This design comes from an exercise in tuning for small area on the open sky130 flow, not from production work.
RTL that was checked went through simulation tests only; none was proved equivalent to the original.
The series may have gaps, and a smaller design here may also do less where the tests do not look.
For run 4, only the layout was checked, not whether the RTL still works.

==> design.v <==
`timescale 1ns / 1ps
module bin_to_dec(
        input [11:0] bin,      
        output reg [15:0] bcd  
    );
    reg [3:0] i;
    always @(bin) begin
        bcd = 0;
        for (i = 0; i < 12; i = i+1)begin
            bcd = {bcd[14:0], bin[11-i]};
            if(i < 11 && bcd[3:0] > 4) bcd[3:0] = bcd[3:0] + 3;
            if(i < 11 && bcd[7:4] > 4) bcd[7:4] = bcd[7:4] + 3;
            if(i < 11 && bcd[11:8] > 4) bcd[11:8] = bcd[11:8] + 3;
            if(i < 11 && bcd[15:12] > 4) bcd[15:12] = bcd[15:12] + 3;
        end
    end
endmodule
`timescale 1ns / 1ps
module edge_detector_n (
    input clk, reset_p,
    input cp, 
    output p_edge, n_edge
    );
    reg ff_cur, ff_old;
    always @(negedge clk or posedge reset_p) begin
        if(reset_p) begin 
            ff_cur <= 0;
            ff_old <= 0;
        end
        else begin
            ff_old <= ff_cur;
            ff_cur <= cp;
        end
    end
    assign p_edge = ({ff_cur, ff_old} == 2'b10) ? 1 : 0;
    assign n_edge = ({ff_cur, ff_old} == 2'b01) ? 1 : 0;
endmodule
module edge_detector_p (
    input clk, reset_p,
    input cp, 
    output p_edge, n_edge
    );
    reg ff_cur, ff_old;
    always @(posedge clk or posedge reset_p) begin
        if(reset_p) begin 
            ff_cur <= 0;
            ff_old <= 0;
        end
        else begin
            ff_old <= ff_cur;
            ff_cur <= cp;
        end
    end
    assign p_edge = ({ff_cur, ff_old} == 2'b10) ? 1 : 0;
    assign n_edge = ({ff_cur, ff_old} == 2'b01) ? 1 : 0;
endmodule
module button_cntr(
    input clk, reset_p,
    input btn,
    output btn_p_edge, btn_n_edge
    );
    reg [16:0] clk_div;
    always @(posedge clk, posedge reset_p)begin
        if (reset_p) begin
            clk_div <= 0;
        end
        else begin
            clk_div <= clk_div + 1;
        end
    end 
    wire clk_div_16;
    edge_detector_n ed1(clk, reset_p, clk_div[16], clk_div_16);
    reg debounced_btn;
    always @(posedge clk, posedge reset_p) begin
        if (reset_p) debounced_btn <= 0;
        else if (clk_div_16) debounced_btn <= btn;
    end
    edge_detector_n ed2(clk, reset_p, debounced_btn, btn_p_edge, btn_n_edge);
endmodule
`timescale 1ns / 1ps
module clock_usec # (
	parameter freq = 2  
	)(
	input clk, reset_p,
	output clock_usec );
	localparam half_freq = freq/2;
	reg [6:0] cnt_sysclk;  
	wire cp_usec;
	always @(posedge clk, posedge reset_p) begin
		if (reset_p) cnt_sysclk =0;
		else if (cnt_sysclk >= freq-1) cnt_sysclk = 0;
		else cnt_sysclk = cnt_sysclk + 1;
	end
	assign cp_usec = (cnt_sysclk < half_freq) ? 0 : 1;
	edge_detector_n ed1 (
		.clk(clk),
		.reset_p(reset_p),
		.cp(cp_usec),
		.n_edge(clock_usec)
	);
endmodule
module clock_div_1000 (
	input clk, reset_p,
	input clk_source,
	output clock_div_1000 );
	reg [8:0] cnt;
	reg cp_div_1000;
	always @(posedge clk, posedge reset_p) begin
		if (reset_p) begin
			cnt = 0;
			cp_div_1000 = 0;
		end
		else if (clk_source) begin
			if (cnt >= 499) begin 
				cnt = 0;
				cp_div_1000 = ~cp_div_1000;
			end
			else cnt = cnt + 1;
		end
	end
	edge_detector_n ed1 (
		.clk(clk),
		.reset_p(reset_p),
		.cp(cp_div_1000),
		.n_edge(clock_div_1000) );
endmodule
module clock_div_N #(
	parameter N = 1000
)(
	input clk, reset_p,
	input clk_source,
	output clock_div_N );
	reg [8:0] cnt;
	reg cp_div_N;
	always @(posedge clk, posedge reset_p) begin
		if (reset_p) begin
			cnt = 0;
			cp_div_N = 0;
		end
		else if (clk_source) begin
			if (cnt >= (N/2) -1) begin 
				cnt = 0;
				cp_div_N = ~cp_div_N;
			end
			else cnt = cnt + 1;
		end
	end
	edge_detector_n ed1 (
		.clk(clk),
		.reset_p(reset_p),
		.cp(cp_div_N),
		.n_edge(clock_div_N) );
endmodule
module clock_usec_duty50 # (
	parameter freq = 2,  
	parameter half_freq = freq/2
	)(
	input clk, reset_p,
	output cp_usec,
	output clock_usec );
	reg [6:0] cnt_sysclk;  
	always @(posedge clk, posedge reset_p) begin
		if (reset_p) cnt_sysclk =0;
		else if (cnt_sysclk >= freq-1) cnt_sysclk = 0;
		else cnt_sysclk = cnt_sysclk + 1;
	end
	assign cp_usec = (cnt_sysclk < half_freq) ? 0 : 1;
	edge_detector_n ed1 (
		.clk(clk),
		.reset_p(reset_p),
		.cp(cp_usec),
		.n_edge(clock_usec)
	);
endmodule
module clock_div_10 (
	input clk, reset_p,
	input clk_source,
	output clock_div_10 );
	integer cnt;  
	reg cp_div_10;
	always @(posedge clk, posedge reset_p) begin
		if (reset_p) begin
			cnt = 0;
			cp_div_10 = 0;
		end
		else if (clk_source) begin
			if (cnt >= 4) begin 
				cnt = 0;
				cp_div_10 = ~cp_div_10;
			end
			else cnt = cnt + 1;
		end
	end
	edge_detector_n ed1 (
		.clk(clk),
		.reset_p(reset_p),
		.cp(cp_div_10),
		.n_edge(clock_div_10) );
endmodule
module clock_min (
	input clk, reset_p,
	input clk_sec,
	output clock_min);
	reg [5:0] cnt;
	wire cp_min;
	always @(posedge clk, posedge reset_p) begin
		if (reset_p) cnt = 0;
		else if (cnt > 59)  cnt = 0;		
		else if (clk_sec) cnt = cnt + 1;
	end
	assign cp_min = (cnt < 30) ? 0 : 1;
	edge_detector_n ed1 (
		.clk(clk),
		.reset_p(reset_p),
		.cp(cp_min),
		.n_edge(clock_min) );
endmodule
module load_count_ud_N #(
	parameter N = 10 )(
	input clk, reset_p,
	input clk_up,
	input clk_dn,
	input data_load,
	input [3:0] set_value,
	output reg [3:0] digit,
	output reg clk_over_flow,
	output reg clk_under_flow );
	always @(posedge clk, posedge reset_p) begin
		if (reset_p) begin
			digit = 0;
			clk_over_flow = 0;
			clk_under_flow = 0;
		end
		else begin
			if (data_load) begin
				digit = set_value;
			end
			else if (clk_up) begin
				if (digit >= (N-1)) begin 
					digit = 0; 
					clk_over_flow = 1;
				end
				else begin digit = digit + 1;
				end
			end
			else if (clk_dn) begin
				digit = digit - 1;
				if (digit > (N-1)) begin
					digit = (N-1);
					clk_under_flow = 1;
				end
			end
			else begin 
				clk_over_flow = 0;
				clk_under_flow = 0;
			end
		end
	end
endmodule
module clk_set(
    input clk, reset_p,
    output clk_msec, clk_csec, clk_sec, clk_min);
    clock_usec usec_clk(clk, reset_p, clk_usec);
    clock_div_1000 msec_clk(clk, reset_p, clk_usec, clk_msec);
    clock_div_10 csec_clk(clk, reset_p, clk_msec, clk_csec);
    clock_div_1000 sec_clk(clk, reset_p, clk_msec, clk_sec);
    clock_min min_clk(clk, reset_p, clk_sec, clk_min);
endmodule
`timescale 1ns / 1ps
module pwm_controller #(
    parameter SYS_FREQ = 2,  
    parameter N = 12
    )(
    input clk, reset_p,
    input [N-1:0] duty,
    input [13:0] pwm_freq,
    output reg pwm    );
    localparam REAL_SYS_FREQ = SYS_FREQ * 1000 * 1000;
    reg [26:0] cnt;
    reg pwm_clk_nbit; 
    wire [26:0] temp;
    assign temp = (REAL_SYS_FREQ /pwm_freq);
    always @(posedge reset_p, posedge clk) begin
        if (reset_p) begin
            pwm_clk_nbit <= 0;
            cnt <= 0;
        end
        else begin
            if (cnt >= temp[26:N] - 1) begin
                cnt <= 0;
                pwm_clk_nbit <= 1'b1;
            end
            else begin
                pwm_clk_nbit <= 1'b0;
                cnt <= cnt + 1;
            end
        end
    end
    reg [N-1:0] cnt_duty;
    always @(posedge reset_p, posedge clk) begin
        if (reset_p) begin
            pwm <= 1'b0;
            cnt_duty <= 0;
        end
        else begin
            if (pwm_clk_nbit) begin
                cnt_duty <= cnt_duty + 1;
                if(cnt_duty < duty) pwm <= 1'b1;
                else pwm <= 1'b0;
            end           
        end
    end
endmodule
`timescale 1ns / 1ps
module btn_double_long #(
    parameter HOLD_TIME   = 700_000,  
              DOUBLE_TIME = 100_000   
)(
    input clk, reset_p,
    input btn,
    output reg single,
    output reg double,
    output reg long );
    localparam WAIT_FOR_PEDGE         = 8'b0000_0001 ,
               TIMER_RUNNING          = 8'b0000_0010 ,
               WAIT_FOR_SECOND_PEDGE  = 8'b0000_0100 ,
               SHORT_PRESS_OUT        = 8'b0000_1000 ,
               LONG_PRESS_OUT         = 8'b0001_0000 ,
               DOUBLE_TAP_OUT         = 8'b0010_0000 ;
    wire btn_p, btn_n;
    button_cntr btn0(.clk(clk),
                     .reset_p(reset_p), 
                     .btn(btn),
                     .btn_p_edge(btn_p),
                     .btn_n_edge(btn_n));
    wire clk_usec;
	clock_usec #(2) clk_us(clk, reset_p, clk_usec);
	reg [20:0] cnt_us;
	reg cnt_us_e;
	always @(negedge clk, posedge reset_p) begin
		if (reset_p) begin
			cnt_us <= 20'b0;
		end
		else begin
			if (cnt_us_e) begin
				if (clk_usec) begin
					cnt_us <= cnt_us + 1;
				end
			end
			else begin
				cnt_us <= 20'b0;
			end
		end
	end
    reg [7:0] state, next_state;
    assign led_bar = state;
    always @(negedge clk, posedge reset_p) begin
        if (reset_p) begin
            state <= WAIT_FOR_PEDGE;
        end
        else begin
            state <= next_state;
        end
    end
    always @(posedge clk, posedge reset_p) begin
        if (reset_p) begin
            cnt_us_e <= 0;
            single <= 0;
            long <= 0;
            double <= 0;
            next_state <= WAIT_FOR_PEDGE;
        end
        else begin
            case (state)
                WAIT_FOR_PEDGE : begin 
                    single <= 0;
                    long <= 0;
                    double <= 0;
                    if(btn_p)begin
                        cnt_us_e <= 1;
                        next_state <= TIMER_RUNNING;
                    end
                end
                TIMER_RUNNING : begin
                    if (cnt_us < HOLD_TIME) begin                 
                        if (btn_n) begin
                            cnt_us_e <= 0;
                            next_state <= WAIT_FOR_SECOND_PEDGE;
                        end
                    end
                    else begin
                        cnt_us_e <= 0;
                        next_state <= LONG_PRESS_OUT;
                    end
                end
                WAIT_FOR_SECOND_PEDGE : begin 
                    if (cnt_us < DOUBLE_TIME) begin
                        cnt_us_e <= 1;
                        if(btn_p) begin
                            cnt_us_e <= 0;
                            next_state <= DOUBLE_TAP_OUT;
                        end
                    end
                    else begin
                        cnt_us_e <= 0;
                        next_state <= SHORT_PRESS_OUT;
                    end
                end
                SHORT_PRESS_OUT : begin
                    single <= 1;
                    next_state <= WAIT_FOR_PEDGE;
                end
                LONG_PRESS_OUT : begin
                    long <= 1;
                    next_state <= WAIT_FOR_PEDGE;
                end
                DOUBLE_TAP_OUT : begin
                    double <= 1;
                    next_state <= WAIT_FOR_PEDGE;
                end
            endcase
        end
    end
endmodule
`timescale 1ns / 1ps
module clap_controller #(
    parameter CLAP_TO_CLAP_TIME  = 500_000,  
              DEBOUNCE_TIME      = 80_000    
)(
    input clk, reset_p,
    input clap,
    output reg single,
    output reg double  );
    localparam WAIT_FOR_FIRST_CLAP         = 8'b0000_0001 ,
               DEBOUNCE_FIRST              = 8'b0000_0010 ,
               DEBOUNCE_SECOND             = 8'b0000_0100 ,
               WAIT_FOR_SECOND_CLAP        = 8'b0000_1000 ,
               SINGLE_CLAP_OUT             = 8'b0001_0000 ,
               DOUBLE_CLAP_OUT             = 8'b0010_0000 ;
    edge_detector_n ed_clap ( .clk(clk), .reset_p(reset_p), .cp(clap), .p_edge(clap_p) );
    wire clk_usec;
	clock_usec #(2) clk_us(clk, reset_p, clk_usec);
	reg [20:0] cnt_us;
	reg cnt_us_e;
	always @(negedge clk, posedge reset_p) begin
		if (reset_p) begin
			cnt_us <= 20'b0;
		end
		else begin
			if (cnt_us_e) begin
				if (clk_usec) begin
					cnt_us <= cnt_us + 1;
				end
			end
			else begin
				cnt_us <= 20'b0;
			end
		end
	end
    reg [7:0] state, next_state;
    assign led_bar = state;
    always @(negedge clk, posedge reset_p) begin
        if (reset_p) begin
            state <= WAIT_FOR_FIRST_CLAP;
        end
        else begin
            state <= next_state;
        end
    end
    always @(posedge clk, posedge reset_p) begin
        if (reset_p) begin
            cnt_us_e <= 0;
            single <= 0;
            double <= 0;
            next_state <= WAIT_FOR_FIRST_CLAP;
        end
        else begin
            case (state) 
                WAIT_FOR_FIRST_CLAP : begin
                    if (clap_p) begin
                        next_state <= DEBOUNCE_FIRST;
                    end
                    else begin
                        single <= 0;
                        double <= 0;
                    end
                end
                DEBOUNCE_FIRST : begin
                    if (cnt_us < DEBOUNCE_TIME) begin
                        cnt_us_e <= 1;
                    end
                    else begin
                        cnt_us_e <= 0;
                        next_state <= WAIT_FOR_SECOND_CLAP;
                    end
                end
                WAIT_FOR_SECOND_CLAP : begin
                    if (cnt_us < CLAP_TO_CLAP_TIME) begin
                        cnt_us_e <= 1;
                        if (clap_p) begin
                            cnt_us_e <= 0;
                            next_state <= DEBOUNCE_SECOND;
                        end
                    end
                    else begin
                        cnt_us_e <= 0;
                        next_state <= SINGLE_CLAP_OUT;
                    end
                end
                DEBOUNCE_SECOND : begin
                    if (cnt_us < DEBOUNCE_TIME) begin
                        cnt_us_e <= 1;
                    end
                    else begin
                        cnt_us_e <= 0;
                        next_state <= DOUBLE_CLAP_OUT;
                    end
                end
                SINGLE_CLAP_OUT : begin
                    single <= 1;
                    next_state <= WAIT_FOR_FIRST_CLAP;
                end
                DOUBLE_CLAP_OUT : begin
                    double <= 1;
                    next_state <= WAIT_FOR_FIRST_CLAP;
                end
            endcase
        end
    end
endmodule
`timescale 1ns / 1ps
module dht11(
    input clk, reset_p,
    input dht11_in,
    output dht11_drive_low,
    output reg [7:0] humidity, temperature,
    output [7:0] led_bar);
    parameter S_IDLE        = 6'b000001;
    parameter S_LOW_18MS    = 6'b000010;
    parameter S_HIGH_20US   = 6'b000100;
    parameter S_LOW_80US    = 6'b001000;
    parameter S_HIGH_80US   = 6'b010000;
    parameter S_READ_DATA   = 6'b100000;
    parameter S_WAIT_PEDGE = 2'b01;
    parameter S_WAIT_NEDGE = 2'b10;
    reg [21:0] count_usec;
    wire clk_usec;
    reg count_usec_e;
    clock_usec usec_clk(clk, reset_p, clk_usec);
    always @(negedge clk, posedge reset_p) begin
        if(reset_p) count_usec = 0;
        else begin
            if(clk_usec && count_usec_e) count_usec = count_usec + 1;
            else if(!count_usec_e) count_usec = 0;
        end
    end
    wire dht_pedge, dht_nedge;
    edge_detector_n ed(.clk(clk), .reset_p(reset_p), .cp(dht11_in),
        .p_edge(dht_pedge), .n_edge(dht_nedge));
    reg [5:0] state, next_state;
    reg [1:0] read_state;
    assign led_bar[5:0] = state;
    always @(negedge clk, posedge reset_p) begin
        if(reset_p) state = S_IDLE;
        else state = next_state;
    end
    reg [39:0] temp_data;  
    reg [5:0] data_count;
    reg dht11_buffer;
    assign dht11_drive_low = ~dht11_buffer;
    always @(posedge clk, posedge reset_p) begin
        if(reset_p) begin
            count_usec_e = 0;
            next_state = S_IDLE;
            dht11_buffer = 1'b1;
            read_state = S_WAIT_PEDGE;
            data_count = 0;
            temp_data = 40'b0;
            humidity <= 8'b0;
            temperature <= 8'b0;
        end
        else begin
            case(state)
                S_IDLE : begin
                    if(count_usec <= 22'd3_000_000) begin
                        count_usec_e = 1;
                        dht11_buffer = 1'b1;
                    end
                    else begin
                        next_state = S_LOW_18MS;
                        count_usec_e = 0;
                    end
                end
                S_LOW_18MS : begin
                    if(count_usec <= 22'd20_000) begin
                        count_usec_e = 1;
                        dht11_buffer = 0;    
                    end
                    else begin
                        count_usec_e = 0;
                        next_state = S_HIGH_20US;
                        dht11_buffer = 1'b1;
                    end
                end
                S_HIGH_20US : begin
                    if(dht_nedge) begin
                        next_state = S_LOW_80US;
                        count_usec_e = 0;
                    end
                    else begin
                        count_usec_e = 1;
                        if (count_usec > 20) begin
                            count_usec_e = 0;
                            next_state = S_IDLE; 
                        end
                    end
                end
                S_LOW_80US : begin
                    if(dht_pedge) begin
                        next_state = S_HIGH_80US;
                        count_usec_e = 0;
                    end
                    else begin 
                        count_usec_e = 1;
                        if (count_usec > 100) begin
                            count_usec_e = 0;
                            next_state = S_IDLE; 
                        end
                    end
                end
                S_HIGH_80US : begin
                    if(dht_nedge) begin
                        next_state = S_READ_DATA;
                        count_usec_e = 0;
                    end
                    else begin 
                        count_usec_e = 1;
                        if (count_usec > 100) begin
                            count_usec_e = 0;
                            next_state = S_IDLE; 
                        end
                    end
                end
                S_READ_DATA : begin
                    case (read_state)
                        S_WAIT_PEDGE : begin
                            if(dht_pedge) begin
                                count_usec_e = 0;
                                read_state = S_WAIT_NEDGE;
                            end
                            else begin
                                count_usec_e = 1;
                                if (count_usec > 60) begin
                                    count_usec_e = 0;
                                    next_state = S_IDLE;
                                end
                            end
                        end
                        S_WAIT_NEDGE : begin
                            if (dht_nedge) begin
                                if (count_usec < 50) begin
                                    temp_data = {temp_data[38:0], 1'b0};
                                end
                                else if (count_usec < 100)begin
                                    temp_data = {temp_data[38:0], 1'b1};
                                end
                                else begin
                                    temp_data = 40'b0;
                                    next_state = S_IDLE;
                                end
                                count_usec_e = 0;
                                data_count = data_count + 1;
                                read_state = S_WAIT_PEDGE;
                            end
                            else begin
                                count_usec_e = 1;
                            end
                        end
                    endcase
                    if (data_count >= 40) begin
                        data_count = 0;
                        next_state = S_IDLE;
                        humidity <= temp_data[39:32];
                        temperature <= temp_data[23:16];
                    end
                end
                default : next_state = S_IDLE;
            endcase
        end
    end
endmodule
module dht11_top_1 (
    input clk, reset_p,
    input dht11_in,
    output dht11_drive_low,
    output [3:0] bcd_humi_10,
    output [3:0] bcd_humi_1,
    output [3:0] bcd_temp_10,
    output [3:0] bcd_temp_1
    );
    wire [7:0] humidity, temperature;
    dht11 dht(  .clk        (clk),
                .reset_p    (reset_p),
                .dht11_in   (dht11_in),
                .dht11_drive_low(dht11_drive_low),
                .humidity   (humidity),
                .temperature(temperature),
                .led_bar    (led_bar) );
    wire [15:0] bcd_humi, bcd_tmpr;
    bin_to_dec humi(.bin({4'b0000,humidity}),
                    .bcd(bcd_humi)          );
    bin_to_dec tmpr(.bin({4'b0000,temperature}),
                    .bcd(bcd_tmpr)          );
    assign bcd_humi_10 = bcd_humi[7:4];
    assign bcd_humi_1  = bcd_humi[3:0];
    assign bcd_temp_10 = bcd_tmpr[7:4];
    assign bcd_temp_1  = bcd_tmpr[3:0];
endmodule
`timescale 1ns / 1ps
module i2c_master (
	input clk, reset_p,
	input rw,
	input [6:0] addr,
	input [7:0] data_in,
	input valid,
	output reg sda,
	output reg scl );
	localparam S_IDLE      		 = 7'b000_0001;
	localparam S_COMM_START		 = 7'b000_0010;
	localparam S_SEND_ADDR 		 = 7'b000_0100;
	localparam S_RD_ACK    		 = 7'b000_1000;
	localparam S_SEND_DATA 		 = 7'b001_0000;
	localparam S_SCL_STOP  		 = 7'b010_0000;
	localparam S_COMM_STOP 		 = 7'b100_0000;
	wire [7:0] addr_rw;
	assign addr_rw = {addr, rw};
	wire clock_usec;
	clock_usec #(2) clk_us(clk, reset_p, clock_usec);
	reg [2:0] cnt_usec_5;
	reg scl_toggle_e;
	always @(posedge clk, posedge reset_p) begin
		if (reset_p) begin
			cnt_usec_5 = 3'b000;
			scl = 1'b1;
		end
		else begin
			if (scl_toggle_e) begin
				if (clock_usec) begin
					if(cnt_usec_5 >= 4) begin
						cnt_usec_5 = 0;
						scl = ~scl;
					end
					else begin
						cnt_usec_5 = cnt_usec_5 + 1;
					end
				end
			end
			else begin
				cnt_usec_5 = 3'b000;
				scl = 1'b1;
			end
		end
	end
	wire valid_p;
	edge_detector_n edge_valid(clk, reset_p, valid, valid_p);
	wire scl_p, scl_n;
	edge_detector_n edge_scl(clk, reset_p, scl, scl_p, scl_n);
	reg [6:0] state, next_state;
	always @(negedge clk, posedge reset_p)begin
		if(reset_p) begin
			state <= S_IDLE;
		end else 
		begin
			state <= next_state;
		end
	end
	reg [7:0] data_out;
	reg [2:0] d_out_cnt;
	reg send_data_done_flag;
	reg [2:0] cnt_stop;
	always @(posedge clk or posedge reset_p)begin
		if(reset_p) begin
			sda <= 1'b1;
			next_state <= S_IDLE;
			scl_toggle_e <= 1'b0;
			d_out_cnt <= 7;
			send_data_done_flag <= 1'b0;
			cnt_stop <= 0;
		end else 
		begin
			if (1) begin
				case (state)
					S_IDLE : begin 
						if(valid_p) begin
							next_state <= S_COMM_START;
						end
						else begin
							next_state <= S_IDLE;
							d_out_cnt <= 7;
						end
					end
					S_COMM_START : begin
						sda <= 1'b0;
						scl_toggle_e <= 1'b1;
						next_state <= S_SEND_ADDR;
					end
					S_SEND_ADDR : begin
						if(scl_n) sda <= addr_rw[d_out_cnt];
						else if (scl_p) begin
							if (d_out_cnt == 0) begin
								d_out_cnt <= 7;
								next_state <= S_RD_ACK;
							end
							else d_out_cnt <= d_out_cnt - 1;
						end
					end
					S_RD_ACK : begin
						if(scl_n) begin 
							sda <= 1'b1;
						end
						else if(scl_p) begin
							if(send_data_done_flag) begin
								next_state <= S_SCL_STOP; 
							end
							else begin
								next_state <= S_SEND_DATA;
							end
							send_data_done_flag <= 0;
						end
					end
					S_SEND_DATA : begin
						if(scl_n) sda <= data_in[d_out_cnt];
						else if (scl_p) begin
							if (d_out_cnt == 0) begin
								d_out_cnt <= 7;
								next_state <= S_RD_ACK;
								send_data_done_flag <= 1;
							end
							else d_out_cnt <= d_out_cnt - 1;
						end
					end
					S_SCL_STOP : begin
						if (scl_n) begin
							sda <= 1'b0;
						end
						else if (scl_p) begin
							scl_toggle_e <= 1'b0;
							next_state <= S_COMM_STOP;
						end
					end
					S_COMM_STOP : begin
						if(clock_usec) begin
							cnt_stop <= cnt_stop + 1;
							if(cnt_stop >= 3) begin
								sda <= 1'b1;
								cnt_stop <= 0;
								next_state <= S_IDLE;
							end
						end
					end
				endcase
			end
		end
	end
endmodule
module i2c_txt_lcd_top (
    input clk, reset_p,
    input rs,  
    input line,
    input [6:0] pos,
    input [(16*8)-1:0] str_data,  
    input [4:0] char_num,
    input send,
	output reg init_flag,
    output scl, sda);
    localparam ADDR = 7'h27;
    localparam IDLE         = 6'b00_0001;
    localparam WAIT         = 6'b00_0010;
    localparam INIT         = 6'b00_0100;
    localparam SEND_DATA    = 6'b00_1000;
    localparam SEND_CMD_XY  = 6'b01_0000;
    localparam RS_DATA = 1'b1;
    localparam RS_CMD  = 1'b0;
    localparam EN_0    = 1'b0;
    localparam EN_1    = 1'b1;
    localparam SET_DDRAM_ADDR_LINE1     = 8'b10_00_0000;  
    localparam SET_DDRAM_ADDR_LINE2     = 8'b11_00_0000;  
    localparam SHIFT_DIPLAY_RIGHT = 8'b0001_1100;
    localparam SHIFT_DIPLAY_LEFT  = 8'b0001_1000;
    localparam SHIFT_CURSOR_RIGHT = 8'b0001_0100;
    localparam SHIFT_CURSOR_LEFT  = 8'b0001_0000;
    reg [7:0] send_buffer;
    edge_detector_n ed_send(.clk(clk), .reset_p(reset_p), .cp(send), .p_edge(send_p) );
    wire clk_usec;
	clock_usec #(2) clk_us(clk, reset_p, clk_usec);
	reg [20:0] cnt_us;
	reg cnt_us_e;
	always @(negedge clk, posedge reset_p) begin
		if (reset_p) begin
			cnt_us <= 20'b0;
		end
		else begin
			if (cnt_us_e) begin
				if (clk_usec) begin
					cnt_us <= cnt_us + 1;
				end
			end
			else begin
				cnt_us <= 20'b0;
			end
		end
	end
	reg [5:0]state, next_state;
	always @(negedge clk, posedge reset_p) begin
		if (reset_p) begin
			state <= IDLE;
		end
		else begin
			state <= next_state;
		end
	end
    reg send_e;
    reg [7:0] data_out;
    reg [7:0] cmd_out;
    reg [7:0] char_parse[15:0];
    reg [5:0] i;
    always @(posedge clk, posedge reset_p) begin
		if (reset_p) begin
            i <= 0;
            data_out <= 8'b0;
            cmd_out <= 8'b0;
			next_state <= IDLE;
            send_buffer <= 8'b0;
            send_e <= 1'b0;
            cnt_us_e <= 1'b0;
            init_flag <= 1'b0;
			char_parse[0]  <= 8'b0;           
			char_parse[1]  <= 8'b0;           
			char_parse[2]  <= 8'b0;           
			char_parse[3]  <= 8'b0;           
			char_parse[4]  <= 8'b0;           
			char_parse[5]  <= 8'b0;           
			char_parse[6]  <= 8'b0;           
			char_parse[7]  <= 8'b0;           
			char_parse[8]  <= 8'b0;           
			char_parse[9]  <= 8'b0;           
			char_parse[10] <= 8'b0;           
			char_parse[11] <= 8'b0;           
			char_parse[12] <= 8'b0;           
			char_parse[13] <= 8'b0;           
			char_parse[14] <= 8'b0;           
			char_parse[15] <= 8'b0;   
		end
		else begin
			case (state)
                IDLE : begin
                    if (init_flag == 1) begin
                        if(send_p) begin
                            if (rs) begin
                                next_state <= SEND_DATA;
                                char_parse[ 0]  <= str_data[  7:  0];
                                char_parse[ 1]  <= str_data[ 15:  8];
                                char_parse[ 2]  <= str_data[ 23: 16];
                                char_parse[ 3]  <= str_data[ 31: 24];
                                char_parse[ 4]  <= str_data[ 39: 32];
                                char_parse[ 5]  <= str_data[ 47: 40];
                                char_parse[ 6]  <= str_data[ 55: 48];
                                char_parse[ 7]  <= str_data[ 63: 56];
                                char_parse[ 8]  <= str_data[ 71: 64];
                                char_parse[ 9]  <= str_data[ 79: 72];
                                char_parse[10]  <= str_data[ 87: 80];
                                char_parse[11]  <= str_data[ 95: 88];
                                char_parse[12]  <= str_data[103: 96];
                                char_parse[13]  <= str_data[111:104];
                                char_parse[14]  <= str_data[119:112];
                                char_parse[15]  <= str_data[127:120];
                            end
                            else begin
                                next_state <= SEND_CMD_XY;
                            end
                        end
                        else next_state <= IDLE;
                    end
                    else next_state <= WAIT;
                end
                WAIT : begin
                    if (cnt_us <= 20'd40_000) begin
                            cnt_us_e <= 1'b1;
                        end
                    else begin
                        next_state = INIT;
                        cnt_us_e <= 1'b0;
                    end
                end
                INIT : begin 
                    cnt_us_e = 1'b1;
                    if      (cnt_us <= 20'd100) send_buffer <= {4'b0011, 4'b0000};
                    else if (cnt_us <= 20'd200) send_e      <= 1'b1;
                    else if (cnt_us <= 20'd300) send_e      <= 1'b0;
                    else if (cnt_us <= 20'd4500) send_buffer <= {4'b0011, 4'b0100};
                    else if (cnt_us <= 20'd4600) send_e      <= 1'b1;
                    else if (cnt_us <= 20'd4700) send_e      <= 1'b0;
                    else if (cnt_us <= 20'd4800) send_buffer <= {4'b0011, 4'b0000};
                    else if (cnt_us <= 20'd4900) send_e      <= 1'b1;
                    else if (cnt_us <= 20'd5000) send_e      <= 1'b0;
                    else if (cnt_us <= 20'd9000) send_buffer <= {4'b0011, 4'b0100};
                    else if (cnt_us <= 20'd9100) send_e      <= 1'b1;
                    else if (cnt_us <= 20'd9200) send_e      <= 1'b0;
                    else if (cnt_us <= 20'd9300) send_buffer <= {4'b0011, 4'b0000};
                    else if (cnt_us <= 20'd9400) send_e      <= 1'b1;
                    else if (cnt_us <= 20'd9500) send_e      <= 1'b0;
                    else if (cnt_us <= 20'd14000) send_buffer <= {4'b0011, 4'b0100};
                    else if (cnt_us <= 20'd14100) send_e      <= 1'b1;
                    else if (cnt_us <= 20'd14200) send_e      <= 1'b0;
                    else if (cnt_us <= 20'd14300) send_buffer <= {4'b0011, 4'b0000};
                    else if (cnt_us <= 20'd14400) send_e      <= 1'b1;
                    else if (cnt_us <= 20'd14500) send_e      <= 1'b0;
                    else if (cnt_us <= 20'd18000) send_buffer <= {4'b0010, 4'b0100};
                    else if (cnt_us <= 20'd18100) send_e      <= 1'b1;
                    else if (cnt_us <= 20'd18200) send_e      <= 1'b0;
                    else if (cnt_us <= 20'd18300) send_buffer <= {4'b0010, 4'b0000};
                    else if (cnt_us <= 20'd18400) send_e      <= 1'b1;
                    else if (cnt_us <= 20'd18500) send_e      <= 1'b0;
                    else if (cnt_us <= 20'd19000) send_buffer <= {4'b0010, 4'b0100};
                    else if (cnt_us <= 20'd19100) send_e      <= 1'b1;
                    else if (cnt_us <= 20'd19200) send_e      <= 1'b0;
                    else if (cnt_us <= 20'd19300) send_buffer <= {4'b0010, 4'b0000};
                    else if (cnt_us <= 20'd19400) send_e      <= 1'b1;
                    else if (cnt_us <= 20'd19500) send_e      <= 1'b0;
                    else if (cnt_us <= 20'd19600) send_buffer <= {4'b1000, 4'b0100};
                    else if (cnt_us <= 20'd19700) send_e      <= 1'b1;
                    else if (cnt_us <= 20'd19800) send_e      <= 1'b0;
                    else if (cnt_us <= 20'd19900) send_buffer <= {4'b1000, 4'b0000};
                    else if (cnt_us <= 20'd20000) send_e      <= 1'b1;
                    else if (cnt_us <= 20'd20100) send_e      <= 1'b0;
                    else if (cnt_us <= 20'd20200) send_buffer <= {4'b0000, 4'b0100};
                    else if (cnt_us <= 20'd20300) send_e      <= 1'b1;
                    else if (cnt_us <= 20'd20400) send_e      <= 1'b0;
                    else if (cnt_us <= 20'd20500) send_buffer <= {4'b0000, 4'b0000};
                    else if (cnt_us <= 20'd20600) send_e      <= 1'b1;
                    else if (cnt_us <= 20'd20700) send_e      <= 1'b0;
                    else if (cnt_us <= 20'd20800) send_buffer <= {4'b1100, 4'b0100};
                    else if (cnt_us <= 20'd20900) send_e      <= 1'b1;
                    else if (cnt_us <= 20'd21000) send_e      <= 1'b0;
                    else if (cnt_us <= 20'd21100) send_buffer <= {4'b1100, 4'b0000};
                    else if (cnt_us <= 20'd21200) send_e      <= 1'b1;
                    else if (cnt_us <= 20'd21300) send_e      <= 1'b0;
                    else if (cnt_us <= 20'd21400) send_buffer <= {4'b0000, 4'b0100};
                    else if (cnt_us <= 20'd21500) send_e      <= 1'b1;
                    else if (cnt_us <= 20'd21600) send_e      <= 1'b0;
                    else if (cnt_us <= 20'd21700) send_buffer <= {4'b0000, 4'b0000};
                    else if (cnt_us <= 20'd21800) send_e      <= 1'b1;
                    else if (cnt_us <= 20'd21900) send_e      <= 1'b0;
                    else if (cnt_us <= 20'd22000) send_buffer <= {4'b0001, 4'b0100};
                    else if (cnt_us <= 20'd22100) send_e      <= 1'b1;
                    else if (cnt_us <= 20'd22200) send_e      <= 1'b0;
                    else if (cnt_us <= 20'd22300) send_buffer <= {4'b0001, 4'b0000};
                    else if (cnt_us <= 20'd22400) send_e      <= 1'b1;
                    else if (cnt_us <= 20'd22500) send_e      <= 1'b0;
                    else if (cnt_us <= 20'd22600) send_buffer <= {4'b0000, 4'b0100};
                    else if (cnt_us <= 20'd22700) send_e      <= 1'b1;
                    else if (cnt_us <= 20'd22800) send_e      <= 1'b0;
                    else if (cnt_us <= 20'd22900) send_buffer <= {4'b0000, 4'b0000};
                    else if (cnt_us <= 20'd23000) send_e      <= 1'b1;
                    else if (cnt_us <= 20'd23100) send_e      <= 1'b0;
                    else if (cnt_us <= 20'd23200) send_buffer <= {4'b0110, 4'b0100};
                    else if (cnt_us <= 20'd23300) send_e      <= 1'b1;
                    else if (cnt_us <= 20'd23400) send_e      <= 1'b0;
                    else if (cnt_us <= 20'd23500) send_buffer <= {4'b0110, 4'b1000};
                    else if (cnt_us <= 20'd23600) send_e      <= 1'b1;
                    else if (cnt_us <= 20'd23700) send_e      <= 1'b0;
                    else if (cnt_us <= 20'd23800) begin
                        init_flag <= 1'b1;
                        next_state <= IDLE;
                        cnt_us_e = 1'b0;
                    end
                end
                SEND_CMD_XY : begin
                    cnt_us_e = 1'b1;
                    cmd_out = line ? (SET_DDRAM_ADDR_LINE2+pos) : (SET_DDRAM_ADDR_LINE1+pos) ;
                    if      (cnt_us <= 20'd100) send_buffer  <= {cmd_out[7:4], 1'b1, EN_1, 1'b0, RS_CMD};
                    else if (cnt_us <= 20'd200) send_e       <= 1'b1;
                    else if (cnt_us <= 20'd300) send_e       <= 1'b0;
                    else if (cnt_us <= 20'd400) send_buffer  <= {cmd_out[7:4], 1'b1, EN_0, 1'b0, RS_CMD};
                    else if (cnt_us <= 20'd500) send_e       <= 1'b1;
                    else if (cnt_us <= 20'd600) send_e       <= 1'b0;
                    else if (cnt_us <= 20'd700) send_buffer <= {cmd_out[3:0], 1'b1, EN_1, 1'b0, RS_CMD};
                    else if (cnt_us <= 20'd800) send_e      <= 1'b1;
                    else if (cnt_us <= 20'd900) send_e      <= 1'b0;
                    else if (cnt_us <= 20'd1000) send_buffer <= {cmd_out[3:0], 1'b1, EN_0, 1'b0, RS_CMD};
                    else if (cnt_us <= 20'd1100) send_e      <= 1'b1;
                    else if (cnt_us <= 20'd1200) send_e      <= 1'b0;
                    else if (cnt_us <= 20'd1300) begin
                        next_state <= IDLE;
                        cnt_us_e = 1'b0;
                    end
                end
                SEND_DATA : begin
                    cnt_us_e = 1'b1;                    
                    data_out = char_parse[char_num-1-i];
                    if      (cnt_us <= 20'd100) send_buffer  <= {data_out[7:4], 1'b1, EN_1, 1'b0, RS_DATA};
                    else if (cnt_us <= 20'd200) send_e       <= 1'b1;
                    else if (cnt_us <= 20'd300) send_e       <= 1'b0;
                    else if (cnt_us <= 20'd400) send_buffer  <= {data_out[7:4], 1'b1, EN_0, 1'b0, RS_DATA};
                    else if (cnt_us <= 20'd500) send_e       <= 1'b1;
                    else if (cnt_us <= 20'd600) send_e       <= 1'b0;
                    else if (cnt_us <= 20'd700) send_buffer <= {data_out[3:0], 1'b1, EN_1, 1'b0, RS_DATA};
                    else if (cnt_us <= 20'd800) send_e      <= 1'b1;
                    else if (cnt_us <= 20'd900) send_e      <= 1'b0;
                    else if (cnt_us <= 20'd1000) send_buffer <= {data_out[3:0], 1'b1, EN_0, 1'b0, RS_DATA};
                    else if (cnt_us <= 20'd1100) send_e      <= 1'b1;
                    else if (cnt_us <= 20'd1200) send_e      <= 1'b0;
                    else if (cnt_us <= 20'd1300) begin
                        i = i + 1;
                        cnt_us_e = 1'b0;
                        if (i == char_num) begin
                            next_state <= IDLE;
                            i = 0;
                        end
                        else begin
                            next_state <= SEND_DATA;
                        end
                    end
                end
            endcase
 		end
	end
    i2c_master i2c( .clk(clk),
                    .reset_p(reset_p),
                    .rw(1'b0),
                    .addr(ADDR),
                    .data_in(send_buffer),
                    .valid(send_e),
                    .sda(sda),
                    .scl(scl) );
endmodule 
module fan_info( 
    input clk, reset_p,
	input dht11_in,
	output dht11_drive_low,
	input [7:0] fan_speed,
	input [3:0] fan_timer_state,
    input [7:0] time_h_1, time_m_10, time_m_1, time_s_10, time_s_1,
    output scl, sda );
    localparam GOTO_LINE1    = 10'b00_0000_0001;
    localparam SEND_LINE1    = 10'b00_0000_0010;
    localparam GOTO_LINE2    = 10'b00_0000_0100;
    localparam SEND_LINE2    = 10'b00_0000_1000;
    wire init_flag;
    wire clk_usec, clk_msec, clk_sec;
	clock_usec #(2) usec (clk, reset_p, clk_usec);
    clock_div_1000     msec (clk, reset_p, clk_usec, clk_msec);
    clock_div_1000      sec (clk, reset_p, clk_msec, clk_sec);
	reg [20:0] cnt_ms;
	reg toggle_var;
	always @(negedge clk, posedge reset_p) begin
		if (reset_p) begin
			cnt_ms <= 20'b0;
			toggle_var <= 1'b0;
		end
		else begin
			if (clk_msec) begin
				cnt_ms <= cnt_ms + 1;
				if (cnt_ms > 500)begin
					toggle_var <= ~toggle_var;
					cnt_ms <= 20'b0;
				end
			end
		end
	end
    assign led_bar = {7'b0, toggle_var};
	reg [20:0] cnt_us;
	reg cnt_us_e;
	always @(negedge clk, posedge reset_p) begin
		if (reset_p) begin
			cnt_us <= 20'b0;
		end
		else begin
			if (cnt_us_e) begin
				if (clk_usec) begin
					cnt_us <= cnt_us + 1;
				end
			end
			else begin
				cnt_us <= 20'b0;
			end
		end
	end
	reg [9:0]state, next_state;
	always @(negedge clk, posedge reset_p) begin
		if (reset_p) begin
			state <= GOTO_LINE1;
		end
		else begin
			state <= next_state;
		end
	end
	wire [7:0] temp_10, temp_1;
	wire [7:0] humi_10, humi_1;
	reg [(7*8)-1:0] fan_speed_display;
    always @(posedge clk, posedge reset_p) begin
        if (reset_p) begin
			fan_speed_display <= 56'b0;
        end
        else begin		
			if (toggle_var) begin
				case (fan_speed)
					8'b0000_0001 : fan_speed_display       <= "       ";
					8'b0000_0010 : fan_speed_display       <= "+      ";
					8'b0000_0100 : fan_speed_display       <= "+*     ";
					8'b0000_1000 : fan_speed_display       <= "+*+    ";
					8'b0001_0000 : fan_speed_display       <= "+*+*   ";
					8'b0010_0000 : fan_speed_display       <= "+*+*+  ";
					8'b0100_0000 : fan_speed_display       <= "+*+*+* ";
					8'b1000_0000 : fan_speed_display       <= "+*+*+*+";
					default      : fan_speed_display       <= "       ";
				endcase 
			end
			else begin
				case (fan_speed)
					8'b0000_0001 : fan_speed_display       <= "       ";
					8'b0000_0010 : fan_speed_display       <= "*      ";
					8'b0000_0100 : fan_speed_display       <= "*+     ";
					8'b0000_1000 : fan_speed_display       <= "*+*    ";
					8'b0001_0000 : fan_speed_display       <= "*+*+   ";
					8'b0010_0000 : fan_speed_display       <= "*+*+*  ";
					8'b0100_0000 : fan_speed_display       <= "*+*+*+ ";
					8'b1000_0000 : fan_speed_display       <= "*+*+*+*";
					default      : fan_speed_display       <= "       ";
				endcase 
			end
        end
    end
    reg rs;
    reg line;
    reg [6:0] pos;
    reg [(16*8)-1:0] str_data;
    reg [4:0] char_num;
    reg send;
    always @(posedge clk, posedge reset_p) begin
        if (reset_p) begin
            rs <= 0;
            line <= 0;
            pos <= 0;
            str_data <= 128'b0;
            char_num <= 0;
            send <= 0;
            cnt_us_e <= 0;
            next_state <= GOTO_LINE1;
        end
        else if (init_flag) begin
            case (state)
                GOTO_LINE1 : begin
                    if (cnt_us < 50_000) begin
                        cnt_us_e <= 1;
                        line <= 0;
                        pos <= 0;
                        rs <= 0;
                        send <= 1;
                    end
                    else begin
                        send <= 0;
                        cnt_us_e <= 0;
                        next_state <= SEND_LINE1;
                    end
                end
                SEND_LINE1 : begin
                    if (cnt_us < 50_000) begin  
                        cnt_us_e <= 1;
                        str_data <= {fan_speed_display, " ", humi_10+8'h30, humi_1+8'h30, "% ", temp_10+8'h30, temp_1+8'h30, 8'b1101_1111,"C"};  
                        char_num <= 16;
                        rs <= 1;
                        send <= 1;
                    end
                    else begin
                        send <= 0;
                        cnt_us_e <= 0;
                        next_state <= GOTO_LINE2;                        
                    end
                end
                GOTO_LINE2: begin
                    if (cnt_us < 50_000) begin
                        cnt_us_e <= 1;
                        line <= 1;
                        pos <= 0;
                        rs <= 0;
                        send <= 1;
                    end
                    else begin
                        send <= 0;
                        cnt_us_e <= 0;
                        next_state <= SEND_LINE2;
                    end
                end
                SEND_LINE2 : begin
                    if (cnt_us < 50_000) begin  
                        cnt_us_e <= 1;
						if (fan_timer_state == 4'b0001) begin
							if (fan_speed == 8'b0000_0001) begin
								str_data <= "  WA!! SANS!!!  ";
							end
							else begin
								str_data <= "  FAN  RUNNING  ";
							end
						end
						else begin
							str_data <= {"RUNNING ", time_h_1+8'h30, "h", time_m_10+8'h30, time_m_1+8'h30, "m", time_s_10+8'h30, time_s_1+8'h30, "s"};
						end
                        char_num <= 16;
                        rs <= 1;
                        send <= 1;
                    end
                    else begin
                        send <= 0;
                        cnt_us_e <= 0;
                        next_state <= GOTO_LINE1;                        
                    end
                end
            endcase
        end
    end
	dht11_top_1 dht(.clk            (clk),
					.reset_p        (reset_p),
					.dht11_in       (dht11_in),
					.dht11_drive_low(dht11_drive_low),
                    .bcd_humi_10    (humi_10),
                    .bcd_humi_1     (humi_1),
                    .bcd_temp_10    (temp_10),
                    .bcd_temp_1     (temp_1)  );
    i2c_txt_lcd_top str(.clk        (clk),
                        .reset_p    (reset_p),
                        .rs         (rs),
                        .line       (line),
                        .pos        (pos),
                        .str_data     (str_data),
                        .char_num   (char_num),
                        .send       (send),
                        .init_flag  (init_flag),
                        .scl        (scl),
                        .sda        (sda) );
endmodule
module fan_controller #(parameter SYS_FREQ = 2, N = 12) (
    input clk, reset_p,
    input btn,
    input btn_back,
    input fan_en,
    input set_idle,
    output reg [7:0] state,
    output pwm, 
    output reg run_e);
    localparam S_IDLE = 8'b0000_0001;
    localparam S_1    = 8'b0000_0010;
    localparam S_2    = 8'b0000_0100;
    localparam S_3    = 8'b0000_1000;
    localparam S_4    = 8'b0001_0000;
    localparam S_5    = 8'b0010_0000;
    localparam S_6    = 8'b0100_0000;
    localparam S_7    = 8'b1000_0000;
    reg [7:0] next_state;
    always @(negedge clk, posedge reset_p) begin
        if(reset_p) begin
            state <= S_IDLE;
        end
        else begin
            state <= next_state;
        end
    end
    always @(posedge clk, posedge reset_p) begin
        if(reset_p) begin
            next_state <= S_IDLE;
        end
        else begin
            if ( (fan_en == 1) && (set_idle == 0) ) begin
                if (btn) begin
                    next_state <= {state[6:0], state[7]};
                end 
                if (btn_back) begin
                    next_state <= {state[0], state[7:1]};
                end
            end
            else begin
                next_state <= S_IDLE; 
            end
        end
    end
    reg [N-1:0] fan_duty;
    always @(posedge clk, posedge reset_p) begin
        if (reset_p) begin
            fan_duty <= 0;
        end
        else begin
            case (state)
                S_IDLE : begin
                    fan_duty <= 0;
                    run_e <= 0;
                end
                S_1 : begin
                    fan_duty <= 1023;
                    run_e <= 1;
                end
                S_2 : begin
                    fan_duty <= 1535;
                end
                S_3 : begin
                    fan_duty <= 2047;
                end
                S_4 : begin
                    fan_duty <= 2559;
                end
                S_5 : begin
                    fan_duty <= 3071;
                end
                S_6 : begin
                    fan_duty <= 3583;
                end
                S_7 : begin
                    fan_duty <= 4095;
                    run_e <= 1;
                end
            endcase
        end
    end
    pwm_controller #(SYS_FREQ, N) pwm_fan (.clk(clk),
                                   .reset_p(reset_p),
                                   .duty(fan_duty),  
                                   .pwm_freq(200),
                                   .pwm(pwm)
                                   );
endmodule
`timescale 1ns / 1ps
module led_controller(
    input clk, reset_p,
    input btn,
    input led_clr,
    output led);
    parameter IDLE      = 4'b0001;       
    parameter LED_1STEP = 4'b0010;
    parameter LED_2STEP = 4'b0100;
    parameter LED_3STEP = 4'b1000;
    reg [6:0] duty;    
    reg [3:0] state;       
    always @(posedge clk, posedge reset_p) begin
        if(reset_p)begin
            state <= IDLE;
            duty <= 0;
        end
        else begin 
            if(btn)begin
                if(state == IDLE)begin
                    state <= LED_1STEP;
                    duty <= 13;
                end
                else if(state == LED_1STEP)begin
                    state <= LED_2STEP;
                    duty <= 38;
                end
                else if(state == LED_2STEP)begin
                    state <= LED_3STEP;
                    duty <= 64;
                end
                else begin
                    state <= IDLE;
                    duty <= 0;
                end
            end
            else if (led_clr)begin
                state <= IDLE;
                duty <= 0;
            end
        end
    end
    pwm_controller #(2, 9) pwm_led (.clk(clk),
                              .reset_p(reset_p),
                              .duty(duty),
                              .pwm_freq(100),
                              .pwm(led)
                              );    
endmodule
`timescale 1ns / 1ps
module servo_rotation #(
    parameter SYS_FREQ = 2,
    parameter N = 12
) (
    input clk, reset_p,
    input start_stop,
    input rot_toggle,
    input btn_long,
    input rot_en,
    output [7:0]duty_out,
    output motor_pwm );
    localparam offset = 9;
    localparam deg_0_t   =  512;  
    localparam deg_90_t  =  308;  
    localparam deg_180_t =  104;  
    localparam deg_0_a   = deg_0_t   + offset;  
    localparam deg_90_a  = deg_90_t  + offset;  
    localparam deg_180_a = deg_180_t + offset;  
    wire clk_usec, clk_msec, clk_Nmsec;
    clock_usec #(SYS_FREQ) usec(clk, reset_p, clk_usec);
    clock_div_1000 msec(clk, reset_p, clk_usec, clk_msec);
    clock_div_N #(4) Nmsec(clk, reset_p, clk_msec, clk_Nmsec);
    reg [N-1:0] pwm_duty;
    reg dir_toggle;
    reg on_off;
    reg [N-1:0] pwm_duty_v;
    reg dir_toggle_v;
    always @(posedge clk, posedge reset_p) begin
        if(reset_p) begin 
            pwm_duty <= deg_90_a;
            dir_toggle <= 1'b1;
            on_off <= 1'b0;
        end
        else begin
            if (start_stop) begin
                on_off <= ~on_off;
            end
            else if (rot_toggle) begin
                dir_toggle <= ~dir_toggle;
            end
            else begin
                if (on_off && rot_en) begin
                    if (clk_Nmsec) begin
                        pwm_duty_v = ( dir_toggle ? pwm_duty + 1 : pwm_duty - 1 );
                        dir_toggle_v = dir_toggle;
                        if (pwm_duty_v <= deg_180_a) dir_toggle_v = ~dir_toggle;
                        else if (pwm_duty_v >= deg_0_a) dir_toggle_v = ~dir_toggle;
                        pwm_duty <= pwm_duty_v;
                        dir_toggle <= dir_toggle_v;
                    end
                end
            end
        end
    end
    assign duty_out = pwm_duty[7:0];
    pwm_controller #(SYS_FREQ, N) pwm_motor(.clk      (clk), 
                                            .reset_p  (reset_p), 
                                            .duty     (pwm_duty),
                                            .pwm_freq (50), 
                                            .pwm      (motor_pwm)          );
endmodule
module fan_timer(
    input clk, reset_p,
    input btn,
    input run_e,
    output reg alarm, 
    output reg [3:0] state,
    output timeout_pedge,
    output [19:0] cur_time,
    output [3:0] led_bar);
    parameter OFF          = 4'b0001;
    parameter ONE          = 4'b0010;
    parameter THREE        = 4'b0100;
    parameter FIVE         = 4'b1000;
    wire btn_pedge, btn_nedge;
    button_cntr ed0(.clk(clk), .reset_p(reset_p), .btn(btn), .btn_p_edge(btn_pedge), .btn_n_edge(btn_nedge));
    reg [3:0]next_state;
    always @(negedge clk or posedge reset_p)begin
        if(reset_p)state = OFF;
        else state = next_state;
    end
    assign led_bar = state;
    reg clk_en;
    reg [3:0] set_value;
    down_timer down(.clk(clk), .en(clk_en), .reset_p(reset_p), .load_enable(btn_nedge), .set_value(set_value), .cur_time(cur_time));
    always @(posedge clk, posedge reset_p) begin
        if(reset_p) begin
            next_state <= OFF;
        end
        else begin
            if (run_e) begin
                if (btn_pedge) begin
                    next_state <= {state[2:0], state[3]};
                end 
            end
            else begin
                next_state <= OFF;
            end
        end
    end
    always @(posedge clk or posedge reset_p)begin
        if(reset_p)begin
            clk_en <= 0;
            set_value <= 0;
        end
        else begin
            case(state)
            OFF:begin
                clk_en <= 0;
            end
            ONE:begin
                clk_en <= 1;
                set_value <= 1;
            end
            THREE:begin
                set_value <= 3;
            end
            FIVE:begin
                set_value <= 5;
            end
            endcase
        end
    end
    always @(posedge clk or posedge reset_p)begin
        if(reset_p) alarm = 0;
        else begin
            if(cur_time==0) alarm = 1;
            else alarm = 0;
        end
    end
    edge_detector_n ed_timeout(.clk(clk), .reset_p(reset_p), .cp(alarm), .p_edge(timeout_pedge));
endmodule
module down_timer(
    input clk, reset_p,
    input en,
    input load_enable,
    input [3:0] set_value,
    output [19:0] cur_time);
    wire clk_sec, clk_sec10, clk_min1, clk_min10, clk_hour;
    wire [3:0] cur_sec1, cur_sec10, cur_min1, cur_min10, cur_hour;
    clk_set_en tb_clk(clk, en, reset_p, clk_msec, clk_sec);
    load_count_dn_en #(10) sec1(.clk(clk), .en(en), .reset_p(reset_p), .clk_dn(clk_sec),
        .data_load(load_enable), .set_value(4'd0), .digit(cur_sec1), .clk_under_flow(clk_sec10));
    load_count_dn_en #(6) sec10(.clk(clk), .en(en), .reset_p(reset_p), .clk_dn(clk_sec10),
        .data_load(load_enable), .set_value(set_value), .digit(cur_sec10), .clk_under_flow(clk_min1));
    load_count_dn_en #(10) min1(.clk(clk), .en(en), .reset_p(reset_p), .clk_dn(clk_min1),
        .data_load(load_enable), .set_value(4'd0), .digit(cur_min1), .clk_under_flow(clk_min10));
    load_count_dn_en #(6) min10(.clk(clk), .en(en), .reset_p(reset_p), .clk_dn(clk_min10),
        .data_load(load_enable), .set_value(4'd0), .digit(cur_min10), .clk_under_flow(clk_hour));
    load_count_dn_en #(10) hour(.clk(clk), .en(en), .reset_p(reset_p), .clk_dn(clk_hour),
        .data_load(load_enable), .set_value(4'd0), .digit(cur_hour), .clk_under_flow());
    assign cur_time = {cur_hour, cur_min10, cur_min1, cur_sec10, cur_sec1};
endmodule
module clk_set_en(
    input clk, en, reset_p,
    output clk_msec, clk_sec);
    reg [6:0] cnt_sysclk;
    always @(posedge clk, posedge reset_p) begin
        if (reset_p) cnt_sysclk <= 0;
        else if (en) begin
            if (cnt_sysclk >= 2-1) cnt_sysclk <= 0;
            else cnt_sysclk <= cnt_sysclk + 1;
        end
    end
    wire cp_usec = (cnt_sysclk < 1) ? 0 : 1;
    wire clk_usec;
    edge_detector_n_en ed_us(clk, en, reset_p, cp_usec, clk_usec);
    reg [8:0] cnt_ms, cnt_s;
    reg cp_ms, cp_s;
    always @(posedge clk, posedge reset_p) begin
        if (reset_p) begin
            cnt_ms <= 0; cp_ms <= 0;
            cnt_s <= 0; cp_s <= 0;
        end
        else if (en) begin
            if (clk_usec) begin
                if (cnt_ms >= 499) begin cnt_ms <= 0; cp_ms <= ~cp_ms; end
                else cnt_ms <= cnt_ms + 1;
            end
            if (clk_msec) begin
                if (cnt_s >= 499) begin cnt_s <= 0; cp_s <= ~cp_s; end
                else cnt_s <= cnt_s + 1;
            end
        end
    end
    edge_detector_n_en ed_ms(clk, en, reset_p, cp_ms, clk_msec);
    edge_detector_n_en ed_s (clk, en, reset_p, cp_s,  clk_sec);
endmodule
module edge_detector_n_en (
    input clk, en, reset_p,
    input cp,
    output n_edge);
    reg ff_cur, ff_old;
    always @(negedge clk or posedge reset_p) begin
        if(reset_p) begin
            ff_cur <= 0;
            ff_old <= 0;
        end
        else if (en) begin
            ff_old <= ff_cur;
            ff_cur <= cp;
        end
    end
    assign n_edge = ({ff_cur, ff_old} == 2'b01) ? 1 : 0;
endmodule
module load_count_dn_en #(
    parameter N = 10 )(
    input clk, en, reset_p,
    input clk_dn,
    input data_load,
    input [3:0] set_value,
    output reg [3:0] digit,
    output reg clk_under_flow );
    always @(posedge clk, posedge reset_p) begin
        if (reset_p) begin
            digit <= 0;
            clk_under_flow <= 0;
        end
        else if (en) begin
            if (data_load) begin
                digit <= set_value;
            end
            else if (clk_dn) begin
                if (digit - 4'd1 > (N-1)) begin
                    digit <= (N-1);
                    clk_under_flow <= 1;
                end
                else digit <= digit - 4'd1;
            end
            else begin
                clk_under_flow <= 0;
            end
        end
    end
endmodule
`timescale 1ns / 1ps
module ultra_sonic_controller(
    input clk, 
    input reset_p, 
    input echo,
    output reg trig,
    output reg sencer);
    parameter S_IDLE = 3'b001;
    parameter S_Trig_10US = 3'b010;
    parameter S_Read_Data = 3'b100;
    reg [11:0] distance;
    reg [21:0] count_usec;
    wire clk_usec;
    reg count_usec_e;
    clock_usec #(2) usec_clk(clk, reset_p, clk_usec);
    always @(negedge clk or posedge reset_p)begin
        if(reset_p) count_usec = 0;
        else begin
            if(clk_usec && count_usec_e) count_usec = count_usec +1;
            else if(!count_usec_e) count_usec = 0;
        end
    end
    wire echo_pedge, echo_nedge;
    edge_detector_n ed(.clk(clk), .reset_p(reset_p), .cp(echo), .p_edge(echo_pedge), .n_edge(echo_nedge));
    reg [2:0] state, next_state;
    always @(posedge clk, posedge reset_p)begin
        if(reset_p)sencer <= 0;
        else if(distance < 12'h5)sencer <= 1;
        else sencer <= 0;
    end
    always @(negedge clk or posedge reset_p) begin
        if(reset_p) state = S_IDLE;
        else state = next_state;
    end
    reg cnt_e;
    wire [11:0] cm;
    sr04_div58 div58(clk, reset_p, clk_usec, cnt_e, cm);
    always @(posedge clk or posedge reset_p)begin
        if(reset_p)begin
            count_usec_e = 0;
            next_state = S_IDLE;
            trig = 0;
            cnt_e <= 0;
            distance <= 0;
        end
        else begin
            case(state)
                S_IDLE:begin
                    if(count_usec < 22'd1000_000)begin
                        count_usec_e = 1;
                    end
                    else begin
                        next_state = S_Trig_10US;
                        count_usec_e = 0;
                    end
                end
                S_Trig_10US:begin
                    if(count_usec <= 22'd10)begin
                        count_usec_e = 1;
                        trig = 1;
                    end
                    else begin
                        count_usec_e = 0;
                        next_state = S_Read_Data;
                        trig = 0;
                    end
                end
                S_Read_Data:begin
                    if(echo_pedge)begin
                        cnt_e <= 1;
                    end
                    else if(echo_nedge)begin
                        next_state = S_IDLE;
                        distance <= cm;
                        cnt_e <= 0;
                    end
                end
                default : next_state = S_IDLE;
            endcase
        end
    end
endmodule
module sr04_div58(
    input clk, reset_p,
    input clk_usec, cnt_e,
    output reg [11:0] cm);
    integer cnt;
    always @(posedge clk or posedge reset_p)begin
        if (reset_p)begin
            cm <= 0;
            cnt <= 0;
        end
        else begin
            if(cnt_e)begin
                if(clk_usec)begin
                    if(cnt + 1 >= 58)begin
                        cnt <= 0;
                        cm <= cm +1;
                    end
                    else cnt <= cnt + 1;
                end
            end
            else begin
                cnt <= 0;
                cm <= 0;
            end
        end
    end
endmodule
`timescale 1ns / 1ps
module buz (
	input clk, reset_p,
	input [6:0] melody_data,
	input buz_stop,
	output reg buz_clk
	);
	parameter sys_freq = 2;  
	parameter do_1_freq	   = 33;
	parameter do_s_1_freq  = 35;
	parameter re_1_freq	   = 37;
	parameter re_s_1_freq  = 39;
	parameter mi_1_freq	   = 41;
	parameter pa_1_freq	   = 44;
	parameter pa_s_1_freq  = 46;
	parameter so_1_freq	   = 49;
	parameter so_s_1_freq  = 52;
	parameter la_1_freq	   = 55;
	parameter la_s_1_freq  = 58;
	parameter ti_1_freq	   = 62;
	parameter do_2_freq	   = 65;
	parameter do_s_2_freq  = 69;
	parameter re_2_freq	   = 73;
	parameter re_s_2_freq  = 78;
	parameter mi_2_freq	   = 82;
	parameter pa_2_freq	   = 87;
	parameter pa_s_2_freq  = 92;
	parameter so_2_freq	   = 98;
	parameter so_s_2_freq  = 104;
	parameter la_2_freq	   = 110;
	parameter la_s_2_freq  = 117;
	parameter ti_2_freq	   = 123;
	parameter do_3_freq	   = 131;
	parameter do_s_3_freq  = 139;
	parameter re_3_freq	   = 147;
	parameter re_s_3_freq  = 156;
	parameter mi_3_freq	   = 165;
	parameter pa_3_freq	   = 175;
	parameter pa_s_3_freq  = 185;
	parameter so_3_freq	   = 196;
	parameter so_s_3_freq  = 208;
	parameter la_3_freq	   = 220;
	parameter la_s_3_freq  = 233;
	parameter ti_3_freq	   = 247;
	parameter do_4_freq	   = 262;
	parameter do_s_4_freq  = 277;
	parameter re_4_freq	   = 294;
	parameter re_s_4_freq  = 311;
	parameter mi_4_freq	   = 330;
	parameter pa_4_freq	   = 349;
	parameter pa_s_4_freq  = 370;
	parameter so_4_freq	   = 392;
	parameter so_s_4_freq  = 415;
	parameter la_4_freq	   = 440;
	parameter la_s_4_freq  = 466;
	parameter ti_4_freq	   = 494;
	parameter do_5_freq	   = 523;
	parameter do_s_5_freq  = 554;
	parameter re_5_freq	   = 587;
	parameter re_s_5_freq  = 622;
	parameter mi_5_freq	   = 659;
	parameter pa_5_freq	   = 698;
	parameter pa_s_5_freq  = 740;
	parameter so_5_freq	   = 784;
	parameter so_s_5_freq  = 831;
	parameter la_5_freq	   = 880;
	parameter la_s_5_freq  = 932;
	parameter ti_5_freq	   = 988;
	parameter do_6_freq	   = 1047;
	parameter do_s_6_freq  = 1109;
	parameter re_6_freq	   = 1175;
	parameter re_s_6_freq  = 1245;
	parameter mi_6_freq	   = 1319;
	parameter pa_6_freq	   = 1397;
	parameter pa_s_6_freq  = 1480;
	parameter so_6_freq	   = 1568;
	parameter so_s_6_freq  = 1661;
	parameter la_6_freq	   = 1760;
	parameter la_s_6_freq  = 1865;
	parameter ti_6_freq	   = 1976;
	parameter do_7_freq	   = 2093;
	parameter do_s_7_freq  = 2217;
	parameter re_7_freq	   = 2349;
	parameter re_s_7_freq  = 2489;
	parameter mi_7_freq	   = 2637;
	parameter pa_7_freq	   = 2794;
	parameter pa_s_7_freq  = 2960;
	parameter so_7_freq	   = 3136;
	parameter so_s_7_freq  = 3322;
	parameter la_7_freq	   = 3520;
	parameter la_s_7_freq  = 3729;
	parameter ti_7_freq	   = 3951;
	parameter do_8_freq	   = 4186;
	parameter do_s_8_freq  = 4435;
	parameter re_8_freq	   = 4699;
	parameter re_s_8_freq  = 4978;
	parameter mi_8_freq	   = 5274;
	parameter pa_8_freq	   = 5588;
	parameter pa_s_8_freq  = 5920;
	parameter so_8_freq	   = 6272;
	parameter so_s_8_freq  = 6645;
	parameter la_8_freq	   = 7040;
	parameter la_s_8_freq  = 7459;
	parameter ti_8_freq	   = 7902;
	parameter do_9_freq	   = 8372;
	parameter do_s_9_freq  = 8870;
	parameter re_9_freq	   = 9397;
	parameter re_s_9_freq  = 9956;
	parameter mi_9_freq	   = 10548;
	parameter pa_9_freq	   = 11175;
	parameter pa_s_9_freq  = 11840;
	parameter so_9_freq	   = 12544;
	parameter so_s_9_freq  = 13290;
	parameter la_9_freq	   = 14080;
	parameter la_s_9_freq  = 14917;
	parameter ti_9_freq	   = 15804;
	wire clk_usec_duty50;
	wire clk_msec_duty50;
	wire clk_usec_tick;
	clock_usec_duty50 #(sys_freq) clk_usec (
		.clk(clk),
		.reset_p(reset_p),
		.cp_usec(clk_usec_duty50),
		.clock_usec(clk_usec_tick) 
	);
	reg [13:0] freq;
	always @(posedge clk, posedge reset_p) begin
		if (reset_p) begin
			freq <= 0;
		end
		else begin
			case (melody_data)
				 0 : freq <= 1;
				 1 : freq <= do_1_freq;
				 2 : freq <= do_s_1_freq;
				 3 : freq <= re_1_freq;
				 4 : freq <= re_s_1_freq;
				 5 : freq <= mi_1_freq;
				 6 : freq <= pa_1_freq;
				 7 : freq <= pa_s_1_freq;
				 8 : freq <= so_1_freq;
				 9 : freq <= so_s_1_freq;
				10 : freq <= la_1_freq;
				11 : freq <= la_s_1_freq;
				12 : freq <= ti_1_freq;
				13 : freq <= do_2_freq;
				14 : freq <= do_s_2_freq;
				15 : freq <= re_2_freq;
				16 : freq <= re_s_2_freq;
				17 : freq <= mi_2_freq;
				18 : freq <= pa_2_freq;
				19 : freq <= pa_s_2_freq;
				20 : freq <= so_2_freq;
				21 : freq <= so_s_2_freq;
				22 : freq <= la_2_freq;
				23 : freq <= la_s_2_freq;
				24 : freq <= ti_2_freq;
				25 : freq <= do_3_freq;
				26 : freq <= do_s_3_freq;
				27 : freq <= re_3_freq;
				28 : freq <= re_s_3_freq;
				29 : freq <= mi_3_freq;
				30 : freq <= pa_3_freq;
				31 : freq <= pa_s_3_freq;
				32 : freq <= so_3_freq;
				33 : freq <= so_s_3_freq;
				34 : freq <= la_3_freq;
				35 : freq <= la_s_3_freq;
				36 : freq <= ti_3_freq;
				37 : freq <= do_4_freq;
				38 : freq <= do_s_4_freq;
				39 : freq <= re_4_freq;
				40 : freq <= re_s_4_freq;
				41 : freq <= mi_4_freq;
				42 : freq <= pa_4_freq;
				43 : freq <= pa_s_4_freq;
				44 : freq <= so_4_freq;
				45 : freq <= so_s_4_freq;
				46 : freq <= la_4_freq;
				47 : freq <= la_s_4_freq;
				48 : freq <= ti_4_freq;
				49 : freq <= do_5_freq;
				50 : freq <= do_s_5_freq;
				51 : freq <= re_5_freq;
				52 : freq <= re_s_5_freq;
				53 : freq <= mi_5_freq;
				54 : freq <= pa_5_freq;
				55 : freq <= pa_s_5_freq;
				56 : freq <= so_5_freq;
				57 : freq <= so_s_5_freq;
				58 : freq <= la_5_freq;
				59 : freq <= la_s_5_freq;
				60 : freq <= ti_5_freq;
				61 : freq <= do_6_freq;
				62 : freq <= do_s_6_freq;
				63 : freq <= re_6_freq;
				64 : freq <= re_s_6_freq;
				65 : freq <= mi_6_freq;
				66 : freq <= pa_6_freq;
				67 : freq <= pa_s_6_freq;
				68 : freq <= so_6_freq;
				69 : freq <= so_s_6_freq;
				70 : freq <= la_6_freq;
				71 : freq <= la_s_6_freq;
				72 : freq <= ti_6_freq;
				73 : freq <= do_7_freq;
				74 : freq <= do_s_7_freq;
				75 : freq <= re_7_freq;
				76 : freq <= re_s_7_freq;
				77 : freq <= mi_7_freq;
				78 : freq <= pa_7_freq;
				79 : freq <= pa_s_7_freq;
				80 : freq <= so_7_freq;
				81 : freq <= so_s_7_freq;
				82 : freq <= la_7_freq;
				83 : freq <= la_s_7_freq;
				84 : freq <= ti_7_freq;
				85 : freq <= do_8_freq;
				86 : freq <= do_s_8_freq;
				87 : freq <= re_8_freq;
				88 : freq <= re_s_8_freq;
				89 : freq <= mi_8_freq;
				90 : freq <= pa_8_freq;
				91 : freq <= pa_s_8_freq;
				92 : freq <= so_8_freq;
				93 : freq <= so_s_8_freq;
				94 : freq <= la_8_freq;
				95 : freq <= la_s_8_freq;
				96 : freq <= ti_8_freq;
				97 : freq <= do_9_freq;
				98 : freq <= do_s_9_freq;
				99 : freq <= re_9_freq;
				100: freq <= re_s_9_freq;
				101: freq <= mi_9_freq;
				102: freq <= pa_9_freq;
				103: freq <= pa_s_9_freq;
				104: freq <= so_9_freq;
				105: freq <= so_s_9_freq;
				106: freq <= la_9_freq;
				107: freq <= la_s_9_freq;
				108: freq <= ti_9_freq;				
				default: freq <= 1;
			endcase
		end
	end
	reg [18:0] freq_cnt;
	always @(posedge clk, posedge reset_p) begin
		if (reset_p) begin 
			buz_clk <= 0;
			freq_cnt <= 0;
		end
		else begin
			if (buz_stop==0) begin
				if (clk_usec_tick) begin
					freq_cnt <= freq_cnt + freq;
					if (freq_cnt > 500000) begin 
						freq_cnt <= 0;
						buz_clk <= ~buz_clk;
					end
				end	
			end
		end
	end
endmodule
module time_millis #(
	parameter sys_freq = 2  
	)(
	input clk, reset_p,
	input timer_en,
	output reg [31:0] millis
	);
	wire clk_usec_tick, clk_msec_tick;
	clock_usec #(sys_freq) clk_usec (.clk(clk),
									 .reset_p(reset_p),
									 .clock_usec(clk_usec_tick) );
	clock_div_1000 clk_msec (.clk(clk),
							 .reset_p(reset_p),
							 .clk_source(clk_usec_tick),
							 .clock_div_1000(clk_msec_tick) );
	always @(posedge clk, posedge reset_p) begin
		if (reset_p) begin
			millis <= 0;
		end
		else begin
			if (timer_en) begin
				if (clk_msec_tick) begin
					millis <= millis + 1;
				end
			end
			else begin
				millis <= 0;
			end
		end
	end
endmodule
module buz_top (
	input clk, reset_p,
	input buz_on,
	output buz_clk
	);
	parameter C1  =   1;
	parameter Db1 =   2;
	parameter D1  =   3;
	parameter Eb1 =   4;
	parameter E1  =   5;
	parameter F1  =   6;
	parameter Gb1 =   7;
	parameter G1  =   8;
	parameter Ab1 =   9;
	parameter A1  =  10;
	parameter Bb1 =  11;
	parameter B1  =  12;
	parameter C2  =  13;
	parameter Db2 =  14;
	parameter D2  =  15;
	parameter Eb2 =  16;
	parameter E2  =  17;
	parameter F2  =  18;
	parameter Gb2 =  19;
	parameter G2  =  20;
	parameter Ab2 =  21;
	parameter A2  =  22;
	parameter Bb2 =  23;
	parameter B2  =  24;
	parameter C3  =  25;
	parameter Db3 =  26;
	parameter D3  =  27;
	parameter Eb3 =  28;
	parameter E3  =  29;
	parameter F3  =  30;
	parameter Gb3 =  31;
	parameter G3  =  32;
	parameter Ab3 =  33;
	parameter A3  =  34;
	parameter Bb3 =  35;
	parameter B3  =  36;
	parameter C4  =  37;
	parameter Db4 =  38;
	parameter D4  =  39;
	parameter Eb4 =  40;
	parameter E4  =  41;
	parameter F4  =  42;
	parameter Gb4 =  43;
	parameter G4  =  44;
	parameter Ab4 =  45;
	parameter A4  =  46;
	parameter Bb4 =  47;
	parameter B4  =  48;
	parameter C5  =  49;
	parameter Db5 =  50;
	parameter D5  =  51;
	parameter Eb5 =  52;
	parameter E5  =  53;
	parameter F5  =  54;
	parameter Gb5 =  55;
	parameter G5  =  56;
	parameter Ab5 =  57;
	parameter A5  =  58;
	parameter Bb5 =  59;
	parameter B5  =  60;
	parameter C6  =  61;
	parameter Db6 =  62;
	parameter D6  =  63;
	parameter Eb6 =  64;
	parameter E6  =  65;
	parameter F6  =  66;
	parameter Gb6 =  67;
	parameter G6  =  68;
	parameter Ab6 =  69;
	parameter A6  =  70;
	parameter Bb6 =  71;
	parameter B6  =  72;
	parameter C7  =  73;
	parameter Db7 =  74;
	parameter D7  =  75;
	parameter Eb7 =  76;
	parameter E7  =  77;
	parameter F7  =  78;
	parameter Gb7 =  79;
	parameter G7  =  80;
	parameter Ab7 =  81;
	parameter A7  =  82;
	parameter Bb7 =  83;
	parameter B7  =  84;
	parameter C8  =  85;
	parameter Db8 =  86;
	parameter D8  =  87;
	parameter Eb8 =  88;
	parameter E8  =  89;
	parameter F8  =  90;
	parameter Gb8 =  91;
	parameter G8  =  92;
	parameter Ab8 =  93;
	parameter A8  =  94;
	parameter Bb8 =  95;
	parameter B8  =  96;
	parameter C9  =  97;
	parameter Db9 =  98;
	parameter D9  =  99;
	parameter Eb9 = 100;
	parameter E9  = 101;
	parameter F9  = 102;
	parameter Gb9 = 103;
	parameter G9  = 104;
	parameter Ab9 = 105;
	parameter A9  = 106;
	parameter Bb9 = 107; 
	parameter B9  = 108;		
	localparam integer DIV = 2;
	function [6:0] tone_rom(input [9:0] k);
		case (k)
			10'd0: tone_rom = 0;
			10'd1: tone_rom = 0;
			10'd2: tone_rom = D4;
			10'd3: tone_rom = 0;
			10'd4: tone_rom = D4;
			10'd5: tone_rom = 0;
			10'd6: tone_rom = D5;
			10'd7: tone_rom = 0;
			10'd8: tone_rom = A4;
			10'd9: tone_rom = 0;
			10'd10: tone_rom = Ab4;
			10'd11: tone_rom = 0;
			10'd12: tone_rom = G4;
			10'd13: tone_rom = 0;
			10'd14: tone_rom = F4;
			10'd15: tone_rom = 0;
			10'd16: tone_rom = D4;
			10'd17: tone_rom = 0;
			10'd18: tone_rom = F4;
			10'd19: tone_rom = 0;
			10'd20: tone_rom = G4;
			10'd21: tone_rom = 0;
			10'd22: tone_rom = C4;
			10'd23: tone_rom = 0;
			10'd24: tone_rom = C4;
			10'd25: tone_rom = 0;
			10'd26: tone_rom = 0;
			10'd27: tone_rom = 0;
			10'd28: tone_rom = 0;
			10'd29: tone_rom = 0;
			10'd30: tone_rom = D5;
			10'd31: tone_rom = 0;
			10'd32: tone_rom = A4;
			10'd33: tone_rom = 0;
			10'd34: tone_rom = Ab4;
			10'd35: tone_rom = 0;
			10'd36: tone_rom = G4;
			10'd37: tone_rom = 0;
			10'd38: tone_rom = F4;
			10'd39: tone_rom = 0;
			10'd40: tone_rom = D4;
			10'd41: tone_rom = 0;
			10'd42: tone_rom = F4;
			10'd43: tone_rom = 0;
			10'd44: tone_rom = G4;
			10'd45: tone_rom = 0;
			10'd46: tone_rom = B3;
			10'd47: tone_rom = 0;
			10'd48: tone_rom = B3;
			10'd49: tone_rom = 0;
			10'd50: tone_rom = D5;
			10'd51: tone_rom = 0;
			10'd52: tone_rom = A4;
			10'd53: tone_rom = 0;
			10'd54: tone_rom = Ab4;
			10'd55: tone_rom = 0;
			10'd56: tone_rom = G4;
			10'd57: tone_rom = 0;
			10'd58: tone_rom = F4;
			10'd59: tone_rom = 0;
			10'd60: tone_rom = D4;
			10'd61: tone_rom = 0;
			10'd62: tone_rom = F4;
			10'd63: tone_rom = 0;
			10'd64: tone_rom = G4;
			10'd65: tone_rom = 0;
			10'd66: tone_rom = 0;
			10'd67: tone_rom = 0;
			10'd68: tone_rom = 0;
			10'd69: tone_rom = 0;
			10'd70: tone_rom = Bb3;
			10'd71: tone_rom = 0;
			10'd72: tone_rom = Bb3;
			10'd73: tone_rom = 0;
			10'd74: tone_rom = D5;
			10'd75: tone_rom = 0;
			10'd76: tone_rom = A4;
			10'd77: tone_rom = 0;
			10'd78: tone_rom = Ab4;
			10'd79: tone_rom = 0;
			10'd80: tone_rom = G4;
			10'd81: tone_rom = 0;
			10'd82: tone_rom = F4;
			10'd83: tone_rom = 0;
			10'd84: tone_rom = D4;
			10'd85: tone_rom = 0;
			10'd86: tone_rom = F4;
			10'd87: tone_rom = 0;
			10'd88: tone_rom = G4;
			10'd89: tone_rom = 0;
			10'd90: tone_rom = D5;
			10'd91: tone_rom = 0;
			10'd92: tone_rom = D5;
			10'd93: tone_rom = 0;
			10'd94: tone_rom = D6;
			10'd95: tone_rom = 0;
			10'd96: tone_rom = A5;
			10'd97: tone_rom = 0;
			10'd98: tone_rom = Ab5;
			10'd99: tone_rom = 0;
			10'd100: tone_rom = G5;
			10'd101: tone_rom = 0;
			10'd102: tone_rom = F5;
			10'd103: tone_rom = 0;
			10'd104: tone_rom = D5;
			10'd105: tone_rom = 0;
			10'd106: tone_rom = F5;
			10'd107: tone_rom = 0;
			10'd108: tone_rom = G5;
			10'd109: tone_rom = 0;
			10'd110: tone_rom = C5;
			10'd111: tone_rom = 0;
			10'd112: tone_rom = C5;
			10'd113: tone_rom = 0;
			10'd114: tone_rom = D6;
			10'd115: tone_rom = 0;
			10'd116: tone_rom = A5;
			10'd117: tone_rom = 0;
			10'd118: tone_rom = Ab5;
			10'd119: tone_rom = 0;
			10'd120: tone_rom = G5;
			10'd121: tone_rom = 0;
			10'd122: tone_rom = F5;
			10'd123: tone_rom = 0;
			10'd124: tone_rom = D5;
			10'd125: tone_rom = 0;
			10'd126: tone_rom = F5;
			10'd127: tone_rom = 0;
			10'd128: tone_rom = G5;
			10'd129: tone_rom = 0;
			10'd130: tone_rom = B4;
			10'd131: tone_rom = 0;
			10'd132: tone_rom = B4;
			10'd133: tone_rom = 0;
			10'd134: tone_rom = D6;
			10'd135: tone_rom = 0;
			10'd136: tone_rom = A5;
			10'd137: tone_rom = 0;
			10'd138: tone_rom = Ab5;
			10'd139: tone_rom = 0;
			10'd140: tone_rom = G5;
			10'd141: tone_rom = 0;
			10'd142: tone_rom = F5;
			10'd143: tone_rom = 0;
			10'd144: tone_rom = D5;
			10'd145: tone_rom = 0;
			10'd146: tone_rom = F5;
			10'd147: tone_rom = 0;
			10'd148: tone_rom = G5;
			10'd149: tone_rom = 0;
			10'd150: tone_rom = Bb4;
			10'd151: tone_rom = 0;
			10'd152: tone_rom = Bb4;
			10'd153: tone_rom = 0;
			10'd154: tone_rom = D6;
			10'd155: tone_rom = 0;
			10'd156: tone_rom = A5;
			10'd157: tone_rom = 0;
			10'd158: tone_rom = Ab5;
			10'd159: tone_rom = 0;
			10'd160: tone_rom = G5;
			10'd161: tone_rom = 0;
			10'd162: tone_rom = F5;
			10'd163: tone_rom = 0;
			10'd164: tone_rom = D5;
			10'd165: tone_rom = 0;
			10'd166: tone_rom = F5;
			10'd167: tone_rom = 0;
			10'd168: tone_rom = G5;
			10'd169: tone_rom = 0;
			10'd170: tone_rom = D5;
			10'd171: tone_rom = 0;
			10'd172: tone_rom = D5;
			10'd173: tone_rom = 0;
			10'd174: tone_rom = D6;
			10'd175: tone_rom = 0;
			10'd176: tone_rom = A5;
			10'd177: tone_rom = 0;
			10'd178: tone_rom = Ab5;
			10'd179: tone_rom = 0;
			10'd180: tone_rom = G5;
			10'd181: tone_rom = 0;
			10'd182: tone_rom = F5;
			10'd183: tone_rom = 0;
			10'd184: tone_rom = D5;
			10'd185: tone_rom = 0;
			10'd186: tone_rom = F5;
			10'd187: tone_rom = 0;
			10'd188: tone_rom = G5;
			10'd189: tone_rom = 0;
			10'd190: tone_rom = C5;
			10'd191: tone_rom = 0;
			10'd192: tone_rom = C5;
			10'd193: tone_rom = 0;
			10'd194: tone_rom = D6;
			10'd195: tone_rom = 0;
			10'd196: tone_rom = A5;
			10'd197: tone_rom = 0;
			10'd198: tone_rom = Ab5;
			10'd199: tone_rom = 0;
			10'd200: tone_rom = G5;
			10'd201: tone_rom = 0;
			10'd202: tone_rom = F5;
			10'd203: tone_rom = 0;
			10'd204: tone_rom = D5;
			10'd205: tone_rom = 0;
			10'd206: tone_rom = F5;
			10'd207: tone_rom = 0;
			10'd208: tone_rom = G5;
			10'd209: tone_rom = 0;
			10'd210: tone_rom = B4;
			10'd211: tone_rom = 0;
			10'd212: tone_rom = B4;
			10'd213: tone_rom = 0;
			10'd214: tone_rom = D6;
			10'd215: tone_rom = 0;
			10'd216: tone_rom = A5;
			10'd217: tone_rom = 0;
			10'd218: tone_rom = Ab5;
			10'd219: tone_rom = 0;
			10'd220: tone_rom = G5;
			10'd221: tone_rom = 0;
			10'd222: tone_rom = F5;
			10'd223: tone_rom = 0;
			10'd224: tone_rom = D5;
			10'd225: tone_rom = 0;
			10'd226: tone_rom = F5;
			10'd227: tone_rom = 0;
			10'd228: tone_rom = G5;
			10'd229: tone_rom = 0;
			10'd230: tone_rom = Bb4;
			10'd231: tone_rom = 0;
			10'd232: tone_rom = Bb4;
			10'd233: tone_rom = 0;
			10'd234: tone_rom = D6;
			10'd235: tone_rom = 0;
			10'd236: tone_rom = A5;
			10'd237: tone_rom = 0;
			10'd238: tone_rom = Ab5;
			10'd239: tone_rom = 0;
			10'd240: tone_rom = G5;
			10'd241: tone_rom = 0;
			10'd242: tone_rom = F5;
			10'd243: tone_rom = 0;
			10'd244: tone_rom = D5;
			10'd245: tone_rom = 0;
			10'd246: tone_rom = F5;
			10'd247: tone_rom = 0;
			10'd248: tone_rom = G5;
			10'd249: tone_rom = 0;
			10'd250: tone_rom = F5;
			10'd251: tone_rom = 0;
			10'd252: tone_rom = F5;
			10'd253: tone_rom = 0;
			10'd254: tone_rom = F5;
			10'd255: tone_rom = 0;
			10'd256: tone_rom = F5;
			10'd257: tone_rom = 0;
			10'd258: tone_rom = F5;
			10'd259: tone_rom = 0;
			10'd260: tone_rom = D5;
			10'd261: tone_rom = 0;
			10'd262: tone_rom = D5;
			10'd263: tone_rom = 0;
			10'd264: tone_rom = F5;
			10'd265: tone_rom = 0;
			10'd266: tone_rom = F5;
			10'd267: tone_rom = 0;
			10'd268: tone_rom = F5;
			10'd269: tone_rom = 0;
			10'd270: tone_rom = G5;
			10'd271: tone_rom = 0;
			10'd272: tone_rom = Ab5;
			10'd273: tone_rom = 0;
			10'd274: tone_rom = G5;
			10'd275: tone_rom = 0;
			10'd276: tone_rom = Ab5;
			10'd277: tone_rom = 0;
			10'd278: tone_rom = G5;
			10'd279: tone_rom = 0;
			10'd280: tone_rom = F5;
			10'd281: tone_rom = 0;
			10'd282: tone_rom = D5;
			10'd283: tone_rom = 0;
			10'd284: tone_rom = F5;
			10'd285: tone_rom = 0;
			10'd286: tone_rom = G5;
			10'd287: tone_rom = 0;
			10'd288: tone_rom = F5;
			10'd289: tone_rom = 0;
			10'd290: tone_rom = F5;
			10'd291: tone_rom = 0;
			10'd292: tone_rom = F5;
			10'd293: tone_rom = 0;
			10'd294: tone_rom = G5;
			10'd295: tone_rom = 0;
			10'd296: tone_rom = Ab5;
			10'd297: tone_rom = 0;
			10'd298: tone_rom = A5;
			10'd299: tone_rom = 0;
			10'd300: tone_rom = C6;
			10'd301: tone_rom = 0;
			10'd302: tone_rom = A5;
			10'd303: tone_rom = 0;
			10'd304: tone_rom = D6;
			10'd305: tone_rom = 0;
			10'd306: tone_rom = D6;
			10'd307: tone_rom = 0;
			10'd308: tone_rom = D6;
			10'd309: tone_rom = 0;
			10'd310: tone_rom = A5;
			10'd311: tone_rom = 0;
			10'd312: tone_rom = D6;
			10'd313: tone_rom = 0;
			10'd314: tone_rom = C6;
			10'd315: tone_rom = 0;
			10'd316: tone_rom = G6;
			10'd317: tone_rom = 0;
			10'd318: tone_rom = A5;
			10'd319: tone_rom = 0;
			10'd320: tone_rom = A5;
			10'd321: tone_rom = 0;
			10'd322: tone_rom = A5;
			10'd323: tone_rom = 0;
			10'd324: tone_rom = A5;
			10'd325: tone_rom = 0;
			10'd326: tone_rom = A5;
			10'd327: tone_rom = 0;
			10'd328: tone_rom = G5;
			10'd329: tone_rom = 0;
			10'd330: tone_rom = G5;
			10'd331: tone_rom = 0;
			10'd332: tone_rom = A5;
			10'd333: tone_rom = 0;
			10'd334: tone_rom = A5;
			10'd335: tone_rom = 0;
			10'd336: tone_rom = A5;
			10'd337: tone_rom = 0;
			10'd338: tone_rom = A5;
			10'd339: tone_rom = 0;
			10'd340: tone_rom = G5;
			10'd341: tone_rom = 0;
			10'd342: tone_rom = A5;
			10'd343: tone_rom = 0;
			10'd344: tone_rom = D6;
			10'd345: tone_rom = 0;
			10'd346: tone_rom = A5;
			10'd347: tone_rom = 0;
			10'd348: tone_rom = G5;
			10'd349: tone_rom = 0;
			10'd350: tone_rom = D6;
			10'd351: tone_rom = 0;
			10'd352: tone_rom = A5;
			10'd353: tone_rom = 0;
			10'd354: tone_rom = G5;
			10'd355: tone_rom = 0;
			10'd356: tone_rom = F5;
			10'd357: tone_rom = 0;
			10'd358: tone_rom = C6;
			10'd359: tone_rom = 0;
			10'd360: tone_rom = G5;
			10'd361: tone_rom = 0;
			10'd362: tone_rom = F5;
			10'd363: tone_rom = 0;
			10'd364: tone_rom = E5;
			10'd365: tone_rom = 0;
			10'd366: tone_rom = Bb4;
			10'd367: tone_rom = 0;
			10'd368: tone_rom = C5;
			10'd369: tone_rom = 0;
			10'd370: tone_rom = D5;
			10'd371: tone_rom = 0;
			10'd372: tone_rom = F5;
			10'd373: tone_rom = 0;
			10'd374: tone_rom = C6;
			10'd375: tone_rom = 0;
			default: tone_rom = 0;
		endcase
	endfunction
	function [12:0] dur_rom(input [8:0] k);
		case (k)
			9'd0: dur_rom = 0;
			9'd1: dur_rom = 0;
			9'd2: dur_rom = 125/DIV;
			9'd3: dur_rom = 125/DIV;
			9'd4: dur_rom = 125/DIV;
			9'd5: dur_rom = 125/DIV;
			9'd6: dur_rom = 250/DIV;
			9'd7: dur_rom = 250/DIV;
			9'd8: dur_rom = 375/DIV;
			9'd9: dur_rom = 375/DIV;
			9'd10: dur_rom = 250/DIV;
			9'd11: dur_rom = 250/DIV;
			9'd12: dur_rom = 250/DIV;
			9'd13: dur_rom = 250/DIV;
			9'd14: dur_rom = 250/DIV;
			9'd15: dur_rom = 250/DIV;
			9'd16: dur_rom = 125/DIV;
			9'd17: dur_rom = 125/DIV;
			9'd18: dur_rom = 125/DIV;
			9'd19: dur_rom = 125/DIV;
			9'd20: dur_rom = 125/DIV;
			9'd21: dur_rom = 125/DIV;
			9'd22: dur_rom = 125/DIV;
			9'd23: dur_rom = 125/DIV;
			9'd24: dur_rom = 125/DIV;
			9'd25: dur_rom = 125/DIV;
			9'd26: dur_rom = 0/DIV;
			9'd27: dur_rom = 0/DIV;
			9'd28: dur_rom = 0/DIV;
			9'd29: dur_rom = 0/DIV;
			9'd30: dur_rom = 250/DIV;
			9'd31: dur_rom = 250/DIV;
			9'd32: dur_rom = 375/DIV;
			9'd33: dur_rom = 375/DIV;
			9'd34: dur_rom = 250/DIV;
			9'd35: dur_rom = 250/DIV;
			9'd36: dur_rom = 250/DIV;
			9'd37: dur_rom = 250/DIV;
			9'd38: dur_rom = 250/DIV;
			9'd39: dur_rom = 250/DIV;
			9'd40: dur_rom = 125/DIV;
			9'd41: dur_rom = 125/DIV;
			9'd42: dur_rom = 125/DIV;
			9'd43: dur_rom = 125/DIV;
			9'd44: dur_rom = 125/DIV;
			9'd45: dur_rom = 125/DIV;
			9'd46: dur_rom = 125/DIV;
			9'd47: dur_rom = 125/DIV;
			9'd48: dur_rom = 125/DIV;
			9'd49: dur_rom = 125/DIV;
			9'd50: dur_rom = 250/DIV;
			9'd51: dur_rom = 250/DIV;
			9'd52: dur_rom = 375/DIV;
			9'd53: dur_rom = 375/DIV;
			9'd54: dur_rom = 250/DIV;
			9'd55: dur_rom = 250/DIV;
			9'd56: dur_rom = 250/DIV;
			9'd57: dur_rom = 250/DIV;
			9'd58: dur_rom = 250/DIV;
			9'd59: dur_rom = 250/DIV;
			9'd60: dur_rom = 125/DIV;
			9'd61: dur_rom = 125/DIV;
			9'd62: dur_rom = 125/DIV;
			9'd63: dur_rom = 125/DIV;
			9'd64: dur_rom = 125/DIV;
			9'd65: dur_rom = 125/DIV;
			9'd66: dur_rom = 0/DIV;
			9'd67: dur_rom = 0/DIV;
			9'd68: dur_rom = 0/DIV;
			9'd69: dur_rom = 0/DIV;
			9'd70: dur_rom = 125/DIV;
			9'd71: dur_rom = 125/DIV;
			9'd72: dur_rom = 125/DIV;
			9'd73: dur_rom = 125/DIV;
			9'd74: dur_rom = 250/DIV;
			9'd75: dur_rom = 250/DIV;
			9'd76: dur_rom = 375/DIV;
			9'd77: dur_rom = 375/DIV;
			9'd78: dur_rom = 250/DIV;
			9'd79: dur_rom = 250/DIV;
			9'd80: dur_rom = 250/DIV;
			9'd81: dur_rom = 250/DIV;
			9'd82: dur_rom = 250/DIV;
			9'd83: dur_rom = 250/DIV;
			9'd84: dur_rom = 125/DIV;
			9'd85: dur_rom = 125/DIV;
			9'd86: dur_rom = 125/DIV;
			9'd87: dur_rom = 125/DIV;
			9'd88: dur_rom = 125/DIV;
			9'd89: dur_rom = 125/DIV;
			9'd90: dur_rom = 125/DIV;
			9'd91: dur_rom = 125/DIV;
			9'd92: dur_rom = 125/DIV;
			9'd93: dur_rom = 125/DIV;
			9'd94: dur_rom = 250/DIV;
			9'd95: dur_rom = 250/DIV;
			9'd96: dur_rom = 375/DIV;
			9'd97: dur_rom = 375/DIV;
			9'd98: dur_rom = 250/DIV;
			9'd99: dur_rom = 250/DIV;
			9'd100: dur_rom = 250/DIV;
			9'd101: dur_rom = 250/DIV;
			9'd102: dur_rom = 250/DIV;
			9'd103: dur_rom = 250/DIV;
			9'd104: dur_rom = 125/DIV;
			9'd105: dur_rom = 125/DIV;
			9'd106: dur_rom = 125/DIV;
			9'd107: dur_rom = 125/DIV;
			9'd108: dur_rom = 125/DIV;
			9'd109: dur_rom = 125/DIV;
			9'd110: dur_rom = 125/DIV;
			9'd111: dur_rom = 125/DIV;
			9'd112: dur_rom = 125/DIV;
			9'd113: dur_rom = 125/DIV;
			9'd114: dur_rom = 250/DIV;
			9'd115: dur_rom = 250/DIV;
			9'd116: dur_rom = 375/DIV;
			9'd117: dur_rom = 375/DIV;
			9'd118: dur_rom = 250/DIV;
			9'd119: dur_rom = 250/DIV;
			9'd120: dur_rom = 250/DIV;
			9'd121: dur_rom = 250/DIV;
			9'd122: dur_rom = 250/DIV;
			9'd123: dur_rom = 250/DIV;
			9'd124: dur_rom = 125/DIV;
			9'd125: dur_rom = 125/DIV;
			9'd126: dur_rom = 125/DIV;
			9'd127: dur_rom = 125/DIV;
			9'd128: dur_rom = 125/DIV;
			9'd129: dur_rom = 125/DIV;
			9'd130: dur_rom = 125/DIV;
			9'd131: dur_rom = 125/DIV;
			9'd132: dur_rom = 125/DIV;
			9'd133: dur_rom = 125/DIV;
			9'd134: dur_rom = 250/DIV;
			9'd135: dur_rom = 250/DIV;
			9'd136: dur_rom = 375/DIV;
			9'd137: dur_rom = 375/DIV;
			9'd138: dur_rom = 250/DIV;
			9'd139: dur_rom = 250/DIV;
			9'd140: dur_rom = 250/DIV;
			9'd141: dur_rom = 250/DIV;
			9'd142: dur_rom = 250/DIV;
			9'd143: dur_rom = 250/DIV;
			9'd144: dur_rom = 125/DIV;
			9'd145: dur_rom = 125/DIV;
			9'd146: dur_rom = 125/DIV;
			9'd147: dur_rom = 125/DIV;
			9'd148: dur_rom = 125/DIV;
			9'd149: dur_rom = 125/DIV;
			9'd150: dur_rom = 125/DIV;
			9'd151: dur_rom = 125/DIV;
			9'd152: dur_rom = 125/DIV;
			9'd153: dur_rom = 125/DIV;
			9'd154: dur_rom = 250/DIV;
			9'd155: dur_rom = 250/DIV;
			9'd156: dur_rom = 375/DIV;
			9'd157: dur_rom = 375/DIV;
			9'd158: dur_rom = 250/DIV;
			9'd159: dur_rom = 250/DIV;
			9'd160: dur_rom = 250/DIV;
			9'd161: dur_rom = 250/DIV;
			9'd162: dur_rom = 250/DIV;
			9'd163: dur_rom = 250/DIV;
			9'd164: dur_rom = 125/DIV;
			9'd165: dur_rom = 125/DIV;
			9'd166: dur_rom = 125/DIV;
			9'd167: dur_rom = 125/DIV;
			9'd168: dur_rom = 125/DIV;
			9'd169: dur_rom = 125/DIV;
			9'd170: dur_rom = 125/DIV;
			9'd171: dur_rom = 125/DIV;
			9'd172: dur_rom = 125/DIV;
			9'd173: dur_rom = 125/DIV;
			9'd174: dur_rom = 250/DIV;
			9'd175: dur_rom = 250/DIV;
			9'd176: dur_rom = 375/DIV;
			9'd177: dur_rom = 375/DIV;
			9'd178: dur_rom = 250/DIV;
			9'd179: dur_rom = 250/DIV;
			9'd180: dur_rom = 250/DIV;
			9'd181: dur_rom = 250/DIV;
			9'd182: dur_rom = 250/DIV;
			9'd183: dur_rom = 250/DIV;
			9'd184: dur_rom = 125/DIV;
			9'd185: dur_rom = 125/DIV;
			9'd186: dur_rom = 125/DIV;
			9'd187: dur_rom = 125/DIV;
			9'd188: dur_rom = 125/DIV;
			9'd189: dur_rom = 125/DIV;
			9'd190: dur_rom = 125/DIV;
			9'd191: dur_rom = 125/DIV;
			9'd192: dur_rom = 125/DIV;
			9'd193: dur_rom = 125/DIV;
			9'd194: dur_rom = 250/DIV;
			9'd195: dur_rom = 250/DIV;
			9'd196: dur_rom = 375/DIV;
			9'd197: dur_rom = 375/DIV;
			9'd198: dur_rom = 250/DIV;
			9'd199: dur_rom = 250/DIV;
			9'd200: dur_rom = 250/DIV;
			9'd201: dur_rom = 250/DIV;
			9'd202: dur_rom = 250/DIV;
			9'd203: dur_rom = 250/DIV;
			9'd204: dur_rom = 125/DIV;
			9'd205: dur_rom = 125/DIV;
			9'd206: dur_rom = 125/DIV;
			9'd207: dur_rom = 125/DIV;
			9'd208: dur_rom = 125/DIV;
			9'd209: dur_rom = 125/DIV;
			9'd210: dur_rom = 125/DIV;
			9'd211: dur_rom = 125/DIV;
			9'd212: dur_rom = 125/DIV;
			9'd213: dur_rom = 125/DIV;
			9'd214: dur_rom = 250/DIV;
			9'd215: dur_rom = 250/DIV;
			9'd216: dur_rom = 375/DIV;
			9'd217: dur_rom = 325/DIV;
			9'd218: dur_rom = 250/DIV;
			9'd219: dur_rom = 250/DIV;
			9'd220: dur_rom = 250/DIV;
			9'd221: dur_rom = 250/DIV;
			9'd222: dur_rom = 250/DIV;
			9'd223: dur_rom = 250/DIV;
			9'd224: dur_rom = 125/DIV;
			9'd225: dur_rom = 125/DIV;
			9'd226: dur_rom = 125/DIV;
			9'd227: dur_rom = 125/DIV;
			9'd228: dur_rom = 125/DIV;
			9'd229: dur_rom = 125/DIV;
			9'd230: dur_rom = 125/DIV;
			9'd231: dur_rom = 125/DIV;
			9'd232: dur_rom = 125/DIV;
			9'd233: dur_rom = 125/DIV;
			9'd234: dur_rom = 250/DIV;
			9'd235: dur_rom = 250/DIV;
			9'd236: dur_rom = 375/DIV;
			9'd237: dur_rom = 375/DIV;
			9'd238: dur_rom = 250/DIV;
			9'd239: dur_rom = 250/DIV;
			9'd240: dur_rom = 250/DIV;
			9'd241: dur_rom = 250/DIV;
			9'd242: dur_rom = 250/DIV;
			9'd243: dur_rom = 250/DIV;
			9'd244: dur_rom = 125/DIV;
			9'd245: dur_rom = 125/DIV;
			9'd246: dur_rom = 125/DIV;
			9'd247: dur_rom = 125/DIV;
			9'd248: dur_rom = 125/DIV;
			9'd249: dur_rom = 125/DIV;
			9'd250: dur_rom = 250/DIV;
			9'd251: dur_rom = 250/DIV;
			9'd252: dur_rom = 125/DIV;
			9'd253: dur_rom = 125/DIV;
			9'd254: dur_rom = 125/DIV;
			9'd255: dur_rom = 250/DIV;
			9'd256: dur_rom = 250/DIV;
			9'd257: dur_rom = 250/DIV;
			9'd258: dur_rom = 250/DIV;
			9'd259: dur_rom = 250/DIV;
			9'd260: dur_rom = 250/DIV;
			9'd261: dur_rom = 250/DIV;
			9'd262: dur_rom = 625/DIV;
			9'd263: dur_rom = 625/DIV;
			9'd264: dur_rom = 250/DIV;
			9'd265: dur_rom = 250/DIV;
			9'd266: dur_rom = 125/DIV;
			9'd267: dur_rom = 125/DIV;
			9'd268: dur_rom = 125/DIV;
			9'd269: dur_rom = 250/DIV;
			9'd270: dur_rom = 250/DIV;
			9'd271: dur_rom = 250/DIV;
			9'd272: dur_rom = 250/DIV;
			9'd273: dur_rom = 250/DIV;
			9'd274: dur_rom = 42/DIV;
			9'd275: dur_rom = 42/DIV;
			9'd276: dur_rom = 42/DIV;
			9'd277: dur_rom = 42/DIV;
			9'd278: dur_rom = 42/DIV;
			9'd279: dur_rom = 42/DIV;
			9'd280: dur_rom = 125/DIV;
			9'd281: dur_rom = 125/DIV;
			9'd282: dur_rom = 125/DIV;
			9'd283: dur_rom = 125/DIV;
			9'd284: dur_rom = 125/DIV;
			9'd285: dur_rom = 125/DIV;
			9'd286: dur_rom = 125/DIV;
			9'd287: dur_rom = 375/DIV;
			9'd288: dur_rom = 250/DIV;
			9'd289: dur_rom = 250/DIV;
			9'd290: dur_rom = 125/DIV;
			9'd291: dur_rom = 125/DIV;
			9'd292: dur_rom = 125/DIV;
			9'd293: dur_rom = 250/DIV;
			9'd294: dur_rom = 250/DIV;
			9'd295: dur_rom = 250/DIV;
			9'd296: dur_rom = 125/DIV;
			9'd297: dur_rom = 250/DIV;
			9'd298: dur_rom = 250/DIV;
			9'd299: dur_rom = 250/DIV;
			9'd300: dur_rom = 250/DIV;
			9'd301: dur_rom = 250/DIV;
			9'd302: dur_rom = 375/DIV;
			9'd303: dur_rom = 375/DIV;
			9'd304: dur_rom = 250/DIV;
			9'd305: dur_rom = 250/DIV;
			9'd306: dur_rom = 250/DIV;
			9'd307: dur_rom = 250/DIV;
			9'd308: dur_rom = 125/DIV;
			9'd309: dur_rom = 125/DIV;
			9'd310: dur_rom = 125/DIV;
			9'd311: dur_rom = 125/DIV;
			9'd312: dur_rom = 125/DIV;
			9'd313: dur_rom = 125/DIV;
			9'd314: dur_rom = 625/DIV;
			9'd315: dur_rom = 625/DIV;
			9'd316: dur_rom = 500/DIV;
			9'd317: dur_rom = 500/DIV;
			9'd318: dur_rom = 250/DIV;
			9'd319: dur_rom = 250/DIV;
			9'd320: dur_rom = 125/DIV;
			9'd321: dur_rom = 125/DIV;
			9'd322: dur_rom = 125/DIV;
			9'd323: dur_rom = 250/DIV;
			9'd324: dur_rom = 250/DIV;
			9'd325: dur_rom = 250/DIV;
			9'd326: dur_rom = 250/DIV;
			9'd327: dur_rom = 250/DIV;
			9'd328: dur_rom = 250/DIV;
			9'd329: dur_rom = 250/DIV;
			9'd330: dur_rom = 625/DIV;
			9'd331: dur_rom = 625/DIV;
			9'd332: dur_rom = 250/DIV;
			9'd333: dur_rom = 250/DIV;
			9'd334: dur_rom = 125/DIV;
			9'd335: dur_rom = 125/DIV;
			9'd336: dur_rom = 125/DIV;
			9'd337: dur_rom = 250/DIV;
			9'd338: dur_rom = 250/DIV;
			9'd339: dur_rom = 250/DIV;
			9'd340: dur_rom = 125/DIV;
			9'd341: dur_rom = 250/DIV;
			9'd342: dur_rom = 250/DIV;
			9'd343: dur_rom = 250/DIV;
			9'd344: dur_rom = 125/DIV;
			9'd345: dur_rom = 250/DIV;
			9'd346: dur_rom = 125/DIV;
			9'd347: dur_rom = 125/DIV;
			9'd348: dur_rom = 250/DIV;
			9'd349: dur_rom = 250/DIV;
			9'd350: dur_rom = 250/DIV;
			9'd351: dur_rom = 250/DIV;
			9'd352: dur_rom = 250/DIV;
			9'd353: dur_rom = 250/DIV;
			9'd354: dur_rom = 250/DIV;
			9'd355: dur_rom = 250/DIV;
			9'd356: dur_rom = 250/DIV;
			9'd357: dur_rom = 250/DIV;
			9'd358: dur_rom = 250/DIV;
			9'd359: dur_rom = 250/DIV;
			9'd360: dur_rom = 250/DIV;
			9'd361: dur_rom = 250/DIV;
			9'd362: dur_rom = 250/DIV;
			9'd363: dur_rom = 250/DIV;
			9'd364: dur_rom = 250/DIV;
			9'd365: dur_rom = 250/DIV;
			9'd366: dur_rom = 250/DIV;
			9'd367: dur_rom = 250/DIV;
			9'd368: dur_rom = 125/DIV;
			9'd369: dur_rom = 125/DIV;
			9'd370: dur_rom = 125/DIV;
			9'd371: dur_rom = 250/DIV;
			9'd372: dur_rom = 250/DIV;
			9'd373: dur_rom = 250/DIV;
			9'd374: dur_rom = 1125/DIV;
			9'd375: dur_rom = 2125/DIV;
			default: dur_rom = 0;
		endcase
	endfunction
	wire buz_on_p;
	button_cntr btn0 (clk, reset_p, buz_on, buz_on_p, buz_on_n);
	wire [31:0] current_time;
	reg [31:0] last_time;
	reg timer_en;
	time_millis time_millis_inst (.clk(clk),
								  .reset_p(reset_p),
								  .timer_en(timer_en),
								  .millis(current_time) );	
	reg [6:0] melody_data;
	reg [8:0] i;
	reg buz_stop;
	always @(posedge clk, posedge reset_p) begin
		if (reset_p) begin 
			last_time <= 32'b0;
			i <= 0;
			melody_data <= 0;
			timer_en <= 0;
			buz_stop <= 0;
		end
		else begin
			if (current_time - last_time >= dur_rom(i)) begin
				last_time <= current_time;
				melody_data <= tone_rom({1'b0, i} + 10'd1);
				i <= i + 1;
				if (i == 374) begin
					i <= 0;
					timer_en <= 0;
					buz_stop <= 1;
				end
			end
			if (buz_on_p) begin
				timer_en <= 1;
				buz_stop <= 0;
			end
			else if (buz_on_n) begin
				timer_en <= 0;
				i <= 0;
				melody_data <= 0;
				buz_stop <= 1;
			end
		end
	end
	buz buz_module_0(clk, reset_p, melody_data, buz_stop, buz_clk);	
endmodule
`timescale 1us / 1ns
module project_1(
    input        clk, 
    input        reset_p,
    input  [3:0] btn,
    input        clap,
    input        echo,
    input        dht11_in,   
    output       dht11_drive_low,  
    output [7:0] led_bar,    
    output       trig,
    output       servo_pwm,
    output       pwm, 
    output       led,
    output       buz_clk,
    output       sda,
    output       scl    );
    localparam SYS_FREQ              = 2;         
    localparam BTN_HOLD_TIME         = 700_000;   
    localparam BTN_DOUBLE_TAP_TIME   = 100_000;   
    wire        fan_en;
    wire        run_e;
    wire [7:0]  fan_led;
    wire [7:0]  timer_led;
    wire [19:0] cur_time;
    wire [7:0]  fan_speed;
    wire [3:0]  fan_timer_state;
    wire [3:0]  btn_single;
    wire [3:0]  btn_double; 
    wire [3:0]  btn_long;
    wire        timeout_pedge;
    wire        alarm;
    assign      fan_en = timeout_pedge ? 0 : 1;
    reg         buz_on;
    always @(posedge clk, posedge reset_p)begin
        if(reset_p)begin
            buz_on <= 0;
        end
        else begin
            if(timeout_pedge)begin
                buz_on <= 1;
            end
            if(btn || clap) begin
                buz_on <= 0;
            end
        end
    end
    fan_info lcd( .clk            (clk),
                  .reset_p        (reset_p),
                  .dht11_in       (dht11_in),
                  .dht11_drive_low(dht11_drive_low),
                  .fan_speed      (fan_speed),
                  .fan_timer_state(fan_timer_state),
                  .sda            (sda), 
                  .scl            (scl),
                  .time_h_1       (cur_time[19:16]),
                  .time_m_10      (cur_time[15:12]),
                  .time_m_1       (cur_time[11: 8]),
                  .time_s_10      (cur_time[ 7: 4]),
                  .time_s_1       (cur_time[ 3: 0])    );
    wire sencer;
    ultra_sonic_controller us_inst(.clk     (clk),
                                   .reset_p (reset_p),
                                   .echo    (echo),
                                   .trig    (trig),
                                   .sencer  (sencer)  );
    assign led_bar = {7'b0, sencer};
    wire clap_single, clap_double;
    clap_controller clap_inst (.clk     (clk),
                               .reset_p (reset_p),
                               .clap    (clap),
                               .single  (clap_single),
                               .double  (clap_double)  );
    btn_double_long #(BTN_HOLD_TIME, BTN_DOUBLE_TAP_TIME) btn_fan_cntr  (.clk     (clk), 
                                                                         .reset_p (reset_p), 
                                                                         .btn     (btn[0]),
                                                                         .single  (btn_single[0]), 
                                                                         .double  (btn_double[0]), 
                                                                         .long    (btn_long[0])    );
    btn_double_long #(BTN_HOLD_TIME, BTN_DOUBLE_TAP_TIME) btn_led_cntr  (.clk     (clk), 
                                                                         .reset_p (reset_p), 
                                                                         .btn     (btn[1]),
                                                                         .single  (btn_single[1]), 
                                                                         .double  (btn_double[1]), 
                                                                         .long    (btn_long[1])    );
    btn_double_long #(BTN_HOLD_TIME, BTN_DOUBLE_TAP_TIME) btn_servo_cntr(.clk     (clk), 
                                                                         .reset_p (reset_p), 
                                                                         .btn     (btn[3]),
                                                                         .single  (btn_single[3]), 
                                                                         .double  (btn_double[3]), 
                                                                         .long    (btn_long[3])    );
    wire set_fan_idle;
    wire wind_inc;
    assign set_fan_idle = btn_long[0] || clap_double || sencer;
    assign wind_inc = btn_single[0] || clap_single;
    fan_controller #(SYS_FREQ, 12) fan_cntr (.clk      (clk), 
                                    .reset_p  (reset_p), 
                                    .btn      (wind_inc), 
                                    .btn_back (btn_double[0]),
                                    .set_idle (set_fan_idle),
                                    .fan_en   (fan_en), 
                                    .state    (fan_speed), 
                                    .pwm      (pwm), 
                                    .run_e    (run_e));
    wire rot_en;
    assign rot_en = ~fan_speed[0];
    servo_rotation servo_inst(.clk        (clk), 
                              .reset_p    (reset_p), 
                              .start_stop (btn_single[3]), 
                              .rot_toggle (btn_double[3]), 
                              .btn_long   (btn_long[3]), 
                              .rot_en     (rot_en),
                              .motor_pwm  (servo_pwm) );
    buz_top buzz(.clk     (clk), 
                 .reset_p (reset_p), 
                 .buz_on  (buz_on), 
                 .buz_clk (buz_clk) );
    led_controller led_cntr(clk, reset_p, btn_single[1], btn_long[1], led);
    fan_timer fan_tmr(clk, reset_p, btn[2], run_e, alarm, fan_timer_state, timeout_pedge, cur_time, timer_led);
endmodule
==> run.sh <==
#!/bin/bash
# synth_recipe.tcl (not shown) runs the flow's synth.tcl, then flattens the netlist and writes it again
# the make line also repeats each setting of config.mk as NAME=value (left out here)
make -C /OpenROAD-flow-scripts/flow DESIGN_CONFIG=/design/flow/config.mk WORK_HOME=/design/flow/orfs CLKGATE_MAP_FILE= SYNTH_SCRIPT=/design/flow/synth_recipe.tcl finish
==> config.mk <==
export PLATFORM = sky130hd
export DESIGN_NAME = project_1
export DESIGN_NICKNAME = project_1
export VERILOG_FILES = /design/flow/design.v
export SDC_FILE = /design/flow/constraint.sdc
export NUM_CORES = 4
export LEC_CHECK = 0
export CAP_MARGIN = 20
export CORE_MARGIN = 2
export CORE_UTILIZATION = 40
export SLEW_MARGIN = 20
export SYNTH_MEMORY_MAX_BITS = 16384
==> constraint.sdc <==
create_clock -name core_clock -period 20.0 [get_ports {clk}]
set_input_delay 4.0000 -clock core_clock [delete_from_list [all_inputs] [get_ports {clk}]]
set_output_delay 4.0000 -clock core_clock [all_outputs]
set_load 0.01 [all_outputs]
Run 1, signal metal coverage by tile:
The die is cut into 21 by 21 equal tiles; dark blue is low, red is high, scaled to the fullest tile. Values are wire area over tile area, all layers added.
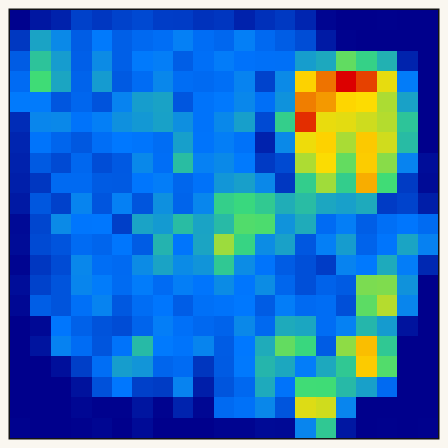
nearly empty tiles	14%
fullest tile	0.64
mean over tiles	0.16
emptiest ninth of the die	lower left
densest ninth of the die	upper right
tiles over half the peak	10%

Run 1, placed standard cells:
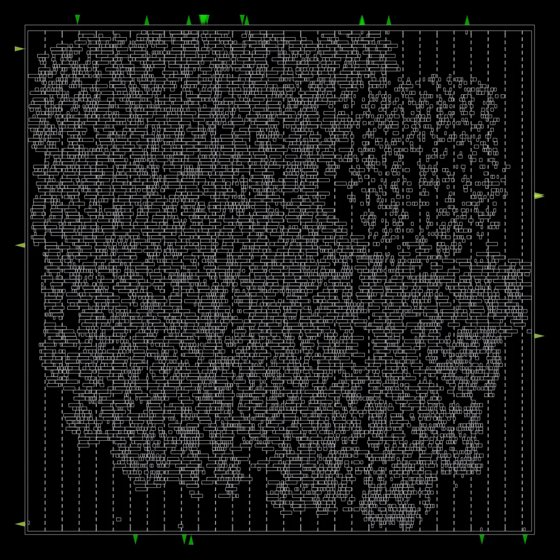
sequential fraction of total cell area: 0.4129
final core utilization: 0.4494
Rows: 149

==> impl_metrics.py, run 1 <==
metrics = {
    "status": {
        "status": "finished clean",
    },
    "routing": {
        "wl_um": 170700,
        "viasPerCell": 5.551,
        "ant_nets": 0,
        "met2_wirelength_um": 77410,
        "vias": 53042,
        "met3_length_um": 8166,
        "avgRoutedWirePerCell_um": 17.86,
        "highest_layer": "met5",
    },
    "global_route": {
        "antenna_found_initial": 3,
        "grtUsageMet1": 0.2834,
        "grt_remaining_overflow": 0,
        "track_usage": 0.2010,
        "grt_pass1_wl_um": 280900,
    },
    "synth": {
        "ys_ff_latch": 1224,
        "synth_top_cell_by_area": "dfrtp_1",
        "synth_compound_area_frac": 0.1611,
        "synth_fa_ha_area_frac": 0.04832,
        "seq_area_frac_synth": 0.4593,
        "synth_top_family_by_area": "simple AND/OR/NAND/NOR gates",
        "yosys.area.top_type_share": 0.3266,
        "async_reset_ff_frac": 0.9992,
        "yosysMostFrequentCell": "dfrtp_1",
        "yosys.area_share.simple": 0.2104,
        "syn_inst": 7218,
        "ys_dominant_reg_cell": "dfrtp_1",
        "synth_xor_area_frac": 0.05559,
        "yosys-top-cells-area": "dfrtp_1 (33%), dfrtn_1 (12%), ha_1 (4.7%)",
        "yosys_warnings": 54,
        "synth_top_cells_by_count": "dfrtp_1 (872), nand2_1 (797), nor2_1 (557)",
    },
    "clock_network": {
        "postCtsHoldBufs": 0,
        "post-cts-setup-buffers": 0,
        "clock_latency_ns": 0.77,
        "ctsResizeCount": 0,
        "cts_buffer_depth": 3,
        "cts_tree": "done",
        "clock-sinks": 1224,
    },
    "cells_and_area": {
        "drive_gt1_frac": 0.07549,
        "area_delta_synth_final_pct": 11.24,
        "fin_cells": 9556,
        "stdcell_area_sq_um": 74310,
        "layout.nets": 7517,
    },
    "place": {
        "dpl.hpwl_um": 117900,
        "dp_slack_ns": 3.658,
        "gp_congestion": 0.9733,
        "placed_cell_area_sq_um": 69660,
        "dp.cells": 9294,
        "io_buffers": 17,
    },
    "setup_path": {
        "critPathKind": "in2async",
        "critPathMaxStageDelay_ns": 0.66,
        "cp-start-kind": "input pin",
        "required_ns": 10.78,
        "crit_fanout": 172,
        "endpoint_kind": "async pin",
        "crit_chain": "clkdlybuf4s50_1, clkinvlp_4, buf_4, buf_12",
        "path_buf_inv": 4,
    },
    "floorplanning": {
        "die_w_um": 412.7,
        "io_pins": 25,
    },
    "timing": {
        "max_slew_margin": 0.2438,
        "hold_viol": 0,
        "finalWorstSetupSlack_ns": 4.474,
        "tns_ns": 0,
        "whs_ns": 0.3146,
        "rsz0062_at_grt": "false",
        "slew_viol_final": 0,
        "setup_violations": 0,
    },
    "flow_run": {
        "drv_cap": 0,
    },
}
Run 1, signal wires by layer:
The bar under the picture is 100 um long. Only two layers are drawn.
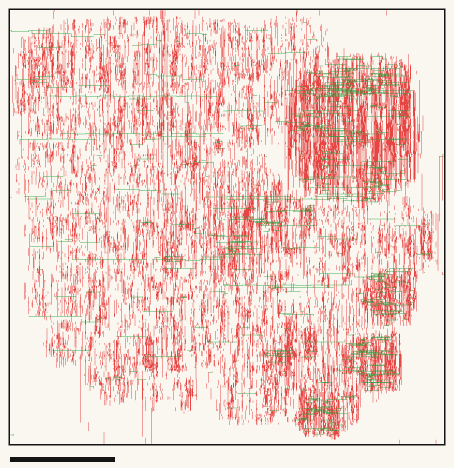
colour	layer	wire length
red	M2	77.4 mm
green	M3	8170 um

run 1: layout make-up:
| type | count | area [sq um] | area share |
|---|---|---|---|
| tap | 2189 | 2739 | 0.03686 |
| inverter | 269 | 1013 | 0.01364 |
| clock buffer | 194 | 3978 | 0.05352 |
| antenna | 2 | 5.005 | 0.00006735 |
| timing repair buffer | 108 | 940.9 | 0.01266 |
| sequential | 1224 | 30680 | 0.4129 |
| clock inverter | 67 | 653.1 | 0.008789 |
| multi-input combinational | 5503 | 34300 | 0.4616 |
run 1: sequential cells by signal (all words and copies together), names as in the netlist, 19 cells and up:
name,flops
btn_servo_cntr.cnt_us,21
us_inst.count_usec,22
clap_inst.cnt_us,21
led_cntr.pwm_led.cnt,27
lcd.str_data,60
btn_fan_cntr.cnt_us,21
fan_cntr.pwm_fan.cnt,27
buzz.time_millis_inst.millis,32
servo_inst.pwm_motor.cnt,27
btn_led_cntr.cnt_us,21
lcd.cnt_us,21
lcd.cnt_ms,21
lcd.str.cnt_us,21
buzz.last_time,32
buzz.buz_module_0.freq_cnt,19
lcd.dht.dht.count_usec,22
lcd.str.char_parse,60
lcd.dht.dht.temp_data,40
us_inst.div58.cnt,32
run 1: worst paths after layout:
kind / slack, ns / from / to / cells after the start
worst min-delay path: 0.31 / clap_inst.clk_us.ed1.ff_cur / clap_inst.clk_us.ed1.ff_old / 0
worst max register to register: 5.53 / lcd.str.cnt_us[2] / lcd.str.send_buffer[6] / 11
min in group asynchronous: 3.89 / reset_p / btn_servo_cntr.next_state[5] / 2
worst max-delay path: 4.47 / reset_p / btn_fan_cntr.cnt_us[14] / 4
worst min register to register: 0.31 / clap_inst.clk_us.ed1.ff_cur / clap_inst.clk_us.ed1.ff_old / 0
max in group core_clock: 5.53 / lcd.str.cnt_us[2] / lcd.str.send_buffer[6] / 11
run 1: cell usage in the layout (no fill, tap or decap), types with 141 or more instances in the layout:
master	instances
dfrtp_1	871
xnor2_1	295
inv_1	275
nor3_1	155
a21oi_1	368
clkbuf_16	141
dfrtn_1	314
o21ai_0	518
nand3_1	265
ha_1	250
nand2_1	797
nor2_1	557
and2_1	208
Run 1, the clock network:
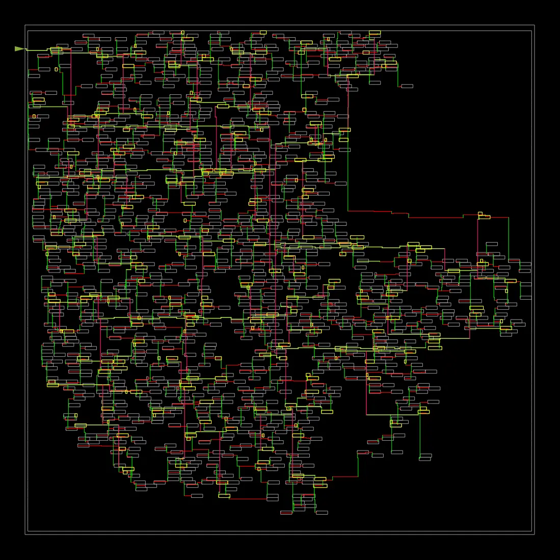

## Run 2: files that changed since run 1, shown whole
==> design.v <==
`timescale 1ns / 1ps
module dht11_rd(
    input  clk, reset_p,
    input  usec_n,
    input  dht11_in,
    output dht11_drive_low,
    output reg [7:0] humidity,
    output reg [7:0] temperature );
    localparam S_IDLE = 3'd0, S_LOW_18MS = 3'd1, S_HIGH_20US = 3'd2, S_LOW_80US = 3'd3,
               S_HIGH_80US = 3'd4, S_READ_DATA = 3'd5;
    reg [21:0] cnt;
    reg        cnt_e;
    always @(negedge clk, posedge reset_p) begin
        if (reset_p) cnt <= 0;
        else begin
            if (usec_n && cnt_e) cnt <= cnt + 1'b1;
            else if (!cnt_e) cnt <= 0;
        end
    end
    reg ff_cur, ff_old;
    always @(negedge clk, posedge reset_p) begin
        if (reset_p) begin
            ff_cur <= 0;
            ff_old <= 0;
        end
        else begin
            ff_old <= ff_cur;
            ff_cur <= dht11_in;
        end
    end
    wire d_pedge = ff_cur & ~ff_old;
    wire d_nedge = ~ff_cur & ff_old;
    reg [2:0] state;
    reg       rd_nedge;      
    reg [5:0] data_count;
    reg       buffer;
    reg [7:0] h_sh, t_sh;    
    assign dht11_drive_low = ~buffer;
    wire [5:0] o = data_count + 1'b1;
    wire bit_end = (state == S_READ_DATA) && rd_nedge && d_nedge;
    wire bit_bad = (cnt >= 22'd100);
    wire bit_val = (cnt >= 22'd50);
    wire load    = bit_end && (o == 6'd40);
    always @(posedge clk) begin
        if (bit_end) begin
            if (bit_bad) begin
                h_sh <= 0;
                t_sh <= 0;
            end
            else begin
                if (o >= 6'd1 && o <= 6'd8) h_sh <= {h_sh[6:0], bit_val};
                if (o >= 6'd17 && o <= 6'd24) t_sh <= {t_sh[6:0], bit_val};
            end
        end
    end
    always @(posedge clk, posedge reset_p) begin
        if (reset_p) begin
            cnt_e <= 0;
            state <= S_IDLE;
            buffer <= 1'b1;
            rd_nedge <= 0;
            data_count <= 0;
            humidity <= 0;
            temperature <= 0;
        end
        else begin
            case (state)
                S_IDLE: begin
                    if (cnt <= 22'd3000000) begin
                        cnt_e <= 1;
                        buffer <= 1;
                    end
                    else begin
                        state <= S_LOW_18MS;
                        cnt_e <= 0;
                    end
                end
                S_LOW_18MS: begin
                    if (cnt <= 22'd20000) begin
                        cnt_e <= 1;
                        buffer <= 0;
                    end
                    else begin
                        cnt_e <= 0;
                        state <= S_HIGH_20US;
                        buffer <= 1;
                    end
                end
                S_HIGH_20US: begin
                    if (d_nedge) begin
                        state <= S_LOW_80US;
                        cnt_e <= 0;
                    end
                    else if (cnt > 22'd20) begin
                        cnt_e <= 0;
                        state <= S_IDLE;
                    end
                    else cnt_e <= 1;
                end
                S_LOW_80US: begin
                    if (d_pedge) begin
                        state <= S_HIGH_80US;
                        cnt_e <= 0;
                    end
                    else if (cnt > 22'd100) begin
                        cnt_e <= 0;
                        state <= S_IDLE;
                    end
                    else cnt_e <= 1;
                end
                S_HIGH_80US: begin
                    if (d_nedge) begin
                        state <= S_READ_DATA;
                        cnt_e <= 0;
                    end
                    else if (cnt > 22'd100) begin
                        cnt_e <= 0;
                        state <= S_IDLE;
                    end
                    else cnt_e <= 1;
                end
                S_READ_DATA: begin
                    if (!rd_nedge) begin
                        if (d_pedge) begin
                            cnt_e <= 0;
                            rd_nedge <= 1;
                        end
                        else if (cnt > 22'd60) begin
                            cnt_e <= 0;
                            state <= S_IDLE;
                        end
                        else cnt_e <= 1;
                    end
                    else begin
                        if (d_nedge) begin
                            if (bit_bad) state <= S_IDLE;
                            cnt_e <= 0;
                            data_count <= o;
                            rd_nedge <= 0;
                        end
                        else cnt_e <= 1;
                    end
                    if (load) begin
                        data_count <= 0;
                        state <= S_IDLE;
                        humidity <= bit_bad ? 8'd0 : h_sh;
                        temperature <= bit_bad ? 8'd0 : t_sh;
                    end
                end
                default: state <= S_IDLE;
            endcase
        end
    end
endmodule
`timescale 1ns / 1ps
module lcd_ctrl (
    input  clk, reset_p,
    input  usec_p,
    input  usec_n,
    input  msec_n,
    input  [2:0]  fan_speed,         
    input         timer_off,
    input  [7:0]  humidity,
    input  [7:0]  temperature,
    input  [19:0] cur_time,
    output sda,
    output scl );
    reg [8:0] cnt_ms;
    reg       toggle_var;
    always @(negedge clk, posedge reset_p) begin
        if (reset_p) begin
            cnt_ms <= 0;
            toggle_var <= 0;
        end
        else if (msec_n) begin
            if (cnt_ms > 9'd500) begin
                toggle_var <= ~toggle_var;
                cnt_ms <= 0;
            end
            else cnt_ms <= cnt_ms + 1'b1;
        end
    end
    reg [15:0] f_cnt;
    reg        f_e;
    always @(negedge clk, posedge reset_p) begin
        if (reset_p) f_cnt <= 0;
        else if (f_e) begin
            if (usec_n) f_cnt <= f_cnt + 1'b1;
        end
        else f_cnt <= 0;
    end
    reg [1:0]  f_st;
    reg        send, send_d;
    reg [21:0] snap;         
    wire       init_flag;
    always @(posedge clk, posedge reset_p) begin
        if (reset_p) begin
            f_st <= 0;
            send <= 0;
            f_e <= 0;
        end
        else if (init_flag) begin
            if (f_cnt < 16'd50000) begin
                f_e <= 1;
                send <= 1;
            end
            else begin
                send <= 0;
                f_e <= 0;
                f_st <= f_st + 1'b1;
            end
        end
    end
    always @(posedge clk) begin
        if (init_flag) begin
            if (f_cnt < 16'd50000) begin
                if (!send && f_st == 2'd1) snap[19:4] <= {temperature, humidity};
                if (!send && f_st == 2'd3) snap <= {cur_time, timer_off ? ((fan_speed == 3'd0) ? 2'd0 : 2'd1) : 2'd2};
            end
            else if (f_st == 2'd0) snap[3:0] <= {fan_speed, toggle_var};
        end
    end
    always @(posedge clk, posedge reset_p) begin
        if (reset_p) send_d <= 0;
        else send_d <= send;
    end
    wire send_p = send & ~send_d;
    wire rs     = f_st[0];
    wire line   = f_st[1];
    reg [3:0] ci;                    
    reg [7:0] ch;
    reg [7:0] bcd_in;
    reg [7:0] bcd;
    reg [3:0] sp;
    integer k;
    always @* begin
        bcd_in = ci[2] ? snap[19:12] : snap[11:4];
        bcd = 0;
        for (k = 7; k >= 0; k = k - 1) begin
            if (bcd[3:0] > 4) bcd[3:0] = bcd[3:0] + 4'd3;
            if (bcd[7:4] > 4) bcd[7:4] = bcd[7:4] + 4'd3;
            bcd = {bcd[6:0], bcd_in[k]};
        end
        sp = {1'b0, snap[3:1]};
        ch = " ";
        if (!line) begin
            case (ci)
                4'd0, 4'd1, 4'd2, 4'd3, 4'd4, 4'd5, 4'd6:
                    ch = (ci < sp) ? ((ci[0] == snap[0]) ? "*" : "+") : " ";
                4'd7:  ch = " ";
                4'd8:  ch = {4'h3, bcd[7:4]};
                4'd9:  ch = {4'h3, bcd[3:0]};
                4'd10: ch = "%";
                4'd11: ch = " ";
                4'd12: ch = {4'h3, bcd[7:4]};
                4'd13: ch = {4'h3, bcd[3:0]};
                4'd14: ch = 8'b1101_1111;
                4'd15: ch = "C";
            endcase
        end
        else if (snap[1:0] == 2'd0) begin
            case (ci)
                4'd2:  ch = "W";
                4'd3:  ch = "A";
                4'd4:  ch = "!";
                4'd5:  ch = "!";
                4'd7:  ch = "S";
                4'd8:  ch = "A";
                4'd9:  ch = "N";
                4'd10: ch = "S";
                4'd11: ch = "!";
                4'd12: ch = "!";
                4'd13: ch = "!";
                default: ch = " ";
            endcase
        end
        else if (snap[1:0] == 2'd1) begin
            case (ci)
                4'd2:  ch = "F";
                4'd3:  ch = "A";
                4'd4:  ch = "N";
                4'd7:  ch = "R";
                4'd8:  ch = "U";
                4'd9:  ch = "N";
                4'd10: ch = "N";
                4'd11: ch = "I";
                4'd12: ch = "N";
                4'd13: ch = "G";
                default: ch = " ";
            endcase
        end
        else begin
            case (ci)
                4'd0:  ch = "R";
                4'd1:  ch = "U";
                4'd2:  ch = "N";
                4'd3:  ch = "N";
                4'd4:  ch = "I";
                4'd5:  ch = "N";
                4'd6:  ch = "G";
                4'd7:  ch = " ";
                4'd8:  ch = {4'h3, snap[21:18]};
                4'd9:  ch = "h";
                4'd10: ch = {4'h3, snap[17:14]};
                4'd11: ch = {4'h3, snap[13:10]};
                4'd12: ch = "m";
                4'd13: ch = {4'h3, snap[9:6]};
                4'd14: ch = {4'h3, snap[5:2]};
                4'd15: ch = "s";
            endcase
        end
    end
    reg [6:0] t_b;
    reg [8:0] t_a;
    reg       t_e;
    always @(negedge clk, posedge reset_p) begin
        if (reset_p) begin
            t_b <= 0;
            t_a <= 0;
        end
        else if (t_e) begin
            if (usec_n) begin
                if (t_b == 7'd100) begin
                    t_b <= 7'd1;
                    t_a <= t_a + 1'b1;
                end
                else t_b <= t_b + 1'b1;
            end
        end
        else begin
            t_b <= 0;
            t_a <= 0;
        end
    end
    localparam L_IDLE = 3'd0, L_WAIT = 3'd1, L_INIT = 3'd2, L_DATA = 3'd3, L_CMD = 3'd4;
    reg [2:0] l_st;
    reg [7:0] send_buffer;
    reg       send_e;
    reg       init_r;
    assign init_flag = init_r;
    reg       in_ld, in_se, in_sv, in_done;
    reg [7:0] in_buf;
    always @* begin
        in_ld = 0; in_se = 0; in_sv = 0; in_done = 0; in_buf = 8'h00;
        if (t_a < 9'd3) begin
            if (t_a == 9'd0) begin in_ld = 1; in_buf = 8'h30; end
            else begin in_se = 1; in_sv = (t_a == 9'd1); end
        end
        else if (t_a < 9'd45) begin in_ld = 1; in_buf = 8'h34; end
        else if (t_a < 9'd47) begin in_se = 1; in_sv = (t_a == 9'd45); end
        else if (t_a < 9'd48) begin in_ld = 1; in_buf = 8'h30; end
        else if (t_a < 9'd50) begin in_se = 1; in_sv = (t_a == 9'd48); end
        else if (t_a < 9'd90) begin in_ld = 1; in_buf = 8'h34; end
        else if (t_a < 9'd92) begin in_se = 1; in_sv = (t_a == 9'd90); end
        else if (t_a < 9'd93) begin in_ld = 1; in_buf = 8'h30; end
        else if (t_a < 9'd95) begin in_se = 1; in_sv = (t_a == 9'd93); end
        else if (t_a < 9'd140) begin in_ld = 1; in_buf = 8'h34; end
        else if (t_a < 9'd142) begin in_se = 1; in_sv = (t_a == 9'd140); end
        else if (t_a < 9'd143) begin in_ld = 1; in_buf = 8'h30; end
        else if (t_a < 9'd145) begin in_se = 1; in_sv = (t_a == 9'd143); end
        else if (t_a < 9'd180) begin in_ld = 1; in_buf = 8'h24; end
        else if (t_a < 9'd182) begin in_se = 1; in_sv = (t_a == 9'd180); end
        else if (t_a < 9'd185) begin
            if (t_a == 9'd182) begin in_ld = 1; in_buf = 8'h20; end
            else begin in_se = 1; in_sv = (t_a == 9'd183); end
        end
        else if (t_a < 9'd190) begin in_ld = 1; in_buf = 8'h24; end
        else if (t_a < 9'd192) begin in_se = 1; in_sv = (t_a == 9'd190); end
        else if (t_a < 9'd237) begin
            case (t_a)
                9'd192, 9'd195, 9'd198, 9'd201, 9'd204, 9'd207, 9'd210, 9'd213,
                9'd216, 9'd219, 9'd222, 9'd225, 9'd228, 9'd231, 9'd234: in_ld = 1;
                9'd193, 9'd196, 9'd199, 9'd202, 9'd205, 9'd208, 9'd211, 9'd214,
                9'd217, 9'd220, 9'd223, 9'd226, 9'd229, 9'd232, 9'd235: begin in_se = 1; in_sv = 1; end
                default: in_se = 1;
            endcase
            if      (t_a < 9'd195) in_buf = 8'h20;
            else if (t_a < 9'd198) in_buf = 8'h84;
            else if (t_a < 9'd201) in_buf = 8'h80;
            else if (t_a < 9'd204) in_buf = 8'h04;
            else if (t_a < 9'd207) in_buf = 8'h00;
            else if (t_a < 9'd210) in_buf = 8'hC4;
            else if (t_a < 9'd213) in_buf = 8'hC0;
            else if (t_a < 9'd216) in_buf = 8'h04;
            else if (t_a < 9'd219) in_buf = 8'h00;
            else if (t_a < 9'd222) in_buf = 8'h14;
            else if (t_a < 9'd225) in_buf = 8'h10;
            else if (t_a < 9'd228) in_buf = 8'h04;
            else if (t_a < 9'd231) in_buf = 8'h00;
            else if (t_a < 9'd234) in_buf = 8'h64;
            else                   in_buf = 8'h68;
        end
        else if (t_a < 9'd238) in_done = 1;
    end
    wire [3:0] nib = (l_st == L_DATA) ? (t_a < 9'd6 ? ch[7:4] : ch[3:0])
                                      : (t_a < 9'd6 ? (line ? 4'hC : 4'h8) : 4'h0);
    wire       en_bit = (t_a == 9'd0) || (t_a == 9'd6);
    always @(posedge clk, posedge reset_p) begin
        if (reset_p) begin
            ci <= 0;
            l_st <= L_IDLE;
            send_buffer <= 8'b0;
            send_e <= 1'b0;
            t_e <= 1'b0;
            init_r <= 1'b0;
        end
        else begin
            case (l_st)
                L_IDLE: begin
                    if (init_r) begin
                        if (send_p) l_st <= rs ? L_DATA : L_CMD;
                    end
                    else l_st <= L_WAIT;
                end
                L_WAIT: begin
                    if (t_a < 9'd400) t_e <= 1'b1;
                    else begin
                        l_st <= L_INIT;
                        t_e <= 1'b0;
                    end
                end
                L_INIT: begin
                    t_e <= 1'b1;
                    if (in_ld) send_buffer <= in_buf;
                    if (in_se) send_e <= in_sv;
                    if (in_done) begin
                        init_r <= 1'b1;
                        l_st <= L_IDLE;
                        t_e <= 1'b0;
                    end
                end
                default: begin       
                    t_e <= 1'b1;
                    if (t_a < 9'd12) begin
                        case (t_a)
                            9'd0, 9'd3, 9'd6, 9'd9:
                                send_buffer <= {nib, 1'b1, en_bit, 1'b0, (l_st == L_DATA)};
                            9'd1, 9'd4, 9'd7, 9'd10: send_e <= 1'b1;
                            default: send_e <= 1'b0;
                        endcase
                    end
                    else if (t_a < 9'd13) begin
                        t_e <= 1'b0;
                        if (l_st == L_DATA) begin
                            ci <= ci + 1'b1;
                            if (ci == 4'd15) l_st <= L_IDLE;
                        end
                        else l_st <= L_IDLE;
                    end
                end
            endcase
        end
    end
    i2c_tx i2c(.clk(clk), .reset_p(reset_p), .usec_p(usec_p), .data_in(send_buffer),
               .valid(send_e), .sda(sda), .scl(scl));
endmodule
module i2c_tx (
    input clk, reset_p,
    input usec_p,
    input [7:0] data_in,
    input valid,
    output reg sda,
    output reg scl );
    localparam [7:0] ADDR_RW = {7'h27, 1'b0};
    localparam S_IDLE = 3'd0, S_COMM_START = 3'd1, S_SEND_ADDR = 3'd2, S_RD_ACK = 3'd3,
               S_SEND_DATA = 3'd4, S_SCL_STOP = 3'd5, S_COMM_STOP = 3'd6;
    reg [2:0] cnt_usec_5;
    reg       scl_toggle_e;
    always @(posedge clk, posedge reset_p) begin
        if (reset_p) begin
            cnt_usec_5 <= 3'b000;
            scl <= 1'b1;
        end
        else if (scl_toggle_e) begin
            if (usec_p) begin
                if (cnt_usec_5 >= 3'd4) begin
                    cnt_usec_5 <= 0;
                    scl <= ~scl;
                end
                else cnt_usec_5 <= cnt_usec_5 + 1'b1;
            end
        end
        else begin
            cnt_usec_5 <= 3'b000;
            scl <= 1'b1;
        end
    end
    reg valid_d, scl_d;
    always @(posedge clk, posedge reset_p) begin
        if (reset_p) begin
            valid_d <= 0;
            scl_d <= 1'b0;
        end
        else begin
            valid_d <= valid;
            scl_d <= scl;
        end
    end
    wire valid_p = valid & ~valid_d;
    wire scl_p = scl & ~scl_d;
    wire scl_n = ~scl & scl_d;
    reg [2:0] state;
    reg [2:0] d_out_cnt;
    reg       done_flag;
    reg [1:0] cnt_stop;
    always @(posedge clk, posedge reset_p) begin
        if (reset_p) begin
            sda <= 1'b1;
            state <= S_IDLE;
            scl_toggle_e <= 1'b0;
            d_out_cnt <= 7;
            done_flag <= 1'b0;
            cnt_stop <= 0;
        end
        else begin
            case (state)
                S_IDLE: begin
                    if (valid_p) state <= S_COMM_START;
                    else d_out_cnt <= 7;
                end
                S_COMM_START: begin
                    sda <= 1'b0;
                    scl_toggle_e <= 1'b1;
                    state <= S_SEND_ADDR;
                end
                S_SEND_ADDR: begin
                    if (scl_n) sda <= ADDR_RW[d_out_cnt];
                    else if (scl_p) begin
                        if (d_out_cnt == 0) begin
                            d_out_cnt <= 7;
                            state <= S_RD_ACK;
                        end
                        else d_out_cnt <= d_out_cnt - 1'b1;
                    end
                end
                S_RD_ACK: begin
                    if (scl_n) sda <= 1'b1;
                    else if (scl_p) begin
                        state <= done_flag ? S_SCL_STOP : S_SEND_DATA;
                        done_flag <= 0;
                    end
                end
                S_SEND_DATA: begin
                    if (scl_n) sda <= data_in[d_out_cnt];
                    else if (scl_p) begin
                        if (d_out_cnt == 0) begin
                            d_out_cnt <= 7;
                            state <= S_RD_ACK;
                            done_flag <= 1;
                        end
                        else d_out_cnt <= d_out_cnt - 1'b1;
                    end
                end
                S_SCL_STOP: begin
                    if (scl_n) sda <= 1'b0;
                    else if (scl_p) begin
                        scl_toggle_e <= 1'b0;
                        state <= S_COMM_STOP;
                    end
                end
                S_COMM_STOP: begin
                    if (usec_p) begin
                        cnt_stop <= cnt_stop + 1'b1;
                        if (cnt_stop == 2'd3) begin
                            sda <= 1'b1;
                            cnt_stop <= 0;
                            state <= S_IDLE;
                        end
                    end
                end
                default: ;
            endcase
        end
    end
endmodule
module buz_rom(input [8:0] i, input [4:0] nc, output reg [4:0] tcode, output reg [10:0] dur, output reg [13:0] freq);
    always @* begin
        case (i)
            9'd2: tcode = 5'd4;
            9'd4: tcode = 5'd4;
            9'd6: tcode = 5'd12;
            9'd8: tcode = 5'd8;
            9'd10: tcode = 5'd7;
            9'd12: tcode = 5'd6;
            9'd14: tcode = 5'd5;
            9'd16: tcode = 5'd4;
            9'd18: tcode = 5'd5;
            9'd20: tcode = 5'd6;
            9'd22: tcode = 5'd3;
            9'd24: tcode = 5'd3;
            9'd30: tcode = 5'd12;
            9'd32: tcode = 5'd8;
            9'd34: tcode = 5'd7;
            9'd36: tcode = 5'd6;
            9'd38: tcode = 5'd5;
            9'd40: tcode = 5'd4;
            9'd42: tcode = 5'd5;
            9'd44: tcode = 5'd6;
            9'd46: tcode = 5'd2;
            9'd48: tcode = 5'd2;
            9'd50: tcode = 5'd12;
            9'd52: tcode = 5'd8;
            9'd54: tcode = 5'd7;
            9'd56: tcode = 5'd6;
            9'd58: tcode = 5'd5;
            9'd60: tcode = 5'd4;
            9'd62: tcode = 5'd5;
            9'd64: tcode = 5'd6;
            9'd70: tcode = 5'd1;
            9'd72: tcode = 5'd1;
            9'd74: tcode = 5'd12;
            9'd76: tcode = 5'd8;
            9'd78: tcode = 5'd7;
            9'd80: tcode = 5'd6;
            9'd82: tcode = 5'd5;
            9'd84: tcode = 5'd4;
            9'd86: tcode = 5'd5;
            9'd88: tcode = 5'd6;
            9'd90: tcode = 5'd12;
            9'd92: tcode = 5'd12;
            9'd94: tcode = 5'd19;
            9'd96: tcode = 5'd17;
            9'd98: tcode = 5'd16;
            9'd100: tcode = 5'd15;
            9'd102: tcode = 5'd14;
            9'd104: tcode = 5'd12;
            9'd106: tcode = 5'd14;
            9'd108: tcode = 5'd15;
            9'd110: tcode = 5'd11;
            9'd112: tcode = 5'd11;
            9'd114: tcode = 5'd19;
            9'd116: tcode = 5'd17;
            9'd118: tcode = 5'd16;
            9'd120: tcode = 5'd15;
            9'd122: tcode = 5'd14;
            9'd124: tcode = 5'd12;
            9'd126: tcode = 5'd14;
            9'd128: tcode = 5'd15;
            9'd130: tcode = 5'd10;
            9'd132: tcode = 5'd10;
            9'd134: tcode = 5'd19;
            9'd136: tcode = 5'd17;
            9'd138: tcode = 5'd16;
            9'd140: tcode = 5'd15;
            9'd142: tcode = 5'd14;
            9'd144: tcode = 5'd12;
            9'd146: tcode = 5'd14;
            9'd148: tcode = 5'd15;
            9'd150: tcode = 5'd9;
            9'd152: tcode = 5'd9;
            9'd154: tcode = 5'd19;
            9'd156: tcode = 5'd17;
            9'd158: tcode = 5'd16;
            9'd160: tcode = 5'd15;
            9'd162: tcode = 5'd14;
            9'd164: tcode = 5'd12;
            9'd166: tcode = 5'd14;
            9'd168: tcode = 5'd15;
            9'd170: tcode = 5'd12;
            9'd172: tcode = 5'd12;
            9'd174: tcode = 5'd19;
            9'd176: tcode = 5'd17;
            9'd178: tcode = 5'd16;
            9'd180: tcode = 5'd15;
            9'd182: tcode = 5'd14;
            9'd184: tcode = 5'd12;
            9'd186: tcode = 5'd14;
            9'd188: tcode = 5'd15;
            9'd190: tcode = 5'd11;
            9'd192: tcode = 5'd11;
            9'd194: tcode = 5'd19;
            9'd196: tcode = 5'd17;
            9'd198: tcode = 5'd16;
            9'd200: tcode = 5'd15;
            9'd202: tcode = 5'd14;
            9'd204: tcode = 5'd12;
            9'd206: tcode = 5'd14;
            9'd208: tcode = 5'd15;
            9'd210: tcode = 5'd10;
            9'd212: tcode = 5'd10;
            9'd214: tcode = 5'd19;
            9'd216: tcode = 5'd17;
            9'd218: tcode = 5'd16;
            9'd220: tcode = 5'd15;
            9'd222: tcode = 5'd14;
            9'd224: tcode = 5'd12;
            9'd226: tcode = 5'd14;
            9'd228: tcode = 5'd15;
            9'd230: tcode = 5'd9;
            9'd232: tcode = 5'd9;
            9'd234: tcode = 5'd19;
            9'd236: tcode = 5'd17;
            9'd238: tcode = 5'd16;
            9'd240: tcode = 5'd15;
            9'd242: tcode = 5'd14;
            9'd244: tcode = 5'd12;
            9'd246: tcode = 5'd14;
            9'd248: tcode = 5'd15;
            9'd250: tcode = 5'd14;
            9'd252: tcode = 5'd14;
            9'd254: tcode = 5'd14;
            9'd256: tcode = 5'd14;
            9'd258: tcode = 5'd14;
            9'd260: tcode = 5'd12;
            9'd262: tcode = 5'd12;
            9'd264: tcode = 5'd14;
            9'd266: tcode = 5'd14;
            9'd268: tcode = 5'd14;
            9'd270: tcode = 5'd15;
            9'd272: tcode = 5'd16;
            9'd274: tcode = 5'd15;
            9'd276: tcode = 5'd16;
            9'd278: tcode = 5'd15;
            9'd280: tcode = 5'd14;
            9'd282: tcode = 5'd12;
            9'd284: tcode = 5'd14;
            9'd286: tcode = 5'd15;
            9'd288: tcode = 5'd14;
            9'd290: tcode = 5'd14;
            9'd292: tcode = 5'd14;
            9'd294: tcode = 5'd15;
            9'd296: tcode = 5'd16;
            9'd298: tcode = 5'd17;
            9'd300: tcode = 5'd18;
            9'd302: tcode = 5'd17;
            9'd304: tcode = 5'd19;
            9'd306: tcode = 5'd19;
            9'd308: tcode = 5'd19;
            9'd310: tcode = 5'd17;
            9'd312: tcode = 5'd19;
            9'd314: tcode = 5'd18;
            9'd316: tcode = 5'd20;
            9'd318: tcode = 5'd17;
            9'd320: tcode = 5'd17;
            9'd322: tcode = 5'd17;
            9'd324: tcode = 5'd17;
            9'd326: tcode = 5'd17;
            9'd328: tcode = 5'd15;
            9'd330: tcode = 5'd15;
            9'd332: tcode = 5'd17;
            9'd334: tcode = 5'd17;
            9'd336: tcode = 5'd17;
            9'd338: tcode = 5'd17;
            9'd340: tcode = 5'd15;
            9'd342: tcode = 5'd17;
            9'd344: tcode = 5'd19;
            9'd346: tcode = 5'd17;
            9'd348: tcode = 5'd15;
            9'd350: tcode = 5'd19;
            9'd352: tcode = 5'd17;
            9'd354: tcode = 5'd15;
            9'd356: tcode = 5'd14;
            9'd358: tcode = 5'd18;
            9'd360: tcode = 5'd15;
            9'd362: tcode = 5'd14;
            9'd364: tcode = 5'd13;
            9'd366: tcode = 5'd9;
            9'd368: tcode = 5'd11;
            9'd370: tcode = 5'd12;
            9'd372: tcode = 5'd14;
            9'd374: tcode = 5'd18;
            default: tcode = 5'd0;
        endcase
        case (i)
            9'd0: dur = 11'd0;
            9'd1: dur = 11'd0;
            9'd2: dur = 11'd62;
            9'd3: dur = 11'd62;
            9'd4: dur = 11'd62;
            9'd5: dur = 11'd62;
            9'd6: dur = 11'd125;
            9'd7: dur = 11'd125;
            9'd8: dur = 11'd187;
            9'd9: dur = 11'd187;
            9'd10: dur = 11'd125;
            9'd11: dur = 11'd125;
            9'd12: dur = 11'd125;
            9'd13: dur = 11'd125;
            9'd14: dur = 11'd125;
            9'd15: dur = 11'd125;
            9'd16: dur = 11'd62;
            9'd17: dur = 11'd62;
            9'd18: dur = 11'd62;
            9'd19: dur = 11'd62;
            9'd20: dur = 11'd62;
            9'd21: dur = 11'd62;
            9'd22: dur = 11'd62;
            9'd23: dur = 11'd62;
            9'd24: dur = 11'd62;
            9'd25: dur = 11'd62;
            9'd26: dur = 11'd0;
            9'd27: dur = 11'd0;
            9'd28: dur = 11'd0;
            9'd29: dur = 11'd0;
            9'd30: dur = 11'd125;
            9'd31: dur = 11'd125;
            9'd32: dur = 11'd187;
            9'd33: dur = 11'd187;
            9'd34: dur = 11'd125;
            9'd35: dur = 11'd125;
            9'd36: dur = 11'd125;
            9'd37: dur = 11'd125;
            9'd38: dur = 11'd125;
            9'd39: dur = 11'd125;
            9'd40: dur = 11'd62;
            9'd41: dur = 11'd62;
            9'd42: dur = 11'd62;
            9'd43: dur = 11'd62;
            9'd44: dur = 11'd62;
            9'd45: dur = 11'd62;
            9'd46: dur = 11'd62;
            9'd47: dur = 11'd62;
            9'd48: dur = 11'd62;
            9'd49: dur = 11'd62;
            9'd50: dur = 11'd125;
            9'd51: dur = 11'd125;
            9'd52: dur = 11'd187;
            9'd53: dur = 11'd187;
            9'd54: dur = 11'd125;
            9'd55: dur = 11'd125;
            9'd56: dur = 11'd125;
            9'd57: dur = 11'd125;
            9'd58: dur = 11'd125;
            9'd59: dur = 11'd125;
            9'd60: dur = 11'd62;
            9'd61: dur = 11'd62;
            9'd62: dur = 11'd62;
            9'd63: dur = 11'd62;
            9'd64: dur = 11'd62;
            9'd65: dur = 11'd62;
            9'd66: dur = 11'd0;
            9'd67: dur = 11'd0;
            9'd68: dur = 11'd0;
            9'd69: dur = 11'd0;
            9'd70: dur = 11'd62;
            9'd71: dur = 11'd62;
            9'd72: dur = 11'd62;
            9'd73: dur = 11'd62;
            9'd74: dur = 11'd125;
            9'd75: dur = 11'd125;
            9'd76: dur = 11'd187;
            9'd77: dur = 11'd187;
            9'd78: dur = 11'd125;
            9'd79: dur = 11'd125;
            9'd80: dur = 11'd125;
            9'd81: dur = 11'd125;
            9'd82: dur = 11'd125;
            9'd83: dur = 11'd125;
            9'd84: dur = 11'd62;
            9'd85: dur = 11'd62;
            9'd86: dur = 11'd62;
            9'd87: dur = 11'd62;
            9'd88: dur = 11'd62;
            9'd89: dur = 11'd62;
            9'd90: dur = 11'd62;
            9'd91: dur = 11'd62;
            9'd92: dur = 11'd62;
            9'd93: dur = 11'd62;
            9'd94: dur = 11'd125;
            9'd95: dur = 11'd125;
            9'd96: dur = 11'd187;
            9'd97: dur = 11'd187;
            9'd98: dur = 11'd125;
            9'd99: dur = 11'd125;
            9'd100: dur = 11'd125;
            9'd101: dur = 11'd125;
            9'd102: dur = 11'd125;
            9'd103: dur = 11'd125;
            9'd104: dur = 11'd62;
            9'd105: dur = 11'd62;
            9'd106: dur = 11'd62;
            9'd107: dur = 11'd62;
            9'd108: dur = 11'd62;
            9'd109: dur = 11'd62;
            9'd110: dur = 11'd62;
            9'd111: dur = 11'd62;
            9'd112: dur = 11'd62;
            9'd113: dur = 11'd62;
            9'd114: dur = 11'd125;
            9'd115: dur = 11'd125;
            9'd116: dur = 11'd187;
            9'd117: dur = 11'd187;
            9'd118: dur = 11'd125;
            9'd119: dur = 11'd125;
            9'd120: dur = 11'd125;
            9'd121: dur = 11'd125;
            9'd122: dur = 11'd125;
            9'd123: dur = 11'd125;
            9'd124: dur = 11'd62;
            9'd125: dur = 11'd62;
            9'd126: dur = 11'd62;
            9'd127: dur = 11'd62;
            9'd128: dur = 11'd62;
            9'd129: dur = 11'd62;
            9'd130: dur = 11'd62;
            9'd131: dur = 11'd62;
            9'd132: dur = 11'd62;
            9'd133: dur = 11'd62;
            9'd134: dur = 11'd125;
            9'd135: dur = 11'd125;
            9'd136: dur = 11'd187;
            9'd137: dur = 11'd187;
            9'd138: dur = 11'd125;
            9'd139: dur = 11'd125;
            9'd140: dur = 11'd125;
            9'd141: dur = 11'd125;
            9'd142: dur = 11'd125;
            9'd143: dur = 11'd125;
            9'd144: dur = 11'd62;
            9'd145: dur = 11'd62;
            9'd146: dur = 11'd62;
            9'd147: dur = 11'd62;
            9'd148: dur = 11'd62;
            9'd149: dur = 11'd62;
            9'd150: dur = 11'd62;
            9'd151: dur = 11'd62;
            9'd152: dur = 11'd62;
            9'd153: dur = 11'd62;
            9'd154: dur = 11'd125;
            9'd155: dur = 11'd125;
            9'd156: dur = 11'd187;
            9'd157: dur = 11'd187;
            9'd158: dur = 11'd125;
            9'd159: dur = 11'd125;
            9'd160: dur = 11'd125;
            9'd161: dur = 11'd125;
            9'd162: dur = 11'd125;
            9'd163: dur = 11'd125;
            9'd164: dur = 11'd62;
            9'd165: dur = 11'd62;
            9'd166: dur = 11'd62;
            9'd167: dur = 11'd62;
            9'd168: dur = 11'd62;
            9'd169: dur = 11'd62;
            9'd170: dur = 11'd62;
            9'd171: dur = 11'd62;
            9'd172: dur = 11'd62;
            9'd173: dur = 11'd62;
            9'd174: dur = 11'd125;
            9'd175: dur = 11'd125;
            9'd176: dur = 11'd187;
            9'd177: dur = 11'd187;
            9'd178: dur = 11'd125;
            9'd179: dur = 11'd125;
            9'd180: dur = 11'd125;
            9'd181: dur = 11'd125;
            9'd182: dur = 11'd125;
            9'd183: dur = 11'd125;
            9'd184: dur = 11'd62;
            9'd185: dur = 11'd62;
            9'd186: dur = 11'd62;
            9'd187: dur = 11'd62;
            9'd188: dur = 11'd62;
            9'd189: dur = 11'd62;
            9'd190: dur = 11'd62;
            9'd191: dur = 11'd62;
            9'd192: dur = 11'd62;
            9'd193: dur = 11'd62;
            9'd194: dur = 11'd125;
            9'd195: dur = 11'd125;
            9'd196: dur = 11'd187;
            9'd197: dur = 11'd187;
            9'd198: dur = 11'd125;
            9'd199: dur = 11'd125;
            9'd200: dur = 11'd125;
            9'd201: dur = 11'd125;
            9'd202: dur = 11'd125;
            9'd203: dur = 11'd125;
            9'd204: dur = 11'd62;
            9'd205: dur = 11'd62;
            9'd206: dur = 11'd62;
            9'd207: dur = 11'd62;
            9'd208: dur = 11'd62;
            9'd209: dur = 11'd62;
            9'd210: dur = 11'd62;
            9'd211: dur = 11'd62;
            9'd212: dur = 11'd62;
            9'd213: dur = 11'd62;
            9'd214: dur = 11'd125;
            9'd215: dur = 11'd125;
            9'd216: dur = 11'd187;
            9'd217: dur = 11'd162;
            9'd218: dur = 11'd125;
            9'd219: dur = 11'd125;
            9'd220: dur = 11'd125;
            9'd221: dur = 11'd125;
            9'd222: dur = 11'd125;
            9'd223: dur = 11'd125;
            9'd224: dur = 11'd62;
            9'd225: dur = 11'd62;
            9'd226: dur = 11'd62;
            9'd227: dur = 11'd62;
            9'd228: dur = 11'd62;
            9'd229: dur = 11'd62;
            9'd230: dur = 11'd62;
            9'd231: dur = 11'd62;
            9'd232: dur = 11'd62;
            9'd233: dur = 11'd62;
            9'd234: dur = 11'd125;
            9'd235: dur = 11'd125;
            9'd236: dur = 11'd187;
            9'd237: dur = 11'd187;
            9'd238: dur = 11'd125;
            9'd239: dur = 11'd125;
            9'd240: dur = 11'd125;
            9'd241: dur = 11'd125;
            9'd242: dur = 11'd125;
            9'd243: dur = 11'd125;
            9'd244: dur = 11'd62;
            9'd245: dur = 11'd62;
            9'd246: dur = 11'd62;
            9'd247: dur = 11'd62;
            9'd248: dur = 11'd62;
            9'd249: dur = 11'd62;
            9'd250: dur = 11'd125;
            9'd251: dur = 11'd125;
            9'd252: dur = 11'd62;
            9'd253: dur = 11'd62;
            9'd254: dur = 11'd62;
            9'd255: dur = 11'd125;
            9'd256: dur = 11'd125;
            9'd257: dur = 11'd125;
            9'd258: dur = 11'd125;
            9'd259: dur = 11'd125;
            9'd260: dur = 11'd125;
            9'd261: dur = 11'd125;
            9'd262: dur = 11'd312;
            9'd263: dur = 11'd312;
            9'd264: dur = 11'd125;
            9'd265: dur = 11'd125;
            9'd266: dur = 11'd62;
            9'd267: dur = 11'd62;
            9'd268: dur = 11'd62;
            9'd269: dur = 11'd125;
            9'd270: dur = 11'd125;
            9'd271: dur = 11'd125;
            9'd272: dur = 11'd125;
            9'd273: dur = 11'd125;
            9'd274: dur = 11'd21;
            9'd275: dur = 11'd21;
            9'd276: dur = 11'd21;
            9'd277: dur = 11'd21;
            9'd278: dur = 11'd21;
            9'd279: dur = 11'd21;
            9'd280: dur = 11'd62;
            9'd281: dur = 11'd62;
            9'd282: dur = 11'd62;
            9'd283: dur = 11'd62;
            9'd284: dur = 11'd62;
            9'd285: dur = 11'd62;
            9'd286: dur = 11'd62;
            9'd287: dur = 11'd187;
            9'd288: dur = 11'd125;
            9'd289: dur = 11'd125;
            9'd290: dur = 11'd62;
            9'd291: dur = 11'd62;
            9'd292: dur = 11'd62;
            9'd293: dur = 11'd125;
            9'd294: dur = 11'd125;
            9'd295: dur = 11'd125;
            9'd296: dur = 11'd62;
            9'd297: dur = 11'd125;
            9'd298: dur = 11'd125;
            9'd299: dur = 11'd125;
            9'd300: dur = 11'd125;
            9'd301: dur = 11'd125;
            9'd302: dur = 11'd187;
            9'd303: dur = 11'd187;
            9'd304: dur = 11'd125;
            9'd305: dur = 11'd125;
            9'd306: dur = 11'd125;
            9'd307: dur = 11'd125;
            9'd308: dur = 11'd62;
            9'd309: dur = 11'd62;
            9'd310: dur = 11'd62;
            9'd311: dur = 11'd62;
            9'd312: dur = 11'd62;
            9'd313: dur = 11'd62;
            9'd314: dur = 11'd312;
            9'd315: dur = 11'd312;
            9'd316: dur = 11'd250;
            9'd317: dur = 11'd250;
            9'd318: dur = 11'd125;
            9'd319: dur = 11'd125;
            9'd320: dur = 11'd62;
            9'd321: dur = 11'd62;
            9'd322: dur = 11'd62;
            9'd323: dur = 11'd125;
            9'd324: dur = 11'd125;
            9'd325: dur = 11'd125;
            9'd326: dur = 11'd125;
            9'd327: dur = 11'd125;
            9'd328: dur = 11'd125;
            9'd329: dur = 11'd125;
            9'd330: dur = 11'd312;
            9'd331: dur = 11'd312;
            9'd332: dur = 11'd125;
            9'd333: dur = 11'd125;
            9'd334: dur = 11'd62;
            9'd335: dur = 11'd62;
            9'd336: dur = 11'd62;
            9'd337: dur = 11'd125;
            9'd338: dur = 11'd125;
            9'd339: dur = 11'd125;
            9'd340: dur = 11'd62;
            9'd341: dur = 11'd125;
            9'd342: dur = 11'd125;
            9'd343: dur = 11'd125;
            9'd344: dur = 11'd62;
            9'd345: dur = 11'd125;
            9'd346: dur = 11'd62;
            9'd347: dur = 11'd62;
            9'd348: dur = 11'd125;
            9'd349: dur = 11'd125;
            9'd350: dur = 11'd125;
            9'd351: dur = 11'd125;
            9'd352: dur = 11'd125;
            9'd353: dur = 11'd125;
            9'd354: dur = 11'd125;
            9'd355: dur = 11'd125;
            9'd356: dur = 11'd125;
            9'd357: dur = 11'd125;
            9'd358: dur = 11'd125;
            9'd359: dur = 11'd125;
            9'd360: dur = 11'd125;
            9'd361: dur = 11'd125;
            9'd362: dur = 11'd125;
            9'd363: dur = 11'd125;
            9'd364: dur = 11'd125;
            9'd365: dur = 11'd125;
            9'd366: dur = 11'd125;
            9'd367: dur = 11'd125;
            9'd368: dur = 11'd62;
            9'd369: dur = 11'd62;
            9'd370: dur = 11'd62;
            9'd371: dur = 11'd125;
            9'd372: dur = 11'd125;
            9'd373: dur = 11'd125;
            9'd374: dur = 11'd562;
            9'd375: dur = 11'd1062;
            default: dur = 11'd0;
        endcase
        case (nc)
            5'd0: freq = 14'd1;
            5'd1: freq = 14'd233;
            5'd2: freq = 14'd247;
            5'd3: freq = 14'd262;
            5'd4: freq = 14'd294;
            5'd5: freq = 14'd349;
            5'd6: freq = 14'd392;
            5'd7: freq = 14'd415;
            5'd8: freq = 14'd440;
            5'd9: freq = 14'd466;
            5'd10: freq = 14'd494;
            5'd11: freq = 14'd523;
            5'd12: freq = 14'd587;
            5'd13: freq = 14'd659;
            5'd14: freq = 14'd698;
            5'd15: freq = 14'd784;
            5'd16: freq = 14'd831;
            5'd17: freq = 14'd880;
            5'd18: freq = 14'd1047;
            5'd19: freq = 14'd1175;
            5'd20: freq = 14'd1568;
            default: freq = 14'd1;
        endcase
    end
endmodule
`timescale 1us / 1ns
module project_1(
    input        clk,
    input        reset_p,
    input  [3:0] btn,
    input        clap,
    input        echo,
    input        dht11_in,
    output       dht11_drive_low,
    output [7:0] led_bar,
    output       trig,
    output       servo_pwm,
    output       pwm,
    output       led,
    output       buz_clk,
    output       sda,
    output       scl    );
    reg [10:0] tb_m;
    reg [1:0]  tb_q;
    reg        tb_f;
    always @(posedge clk, posedge reset_p) begin
        if (reset_p) begin
            tb_m <= 0;
            tb_q <= 0;
            tb_f <= 0;
        end
        else begin
            if (tb_m == 11'd1999) begin
                tb_m <= 0;
                tb_q <= tb_q + 1'b1;
            end
            else tb_m <= tb_m + 1'b1;
            if (tb_m == 11'd3) tb_f <= 1'b1;
        end
    end
    wire usec_p  = ~tb_m[0] & (tb_f | tb_m[1]);
    wire usec_n  =  tb_m[0] & (tb_f | tb_m[1]);
    wire msec_p  = (tb_m == 11'd1) & tb_f;
    wire msec_n  = (tb_m == 11'd2) & tb_f;
    wire ms4_p   = (tb_m == 11'd2) & (tb_q == 2'd0) & tb_f;
    reg [16:0] tb_g;
    always @(posedge clk, posedge reset_p) begin
        if (reset_p) tb_g <= 0;
        else tb_g <= tb_g + 1'b1;
    end
    wire smp = (tb_g == 17'h10000);
    wire [3:0] b_single, b_double, b_long;
    btn_dl b0(.clk(clk), .reset_p(reset_p), .smp(smp), .usec_n(usec_n), .btn(btn[0]),
              .single(b_single[0]), .double(b_double[0]), .long(b_long[0]));
    btn_dl b1(.clk(clk), .reset_p(reset_p), .smp(smp), .usec_n(usec_n), .btn(btn[1]),
              .single(b_single[1]), .double(b_double[1]), .long(b_long[1]));
    btn_dl b3(.clk(clk), .reset_p(reset_p), .smp(smp), .usec_n(usec_n), .btn(btn[3]),
              .single(b_single[3]), .double(b_double[3]), .long(b_long[3]));
    reg clp_cur, clp_old;
    always @(negedge clk, posedge reset_p) begin
        if (reset_p) begin
            clp_cur <= 0;
            clp_old <= 0;
        end
        else begin
            clp_old <= clp_cur;
            clp_cur <= clap;
        end
    end
    wire clap_p = clp_cur & ~clp_old;
    reg [18:0] cc_cnt;
    reg        cc_e;
    always @(negedge clk, posedge reset_p) begin
        if (reset_p) cc_cnt <= 0;
        else if (cc_e) begin
            if (usec_n) cc_cnt <= cc_cnt + 1'b1;
        end
        else cc_cnt <= 0;
    end
    localparam C_WF = 3'd0, C_DF = 3'd1, C_WS = 3'd2, C_DS = 3'd3, C_SO = 3'd4, C_DO = 3'd5;
    reg [2:0] cc_st;
    reg       clap_single, clap_double;
    always @(posedge clk, posedge reset_p) begin
        if (reset_p) begin
            cc_st <= C_WF;
            cc_e <= 0;
            clap_single <= 0;
            clap_double <= 0;
        end
        else begin
            case (cc_st)
                C_WF: begin
                    if (clap_p) cc_st <= C_DF;
                    else begin
                        clap_single <= 0;
                        clap_double <= 0;
                    end
                end
                C_DF: begin
                    if (cc_cnt < 19'd80000) cc_e <= 1;
                    else begin
                        cc_e <= 0;
                        cc_st <= C_WS;
                    end
                end
                C_WS: begin
                    if (cc_cnt < 19'd500000) begin
                        cc_e <= 1;
                        if (clap_p) begin
                            cc_e <= 0;
                            cc_st <= C_DS;
                        end
                    end
                    else begin
                        cc_e <= 0;
                        cc_st <= C_SO;
                    end
                end
                C_DS: begin
                    if (cc_cnt < 19'd80000) cc_e <= 1;
                    else begin
                        cc_e <= 0;
                        cc_st <= C_DO;
                    end
                end
                C_SO: begin
                    clap_single <= 1;
                    cc_st <= C_WF;
                end
                C_DO: begin
                    clap_double <= 1;
                    cc_st <= C_WF;
                end
                default: ;
            endcase
        end
    end
    reg [19:0] us_cnt;
    reg        us_e;
    always @(negedge clk, posedge reset_p) begin
        if (reset_p) us_cnt <= 0;
        else begin
            if (usec_n && us_e) us_cnt <= us_cnt + 1'b1;
            else if (!us_e) us_cnt <= 0;
        end
    end
    reg ec_cur, ec_old;
    always @(negedge clk, posedge reset_p) begin
        if (reset_p) begin
            ec_cur <= 0;
            ec_old <= 0;
        end
        else begin
            ec_old <= ec_cur;
            ec_cur <= echo;
        end
    end
    wire echo_p = ec_cur & ~ec_old;
    wire echo_n = ~ec_cur & ec_old;
    reg [5:0]  us_c58;
    reg [11:0] us_cm;
    reg        us_cnte;
    always @(posedge clk, posedge reset_p) begin
        if (reset_p) begin
            us_c58 <= 0;
            us_cm <= 0;
        end
        else if (us_cnte) begin
            if (usec_p) begin
                if (us_c58 == 6'd57) begin
                    us_c58 <= 0;
                    us_cm <= us_cm + 1'b1;
                end
                else us_c58 <= us_c58 + 1'b1;
            end
        end
        else begin
            us_c58 <= 0;
            us_cm <= 0;
        end
    end
    reg [1:0] us_st;
    reg       us_trig, us_near, sencer;
    always @(posedge clk, posedge reset_p) begin
        if (reset_p) begin
            us_st <= 0;
            us_e <= 0;
            us_trig <= 0;
            us_cnte <= 0;
            us_near <= 1;
            sencer <= 0;
        end
        else begin
            sencer <= us_near;
            case (us_st)
                2'd0: begin
                    if (us_cnt < 20'd1000000) us_e <= 1;
                    else begin
                        us_st <= 2'd1;
                        us_e <= 0;
                    end
                end
                2'd1: begin
                    if (us_cnt <= 20'd10) begin
                        us_e <= 1;
                        us_trig <= 1;
                    end
                    else begin
                        us_e <= 0;
                        us_st <= 2'd2;
                        us_trig <= 0;
                    end
                end
                2'd2: begin
                    if (echo_p) us_cnte <= 1;
                    else if (echo_n) begin
                        us_st <= 2'd0;
                        us_near <= (us_cm < 12'd5);
                        us_cnte <= 0;
                    end
                end
                default: us_st <= 2'd0;
            endcase
        end
    end
    assign trig = us_trig;
    assign led_bar = {7'b0, sencer};
    reg t_deb, t_deb_d;
    always @(posedge clk, posedge reset_p) begin
        if (reset_p) begin
            t_deb <= 0;
            t_deb_d <= 0;
        end
        else begin
            if (smp) t_deb <= btn[2];
            t_deb_d <= t_deb;
        end
    end
    wire t_bp = t_deb & ~t_deb_d;
    wire t_bn = ~t_deb & t_deb_d;
    wire run_e;
    reg [1:0] t_st, t_st_d;      
    always @(posedge clk, posedge reset_p) begin
        if (reset_p) begin
            t_st <= 0;
            t_st_d <= 0;
        end
        else begin
            t_st_d <= t_st;
            if (run_e) begin
                if (t_bp) t_st <= t_st + 1'b1;
            end
            else t_st <= 0;
        end
    end
    wire       t_en  = (t_st_d != 2'd0);
    wire [2:0] t_set = (t_st_d == 2'd1) ? 3'd1 : (t_st_d == 2'd2) ? 3'd3 : 3'd5;
    reg [20:0] t_tb;
    always @(posedge clk, posedge reset_p) begin
        if (reset_p) t_tb <= 0;
        else if (t_en) begin
            if (t_tb == 21'd2000002) t_tb <= 21'd3;
            else t_tb <= t_tb + 1'b1;
        end
    end
    wire t_sec = (t_tb == 21'd2000002);
    wire [3:0] d_s1, d_m1, d_h;
    wire [2:0] d_s10, d_m10;
    wire uf_s1, uf_s10, uf_m1, uf_m10;
    dn_digit #(10, 4) g_s1 (.clk(clk), .reset_p(reset_p), .en(t_en), .dn(t_sec),  .load(t_bn), .setv(4'd0),
                            .digit(d_s1),  .uf(uf_s1));
    dn_digit #(6, 3)  g_s10(.clk(clk), .reset_p(reset_p), .en(t_en), .dn(uf_s1),  .load(t_bn), .setv(t_set),
                            .digit(d_s10), .uf(uf_s10));
    dn_digit #(10, 4) g_m1 (.clk(clk), .reset_p(reset_p), .en(t_en), .dn(uf_s10), .load(t_bn), .setv(4'd0),
                            .digit(d_m1),  .uf(uf_m1));
    dn_digit #(6, 3)  g_m10(.clk(clk), .reset_p(reset_p), .en(t_en), .dn(uf_m1),  .load(t_bn), .setv(3'd0),
                            .digit(d_m10), .uf(uf_m10));
    dn_digit #(10, 4) g_h  (.clk(clk), .reset_p(reset_p), .en(t_en), .dn(uf_m10), .load(t_bn), .setv(4'd0),
                            .digit(d_h),   .uf());
    reg alarm, alarm_d;
    always @(posedge clk, posedge reset_p) begin
        if (reset_p) begin
            alarm <= 0;
            alarm_d <= 0;
        end
        else begin
            alarm <= ({d_h, d_m10, d_m1, d_s10, d_s1} == 18'd0);
            alarm_d <= alarm;
        end
    end
    wire timeout_pedge = alarm & ~alarm_d;
    wire set_idle = b_long[0] | clap_double | sencer;
    wire wind_inc = b_single[0] | clap_single;
    reg [2:0] f_st, f_st_d;
    always @(posedge clk, posedge reset_p) begin
        if (reset_p) begin
            f_st <= 0;
            f_st_d <= 0;
        end
        else begin
            f_st_d <= f_st;
            if (!timeout_pedge && !set_idle) begin
                if (b_double[0]) f_st <= f_st - 1'b1;
                else if (wind_inc) f_st <= f_st + 1'b1;
            end
            else f_st <= 0;
        end
    end
    assign run_e = (f_st_d != 3'd0);
    reg f_pwm;
    wire [11:0] f_x = tb_g[12:1];
    always @(posedge clk, posedge reset_p) begin
        if (reset_p) f_pwm <= 0;
        else if (!tb_g[0]) f_pwm <= (f_st_d != 3'd0) && (f_x != 12'd0) && (f_x[11:9] <= f_st_d);
    end
    assign pwm = f_pwm;
    reg [1:0] l_st;
    always @(posedge clk, posedge reset_p) begin
        if (reset_p) l_st <= 0;
        else if (b_single[1]) l_st <= l_st + 1'b1;
        else if (b_long[1]) l_st <= 0;
    end
    wire [6:0] l_duty = (l_st == 2'd0) ? 7'd0 : (l_st == 2'd1) ? 7'd13 : (l_st == 2'd2) ? 7'd38 : 7'd64;
    reg [5:0] l_c;
    reg [8:0] l_d;       
    reg       l_pwm;
    always @(posedge clk, posedge reset_p) begin
        if (reset_p) begin
            l_c <= 0;
            l_d <= 0;
            l_pwm <= 0;
        end
        else begin
            if (l_c == 6'd38) l_c <= 0;
            else l_c <= l_c + 1'b1;
            if (l_c == 6'd0) begin
                l_d <= l_d + 1'b1;
                l_pwm <= (l_d != 9'd0) && (l_d <= {2'b0, l_duty});
            end
        end
    end
    assign led = l_pwm;
    reg [11:0] sv_duty;
    reg        sv_dir, sv_on;
    reg [11:0] sv_v;
    reg        sv_dv;
    always @(posedge clk, posedge reset_p) begin
        if (reset_p) begin
            sv_duty <= 12'd317;
            sv_dir <= 1'b1;
            sv_on <= 1'b0;
        end
        else begin
            if (b_single[3]) sv_on <= ~sv_on;
            else if (b_double[3]) sv_dir <= ~sv_dir;
            else if (sv_on && (f_st != 3'd0) && ms4_p) begin
                sv_v = sv_dir ? sv_duty + 1'b1 : sv_duty - 1'b1;
                sv_dv = sv_dir;
                if (sv_v <= 12'd113) sv_dv = ~sv_dir;
                else if (sv_v >= 12'd521) sv_dv = ~sv_dir;
                sv_duty <= sv_v;
                sv_dir <= sv_dv;
            end
        end
    end
    reg [3:0]  sv_c;
    reg [11:0] sv_d;     
    reg        sv_pwm;
    always @(posedge clk, posedge reset_p) begin
        if (reset_p) begin
            sv_c <= 0;
            sv_d <= 0;
            sv_pwm <= 0;
        end
        else begin
            if (sv_c == 4'd8) sv_c <= 0;
            else sv_c <= sv_c + 1'b1;
            if (sv_c == 4'd0) begin
                sv_d <= sv_d + 1'b1;
                sv_pwm <= (sv_d != 12'd0) && (sv_d <= sv_duty);
            end
        end
    end
    assign servo_pwm = sv_pwm;
    reg buz_on;
    always @(posedge clk, posedge reset_p) begin
        if (reset_p) buz_on <= 0;
        else begin
            if (timeout_pedge) buz_on <= 1;
            if (btn != 4'd0 || clap) buz_on <= 0;
        end
    end
    buzzer bz(.clk(clk), .reset_p(reset_p), .smp(smp), .usec_p(usec_p), .msec_p(msec_p),
              .buz_on(buz_on), .buz_clk(buz_clk));
    wire [7:0] humidity, temperature;
    dht11_rd dht(.clk(clk), .reset_p(reset_p), .usec_n(usec_n), .dht11_in(dht11_in),
                 .dht11_drive_low(dht11_drive_low), .humidity(humidity), .temperature(temperature));
    lcd_ctrl lcd(.clk(clk), .reset_p(reset_p), .usec_p(usec_p), .usec_n(usec_n), .msec_n(msec_n),
                 .fan_speed(f_st), .timer_off(t_st == 2'd0),
                 .humidity(humidity), .temperature(temperature),
                 .cur_time({d_h, 1'b0, d_m10, d_m1, 1'b0, d_s10, d_s1}),
                 .sda(sda), .scl(scl));
endmodule
module btn_dl (
    input  clk, reset_p,
    input  smp,
    input  usec_n,
    input  btn,
    output single,
    output double,
    output long );
    reg deb, deb_d;
    always @(posedge clk, posedge reset_p) begin
        if (reset_p) begin
            deb <= 0;
            deb_d <= 0;
        end
        else begin
            if (smp) deb <= btn;
            deb_d <= deb;
        end
    end
    wire btn_p = deb & ~deb_d;
    wire btn_n = ~deb & deb_d;
    reg [19:0] cnt;
    reg        cnt_e;
    always @(negedge clk, posedge reset_p) begin
        if (reset_p) cnt <= 0;
        else if (cnt_e) begin
            if (usec_n) cnt <= cnt + 1'b1;
        end
        else cnt <= 0;
    end
    localparam W0 = 4'd0, TR = 4'd1, W2 = 4'd2, SO = 4'd3, LO = 4'd4, DO = 4'd5,
               WS = 4'd6, WL = 4'd7, WD = 4'd8;
    reg [3:0] st;
    always @(posedge clk, posedge reset_p) begin
        if (reset_p) begin
            st <= W0;
            cnt_e <= 0;
        end
        else begin
            case (st)
                TR: begin
                    if (cnt < 20'd700000) begin
                        if (btn_n) begin
                            cnt_e <= 0;
                            st <= W2;
                        end
                    end
                    else begin
                        cnt_e <= 0;
                        st <= LO;
                    end
                end
                W2: begin
                    if (cnt < 20'd100000) begin
                        cnt_e <= 1;
                        if (btn_p) begin
                            cnt_e <= 0;
                            st <= DO;
                        end
                    end
                    else begin
                        cnt_e <= 0;
                        st <= SO;
                    end
                end
                SO: st <= WS;
                LO: st <= WL;
                DO: st <= WD;
                default: begin
                    if (btn_p) begin
                        cnt_e <= 1;
                        st <= TR;
                    end
                    else st <= W0;
                end
            endcase
        end
    end
    assign single = (st == WS);
    assign long   = (st == WL);
    assign double = (st == WD);
endmodule
module dn_digit #(
    parameter N = 10,
    parameter W = 4 )(
    input clk, reset_p,
    input en,
    input dn,
    input load,
    input [W-1:0] setv,
    output reg [W-1:0] digit,
    output reg uf );
    always @(posedge clk, posedge reset_p) begin
        if (reset_p) begin
            digit <= 0;
            uf <= 0;
        end
        else if (en) begin
            if (load) digit <= setv;
            else if (dn) begin
                if (digit == 0) begin
                    digit <= N - 1;
                    uf <= 1;
                end
                else digit <= digit - 1'b1;
            end
            else uf <= 0;
        end
    end
endmodule
module buzzer (
    input  clk, reset_p,
    input  smp,
    input  usec_p,
    input  msec_p,
    input  buz_on,
    output reg buz_clk );
    reg deb, deb_d;
    always @(posedge clk, posedge reset_p) begin
        if (reset_p) begin
            deb <= 0;
            deb_d <= 0;
        end
        else begin
            if (smp) deb <= buz_on;
            deb_d <= deb;
        end
    end
    wire on_p = deb & ~deb_d;
    wire on_n = ~deb & deb_d;
    reg  [8:0]  i;
    reg  [4:0]  nc;          
    wire [4:0]  tcode;
    wire [10:0] dur;
    wire [13:0] freq;
    buz_rom rom(.i(i), .nc(nc), .tcode(tcode), .dur(dur), .freq(freq));
    reg [10:0] el;
    reg        el_n, z_m, z_l;
    reg        timer_en, buz_stop;
    wire adv = el_n | (el >= dur);
    always @(posedge clk, posedge reset_p) begin
        if (reset_p) begin
            el <= 0;
            el_n <= 0;
            z_m <= 1;
            z_l <= 1;
            i <= 0;
            nc <= 0;
            timer_en <= 0;
            buz_stop <= 0;
        end
        else begin
            nc <= tcode;
            if (timer_en) begin
                z_m <= z_m & ~msec_p;
                if (adv) el <= {10'd0, msec_p};
                else el <= el + msec_p;
                el_n <= 0;
            end
            else begin
                z_m <= 1;
                el <= 0;
                el_n <= adv ? ~z_m : ~z_l;
            end
            if (adv) begin
                z_l <= z_m;
                i <= i + 1'b1;
                if (i == 9'd374) begin
                    i <= 0;
                    timer_en <= 0;
                    buz_stop <= 1;
                end
            end
            if (on_p) begin
                timer_en <= 1;
                buz_stop <= 0;
            end
            else if (on_n) begin
                timer_en <= 0;
                i <= 0;
                buz_stop <= 1;
            end
        end
    end
    reg [18:0] fcnt;
    always @(posedge clk, posedge reset_p) begin
        if (reset_p) begin
            buz_clk <= 0;
            fcnt <= 0;
        end
        else if (!buz_stop && usec_p) begin
            fcnt <= fcnt + freq;
            if (fcnt > 19'd500000) begin
                fcnt <= 0;
                buz_clk <= ~buz_clk;
            end
        end
    end
endmodule
Run 2, the clock network:
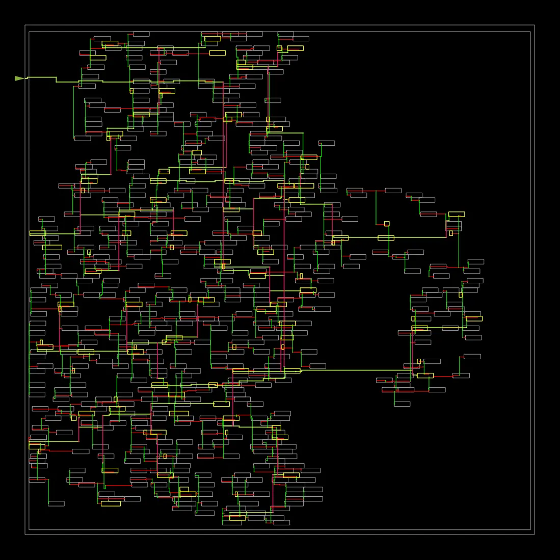
Setup Skew: 0.05124 ns
Clock Sinks: 516

Run 2, placed standard cells:
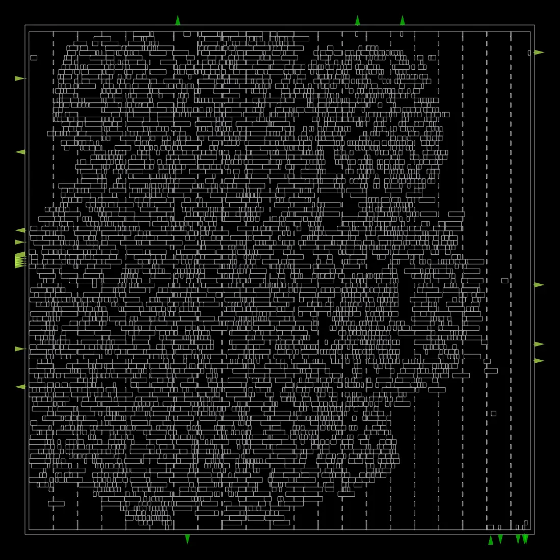
final core utilization: 0.4399
sequential fraction of total cell area: 0.3634
fill cell count: 7950
TAP cells: 1070

==> run 2 against run 1 <==
Against the previous run: register-to-register slack improved by 0.19 ns; non-clock buffer count decreased by 64; sequential share of layout area decreased by 4.9 points; via count decreased by 49%; clock skew decreased by 0.043 ns; sequential cell count decreased by 708; still clean on timing, DRC and antenna; cell count decreased by 49%; worst setup slack improved by 0.29 ns.
==> impl_metrics.py, run 2 <==
metrics = {
    "setup_path": {
        "critPathMaxStageDelay_ns": 0.58,
        "worstRegToRegCells": 11,
        "r2r-start": "lcd.t_a[1]",
        "required_ns": 10.79,
        "crit_fanout": 157,
        "endpoint_kind": "async pin",
        "crit_chain": "clkdlybuf4s50_1, clkinvlp_4, buf_12, buf_4",
        "critPathKind": "in2async",
        "r2r_slack_ns": 5.72,
        "worstSetupStartpoint": "reset_p",
        "arrival_ns": 6.03,
        "cp-start-kind": "input pin",
        "crit_slowest_cell": "buf_12",
        "reg2reg_to": "lcd.send_buffer[7]",
    },
    "floorplanning": {
        "fp-row-count": 105,
        "core_area_sq_um": 82110,
        "die_h_um": 292.1,
        "die_w_um": 292.1,
        "start_util": 0.4044,
        "io_pins": 25,
    },
    "timing": {
        "hold_viol": 0,
        "setup_violations": 0,
        "finalWorstSetupSlack_ns": 4.766,
        "tns_ns": 0,
        "rsz0062_at_grt": "false",
        "max_slew_margin": 0.3354,
        "slew_viol_final": 0,
        "worst_pin_slew_ns": 0.9969,
    },
    "synth": {
        "synth_compound_area_frac": 0.1851,
        "yosys-top-cells-area": "dfrtp_1 (22%), dfrtn_1 (13%), ha_1 (6.4%)",
        "ys_dominant_reg_cell": "dfrtp_1",
        "async_reset_ff_frac": 0.9264,
        "seq_area_frac_synth": 0.3952,
        "synth_top_cell_by_area": "dfrtp_1",
        "yosys_warnings": 9,
        "postSynthAreaPerCell_sq_um": 8.613,
        "ys_ff_latch": 516,
        "synth_top_cells_by_count": "nand2_1 (406), nor2_1 (337), o21ai_0 (302)",
        "yosys.area_share.simple": 0.2142,
        "synth_xor_area_frac": 0.06805,
        "muxShareOfSynthArea": 0.02811,
        "synth_edf_count": 38,
        "syn_inst": 3855,
        "ys_types": 88,
        "synth_top_family_by_area": "simple AND/OR/NAND/NOR gates",
        "yosysMostFrequentCell": "nand2_1",
        "synth_fa_ha_area_frac": 0.06609,
        "yosys.area.top_type_share": 0.2208,
        "syn_area_sq_um": 33200,
    },
    "global_route": {
        "antenna_found_initial": 0,
        "track_usage": 0.1733,
        "grt_pass1_wl_um": 127100,
        "grt_start_max_net_pins": 170,
        "grt_pass1_vias": 25115,
        "grt_remaining_overflow": 0,
    },
    "min_path": {
        "holdPathStages": 0,
        "hp-start": "clp_cur",
        "min_to": "clp_old",
        "worstHoldPathType": "reg2reg",
    },
    "clock_network": {
        "htreeDepth": 2,
        "postCtsHoldBufs": 0,
        "clk_pin_slew_worst_paths_ns": 0.04,
        "cts_buffer_depth": 3,
        "post-cts-setup-buffers": 0,
        "cts_buffers": 56,
        "cts-root-buf": "clkbuf_16",
        "ctsResizeCount": 0,
        "clock_latency_ns": 0.63,
        "cts_tree": "done",
    },
    "place": {
        "dp.cells": 4767,
        "dp_slack_ns": 3.949,
        "io_buffers": 17,
        "dpl.hpwl_um": 50400,
        "placed_cell_area_sq_um": 34190,
        "gp_congestion": 0.9115,
    },
    "cells_and_area": {
        "diodes": 0,
        "area_delta_synth_final_pct": 8.776,
        "final_cell_mix": "nand2_1 (406), nor2_1 (336), o21ai_0 (301), dfrtp_1 (290), a21oi_1 (252)",
        "multi_input_area_sq_um": 18710,
        "seq_area_sq_um": 13130,
        "fin_cells": 4873,
        "layout.nets": 3936,
        "layout_commonest_cell": "nand2_1",
        "drive_gt1_frac": 0.05417,
        "stdcell_area_sq_um": 36120,
    },
    "routing": {
        "viasPerCell": 5.523,
        "wl_um": 75130,
        "avgRoutedWirePerCell_um": 15.42,
        "remaining_drc_errors": 0,
        "drtIter0Drc": 2489,
        "dr.pass1.iters": 8,
        "ant_nets": 0,
        "vias": 26914,
    },
    "flow_run": {
        "drv_cap": 0,
    },
    "status": {
        "status": "finished clean",
    },
}
Run 2, met4 routing:
The bar under the picture is 100 um long. Supply wires on this layer in grey.
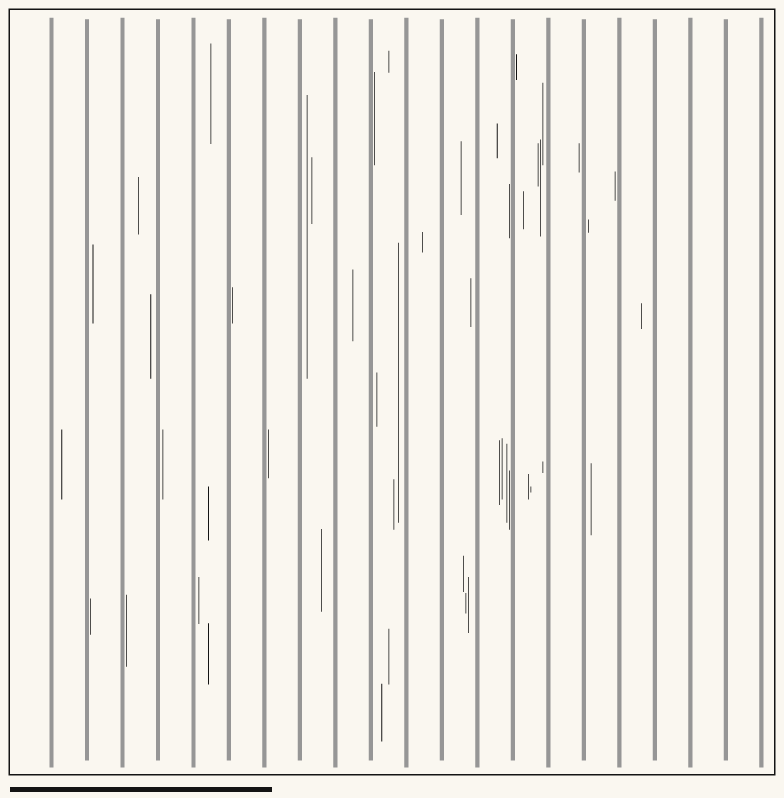
longest straight run	108 um
wire length on this layer	1150 um

run 2: cell type report:
cell class,instances,area share
Multi-Input combinational cell,2976,0.5181
Sequential cell,516,0.3634
Inverter,161,0.01684
Timing Repair Buffer,44,0.01136
Clock buffer,75,0.04472
Tap cell,1070,0.03707
Clock inverter,31,0.008487
run 2: how the worst max path moves through the flow:
stage                     slack (ns)            end  depth (start not counted)
after detailed placement        3.95  lcd.f_cnt[11]                          4
after global routing            4.42  lcd.f_cnt[10]                          4
after CTS                       4.59  lcd.f_cnt[10]                          4
after floorplan                -0.25      b0.cnt[0]                          1
after global placement          3.94  lcd.f_cnt[11]                          4
final                           4.77  lcd.f_cnt[10]                          4
run 2: kinds of logic after synthesis:
logic type                 after synthesis
AOI/OAI and AO/OA                      988
xor gates and xnor gates               258
adders and majority gates              174
buffers and inverters                  369
DFF                                    516
muxes                                   84
other                                    1
and+or+nand+nor                       1465
run 2: metrics by stage:
| step | hold slack (ns) |
|---|---|
| 6_report | 0.3421 |
| 3_3_place_gp | 0.3534 |
| 5_1_grt | 0.3567 |
| 4_1_cts | 0.3496 |
| 3_5_place_dp | 0.3519 |
| 2_1_floorplan | 0.3145 |
run 2: routing by layer:
metal,vias up,global-route usage,part of all wire
met5,-,0,0
met4,0,0.03545,0.015
met3,113,0.02489,0.050
met2,605,0.2660,0.44
met1,12673,0.2587,0.50
li1,13523,-,-
run 2: worst max-delay path: cells and delay by family:
family | cells | cell delay [ns]
buffers and inverters | 4 | 1.91
Run 2, placed cells, one colour a class:
The bar under the picture is 100 um long.
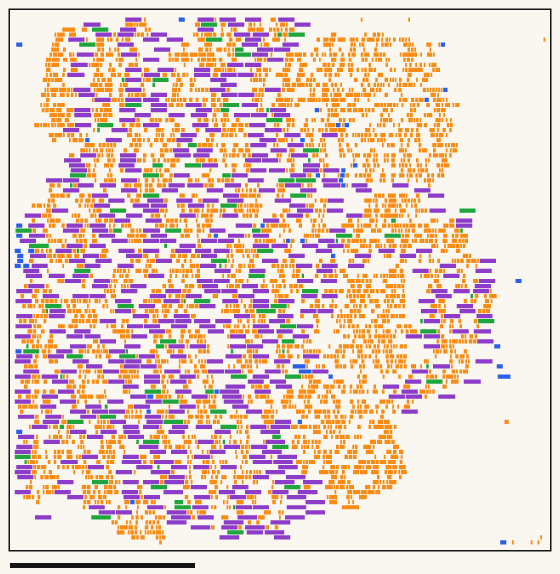

==> run 2 -> run 3 <==
--- a/design.v
+++ b/design.v
@@ -1214,8 +1214,10 @@
     wire smp = (tb_g == 17'h10000);
+    wire t_long = (tb_g == 17'd23745);
+    wire t_dbl  = (tb_g == 17'd3393);
     wire [3:0] b_single, b_double, b_long;
-    btn_dl b0(.clk(clk), .reset_p(reset_p), .smp(smp), .usec_n(usec_n), .btn(btn[0]),
+    btn_dl b0(.clk(clk), .reset_p(reset_p), .smp(smp), .t_long(t_long), .t_dbl(t_dbl), .btn(btn[0]),
               .single(b_single[0]), .double(b_double[0]), .long(b_long[0]));
-    btn_dl b1(.clk(clk), .reset_p(reset_p), .smp(smp), .usec_n(usec_n), .btn(btn[1]),
+    btn_dl b1(.clk(clk), .reset_p(reset_p), .smp(smp), .t_long(t_long), .t_dbl(t_dbl), .btn(btn[1]),
               .single(b_single[1]), .double(b_double[1]), .long(b_long[1]));
-    btn_dl b3(.clk(clk), .reset_p(reset_p), .smp(smp), .usec_n(usec_n), .btn(btn[3]),
+    btn_dl b3(.clk(clk), .reset_p(reset_p), .smp(smp), .t_long(t_long), .t_dbl(t_dbl), .btn(btn[3]),
               .single(b_single[3]), .double(b_double[3]), .long(b_long[3]));
@@ -1569,3 +1571,4 @@
     input  smp,
-    input  usec_n,
+    input  t_long,       
+    input  t_dbl,        
     input  btn,
@@ -1587,11 +1590,2 @@
     wire btn_n = ~deb & deb_d;
-    reg [19:0] cnt;
-    reg        cnt_e;
-    always @(negedge clk, posedge reset_p) begin
-        if (reset_p) cnt <= 0;
-        else if (cnt_e) begin
-            if (usec_n) cnt <= cnt + 1'b1;
-        end
-        else cnt <= 0;
-    end
     localparam W0 = 4'd0, TR = 4'd1, W2 = 4'd2, SO = 4'd3, LO = 4'd4, DO = 4'd5,
@@ -1599,2 +1593,3 @@
     reg [3:0] st;
+    reg [3:0] n;
     always @(posedge clk, posedge reset_p) begin
@@ -1602,10 +1597,11 @@
             st <= W0;
-            cnt_e <= 0;
+            n <= 0;
         end
         else begin
+            if (smp) n <= n + 1'b1;
             case (st)
                 TR: begin
-                    if (cnt < 20'd700000) begin
+                    if (!(t_long && n == 4'd10)) begin
                         if (btn_n) begin
-                            cnt_e <= 0;
+                            n <= 0;
                             st <= W2;
@@ -1613,19 +1609,9 @@
                     end
-                    else begin
-                        cnt_e <= 0;
-                        st <= LO;
-                    end
+                    else st <= LO;
                 end
                 W2: begin
-                    if (cnt < 20'd100000) begin
-                        cnt_e <= 1;
-                        if (btn_p) begin
-                            cnt_e <= 0;
-                            st <= DO;
-                        end
-                    end
-                    else begin
-                        cnt_e <= 0;
-                        st <= SO;
+                    if (!(t_dbl && n == 4'd1)) begin
+                        if (btn_p) st <= DO;
                     end
+                    else st <= SO;
                 end
@@ -1636,3 +1622,3 @@
                     if (btn_p) begin
-                        cnt_e <= 1;
+                        n <= 0;
                         st <= TR;
Run 3, placed cells, one colour a class:
The bar under the picture is 100 um long.
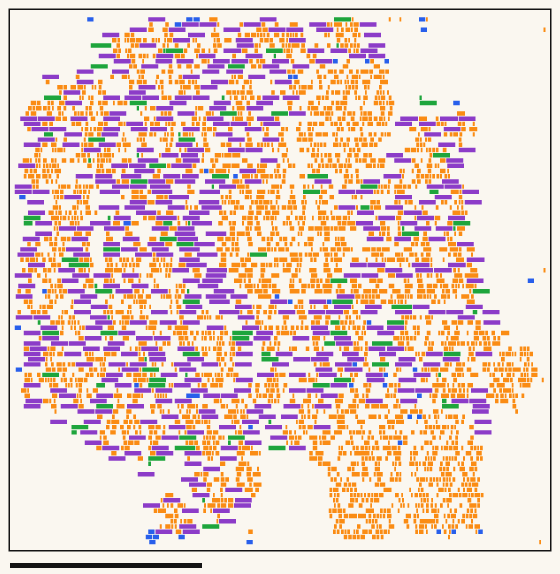
colour	class	cells	share of their area
orange	remaining logic cells	2899	56%
blue	remaining buffers and delay cells	45	1.2%
purple	sequential cells	465	37%
green	clock drivers and dummy loads	98	5.7%

Run 3, met4 routing:
The bar under the picture is 100 um long. Supply wires on this layer in grey.
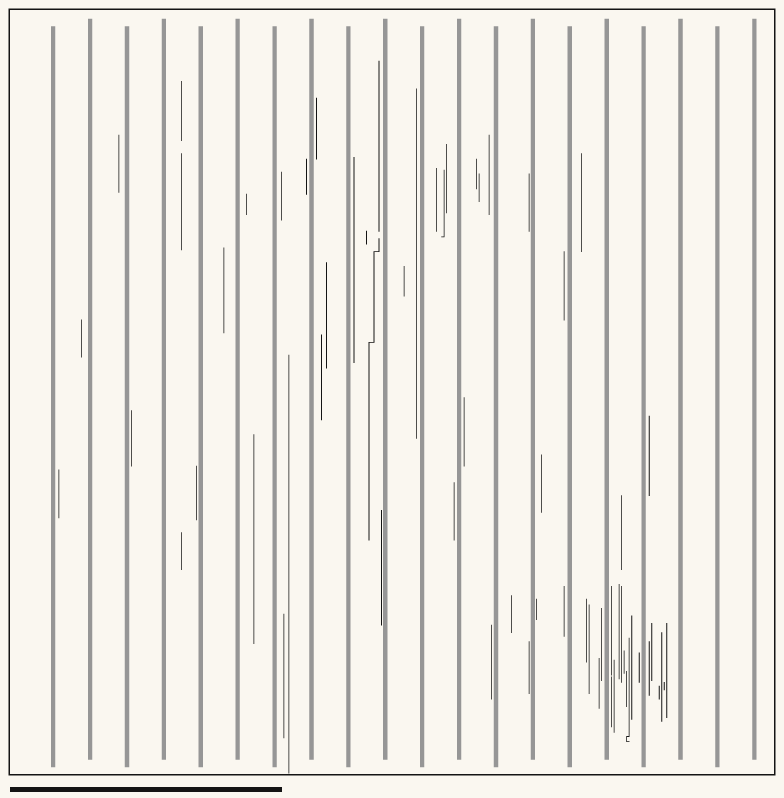
longest straight run	154 um
main direction	vertical
share of all routed wire	2.7%
wire length on this layer	1930 um

==> run 3 against run 2 <==
Against the previous run: die area fell by 7.5%; critical path depth fell by 1; first-iteration DRC count fell by 18%; cell count fell by 6.9%; largest cell class unchanged.
==> impl_metrics.py, run 3 <==
metrics = {
    "setup_path": {
        "critPathKind": "in2async",
        "endpoint_kind": "async pin",
        "crit_slowest_cell": "buf_12",
        "cp-endpoint": "lcd.t_a[4]",
        "worstSetupStartpoint": "reset_p",
        "r2r_slack_ns": 6.53,
        "crit_fanout": 148,
        "arrival_ns": 5.59,
    },
    "synth": {
        "yosysMostFrequentCell": "nor2_1",
        "seq_area_frac_synth": 0.3861,
        "yosys_warnings": 9,
        "synth_top_cells_by_count": "nor2_1 (340), nand2_1 (338), dfrtp_1 (302)",
        "ys_dominant_reg_cell": "dfrtp_1",
        "yosys-top-cells-area": "dfrtp_1 (25%), dfrtn_1 (8.9%), ha_1 (7.2%)",
        "syn_area_sq_um": 30680,
        "ys_ff_latch": 465,
        "postSynthAreaPerCell_sq_um": 8.669,
    },
    "routing": {
        "dr.pass1.iters": 6,
        "vias": 25266,
        "viasPerCell": 5.569,
        "ant_nets": 0,
    },
    "cells_and_area": {
        "layout_commonest_cell": "nor2_1",
        "diodes": 0,
        "area_delta_synth_final_pct": 9.209,
        "multi_input_area_sq_um": 17510,
        "fin_cells": 4537,
        "final_cell_mix": "nor2_1 (339), nand2_1 (338), dfrtp_1 (299), o21ai_0 (234), a21oi_1 (219)",
    },
    "global_route": {
        "grt_start_max_net_pins": 149,
        "grt_pass1_vias": 23597,
        "grt_pass1_wl_um": 121600,
        "grt_remaining_overflow": 0,
    },
    "clock_network": {
        "cts-root-buf": "clkbuf_16",
        "post-cts-setup-buffers": 0,
        "cts_tree": "done",
        "cts_buffers": 52,
        "postCtsHoldBufs": 0,
        "clock_latency_ns": 0.60,
        "ctsResizeCount": 0,
        "cts_buffer_depth": 3,
    },
    "floorplanning": {
        "die_w_um": 280.9,
        "die_h_um": 280.9,
    },
    "status": {
        "status": "finished clean",
    },
    "timing": {
        "rsz0062_at_grt": "false",
        "finClkSkew_ns": 0.02555,
        "setup_violations": 0,
    },
    "place": {
        "io_buffers": 17,
    },
    "min_path": {
        "worstHoldPathType": "reg2reg",
    },
}
Run 3, placed standard cells:
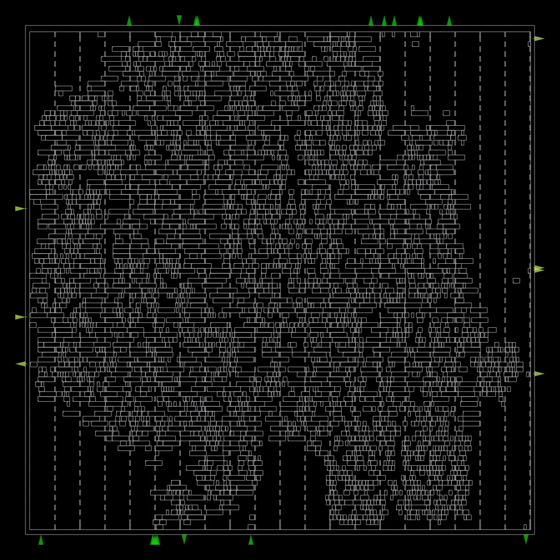
sequential fraction of total cell area: 0.3537
core area: 75950 sq um
final core utilization: 0.4411
TAP cells: 1030

run 3: cells by family (layout without fill, tap and decap cells):
logic type	count (synthesis)	after routing	share of synthesized area
simple gates	1359	1359	0.2178
compound gates	884	884	0.1845
flops	465	465	0.3861
buf+inv	349	311	0.04446
xor+xnor	212	212	0.06052
fa+ha+maj	179	179	0.07374
mux	90	90	0.03271
other cells	1	7	0.0001222
run 3: how the worst min path moves through the flow:
stage,depth (start not counted),end
after floorplan,0,clp_old
after global placement,0,clp_old
after detailed placement,0,clp_old
after CTS,0,clp_old
after global routing,0,clp_old
final,0,clp_old
run 3: worst max-delay path, delay by kind of cell:
family / cells / cell delay [ns]
buffers and inverters: 3 / 1.33
run 3: area by class of cell:
cell class                      instances  share of cell area
Inverter                              168             0.01893
Tap cell                             1030             0.03847
Clock buffer                           75             0.04444
Clock inverter                         23            0.009971
Timing Repair Buffer                   45             0.01184
Multi-Input combinational cell       2731              0.5226
Sequential cell                       465              0.3537
run 3: stage by stage:
step | setup WS (ns) | area [sq um] | util
after detailed placement | 4.438 | 31660 | 0.4169
after CTS | 5.066 | 33480 | 0.4409
final | 5.078 | 33500 | 0.4411
after global placement | 4.434 | 31660 | 0.4169
after global routing | 4.895 | 33500 | 0.4411
after floorplan | 0.4444 | 30700 | -
run 3: metal layers:
layer	share of wire	vias to the layer above	global-route usage
li1	-	12499	-
met2	0.44	639	0.2784
met5	0	-	0
met4	0.027	0	0.05512
met1	0.49	11986	0.2676
met3	0.047	142	0.02328
Run 3, signal metal coverage by tile:
The die is cut into 28 by 28 equal tiles; dark blue is low, red is high, scaled to the fullest tile. Values are wire area over tile area, all layers added.
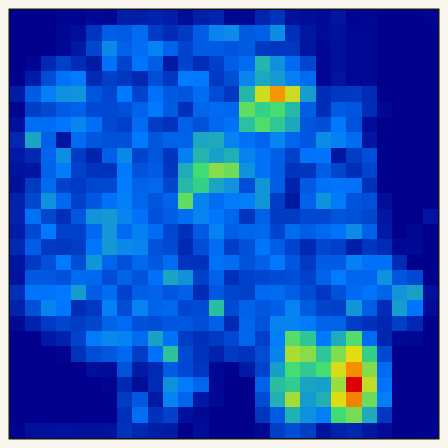

==> run 4: too many edits to list; what changed since run 3 <==
design.v: 1751 -> 6516 lines; modules unchanged: 0
  project_1: edited, 399 -> 6516 lines
  removed: dht11_rd, lcd_ctrl, i2c_tx, buz_rom, btn_dl, dn_digit, buzzer
--- a/config.mk
+++ b/config.mk
@@ -6,7 +6,11 @@
 export NUM_CORES = 4
 export LEC_CHECK = 0
+export ABC_AREA = 1
 export CAP_MARGIN = 20
 export CORE_MARGIN = 2
-export CORE_UTILIZATION = 40
+export CORE_UTILIZATION = 60
+export CTS_CLUSTER_DIAMETER = 100
+export CTS_CLUSTER_SIZE = 30
+export HOLD_SLACK_MARGIN = 0
 export SLEW_MARGIN = 20
 export SYNTH_MEMORY_MAX_BITS = 16384
Run 4, signal metal coverage by tile:
The die is cut into 20 by 20 equal tiles; dark blue is low, red is high, scaled to the fullest tile. Values are wire area over tile area, all layers added.
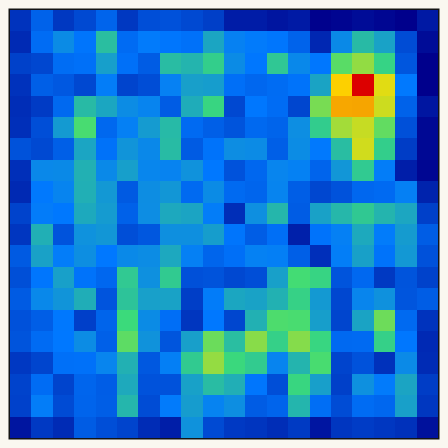
tiles over half the peak	6.0%
mean over tiles	0.21
fullest tile	0.80
nearly empty tiles	2.2%

Run 4, placed cells, one colour a class:
The bar under the picture is 50 um long.
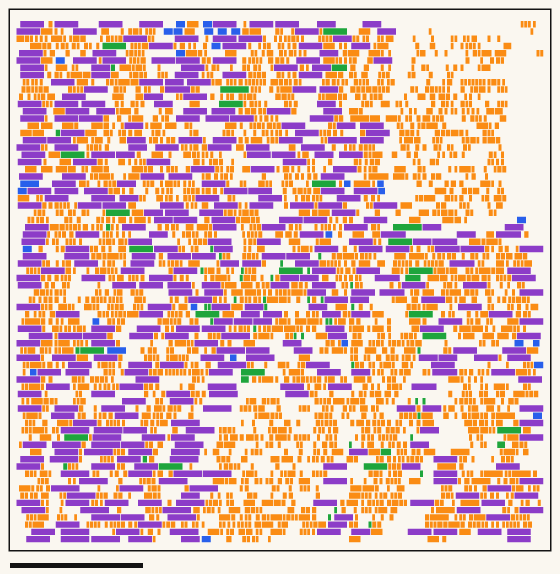
colour	class	cells	share of their area
green	clock drivers and dummy loads	67	3.1%
blue	remaining buffers and delay cells	29	1.2%
orange	remaining logic cells	2573	55%
purple	sequential cells	404	41%

Run 4, signal wires by layer:
The bar under the picture is 50 um long. Only two layers are drawn.
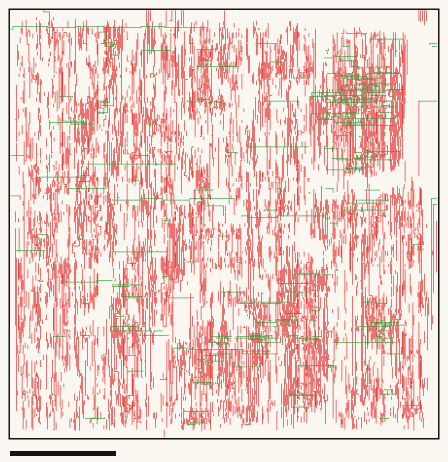
total track usage: 0.2695
drt wl/cell: 15.15 um
drt total wl: 54390 um

==> run 4 against run 3 <==
Against the previous run: via count fell by 20%; clock-buffer cell count fell by 56; cell count fell by 21%; area after synthesis fell by 23%; non-clock buffer count fell by 16; synthesized cell count fell by 14%; worst setup slack got worse by 0.15 ns; cell area fell by 25%; die area fell by 48%; critical path type unchanged.
==> impl_metrics.py, run 4 <==
metrics = {
    "clock_network": {
        "ctsResizeCount": 0,
        "cts-root-buf": "clkbuf_16",
        "cts_buffer_depth": 3,
        "postCtsHoldBufs": 0,
        "clock_latency_ns": 0.63,
        "cts_buffers": 18,
        "cts_tree": "done",
        "post-cts-setup-buffers": 0,
        "clock-sinks": 404,
    },
    "timing": {
        "finalWorstSetupSlack_ns": 4.927,
        "hold_viol": 0,
        "rsz0062_at_grt": "false",
        "setup_violations": 0,
        "finClkSkew_ns": 0.09644,
    },
    "floorplanning": {
        "start_util": 0.6105,
        "dieArea_sq_um": 41020,
        "die_w_um": 202.5,
        "core_area_sq_um": 38740,
        "fp-row-count": 72,
        "die_h_um": 202.5,
    },
    "setup_path": {
        "crit_slowest_cell": "buf_12",
        "required_ns": 10.66,
        "crit_fanout": 146,
        "endpoint_kind": "async pin",
        "arrival_ns": 5.74,
        "path_buf_inv": 4,
        "r2r_slack_ns": 6.80,
        "critPathKind": "in2async",
        "cp_top_family": "buffers and inverters",
    },
    "min_path": {
        "worstHoldPathType": "reg2reg",
        "holdPathStages": 0,
        "min_to": "dht.ff_old",
    },
    "synth": {
        "postSynthAreaPerCell_sq_um": 7.794,
        "yosys_warnings": 1,
        "yosysMostFrequentCell": "nand2_1",
        "ys_types": 81,
        "syn_area_sq_um": 23650,
        "seq_area_frac_synth": 0.4211,
        "ys_ff_latch": 404,
        "yosys-top-cells-area": "dfrtp_1 (26%), ha_1 (9.3%), nand2_1 (9.0%)",
        "synth_top_cells_by_count": "nand2_1 (569), inv_1 (477), nor2_1 (347)",
    },
    "global_route": {
        "use_met2": 0.4749,
        "grt_start_max_net_pins": 147,
        "antenna_found_initial": 0,
        "grt_pass1_vias": 19818,
        "grt_remaining_overflow": 0,
        "grtUsageMet1": 0.3483,
        "grt_use_met3": 0.02761,
        "busiest_layer": "met2",
        "grt_pass1_wl_um": 93170,
    },
    "status": {
        "status": "finished clean",
    },
    "cells_and_area": {
        "diodes": 0,
        "area_delta_synth_final_pct": 6.026,
        "layout_commonest_cell": "nand2_1",
        "final_cell_mix": "nand2_1 (569), inv_1 (510), nor2_1 (346), dfrtp_1 (248), o21ai_0 (242)",
        "drive_gt1_frac": 0.04198,
    },
    "routing": {
        "viasPerCell": 5.645,
        "vias": 20271,
        "dr.pass1.iters": 6,
        "ant_nets": 0,
    },
    "place": {
        "dpl.hpwl_um": 40860,
        "io_buffers": 17,
        "dp_slack_ns": 4.140,
    },
}
-- run 4: worst max path at each step --
stage	start	end	slack, ns	cells after the start
6_report	reset_p	lcd.cnt_ms[0]	4.93	4
2_1_floorplan	reset_p	clp_cur	2.22	1
3_5_place_dp	reset_p	lcd.cnt_ms[1]	4.14	3
3_3_place_gp	reset_p	lcd.cnt_ms[0]	4.16	3
4_1_cts	reset_p	lcd.cnt_ms[0]	4.72	3
5_1_grt	reset_p	lcd.cnt_ms[2]	4.67	4
-- run 4: area by class of cell --
class                           count  area (sq um)  share of cell area
Multi-Input combinational cell   2076         11550              0.4607
Sequential cell                   404          9958              0.3972
Inverter                          497          1873             0.07470
Tap cell                          518         648.1             0.02585
Clock buffer                       19         475.5             0.01896
Timing Repair Buffer               29         285.3             0.01138
Clock inverter                     48         282.8             0.01128
-- run 4: stage by stage --
| step | area (sq um) | utilization | instances |
|---|---|---|---|
| 6_report | 25070 | 0.6473 | 3591 |
| 5_1_grt | 25070 | 0.6473 | 3591 |
| 4_1_cts | 25050 | 0.6467 | 3590 |
| 3_5_place_dp | 24300 | 0.6273 | 3524 |
| 3_3_place_gp | 24300 | 0.6272 | 3524 |
| 2_1_floorplan | 23670 | - | 3040 |
-- run 4: metal layers --
metal / part of all wire / wire (um)
met5: 0 / 0
met4: 0.033 / 1805
met3: 0.040 / 2197
met2: 0.49 / 26630
met1: 0.44 / 23760
-- run 4: cells by family (layout without fill, tap and decap cells) --
family / count (synthesis) / after routing / synth area share
and+or+nand+nor: 1279 / 1279 / 0.2343
AOI/OAI and AO/OA: 567 / 567 / 0.1377
buffers and inverters: 560 / 593 / 0.09153
DFF: 404 / 404 / 0.4211
adders and majority gates: 184 / 184 / 0.1002
xor gates and xnor gates: 36 / 36 / 0.01365
muxes: 3 / 3 / 0.001376
other: 1 / 7 / 0.0001586
Run 4, met4 routing:
The bar under the picture is 50 um long. Supply wires on this layer in grey.
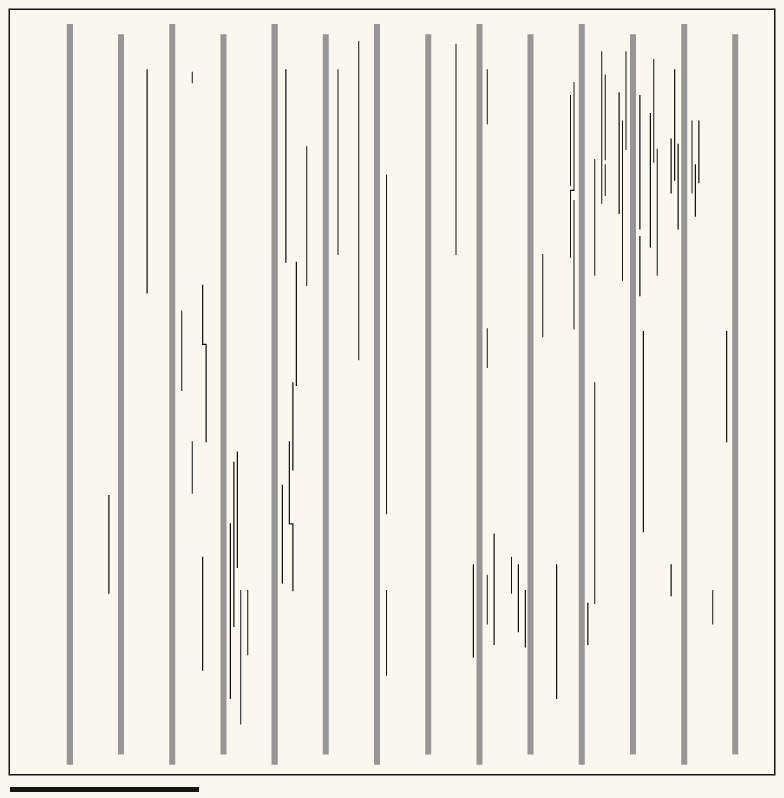

--- run 5: outline of the changes from run 4 ---
design.v: 6516 -> 6362 lines; modules unchanged: 0
  project_1: edited, 6516 -> 6362 lines
--- a/config.mk
+++ b/config.mk
@@ -10,6 +10,6 @@
 export CORE_MARGIN = 2
 export CORE_UTILIZATION = 60
-export CTS_CLUSTER_DIAMETER = 100
-export CTS_CLUSTER_SIZE = 30
+export CTS_CLUSTER_DIAMETER = 80
+export CTS_CLUSTER_SIZE = 20
 export HOLD_SLACK_MARGIN = 0
 export SLEW_MARGIN = 20
Run 5, met4 routing:
The bar under the picture is 50 um long. Supply wires on this layer in grey.
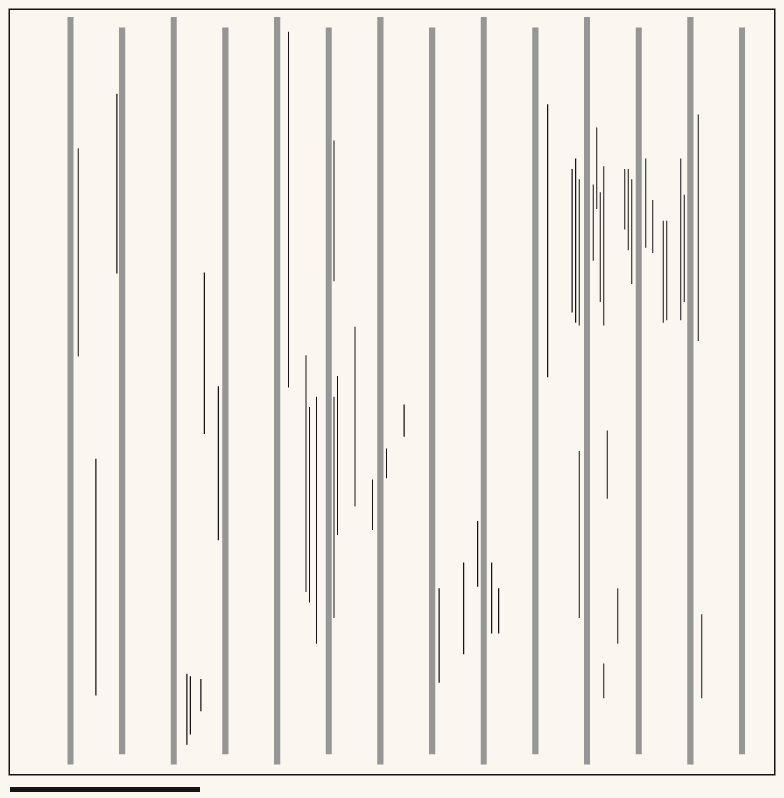
main direction	vertical
longest straight run	93.2 um
share of all routed wire	2.9%

Run 5, placed cells, one colour a class:
The bar under the picture is 50 um long.
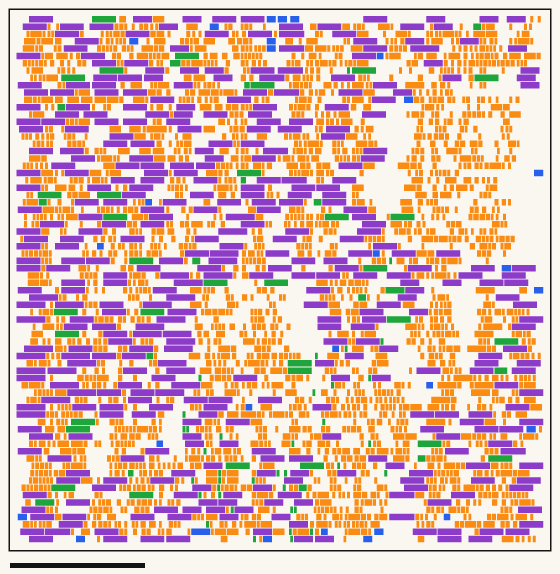
sequential fraction of total cell area: 0.3977
final instance area: 24940 sq um
core area: 38380 sq um
Rows: 72
final core utilization: 0.6498

==> run 5 against run 4 <==
Against the previous run: cell area decreased by 0.54%; global-route usage decreased by 0.14 points; via count decreased by 3.3%; cell count decreased by 3.6%; non-clock buffer count decreased by 1; core utilization increased by 0.25 points; die area decreased by 1.8%; clock-buffer cell count increased by 16; synthesized cell count decreased by 4.8%; critical endpoint is now dht.cnt[0].
==> impl_metrics.py, run 5 <==
metrics = {
    "clock_network": {
        "cts_buffers": 27,
        "cts_tree": "done",
        "postCtsHoldBufs": 0,
        "ctsResizeCount": 0,
        "cts-root-buf": "clkbuf_16",
    },
    "floorplanning": {
        "start_util": 0.6047,
        "dieArea_sq_um": 40270,
        "die_h_um": 200.7,
    },
    "setup_path": {
        "endpoint_kind": "async pin",
        "required_ns": 10.73,
        "r2r_slack_ns": 6.10,
        "critPathKind": "in2async",
        "crit_fanout": 59,
        "arrival_ns": 5.65,
        "worstSetupStartpoint": "reset_p",
    },
    "synth": {
        "yosys-top-cells-area": "dfrtp_1 (27%), ha_1 (9.7%), nand2_1 (8.0%)",
        "yosysMostFrequentCell": "nand2_1",
        "ys_types": 78,
        "syn_area_sq_um": 23210,
        "postSynthAreaPerCell_sq_um": 8.033,
        "yosys_warnings": 1,
        "synth_top_cells_by_count": "nand2_1 (496), inv_1 (417), nor2_1 (281)",
    },
    "cells_and_area": {
        "diodes": 0,
        "area_delta_synth_final_pct": 7.457,
        "drive_gt1_frac": 0.04419,
        "layout_commonest_cell": "nand2_1",
    },
    "global_route": {
        "grt_pass1_vias": 19105,
        "grt_remaining_overflow": 0,
        "grt_start_max_net_pins": 122,
        "antenna_found_initial": 0,
        "grt_pass1_wl_um": 91270,
    },
    "routing": {
        "avgRoutedWirePerCell_um": 15.52,
        "vias": 19600,
    },
    "min_path": {
        "min_to": "dht.ff_old",
        "worstHoldPathType": "reg2reg",
    },
    "place": {
        "dpl.hpwl_um": 39320,
        "io_buffers": 17,
        "dp_slack_ns": 4.365,
    },
    "timing": {
        "rsz0062_at_grt": "false",
    },
    "status": {
        "status": "finished clean",
    },
}
Run 5, placed standard cells:
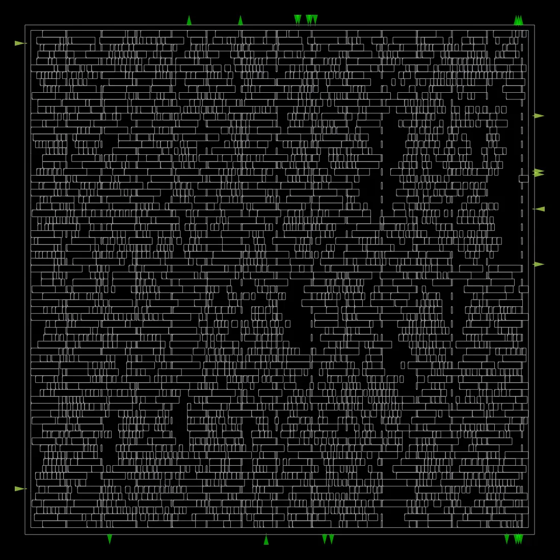
Finished Layout Cells: 3460
num sequential: 402
TAP cells: 518
fill cell count: 3293

==> run 5: cell count changes in the layout (fill, tap and decap cells not counted), sizes merged, moves of 7 or more <==
cell,delta
clkbuf,+16
inv,-52
nand2,-74
nand3,+15
nor2,-65
o21ai,+30
o22ai,-13
o31ai,+15
xnor2,+7
==> run 5: worst max path at each step <==
stage	endpoint	slack, ns	depth (start not counted)
6_report	dht.cnt[0]	5.08	3
3_3_place_gp	dht.cnt[3]	4.38	3
5_1_grt	dht.cnt[3]	4.80	3
2_1_floorplan	clp_cur	2.22	1
3_5_place_dp	dht.cnt[4]	4.37	3
4_1_cts	dht.cnt[0]	4.99	3
==> run 5: cell type report <==
class,instances,area (sq um),area share
Clock buffer,35,822.0,0.03297
Timing Repair Buffer,28,265.3,0.01064
Tap cell,518,648.1,0.02599
Multi-Input combinational cell,1990,11360,0.4554
Inverter,437,1647,0.06603
Sequential cell,402,9918,0.3977
Clock inverter,50,279.0,0.01119
==> run 5: routing by layer <==
layer  up-vias  global-route usage  routed length, um
met5         -                   0                  0
met4         0             0.08122               1553
met1      9210              0.3522              23650
met3       107             0.02938               2547
met2       570              0.4689              25940
li1       9713                   -                  -
==> run 5: worst max-delay path, delay by kind of cell <==
kind / cells / cell delay (ns)
buf+inv: 3 / 1.62
==> run 5: logic make-up (layout without fill, tap and decap cells) <==
logic type,Yosys count,in the layout,share of synthesized area
mux,3,3,0.001402
compound gates,599,599,0.1485
buf+inv,503,550,0.08465
simple gates,1145,1145,0.2150
other cells,1,7,0.0001616
fa+ha+maj,189,189,0.1051
flops,402,402,0.4274
xor+xnor,47,47,0.01774
==> run 5: per-stage QoR <==
| stage | instances |
|---|---|
| after floorplan | 2895 |
| after global placement | 3376 |
| after detailed placement | 3376 |
| after CTS | 3460 |
| after global routing | 3460 |
| final | 3460 |
Run 5, signal wires by layer:
The bar under the picture is 50 um long. Only two layers are drawn.
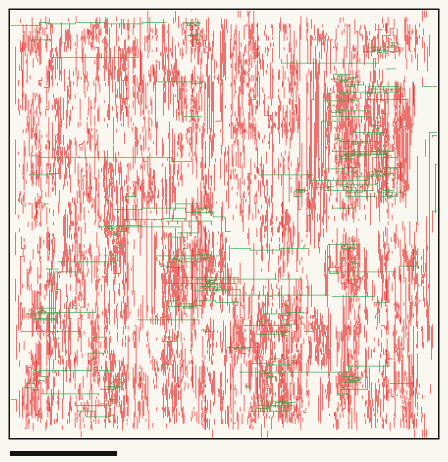

==> run 5 -> run 6 <==
--- a/config.mk
+++ b/config.mk
@@ -10,3 +10,3 @@
 export CORE_MARGIN = 2
-export CORE_UTILIZATION = 60
+export CORE_UTILIZATION = 75
 export CTS_CLUSTER_DIAMETER = 80
Run 6, signal wires by layer:
The bar under the picture is 50 um long. Only two layers are drawn.
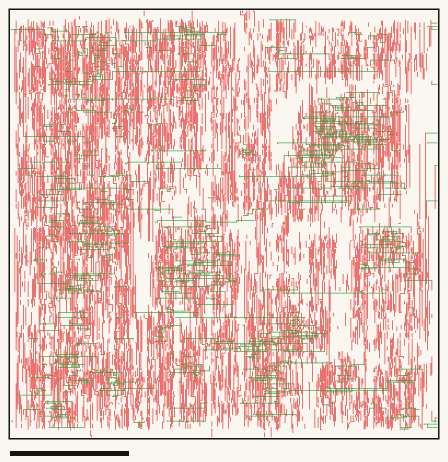
drt wl/cell: 17.89 um
total track usage: 0.3686
total number of vias: 21156
drt total wl: 59570 um

Run 6, the clock network:
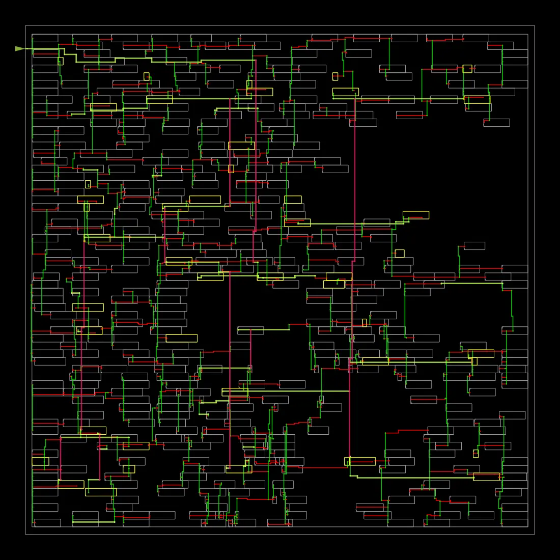
clock latency on the worst-skew pair: 0.64 ns
Setup Skew: 0.08069 ns

Run 6, signal metal coverage by tile:
The die is cut into 36 by 36 equal tiles; dark blue is low, red is high, scaled to the fullest tile. Values are wire area over tile area, all layers added.
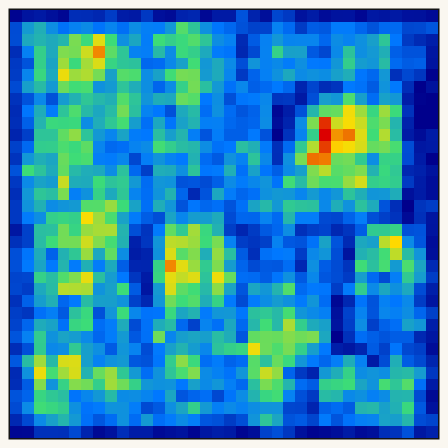

==> run 6 against run 5 <==
Against the previous run: die area fell by 20%; cell area shrank 1.1%; synthesized cell count did not move; area after synthesis stayed put; cell count is 3.8% lower; via count grew 7.9%; sequential cell count did not move; critical path type unchanged.
==> impl_metrics.py, run 6 <==
metrics = {
    "place": {
        "dp_slack_ns": 4.048,
        "io_buffers": 17,
        "dpl.hpwl_um": 40580,
    },
    "clock_network": {
        "cts_tree": "done",
        "cts-root-buf": "clkbuf_16",
        "postCtsHoldBufs": 0,
        "htreeDepth": 1,
        "cts_buffers": 25,
        "cts_buffer_depth": 3,
        "ctsResizeCount": 0,
    },
    "setup_path": {
        "critPathKind": "in2async",
        "path_buf_inv": 3,
        "arrival_ns": 5.72,
        "endpoint_kind": "async pin",
        "crit_fanout": 123,
        "cp_top_family": "buffers and inverters",
        "required_ns": 10.68,
        "r2r_slack_ns": 6.01,
    },
    "routing": {
        "ant_nets": 0,
        "drtIter0Drc": 2129,
    },
    "synth": {
        "yosys-top-cells-area": "dfrtp_1 (27%), ha_1 (9.7%), nand2_1 (8.0%)",
        "yosysMostFrequentCell": "nand2_1",
        "syn_area_sq_um": 23210,
        "yosys_warnings": 1,
        "seq_area_frac_synth": 0.4274,
        "postSynthAreaPerCell_sq_um": 8.033,
        "synth_top_cells_by_count": "nand2_1 (496), inv_1 (417), nor2_1 (281)",
        "ys_types": 78,
    },
    "status": {
        "status": "finished clean",
    },
    "floorplanning": {
        "dieArea_sq_um": 32360,
        "fp-row-count": 64,
        "start_util": 0.7606,
        "die_h_um": 179.9,
        "core_area_sq_um": 30510,
    },
    "global_route": {
        "grt_remaining_overflow": 0,
        "antenna_found_initial": 0,
        "grt_pass1_wl_um": 100400,
        "grt_start_max_net_pins": 124,
        "grt_pass1_vias": 20952,
    },
    "min_path": {
        "worstHoldPathType": "reg2reg",
        "min_to": "clp_old",
    },
    "cells_and_area": {
        "fillers": 1880,
        "top_register": "dht.cnt",
        "diodes": 0,
        "drive_gt1_frac": 0.04226,
        "layout_commonest_cell": "nand2_1",
        "stdcell_area_sq_um": 24670,
    },
    "timing": {
        "rsz0062_at_grt": "false",
    },
}
==> run 6: cell types whose count changed in the layout (fill, tap and decap cells not counted), sizes merged <==
cell      delta
clkbuf      -10
clkinv       +6
inv          -6
buf          -4
bufinv       +4
clkinvlp     +2
==> run 6: cells by family after synthesis <==
kind of cell / Yosys count / synth area share
mux: 3 / 0.001402
xor+xnor: 47 / 0.01774
other cells: 1 / 0.0001616
simple gates: 1145 / 0.2150
fa+ha+maj: 189 / 0.1051
flops: 402 / 0.4274
compound gates: 599 / 0.1485
buf+inv: 503 / 0.08465
==> run 6: per-stage QoR <==
step / util / cells / hold slack [ns]
2_1_floorplan: - / 2895 / 0.3139
5_1_grt: 0.8086 / 3330 / 0.3431
6_report: 0.8086 / 3330 / 0.3435
4_1_cts: 0.8082 / 3330 / 0.3383
3_5_place_dp: 0.7752 / 3250 / 0.3277
3_3_place_gp: 0.7752 / 3250 / 0.3435
==> run 6: area by class of cell <==
type	count	area (sq um)	area share
flip-flops and latches	402	9918	0.4020
clock buffers	25	625.6	0.02536
clock inverters	56	386.6	0.01567
multi-input cells	1990	11360	0.4604
well taps	396	495.5	0.02008
repair buffers	24	239.0	0.009687
inverters	437	1647	0.06674
==> run 6: worst max path at each step <==
stage | endpoint | slack (ns) | startpoint | depth (start not counted)
2_1_floorplan | clp_cur | 2.22 | reset_p | 1
3_3_place_gp | dht.cnt[7] | 4.07 | reset_p | 3
3_5_place_dp | dht.cnt[8] | 4.05 | reset_p | 3
4_1_cts | dht.cnt[8] | 4.63 | reset_p | 3
5_1_grt | dht.cnt[8] | 4.71 | reset_p | 3
6_report | lcd.toggle_var | 4.96 | reset_p | 3
==> run 6: per-layer routing <==
layer / share of wire / track usage / vias up / wire length (um)
met4: 0.047 / 0.1467 / 0 / 2808
met1: 0.39 / 0.4746 / 10011 / 23170
met5: 0 / 0 / - / 0
met2: 0.49 / 0.6391 / 1165 / 29140
met3: 0.075 / 0.04315 / 274 / 4451
li1: - / - / 9706 / -

==> layout pictures side by side <==
The clock network.
image #1
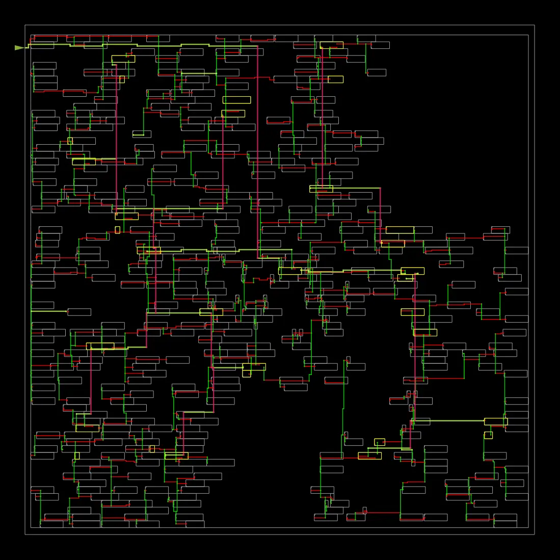
image #2
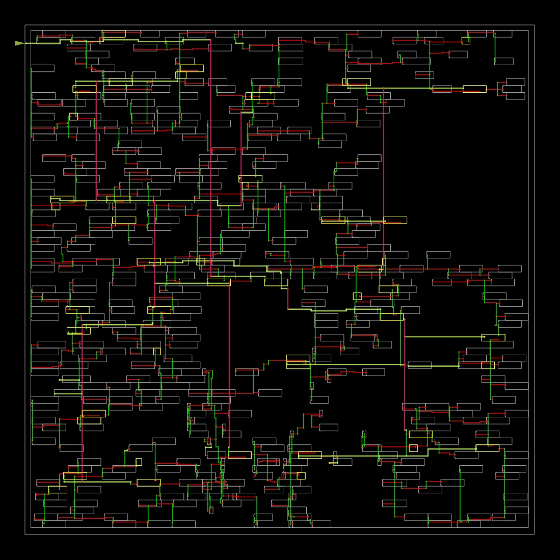
image #3
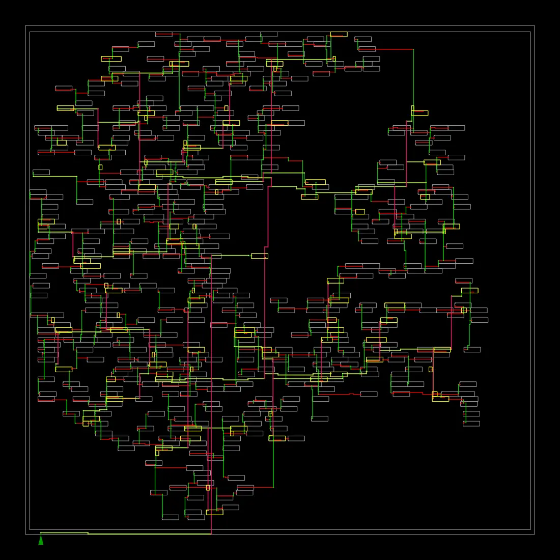
Of these, fewest clock buffers: image #1
Run 4 is image #1.
Run 5 is image #2.
Run 3 is image #3.

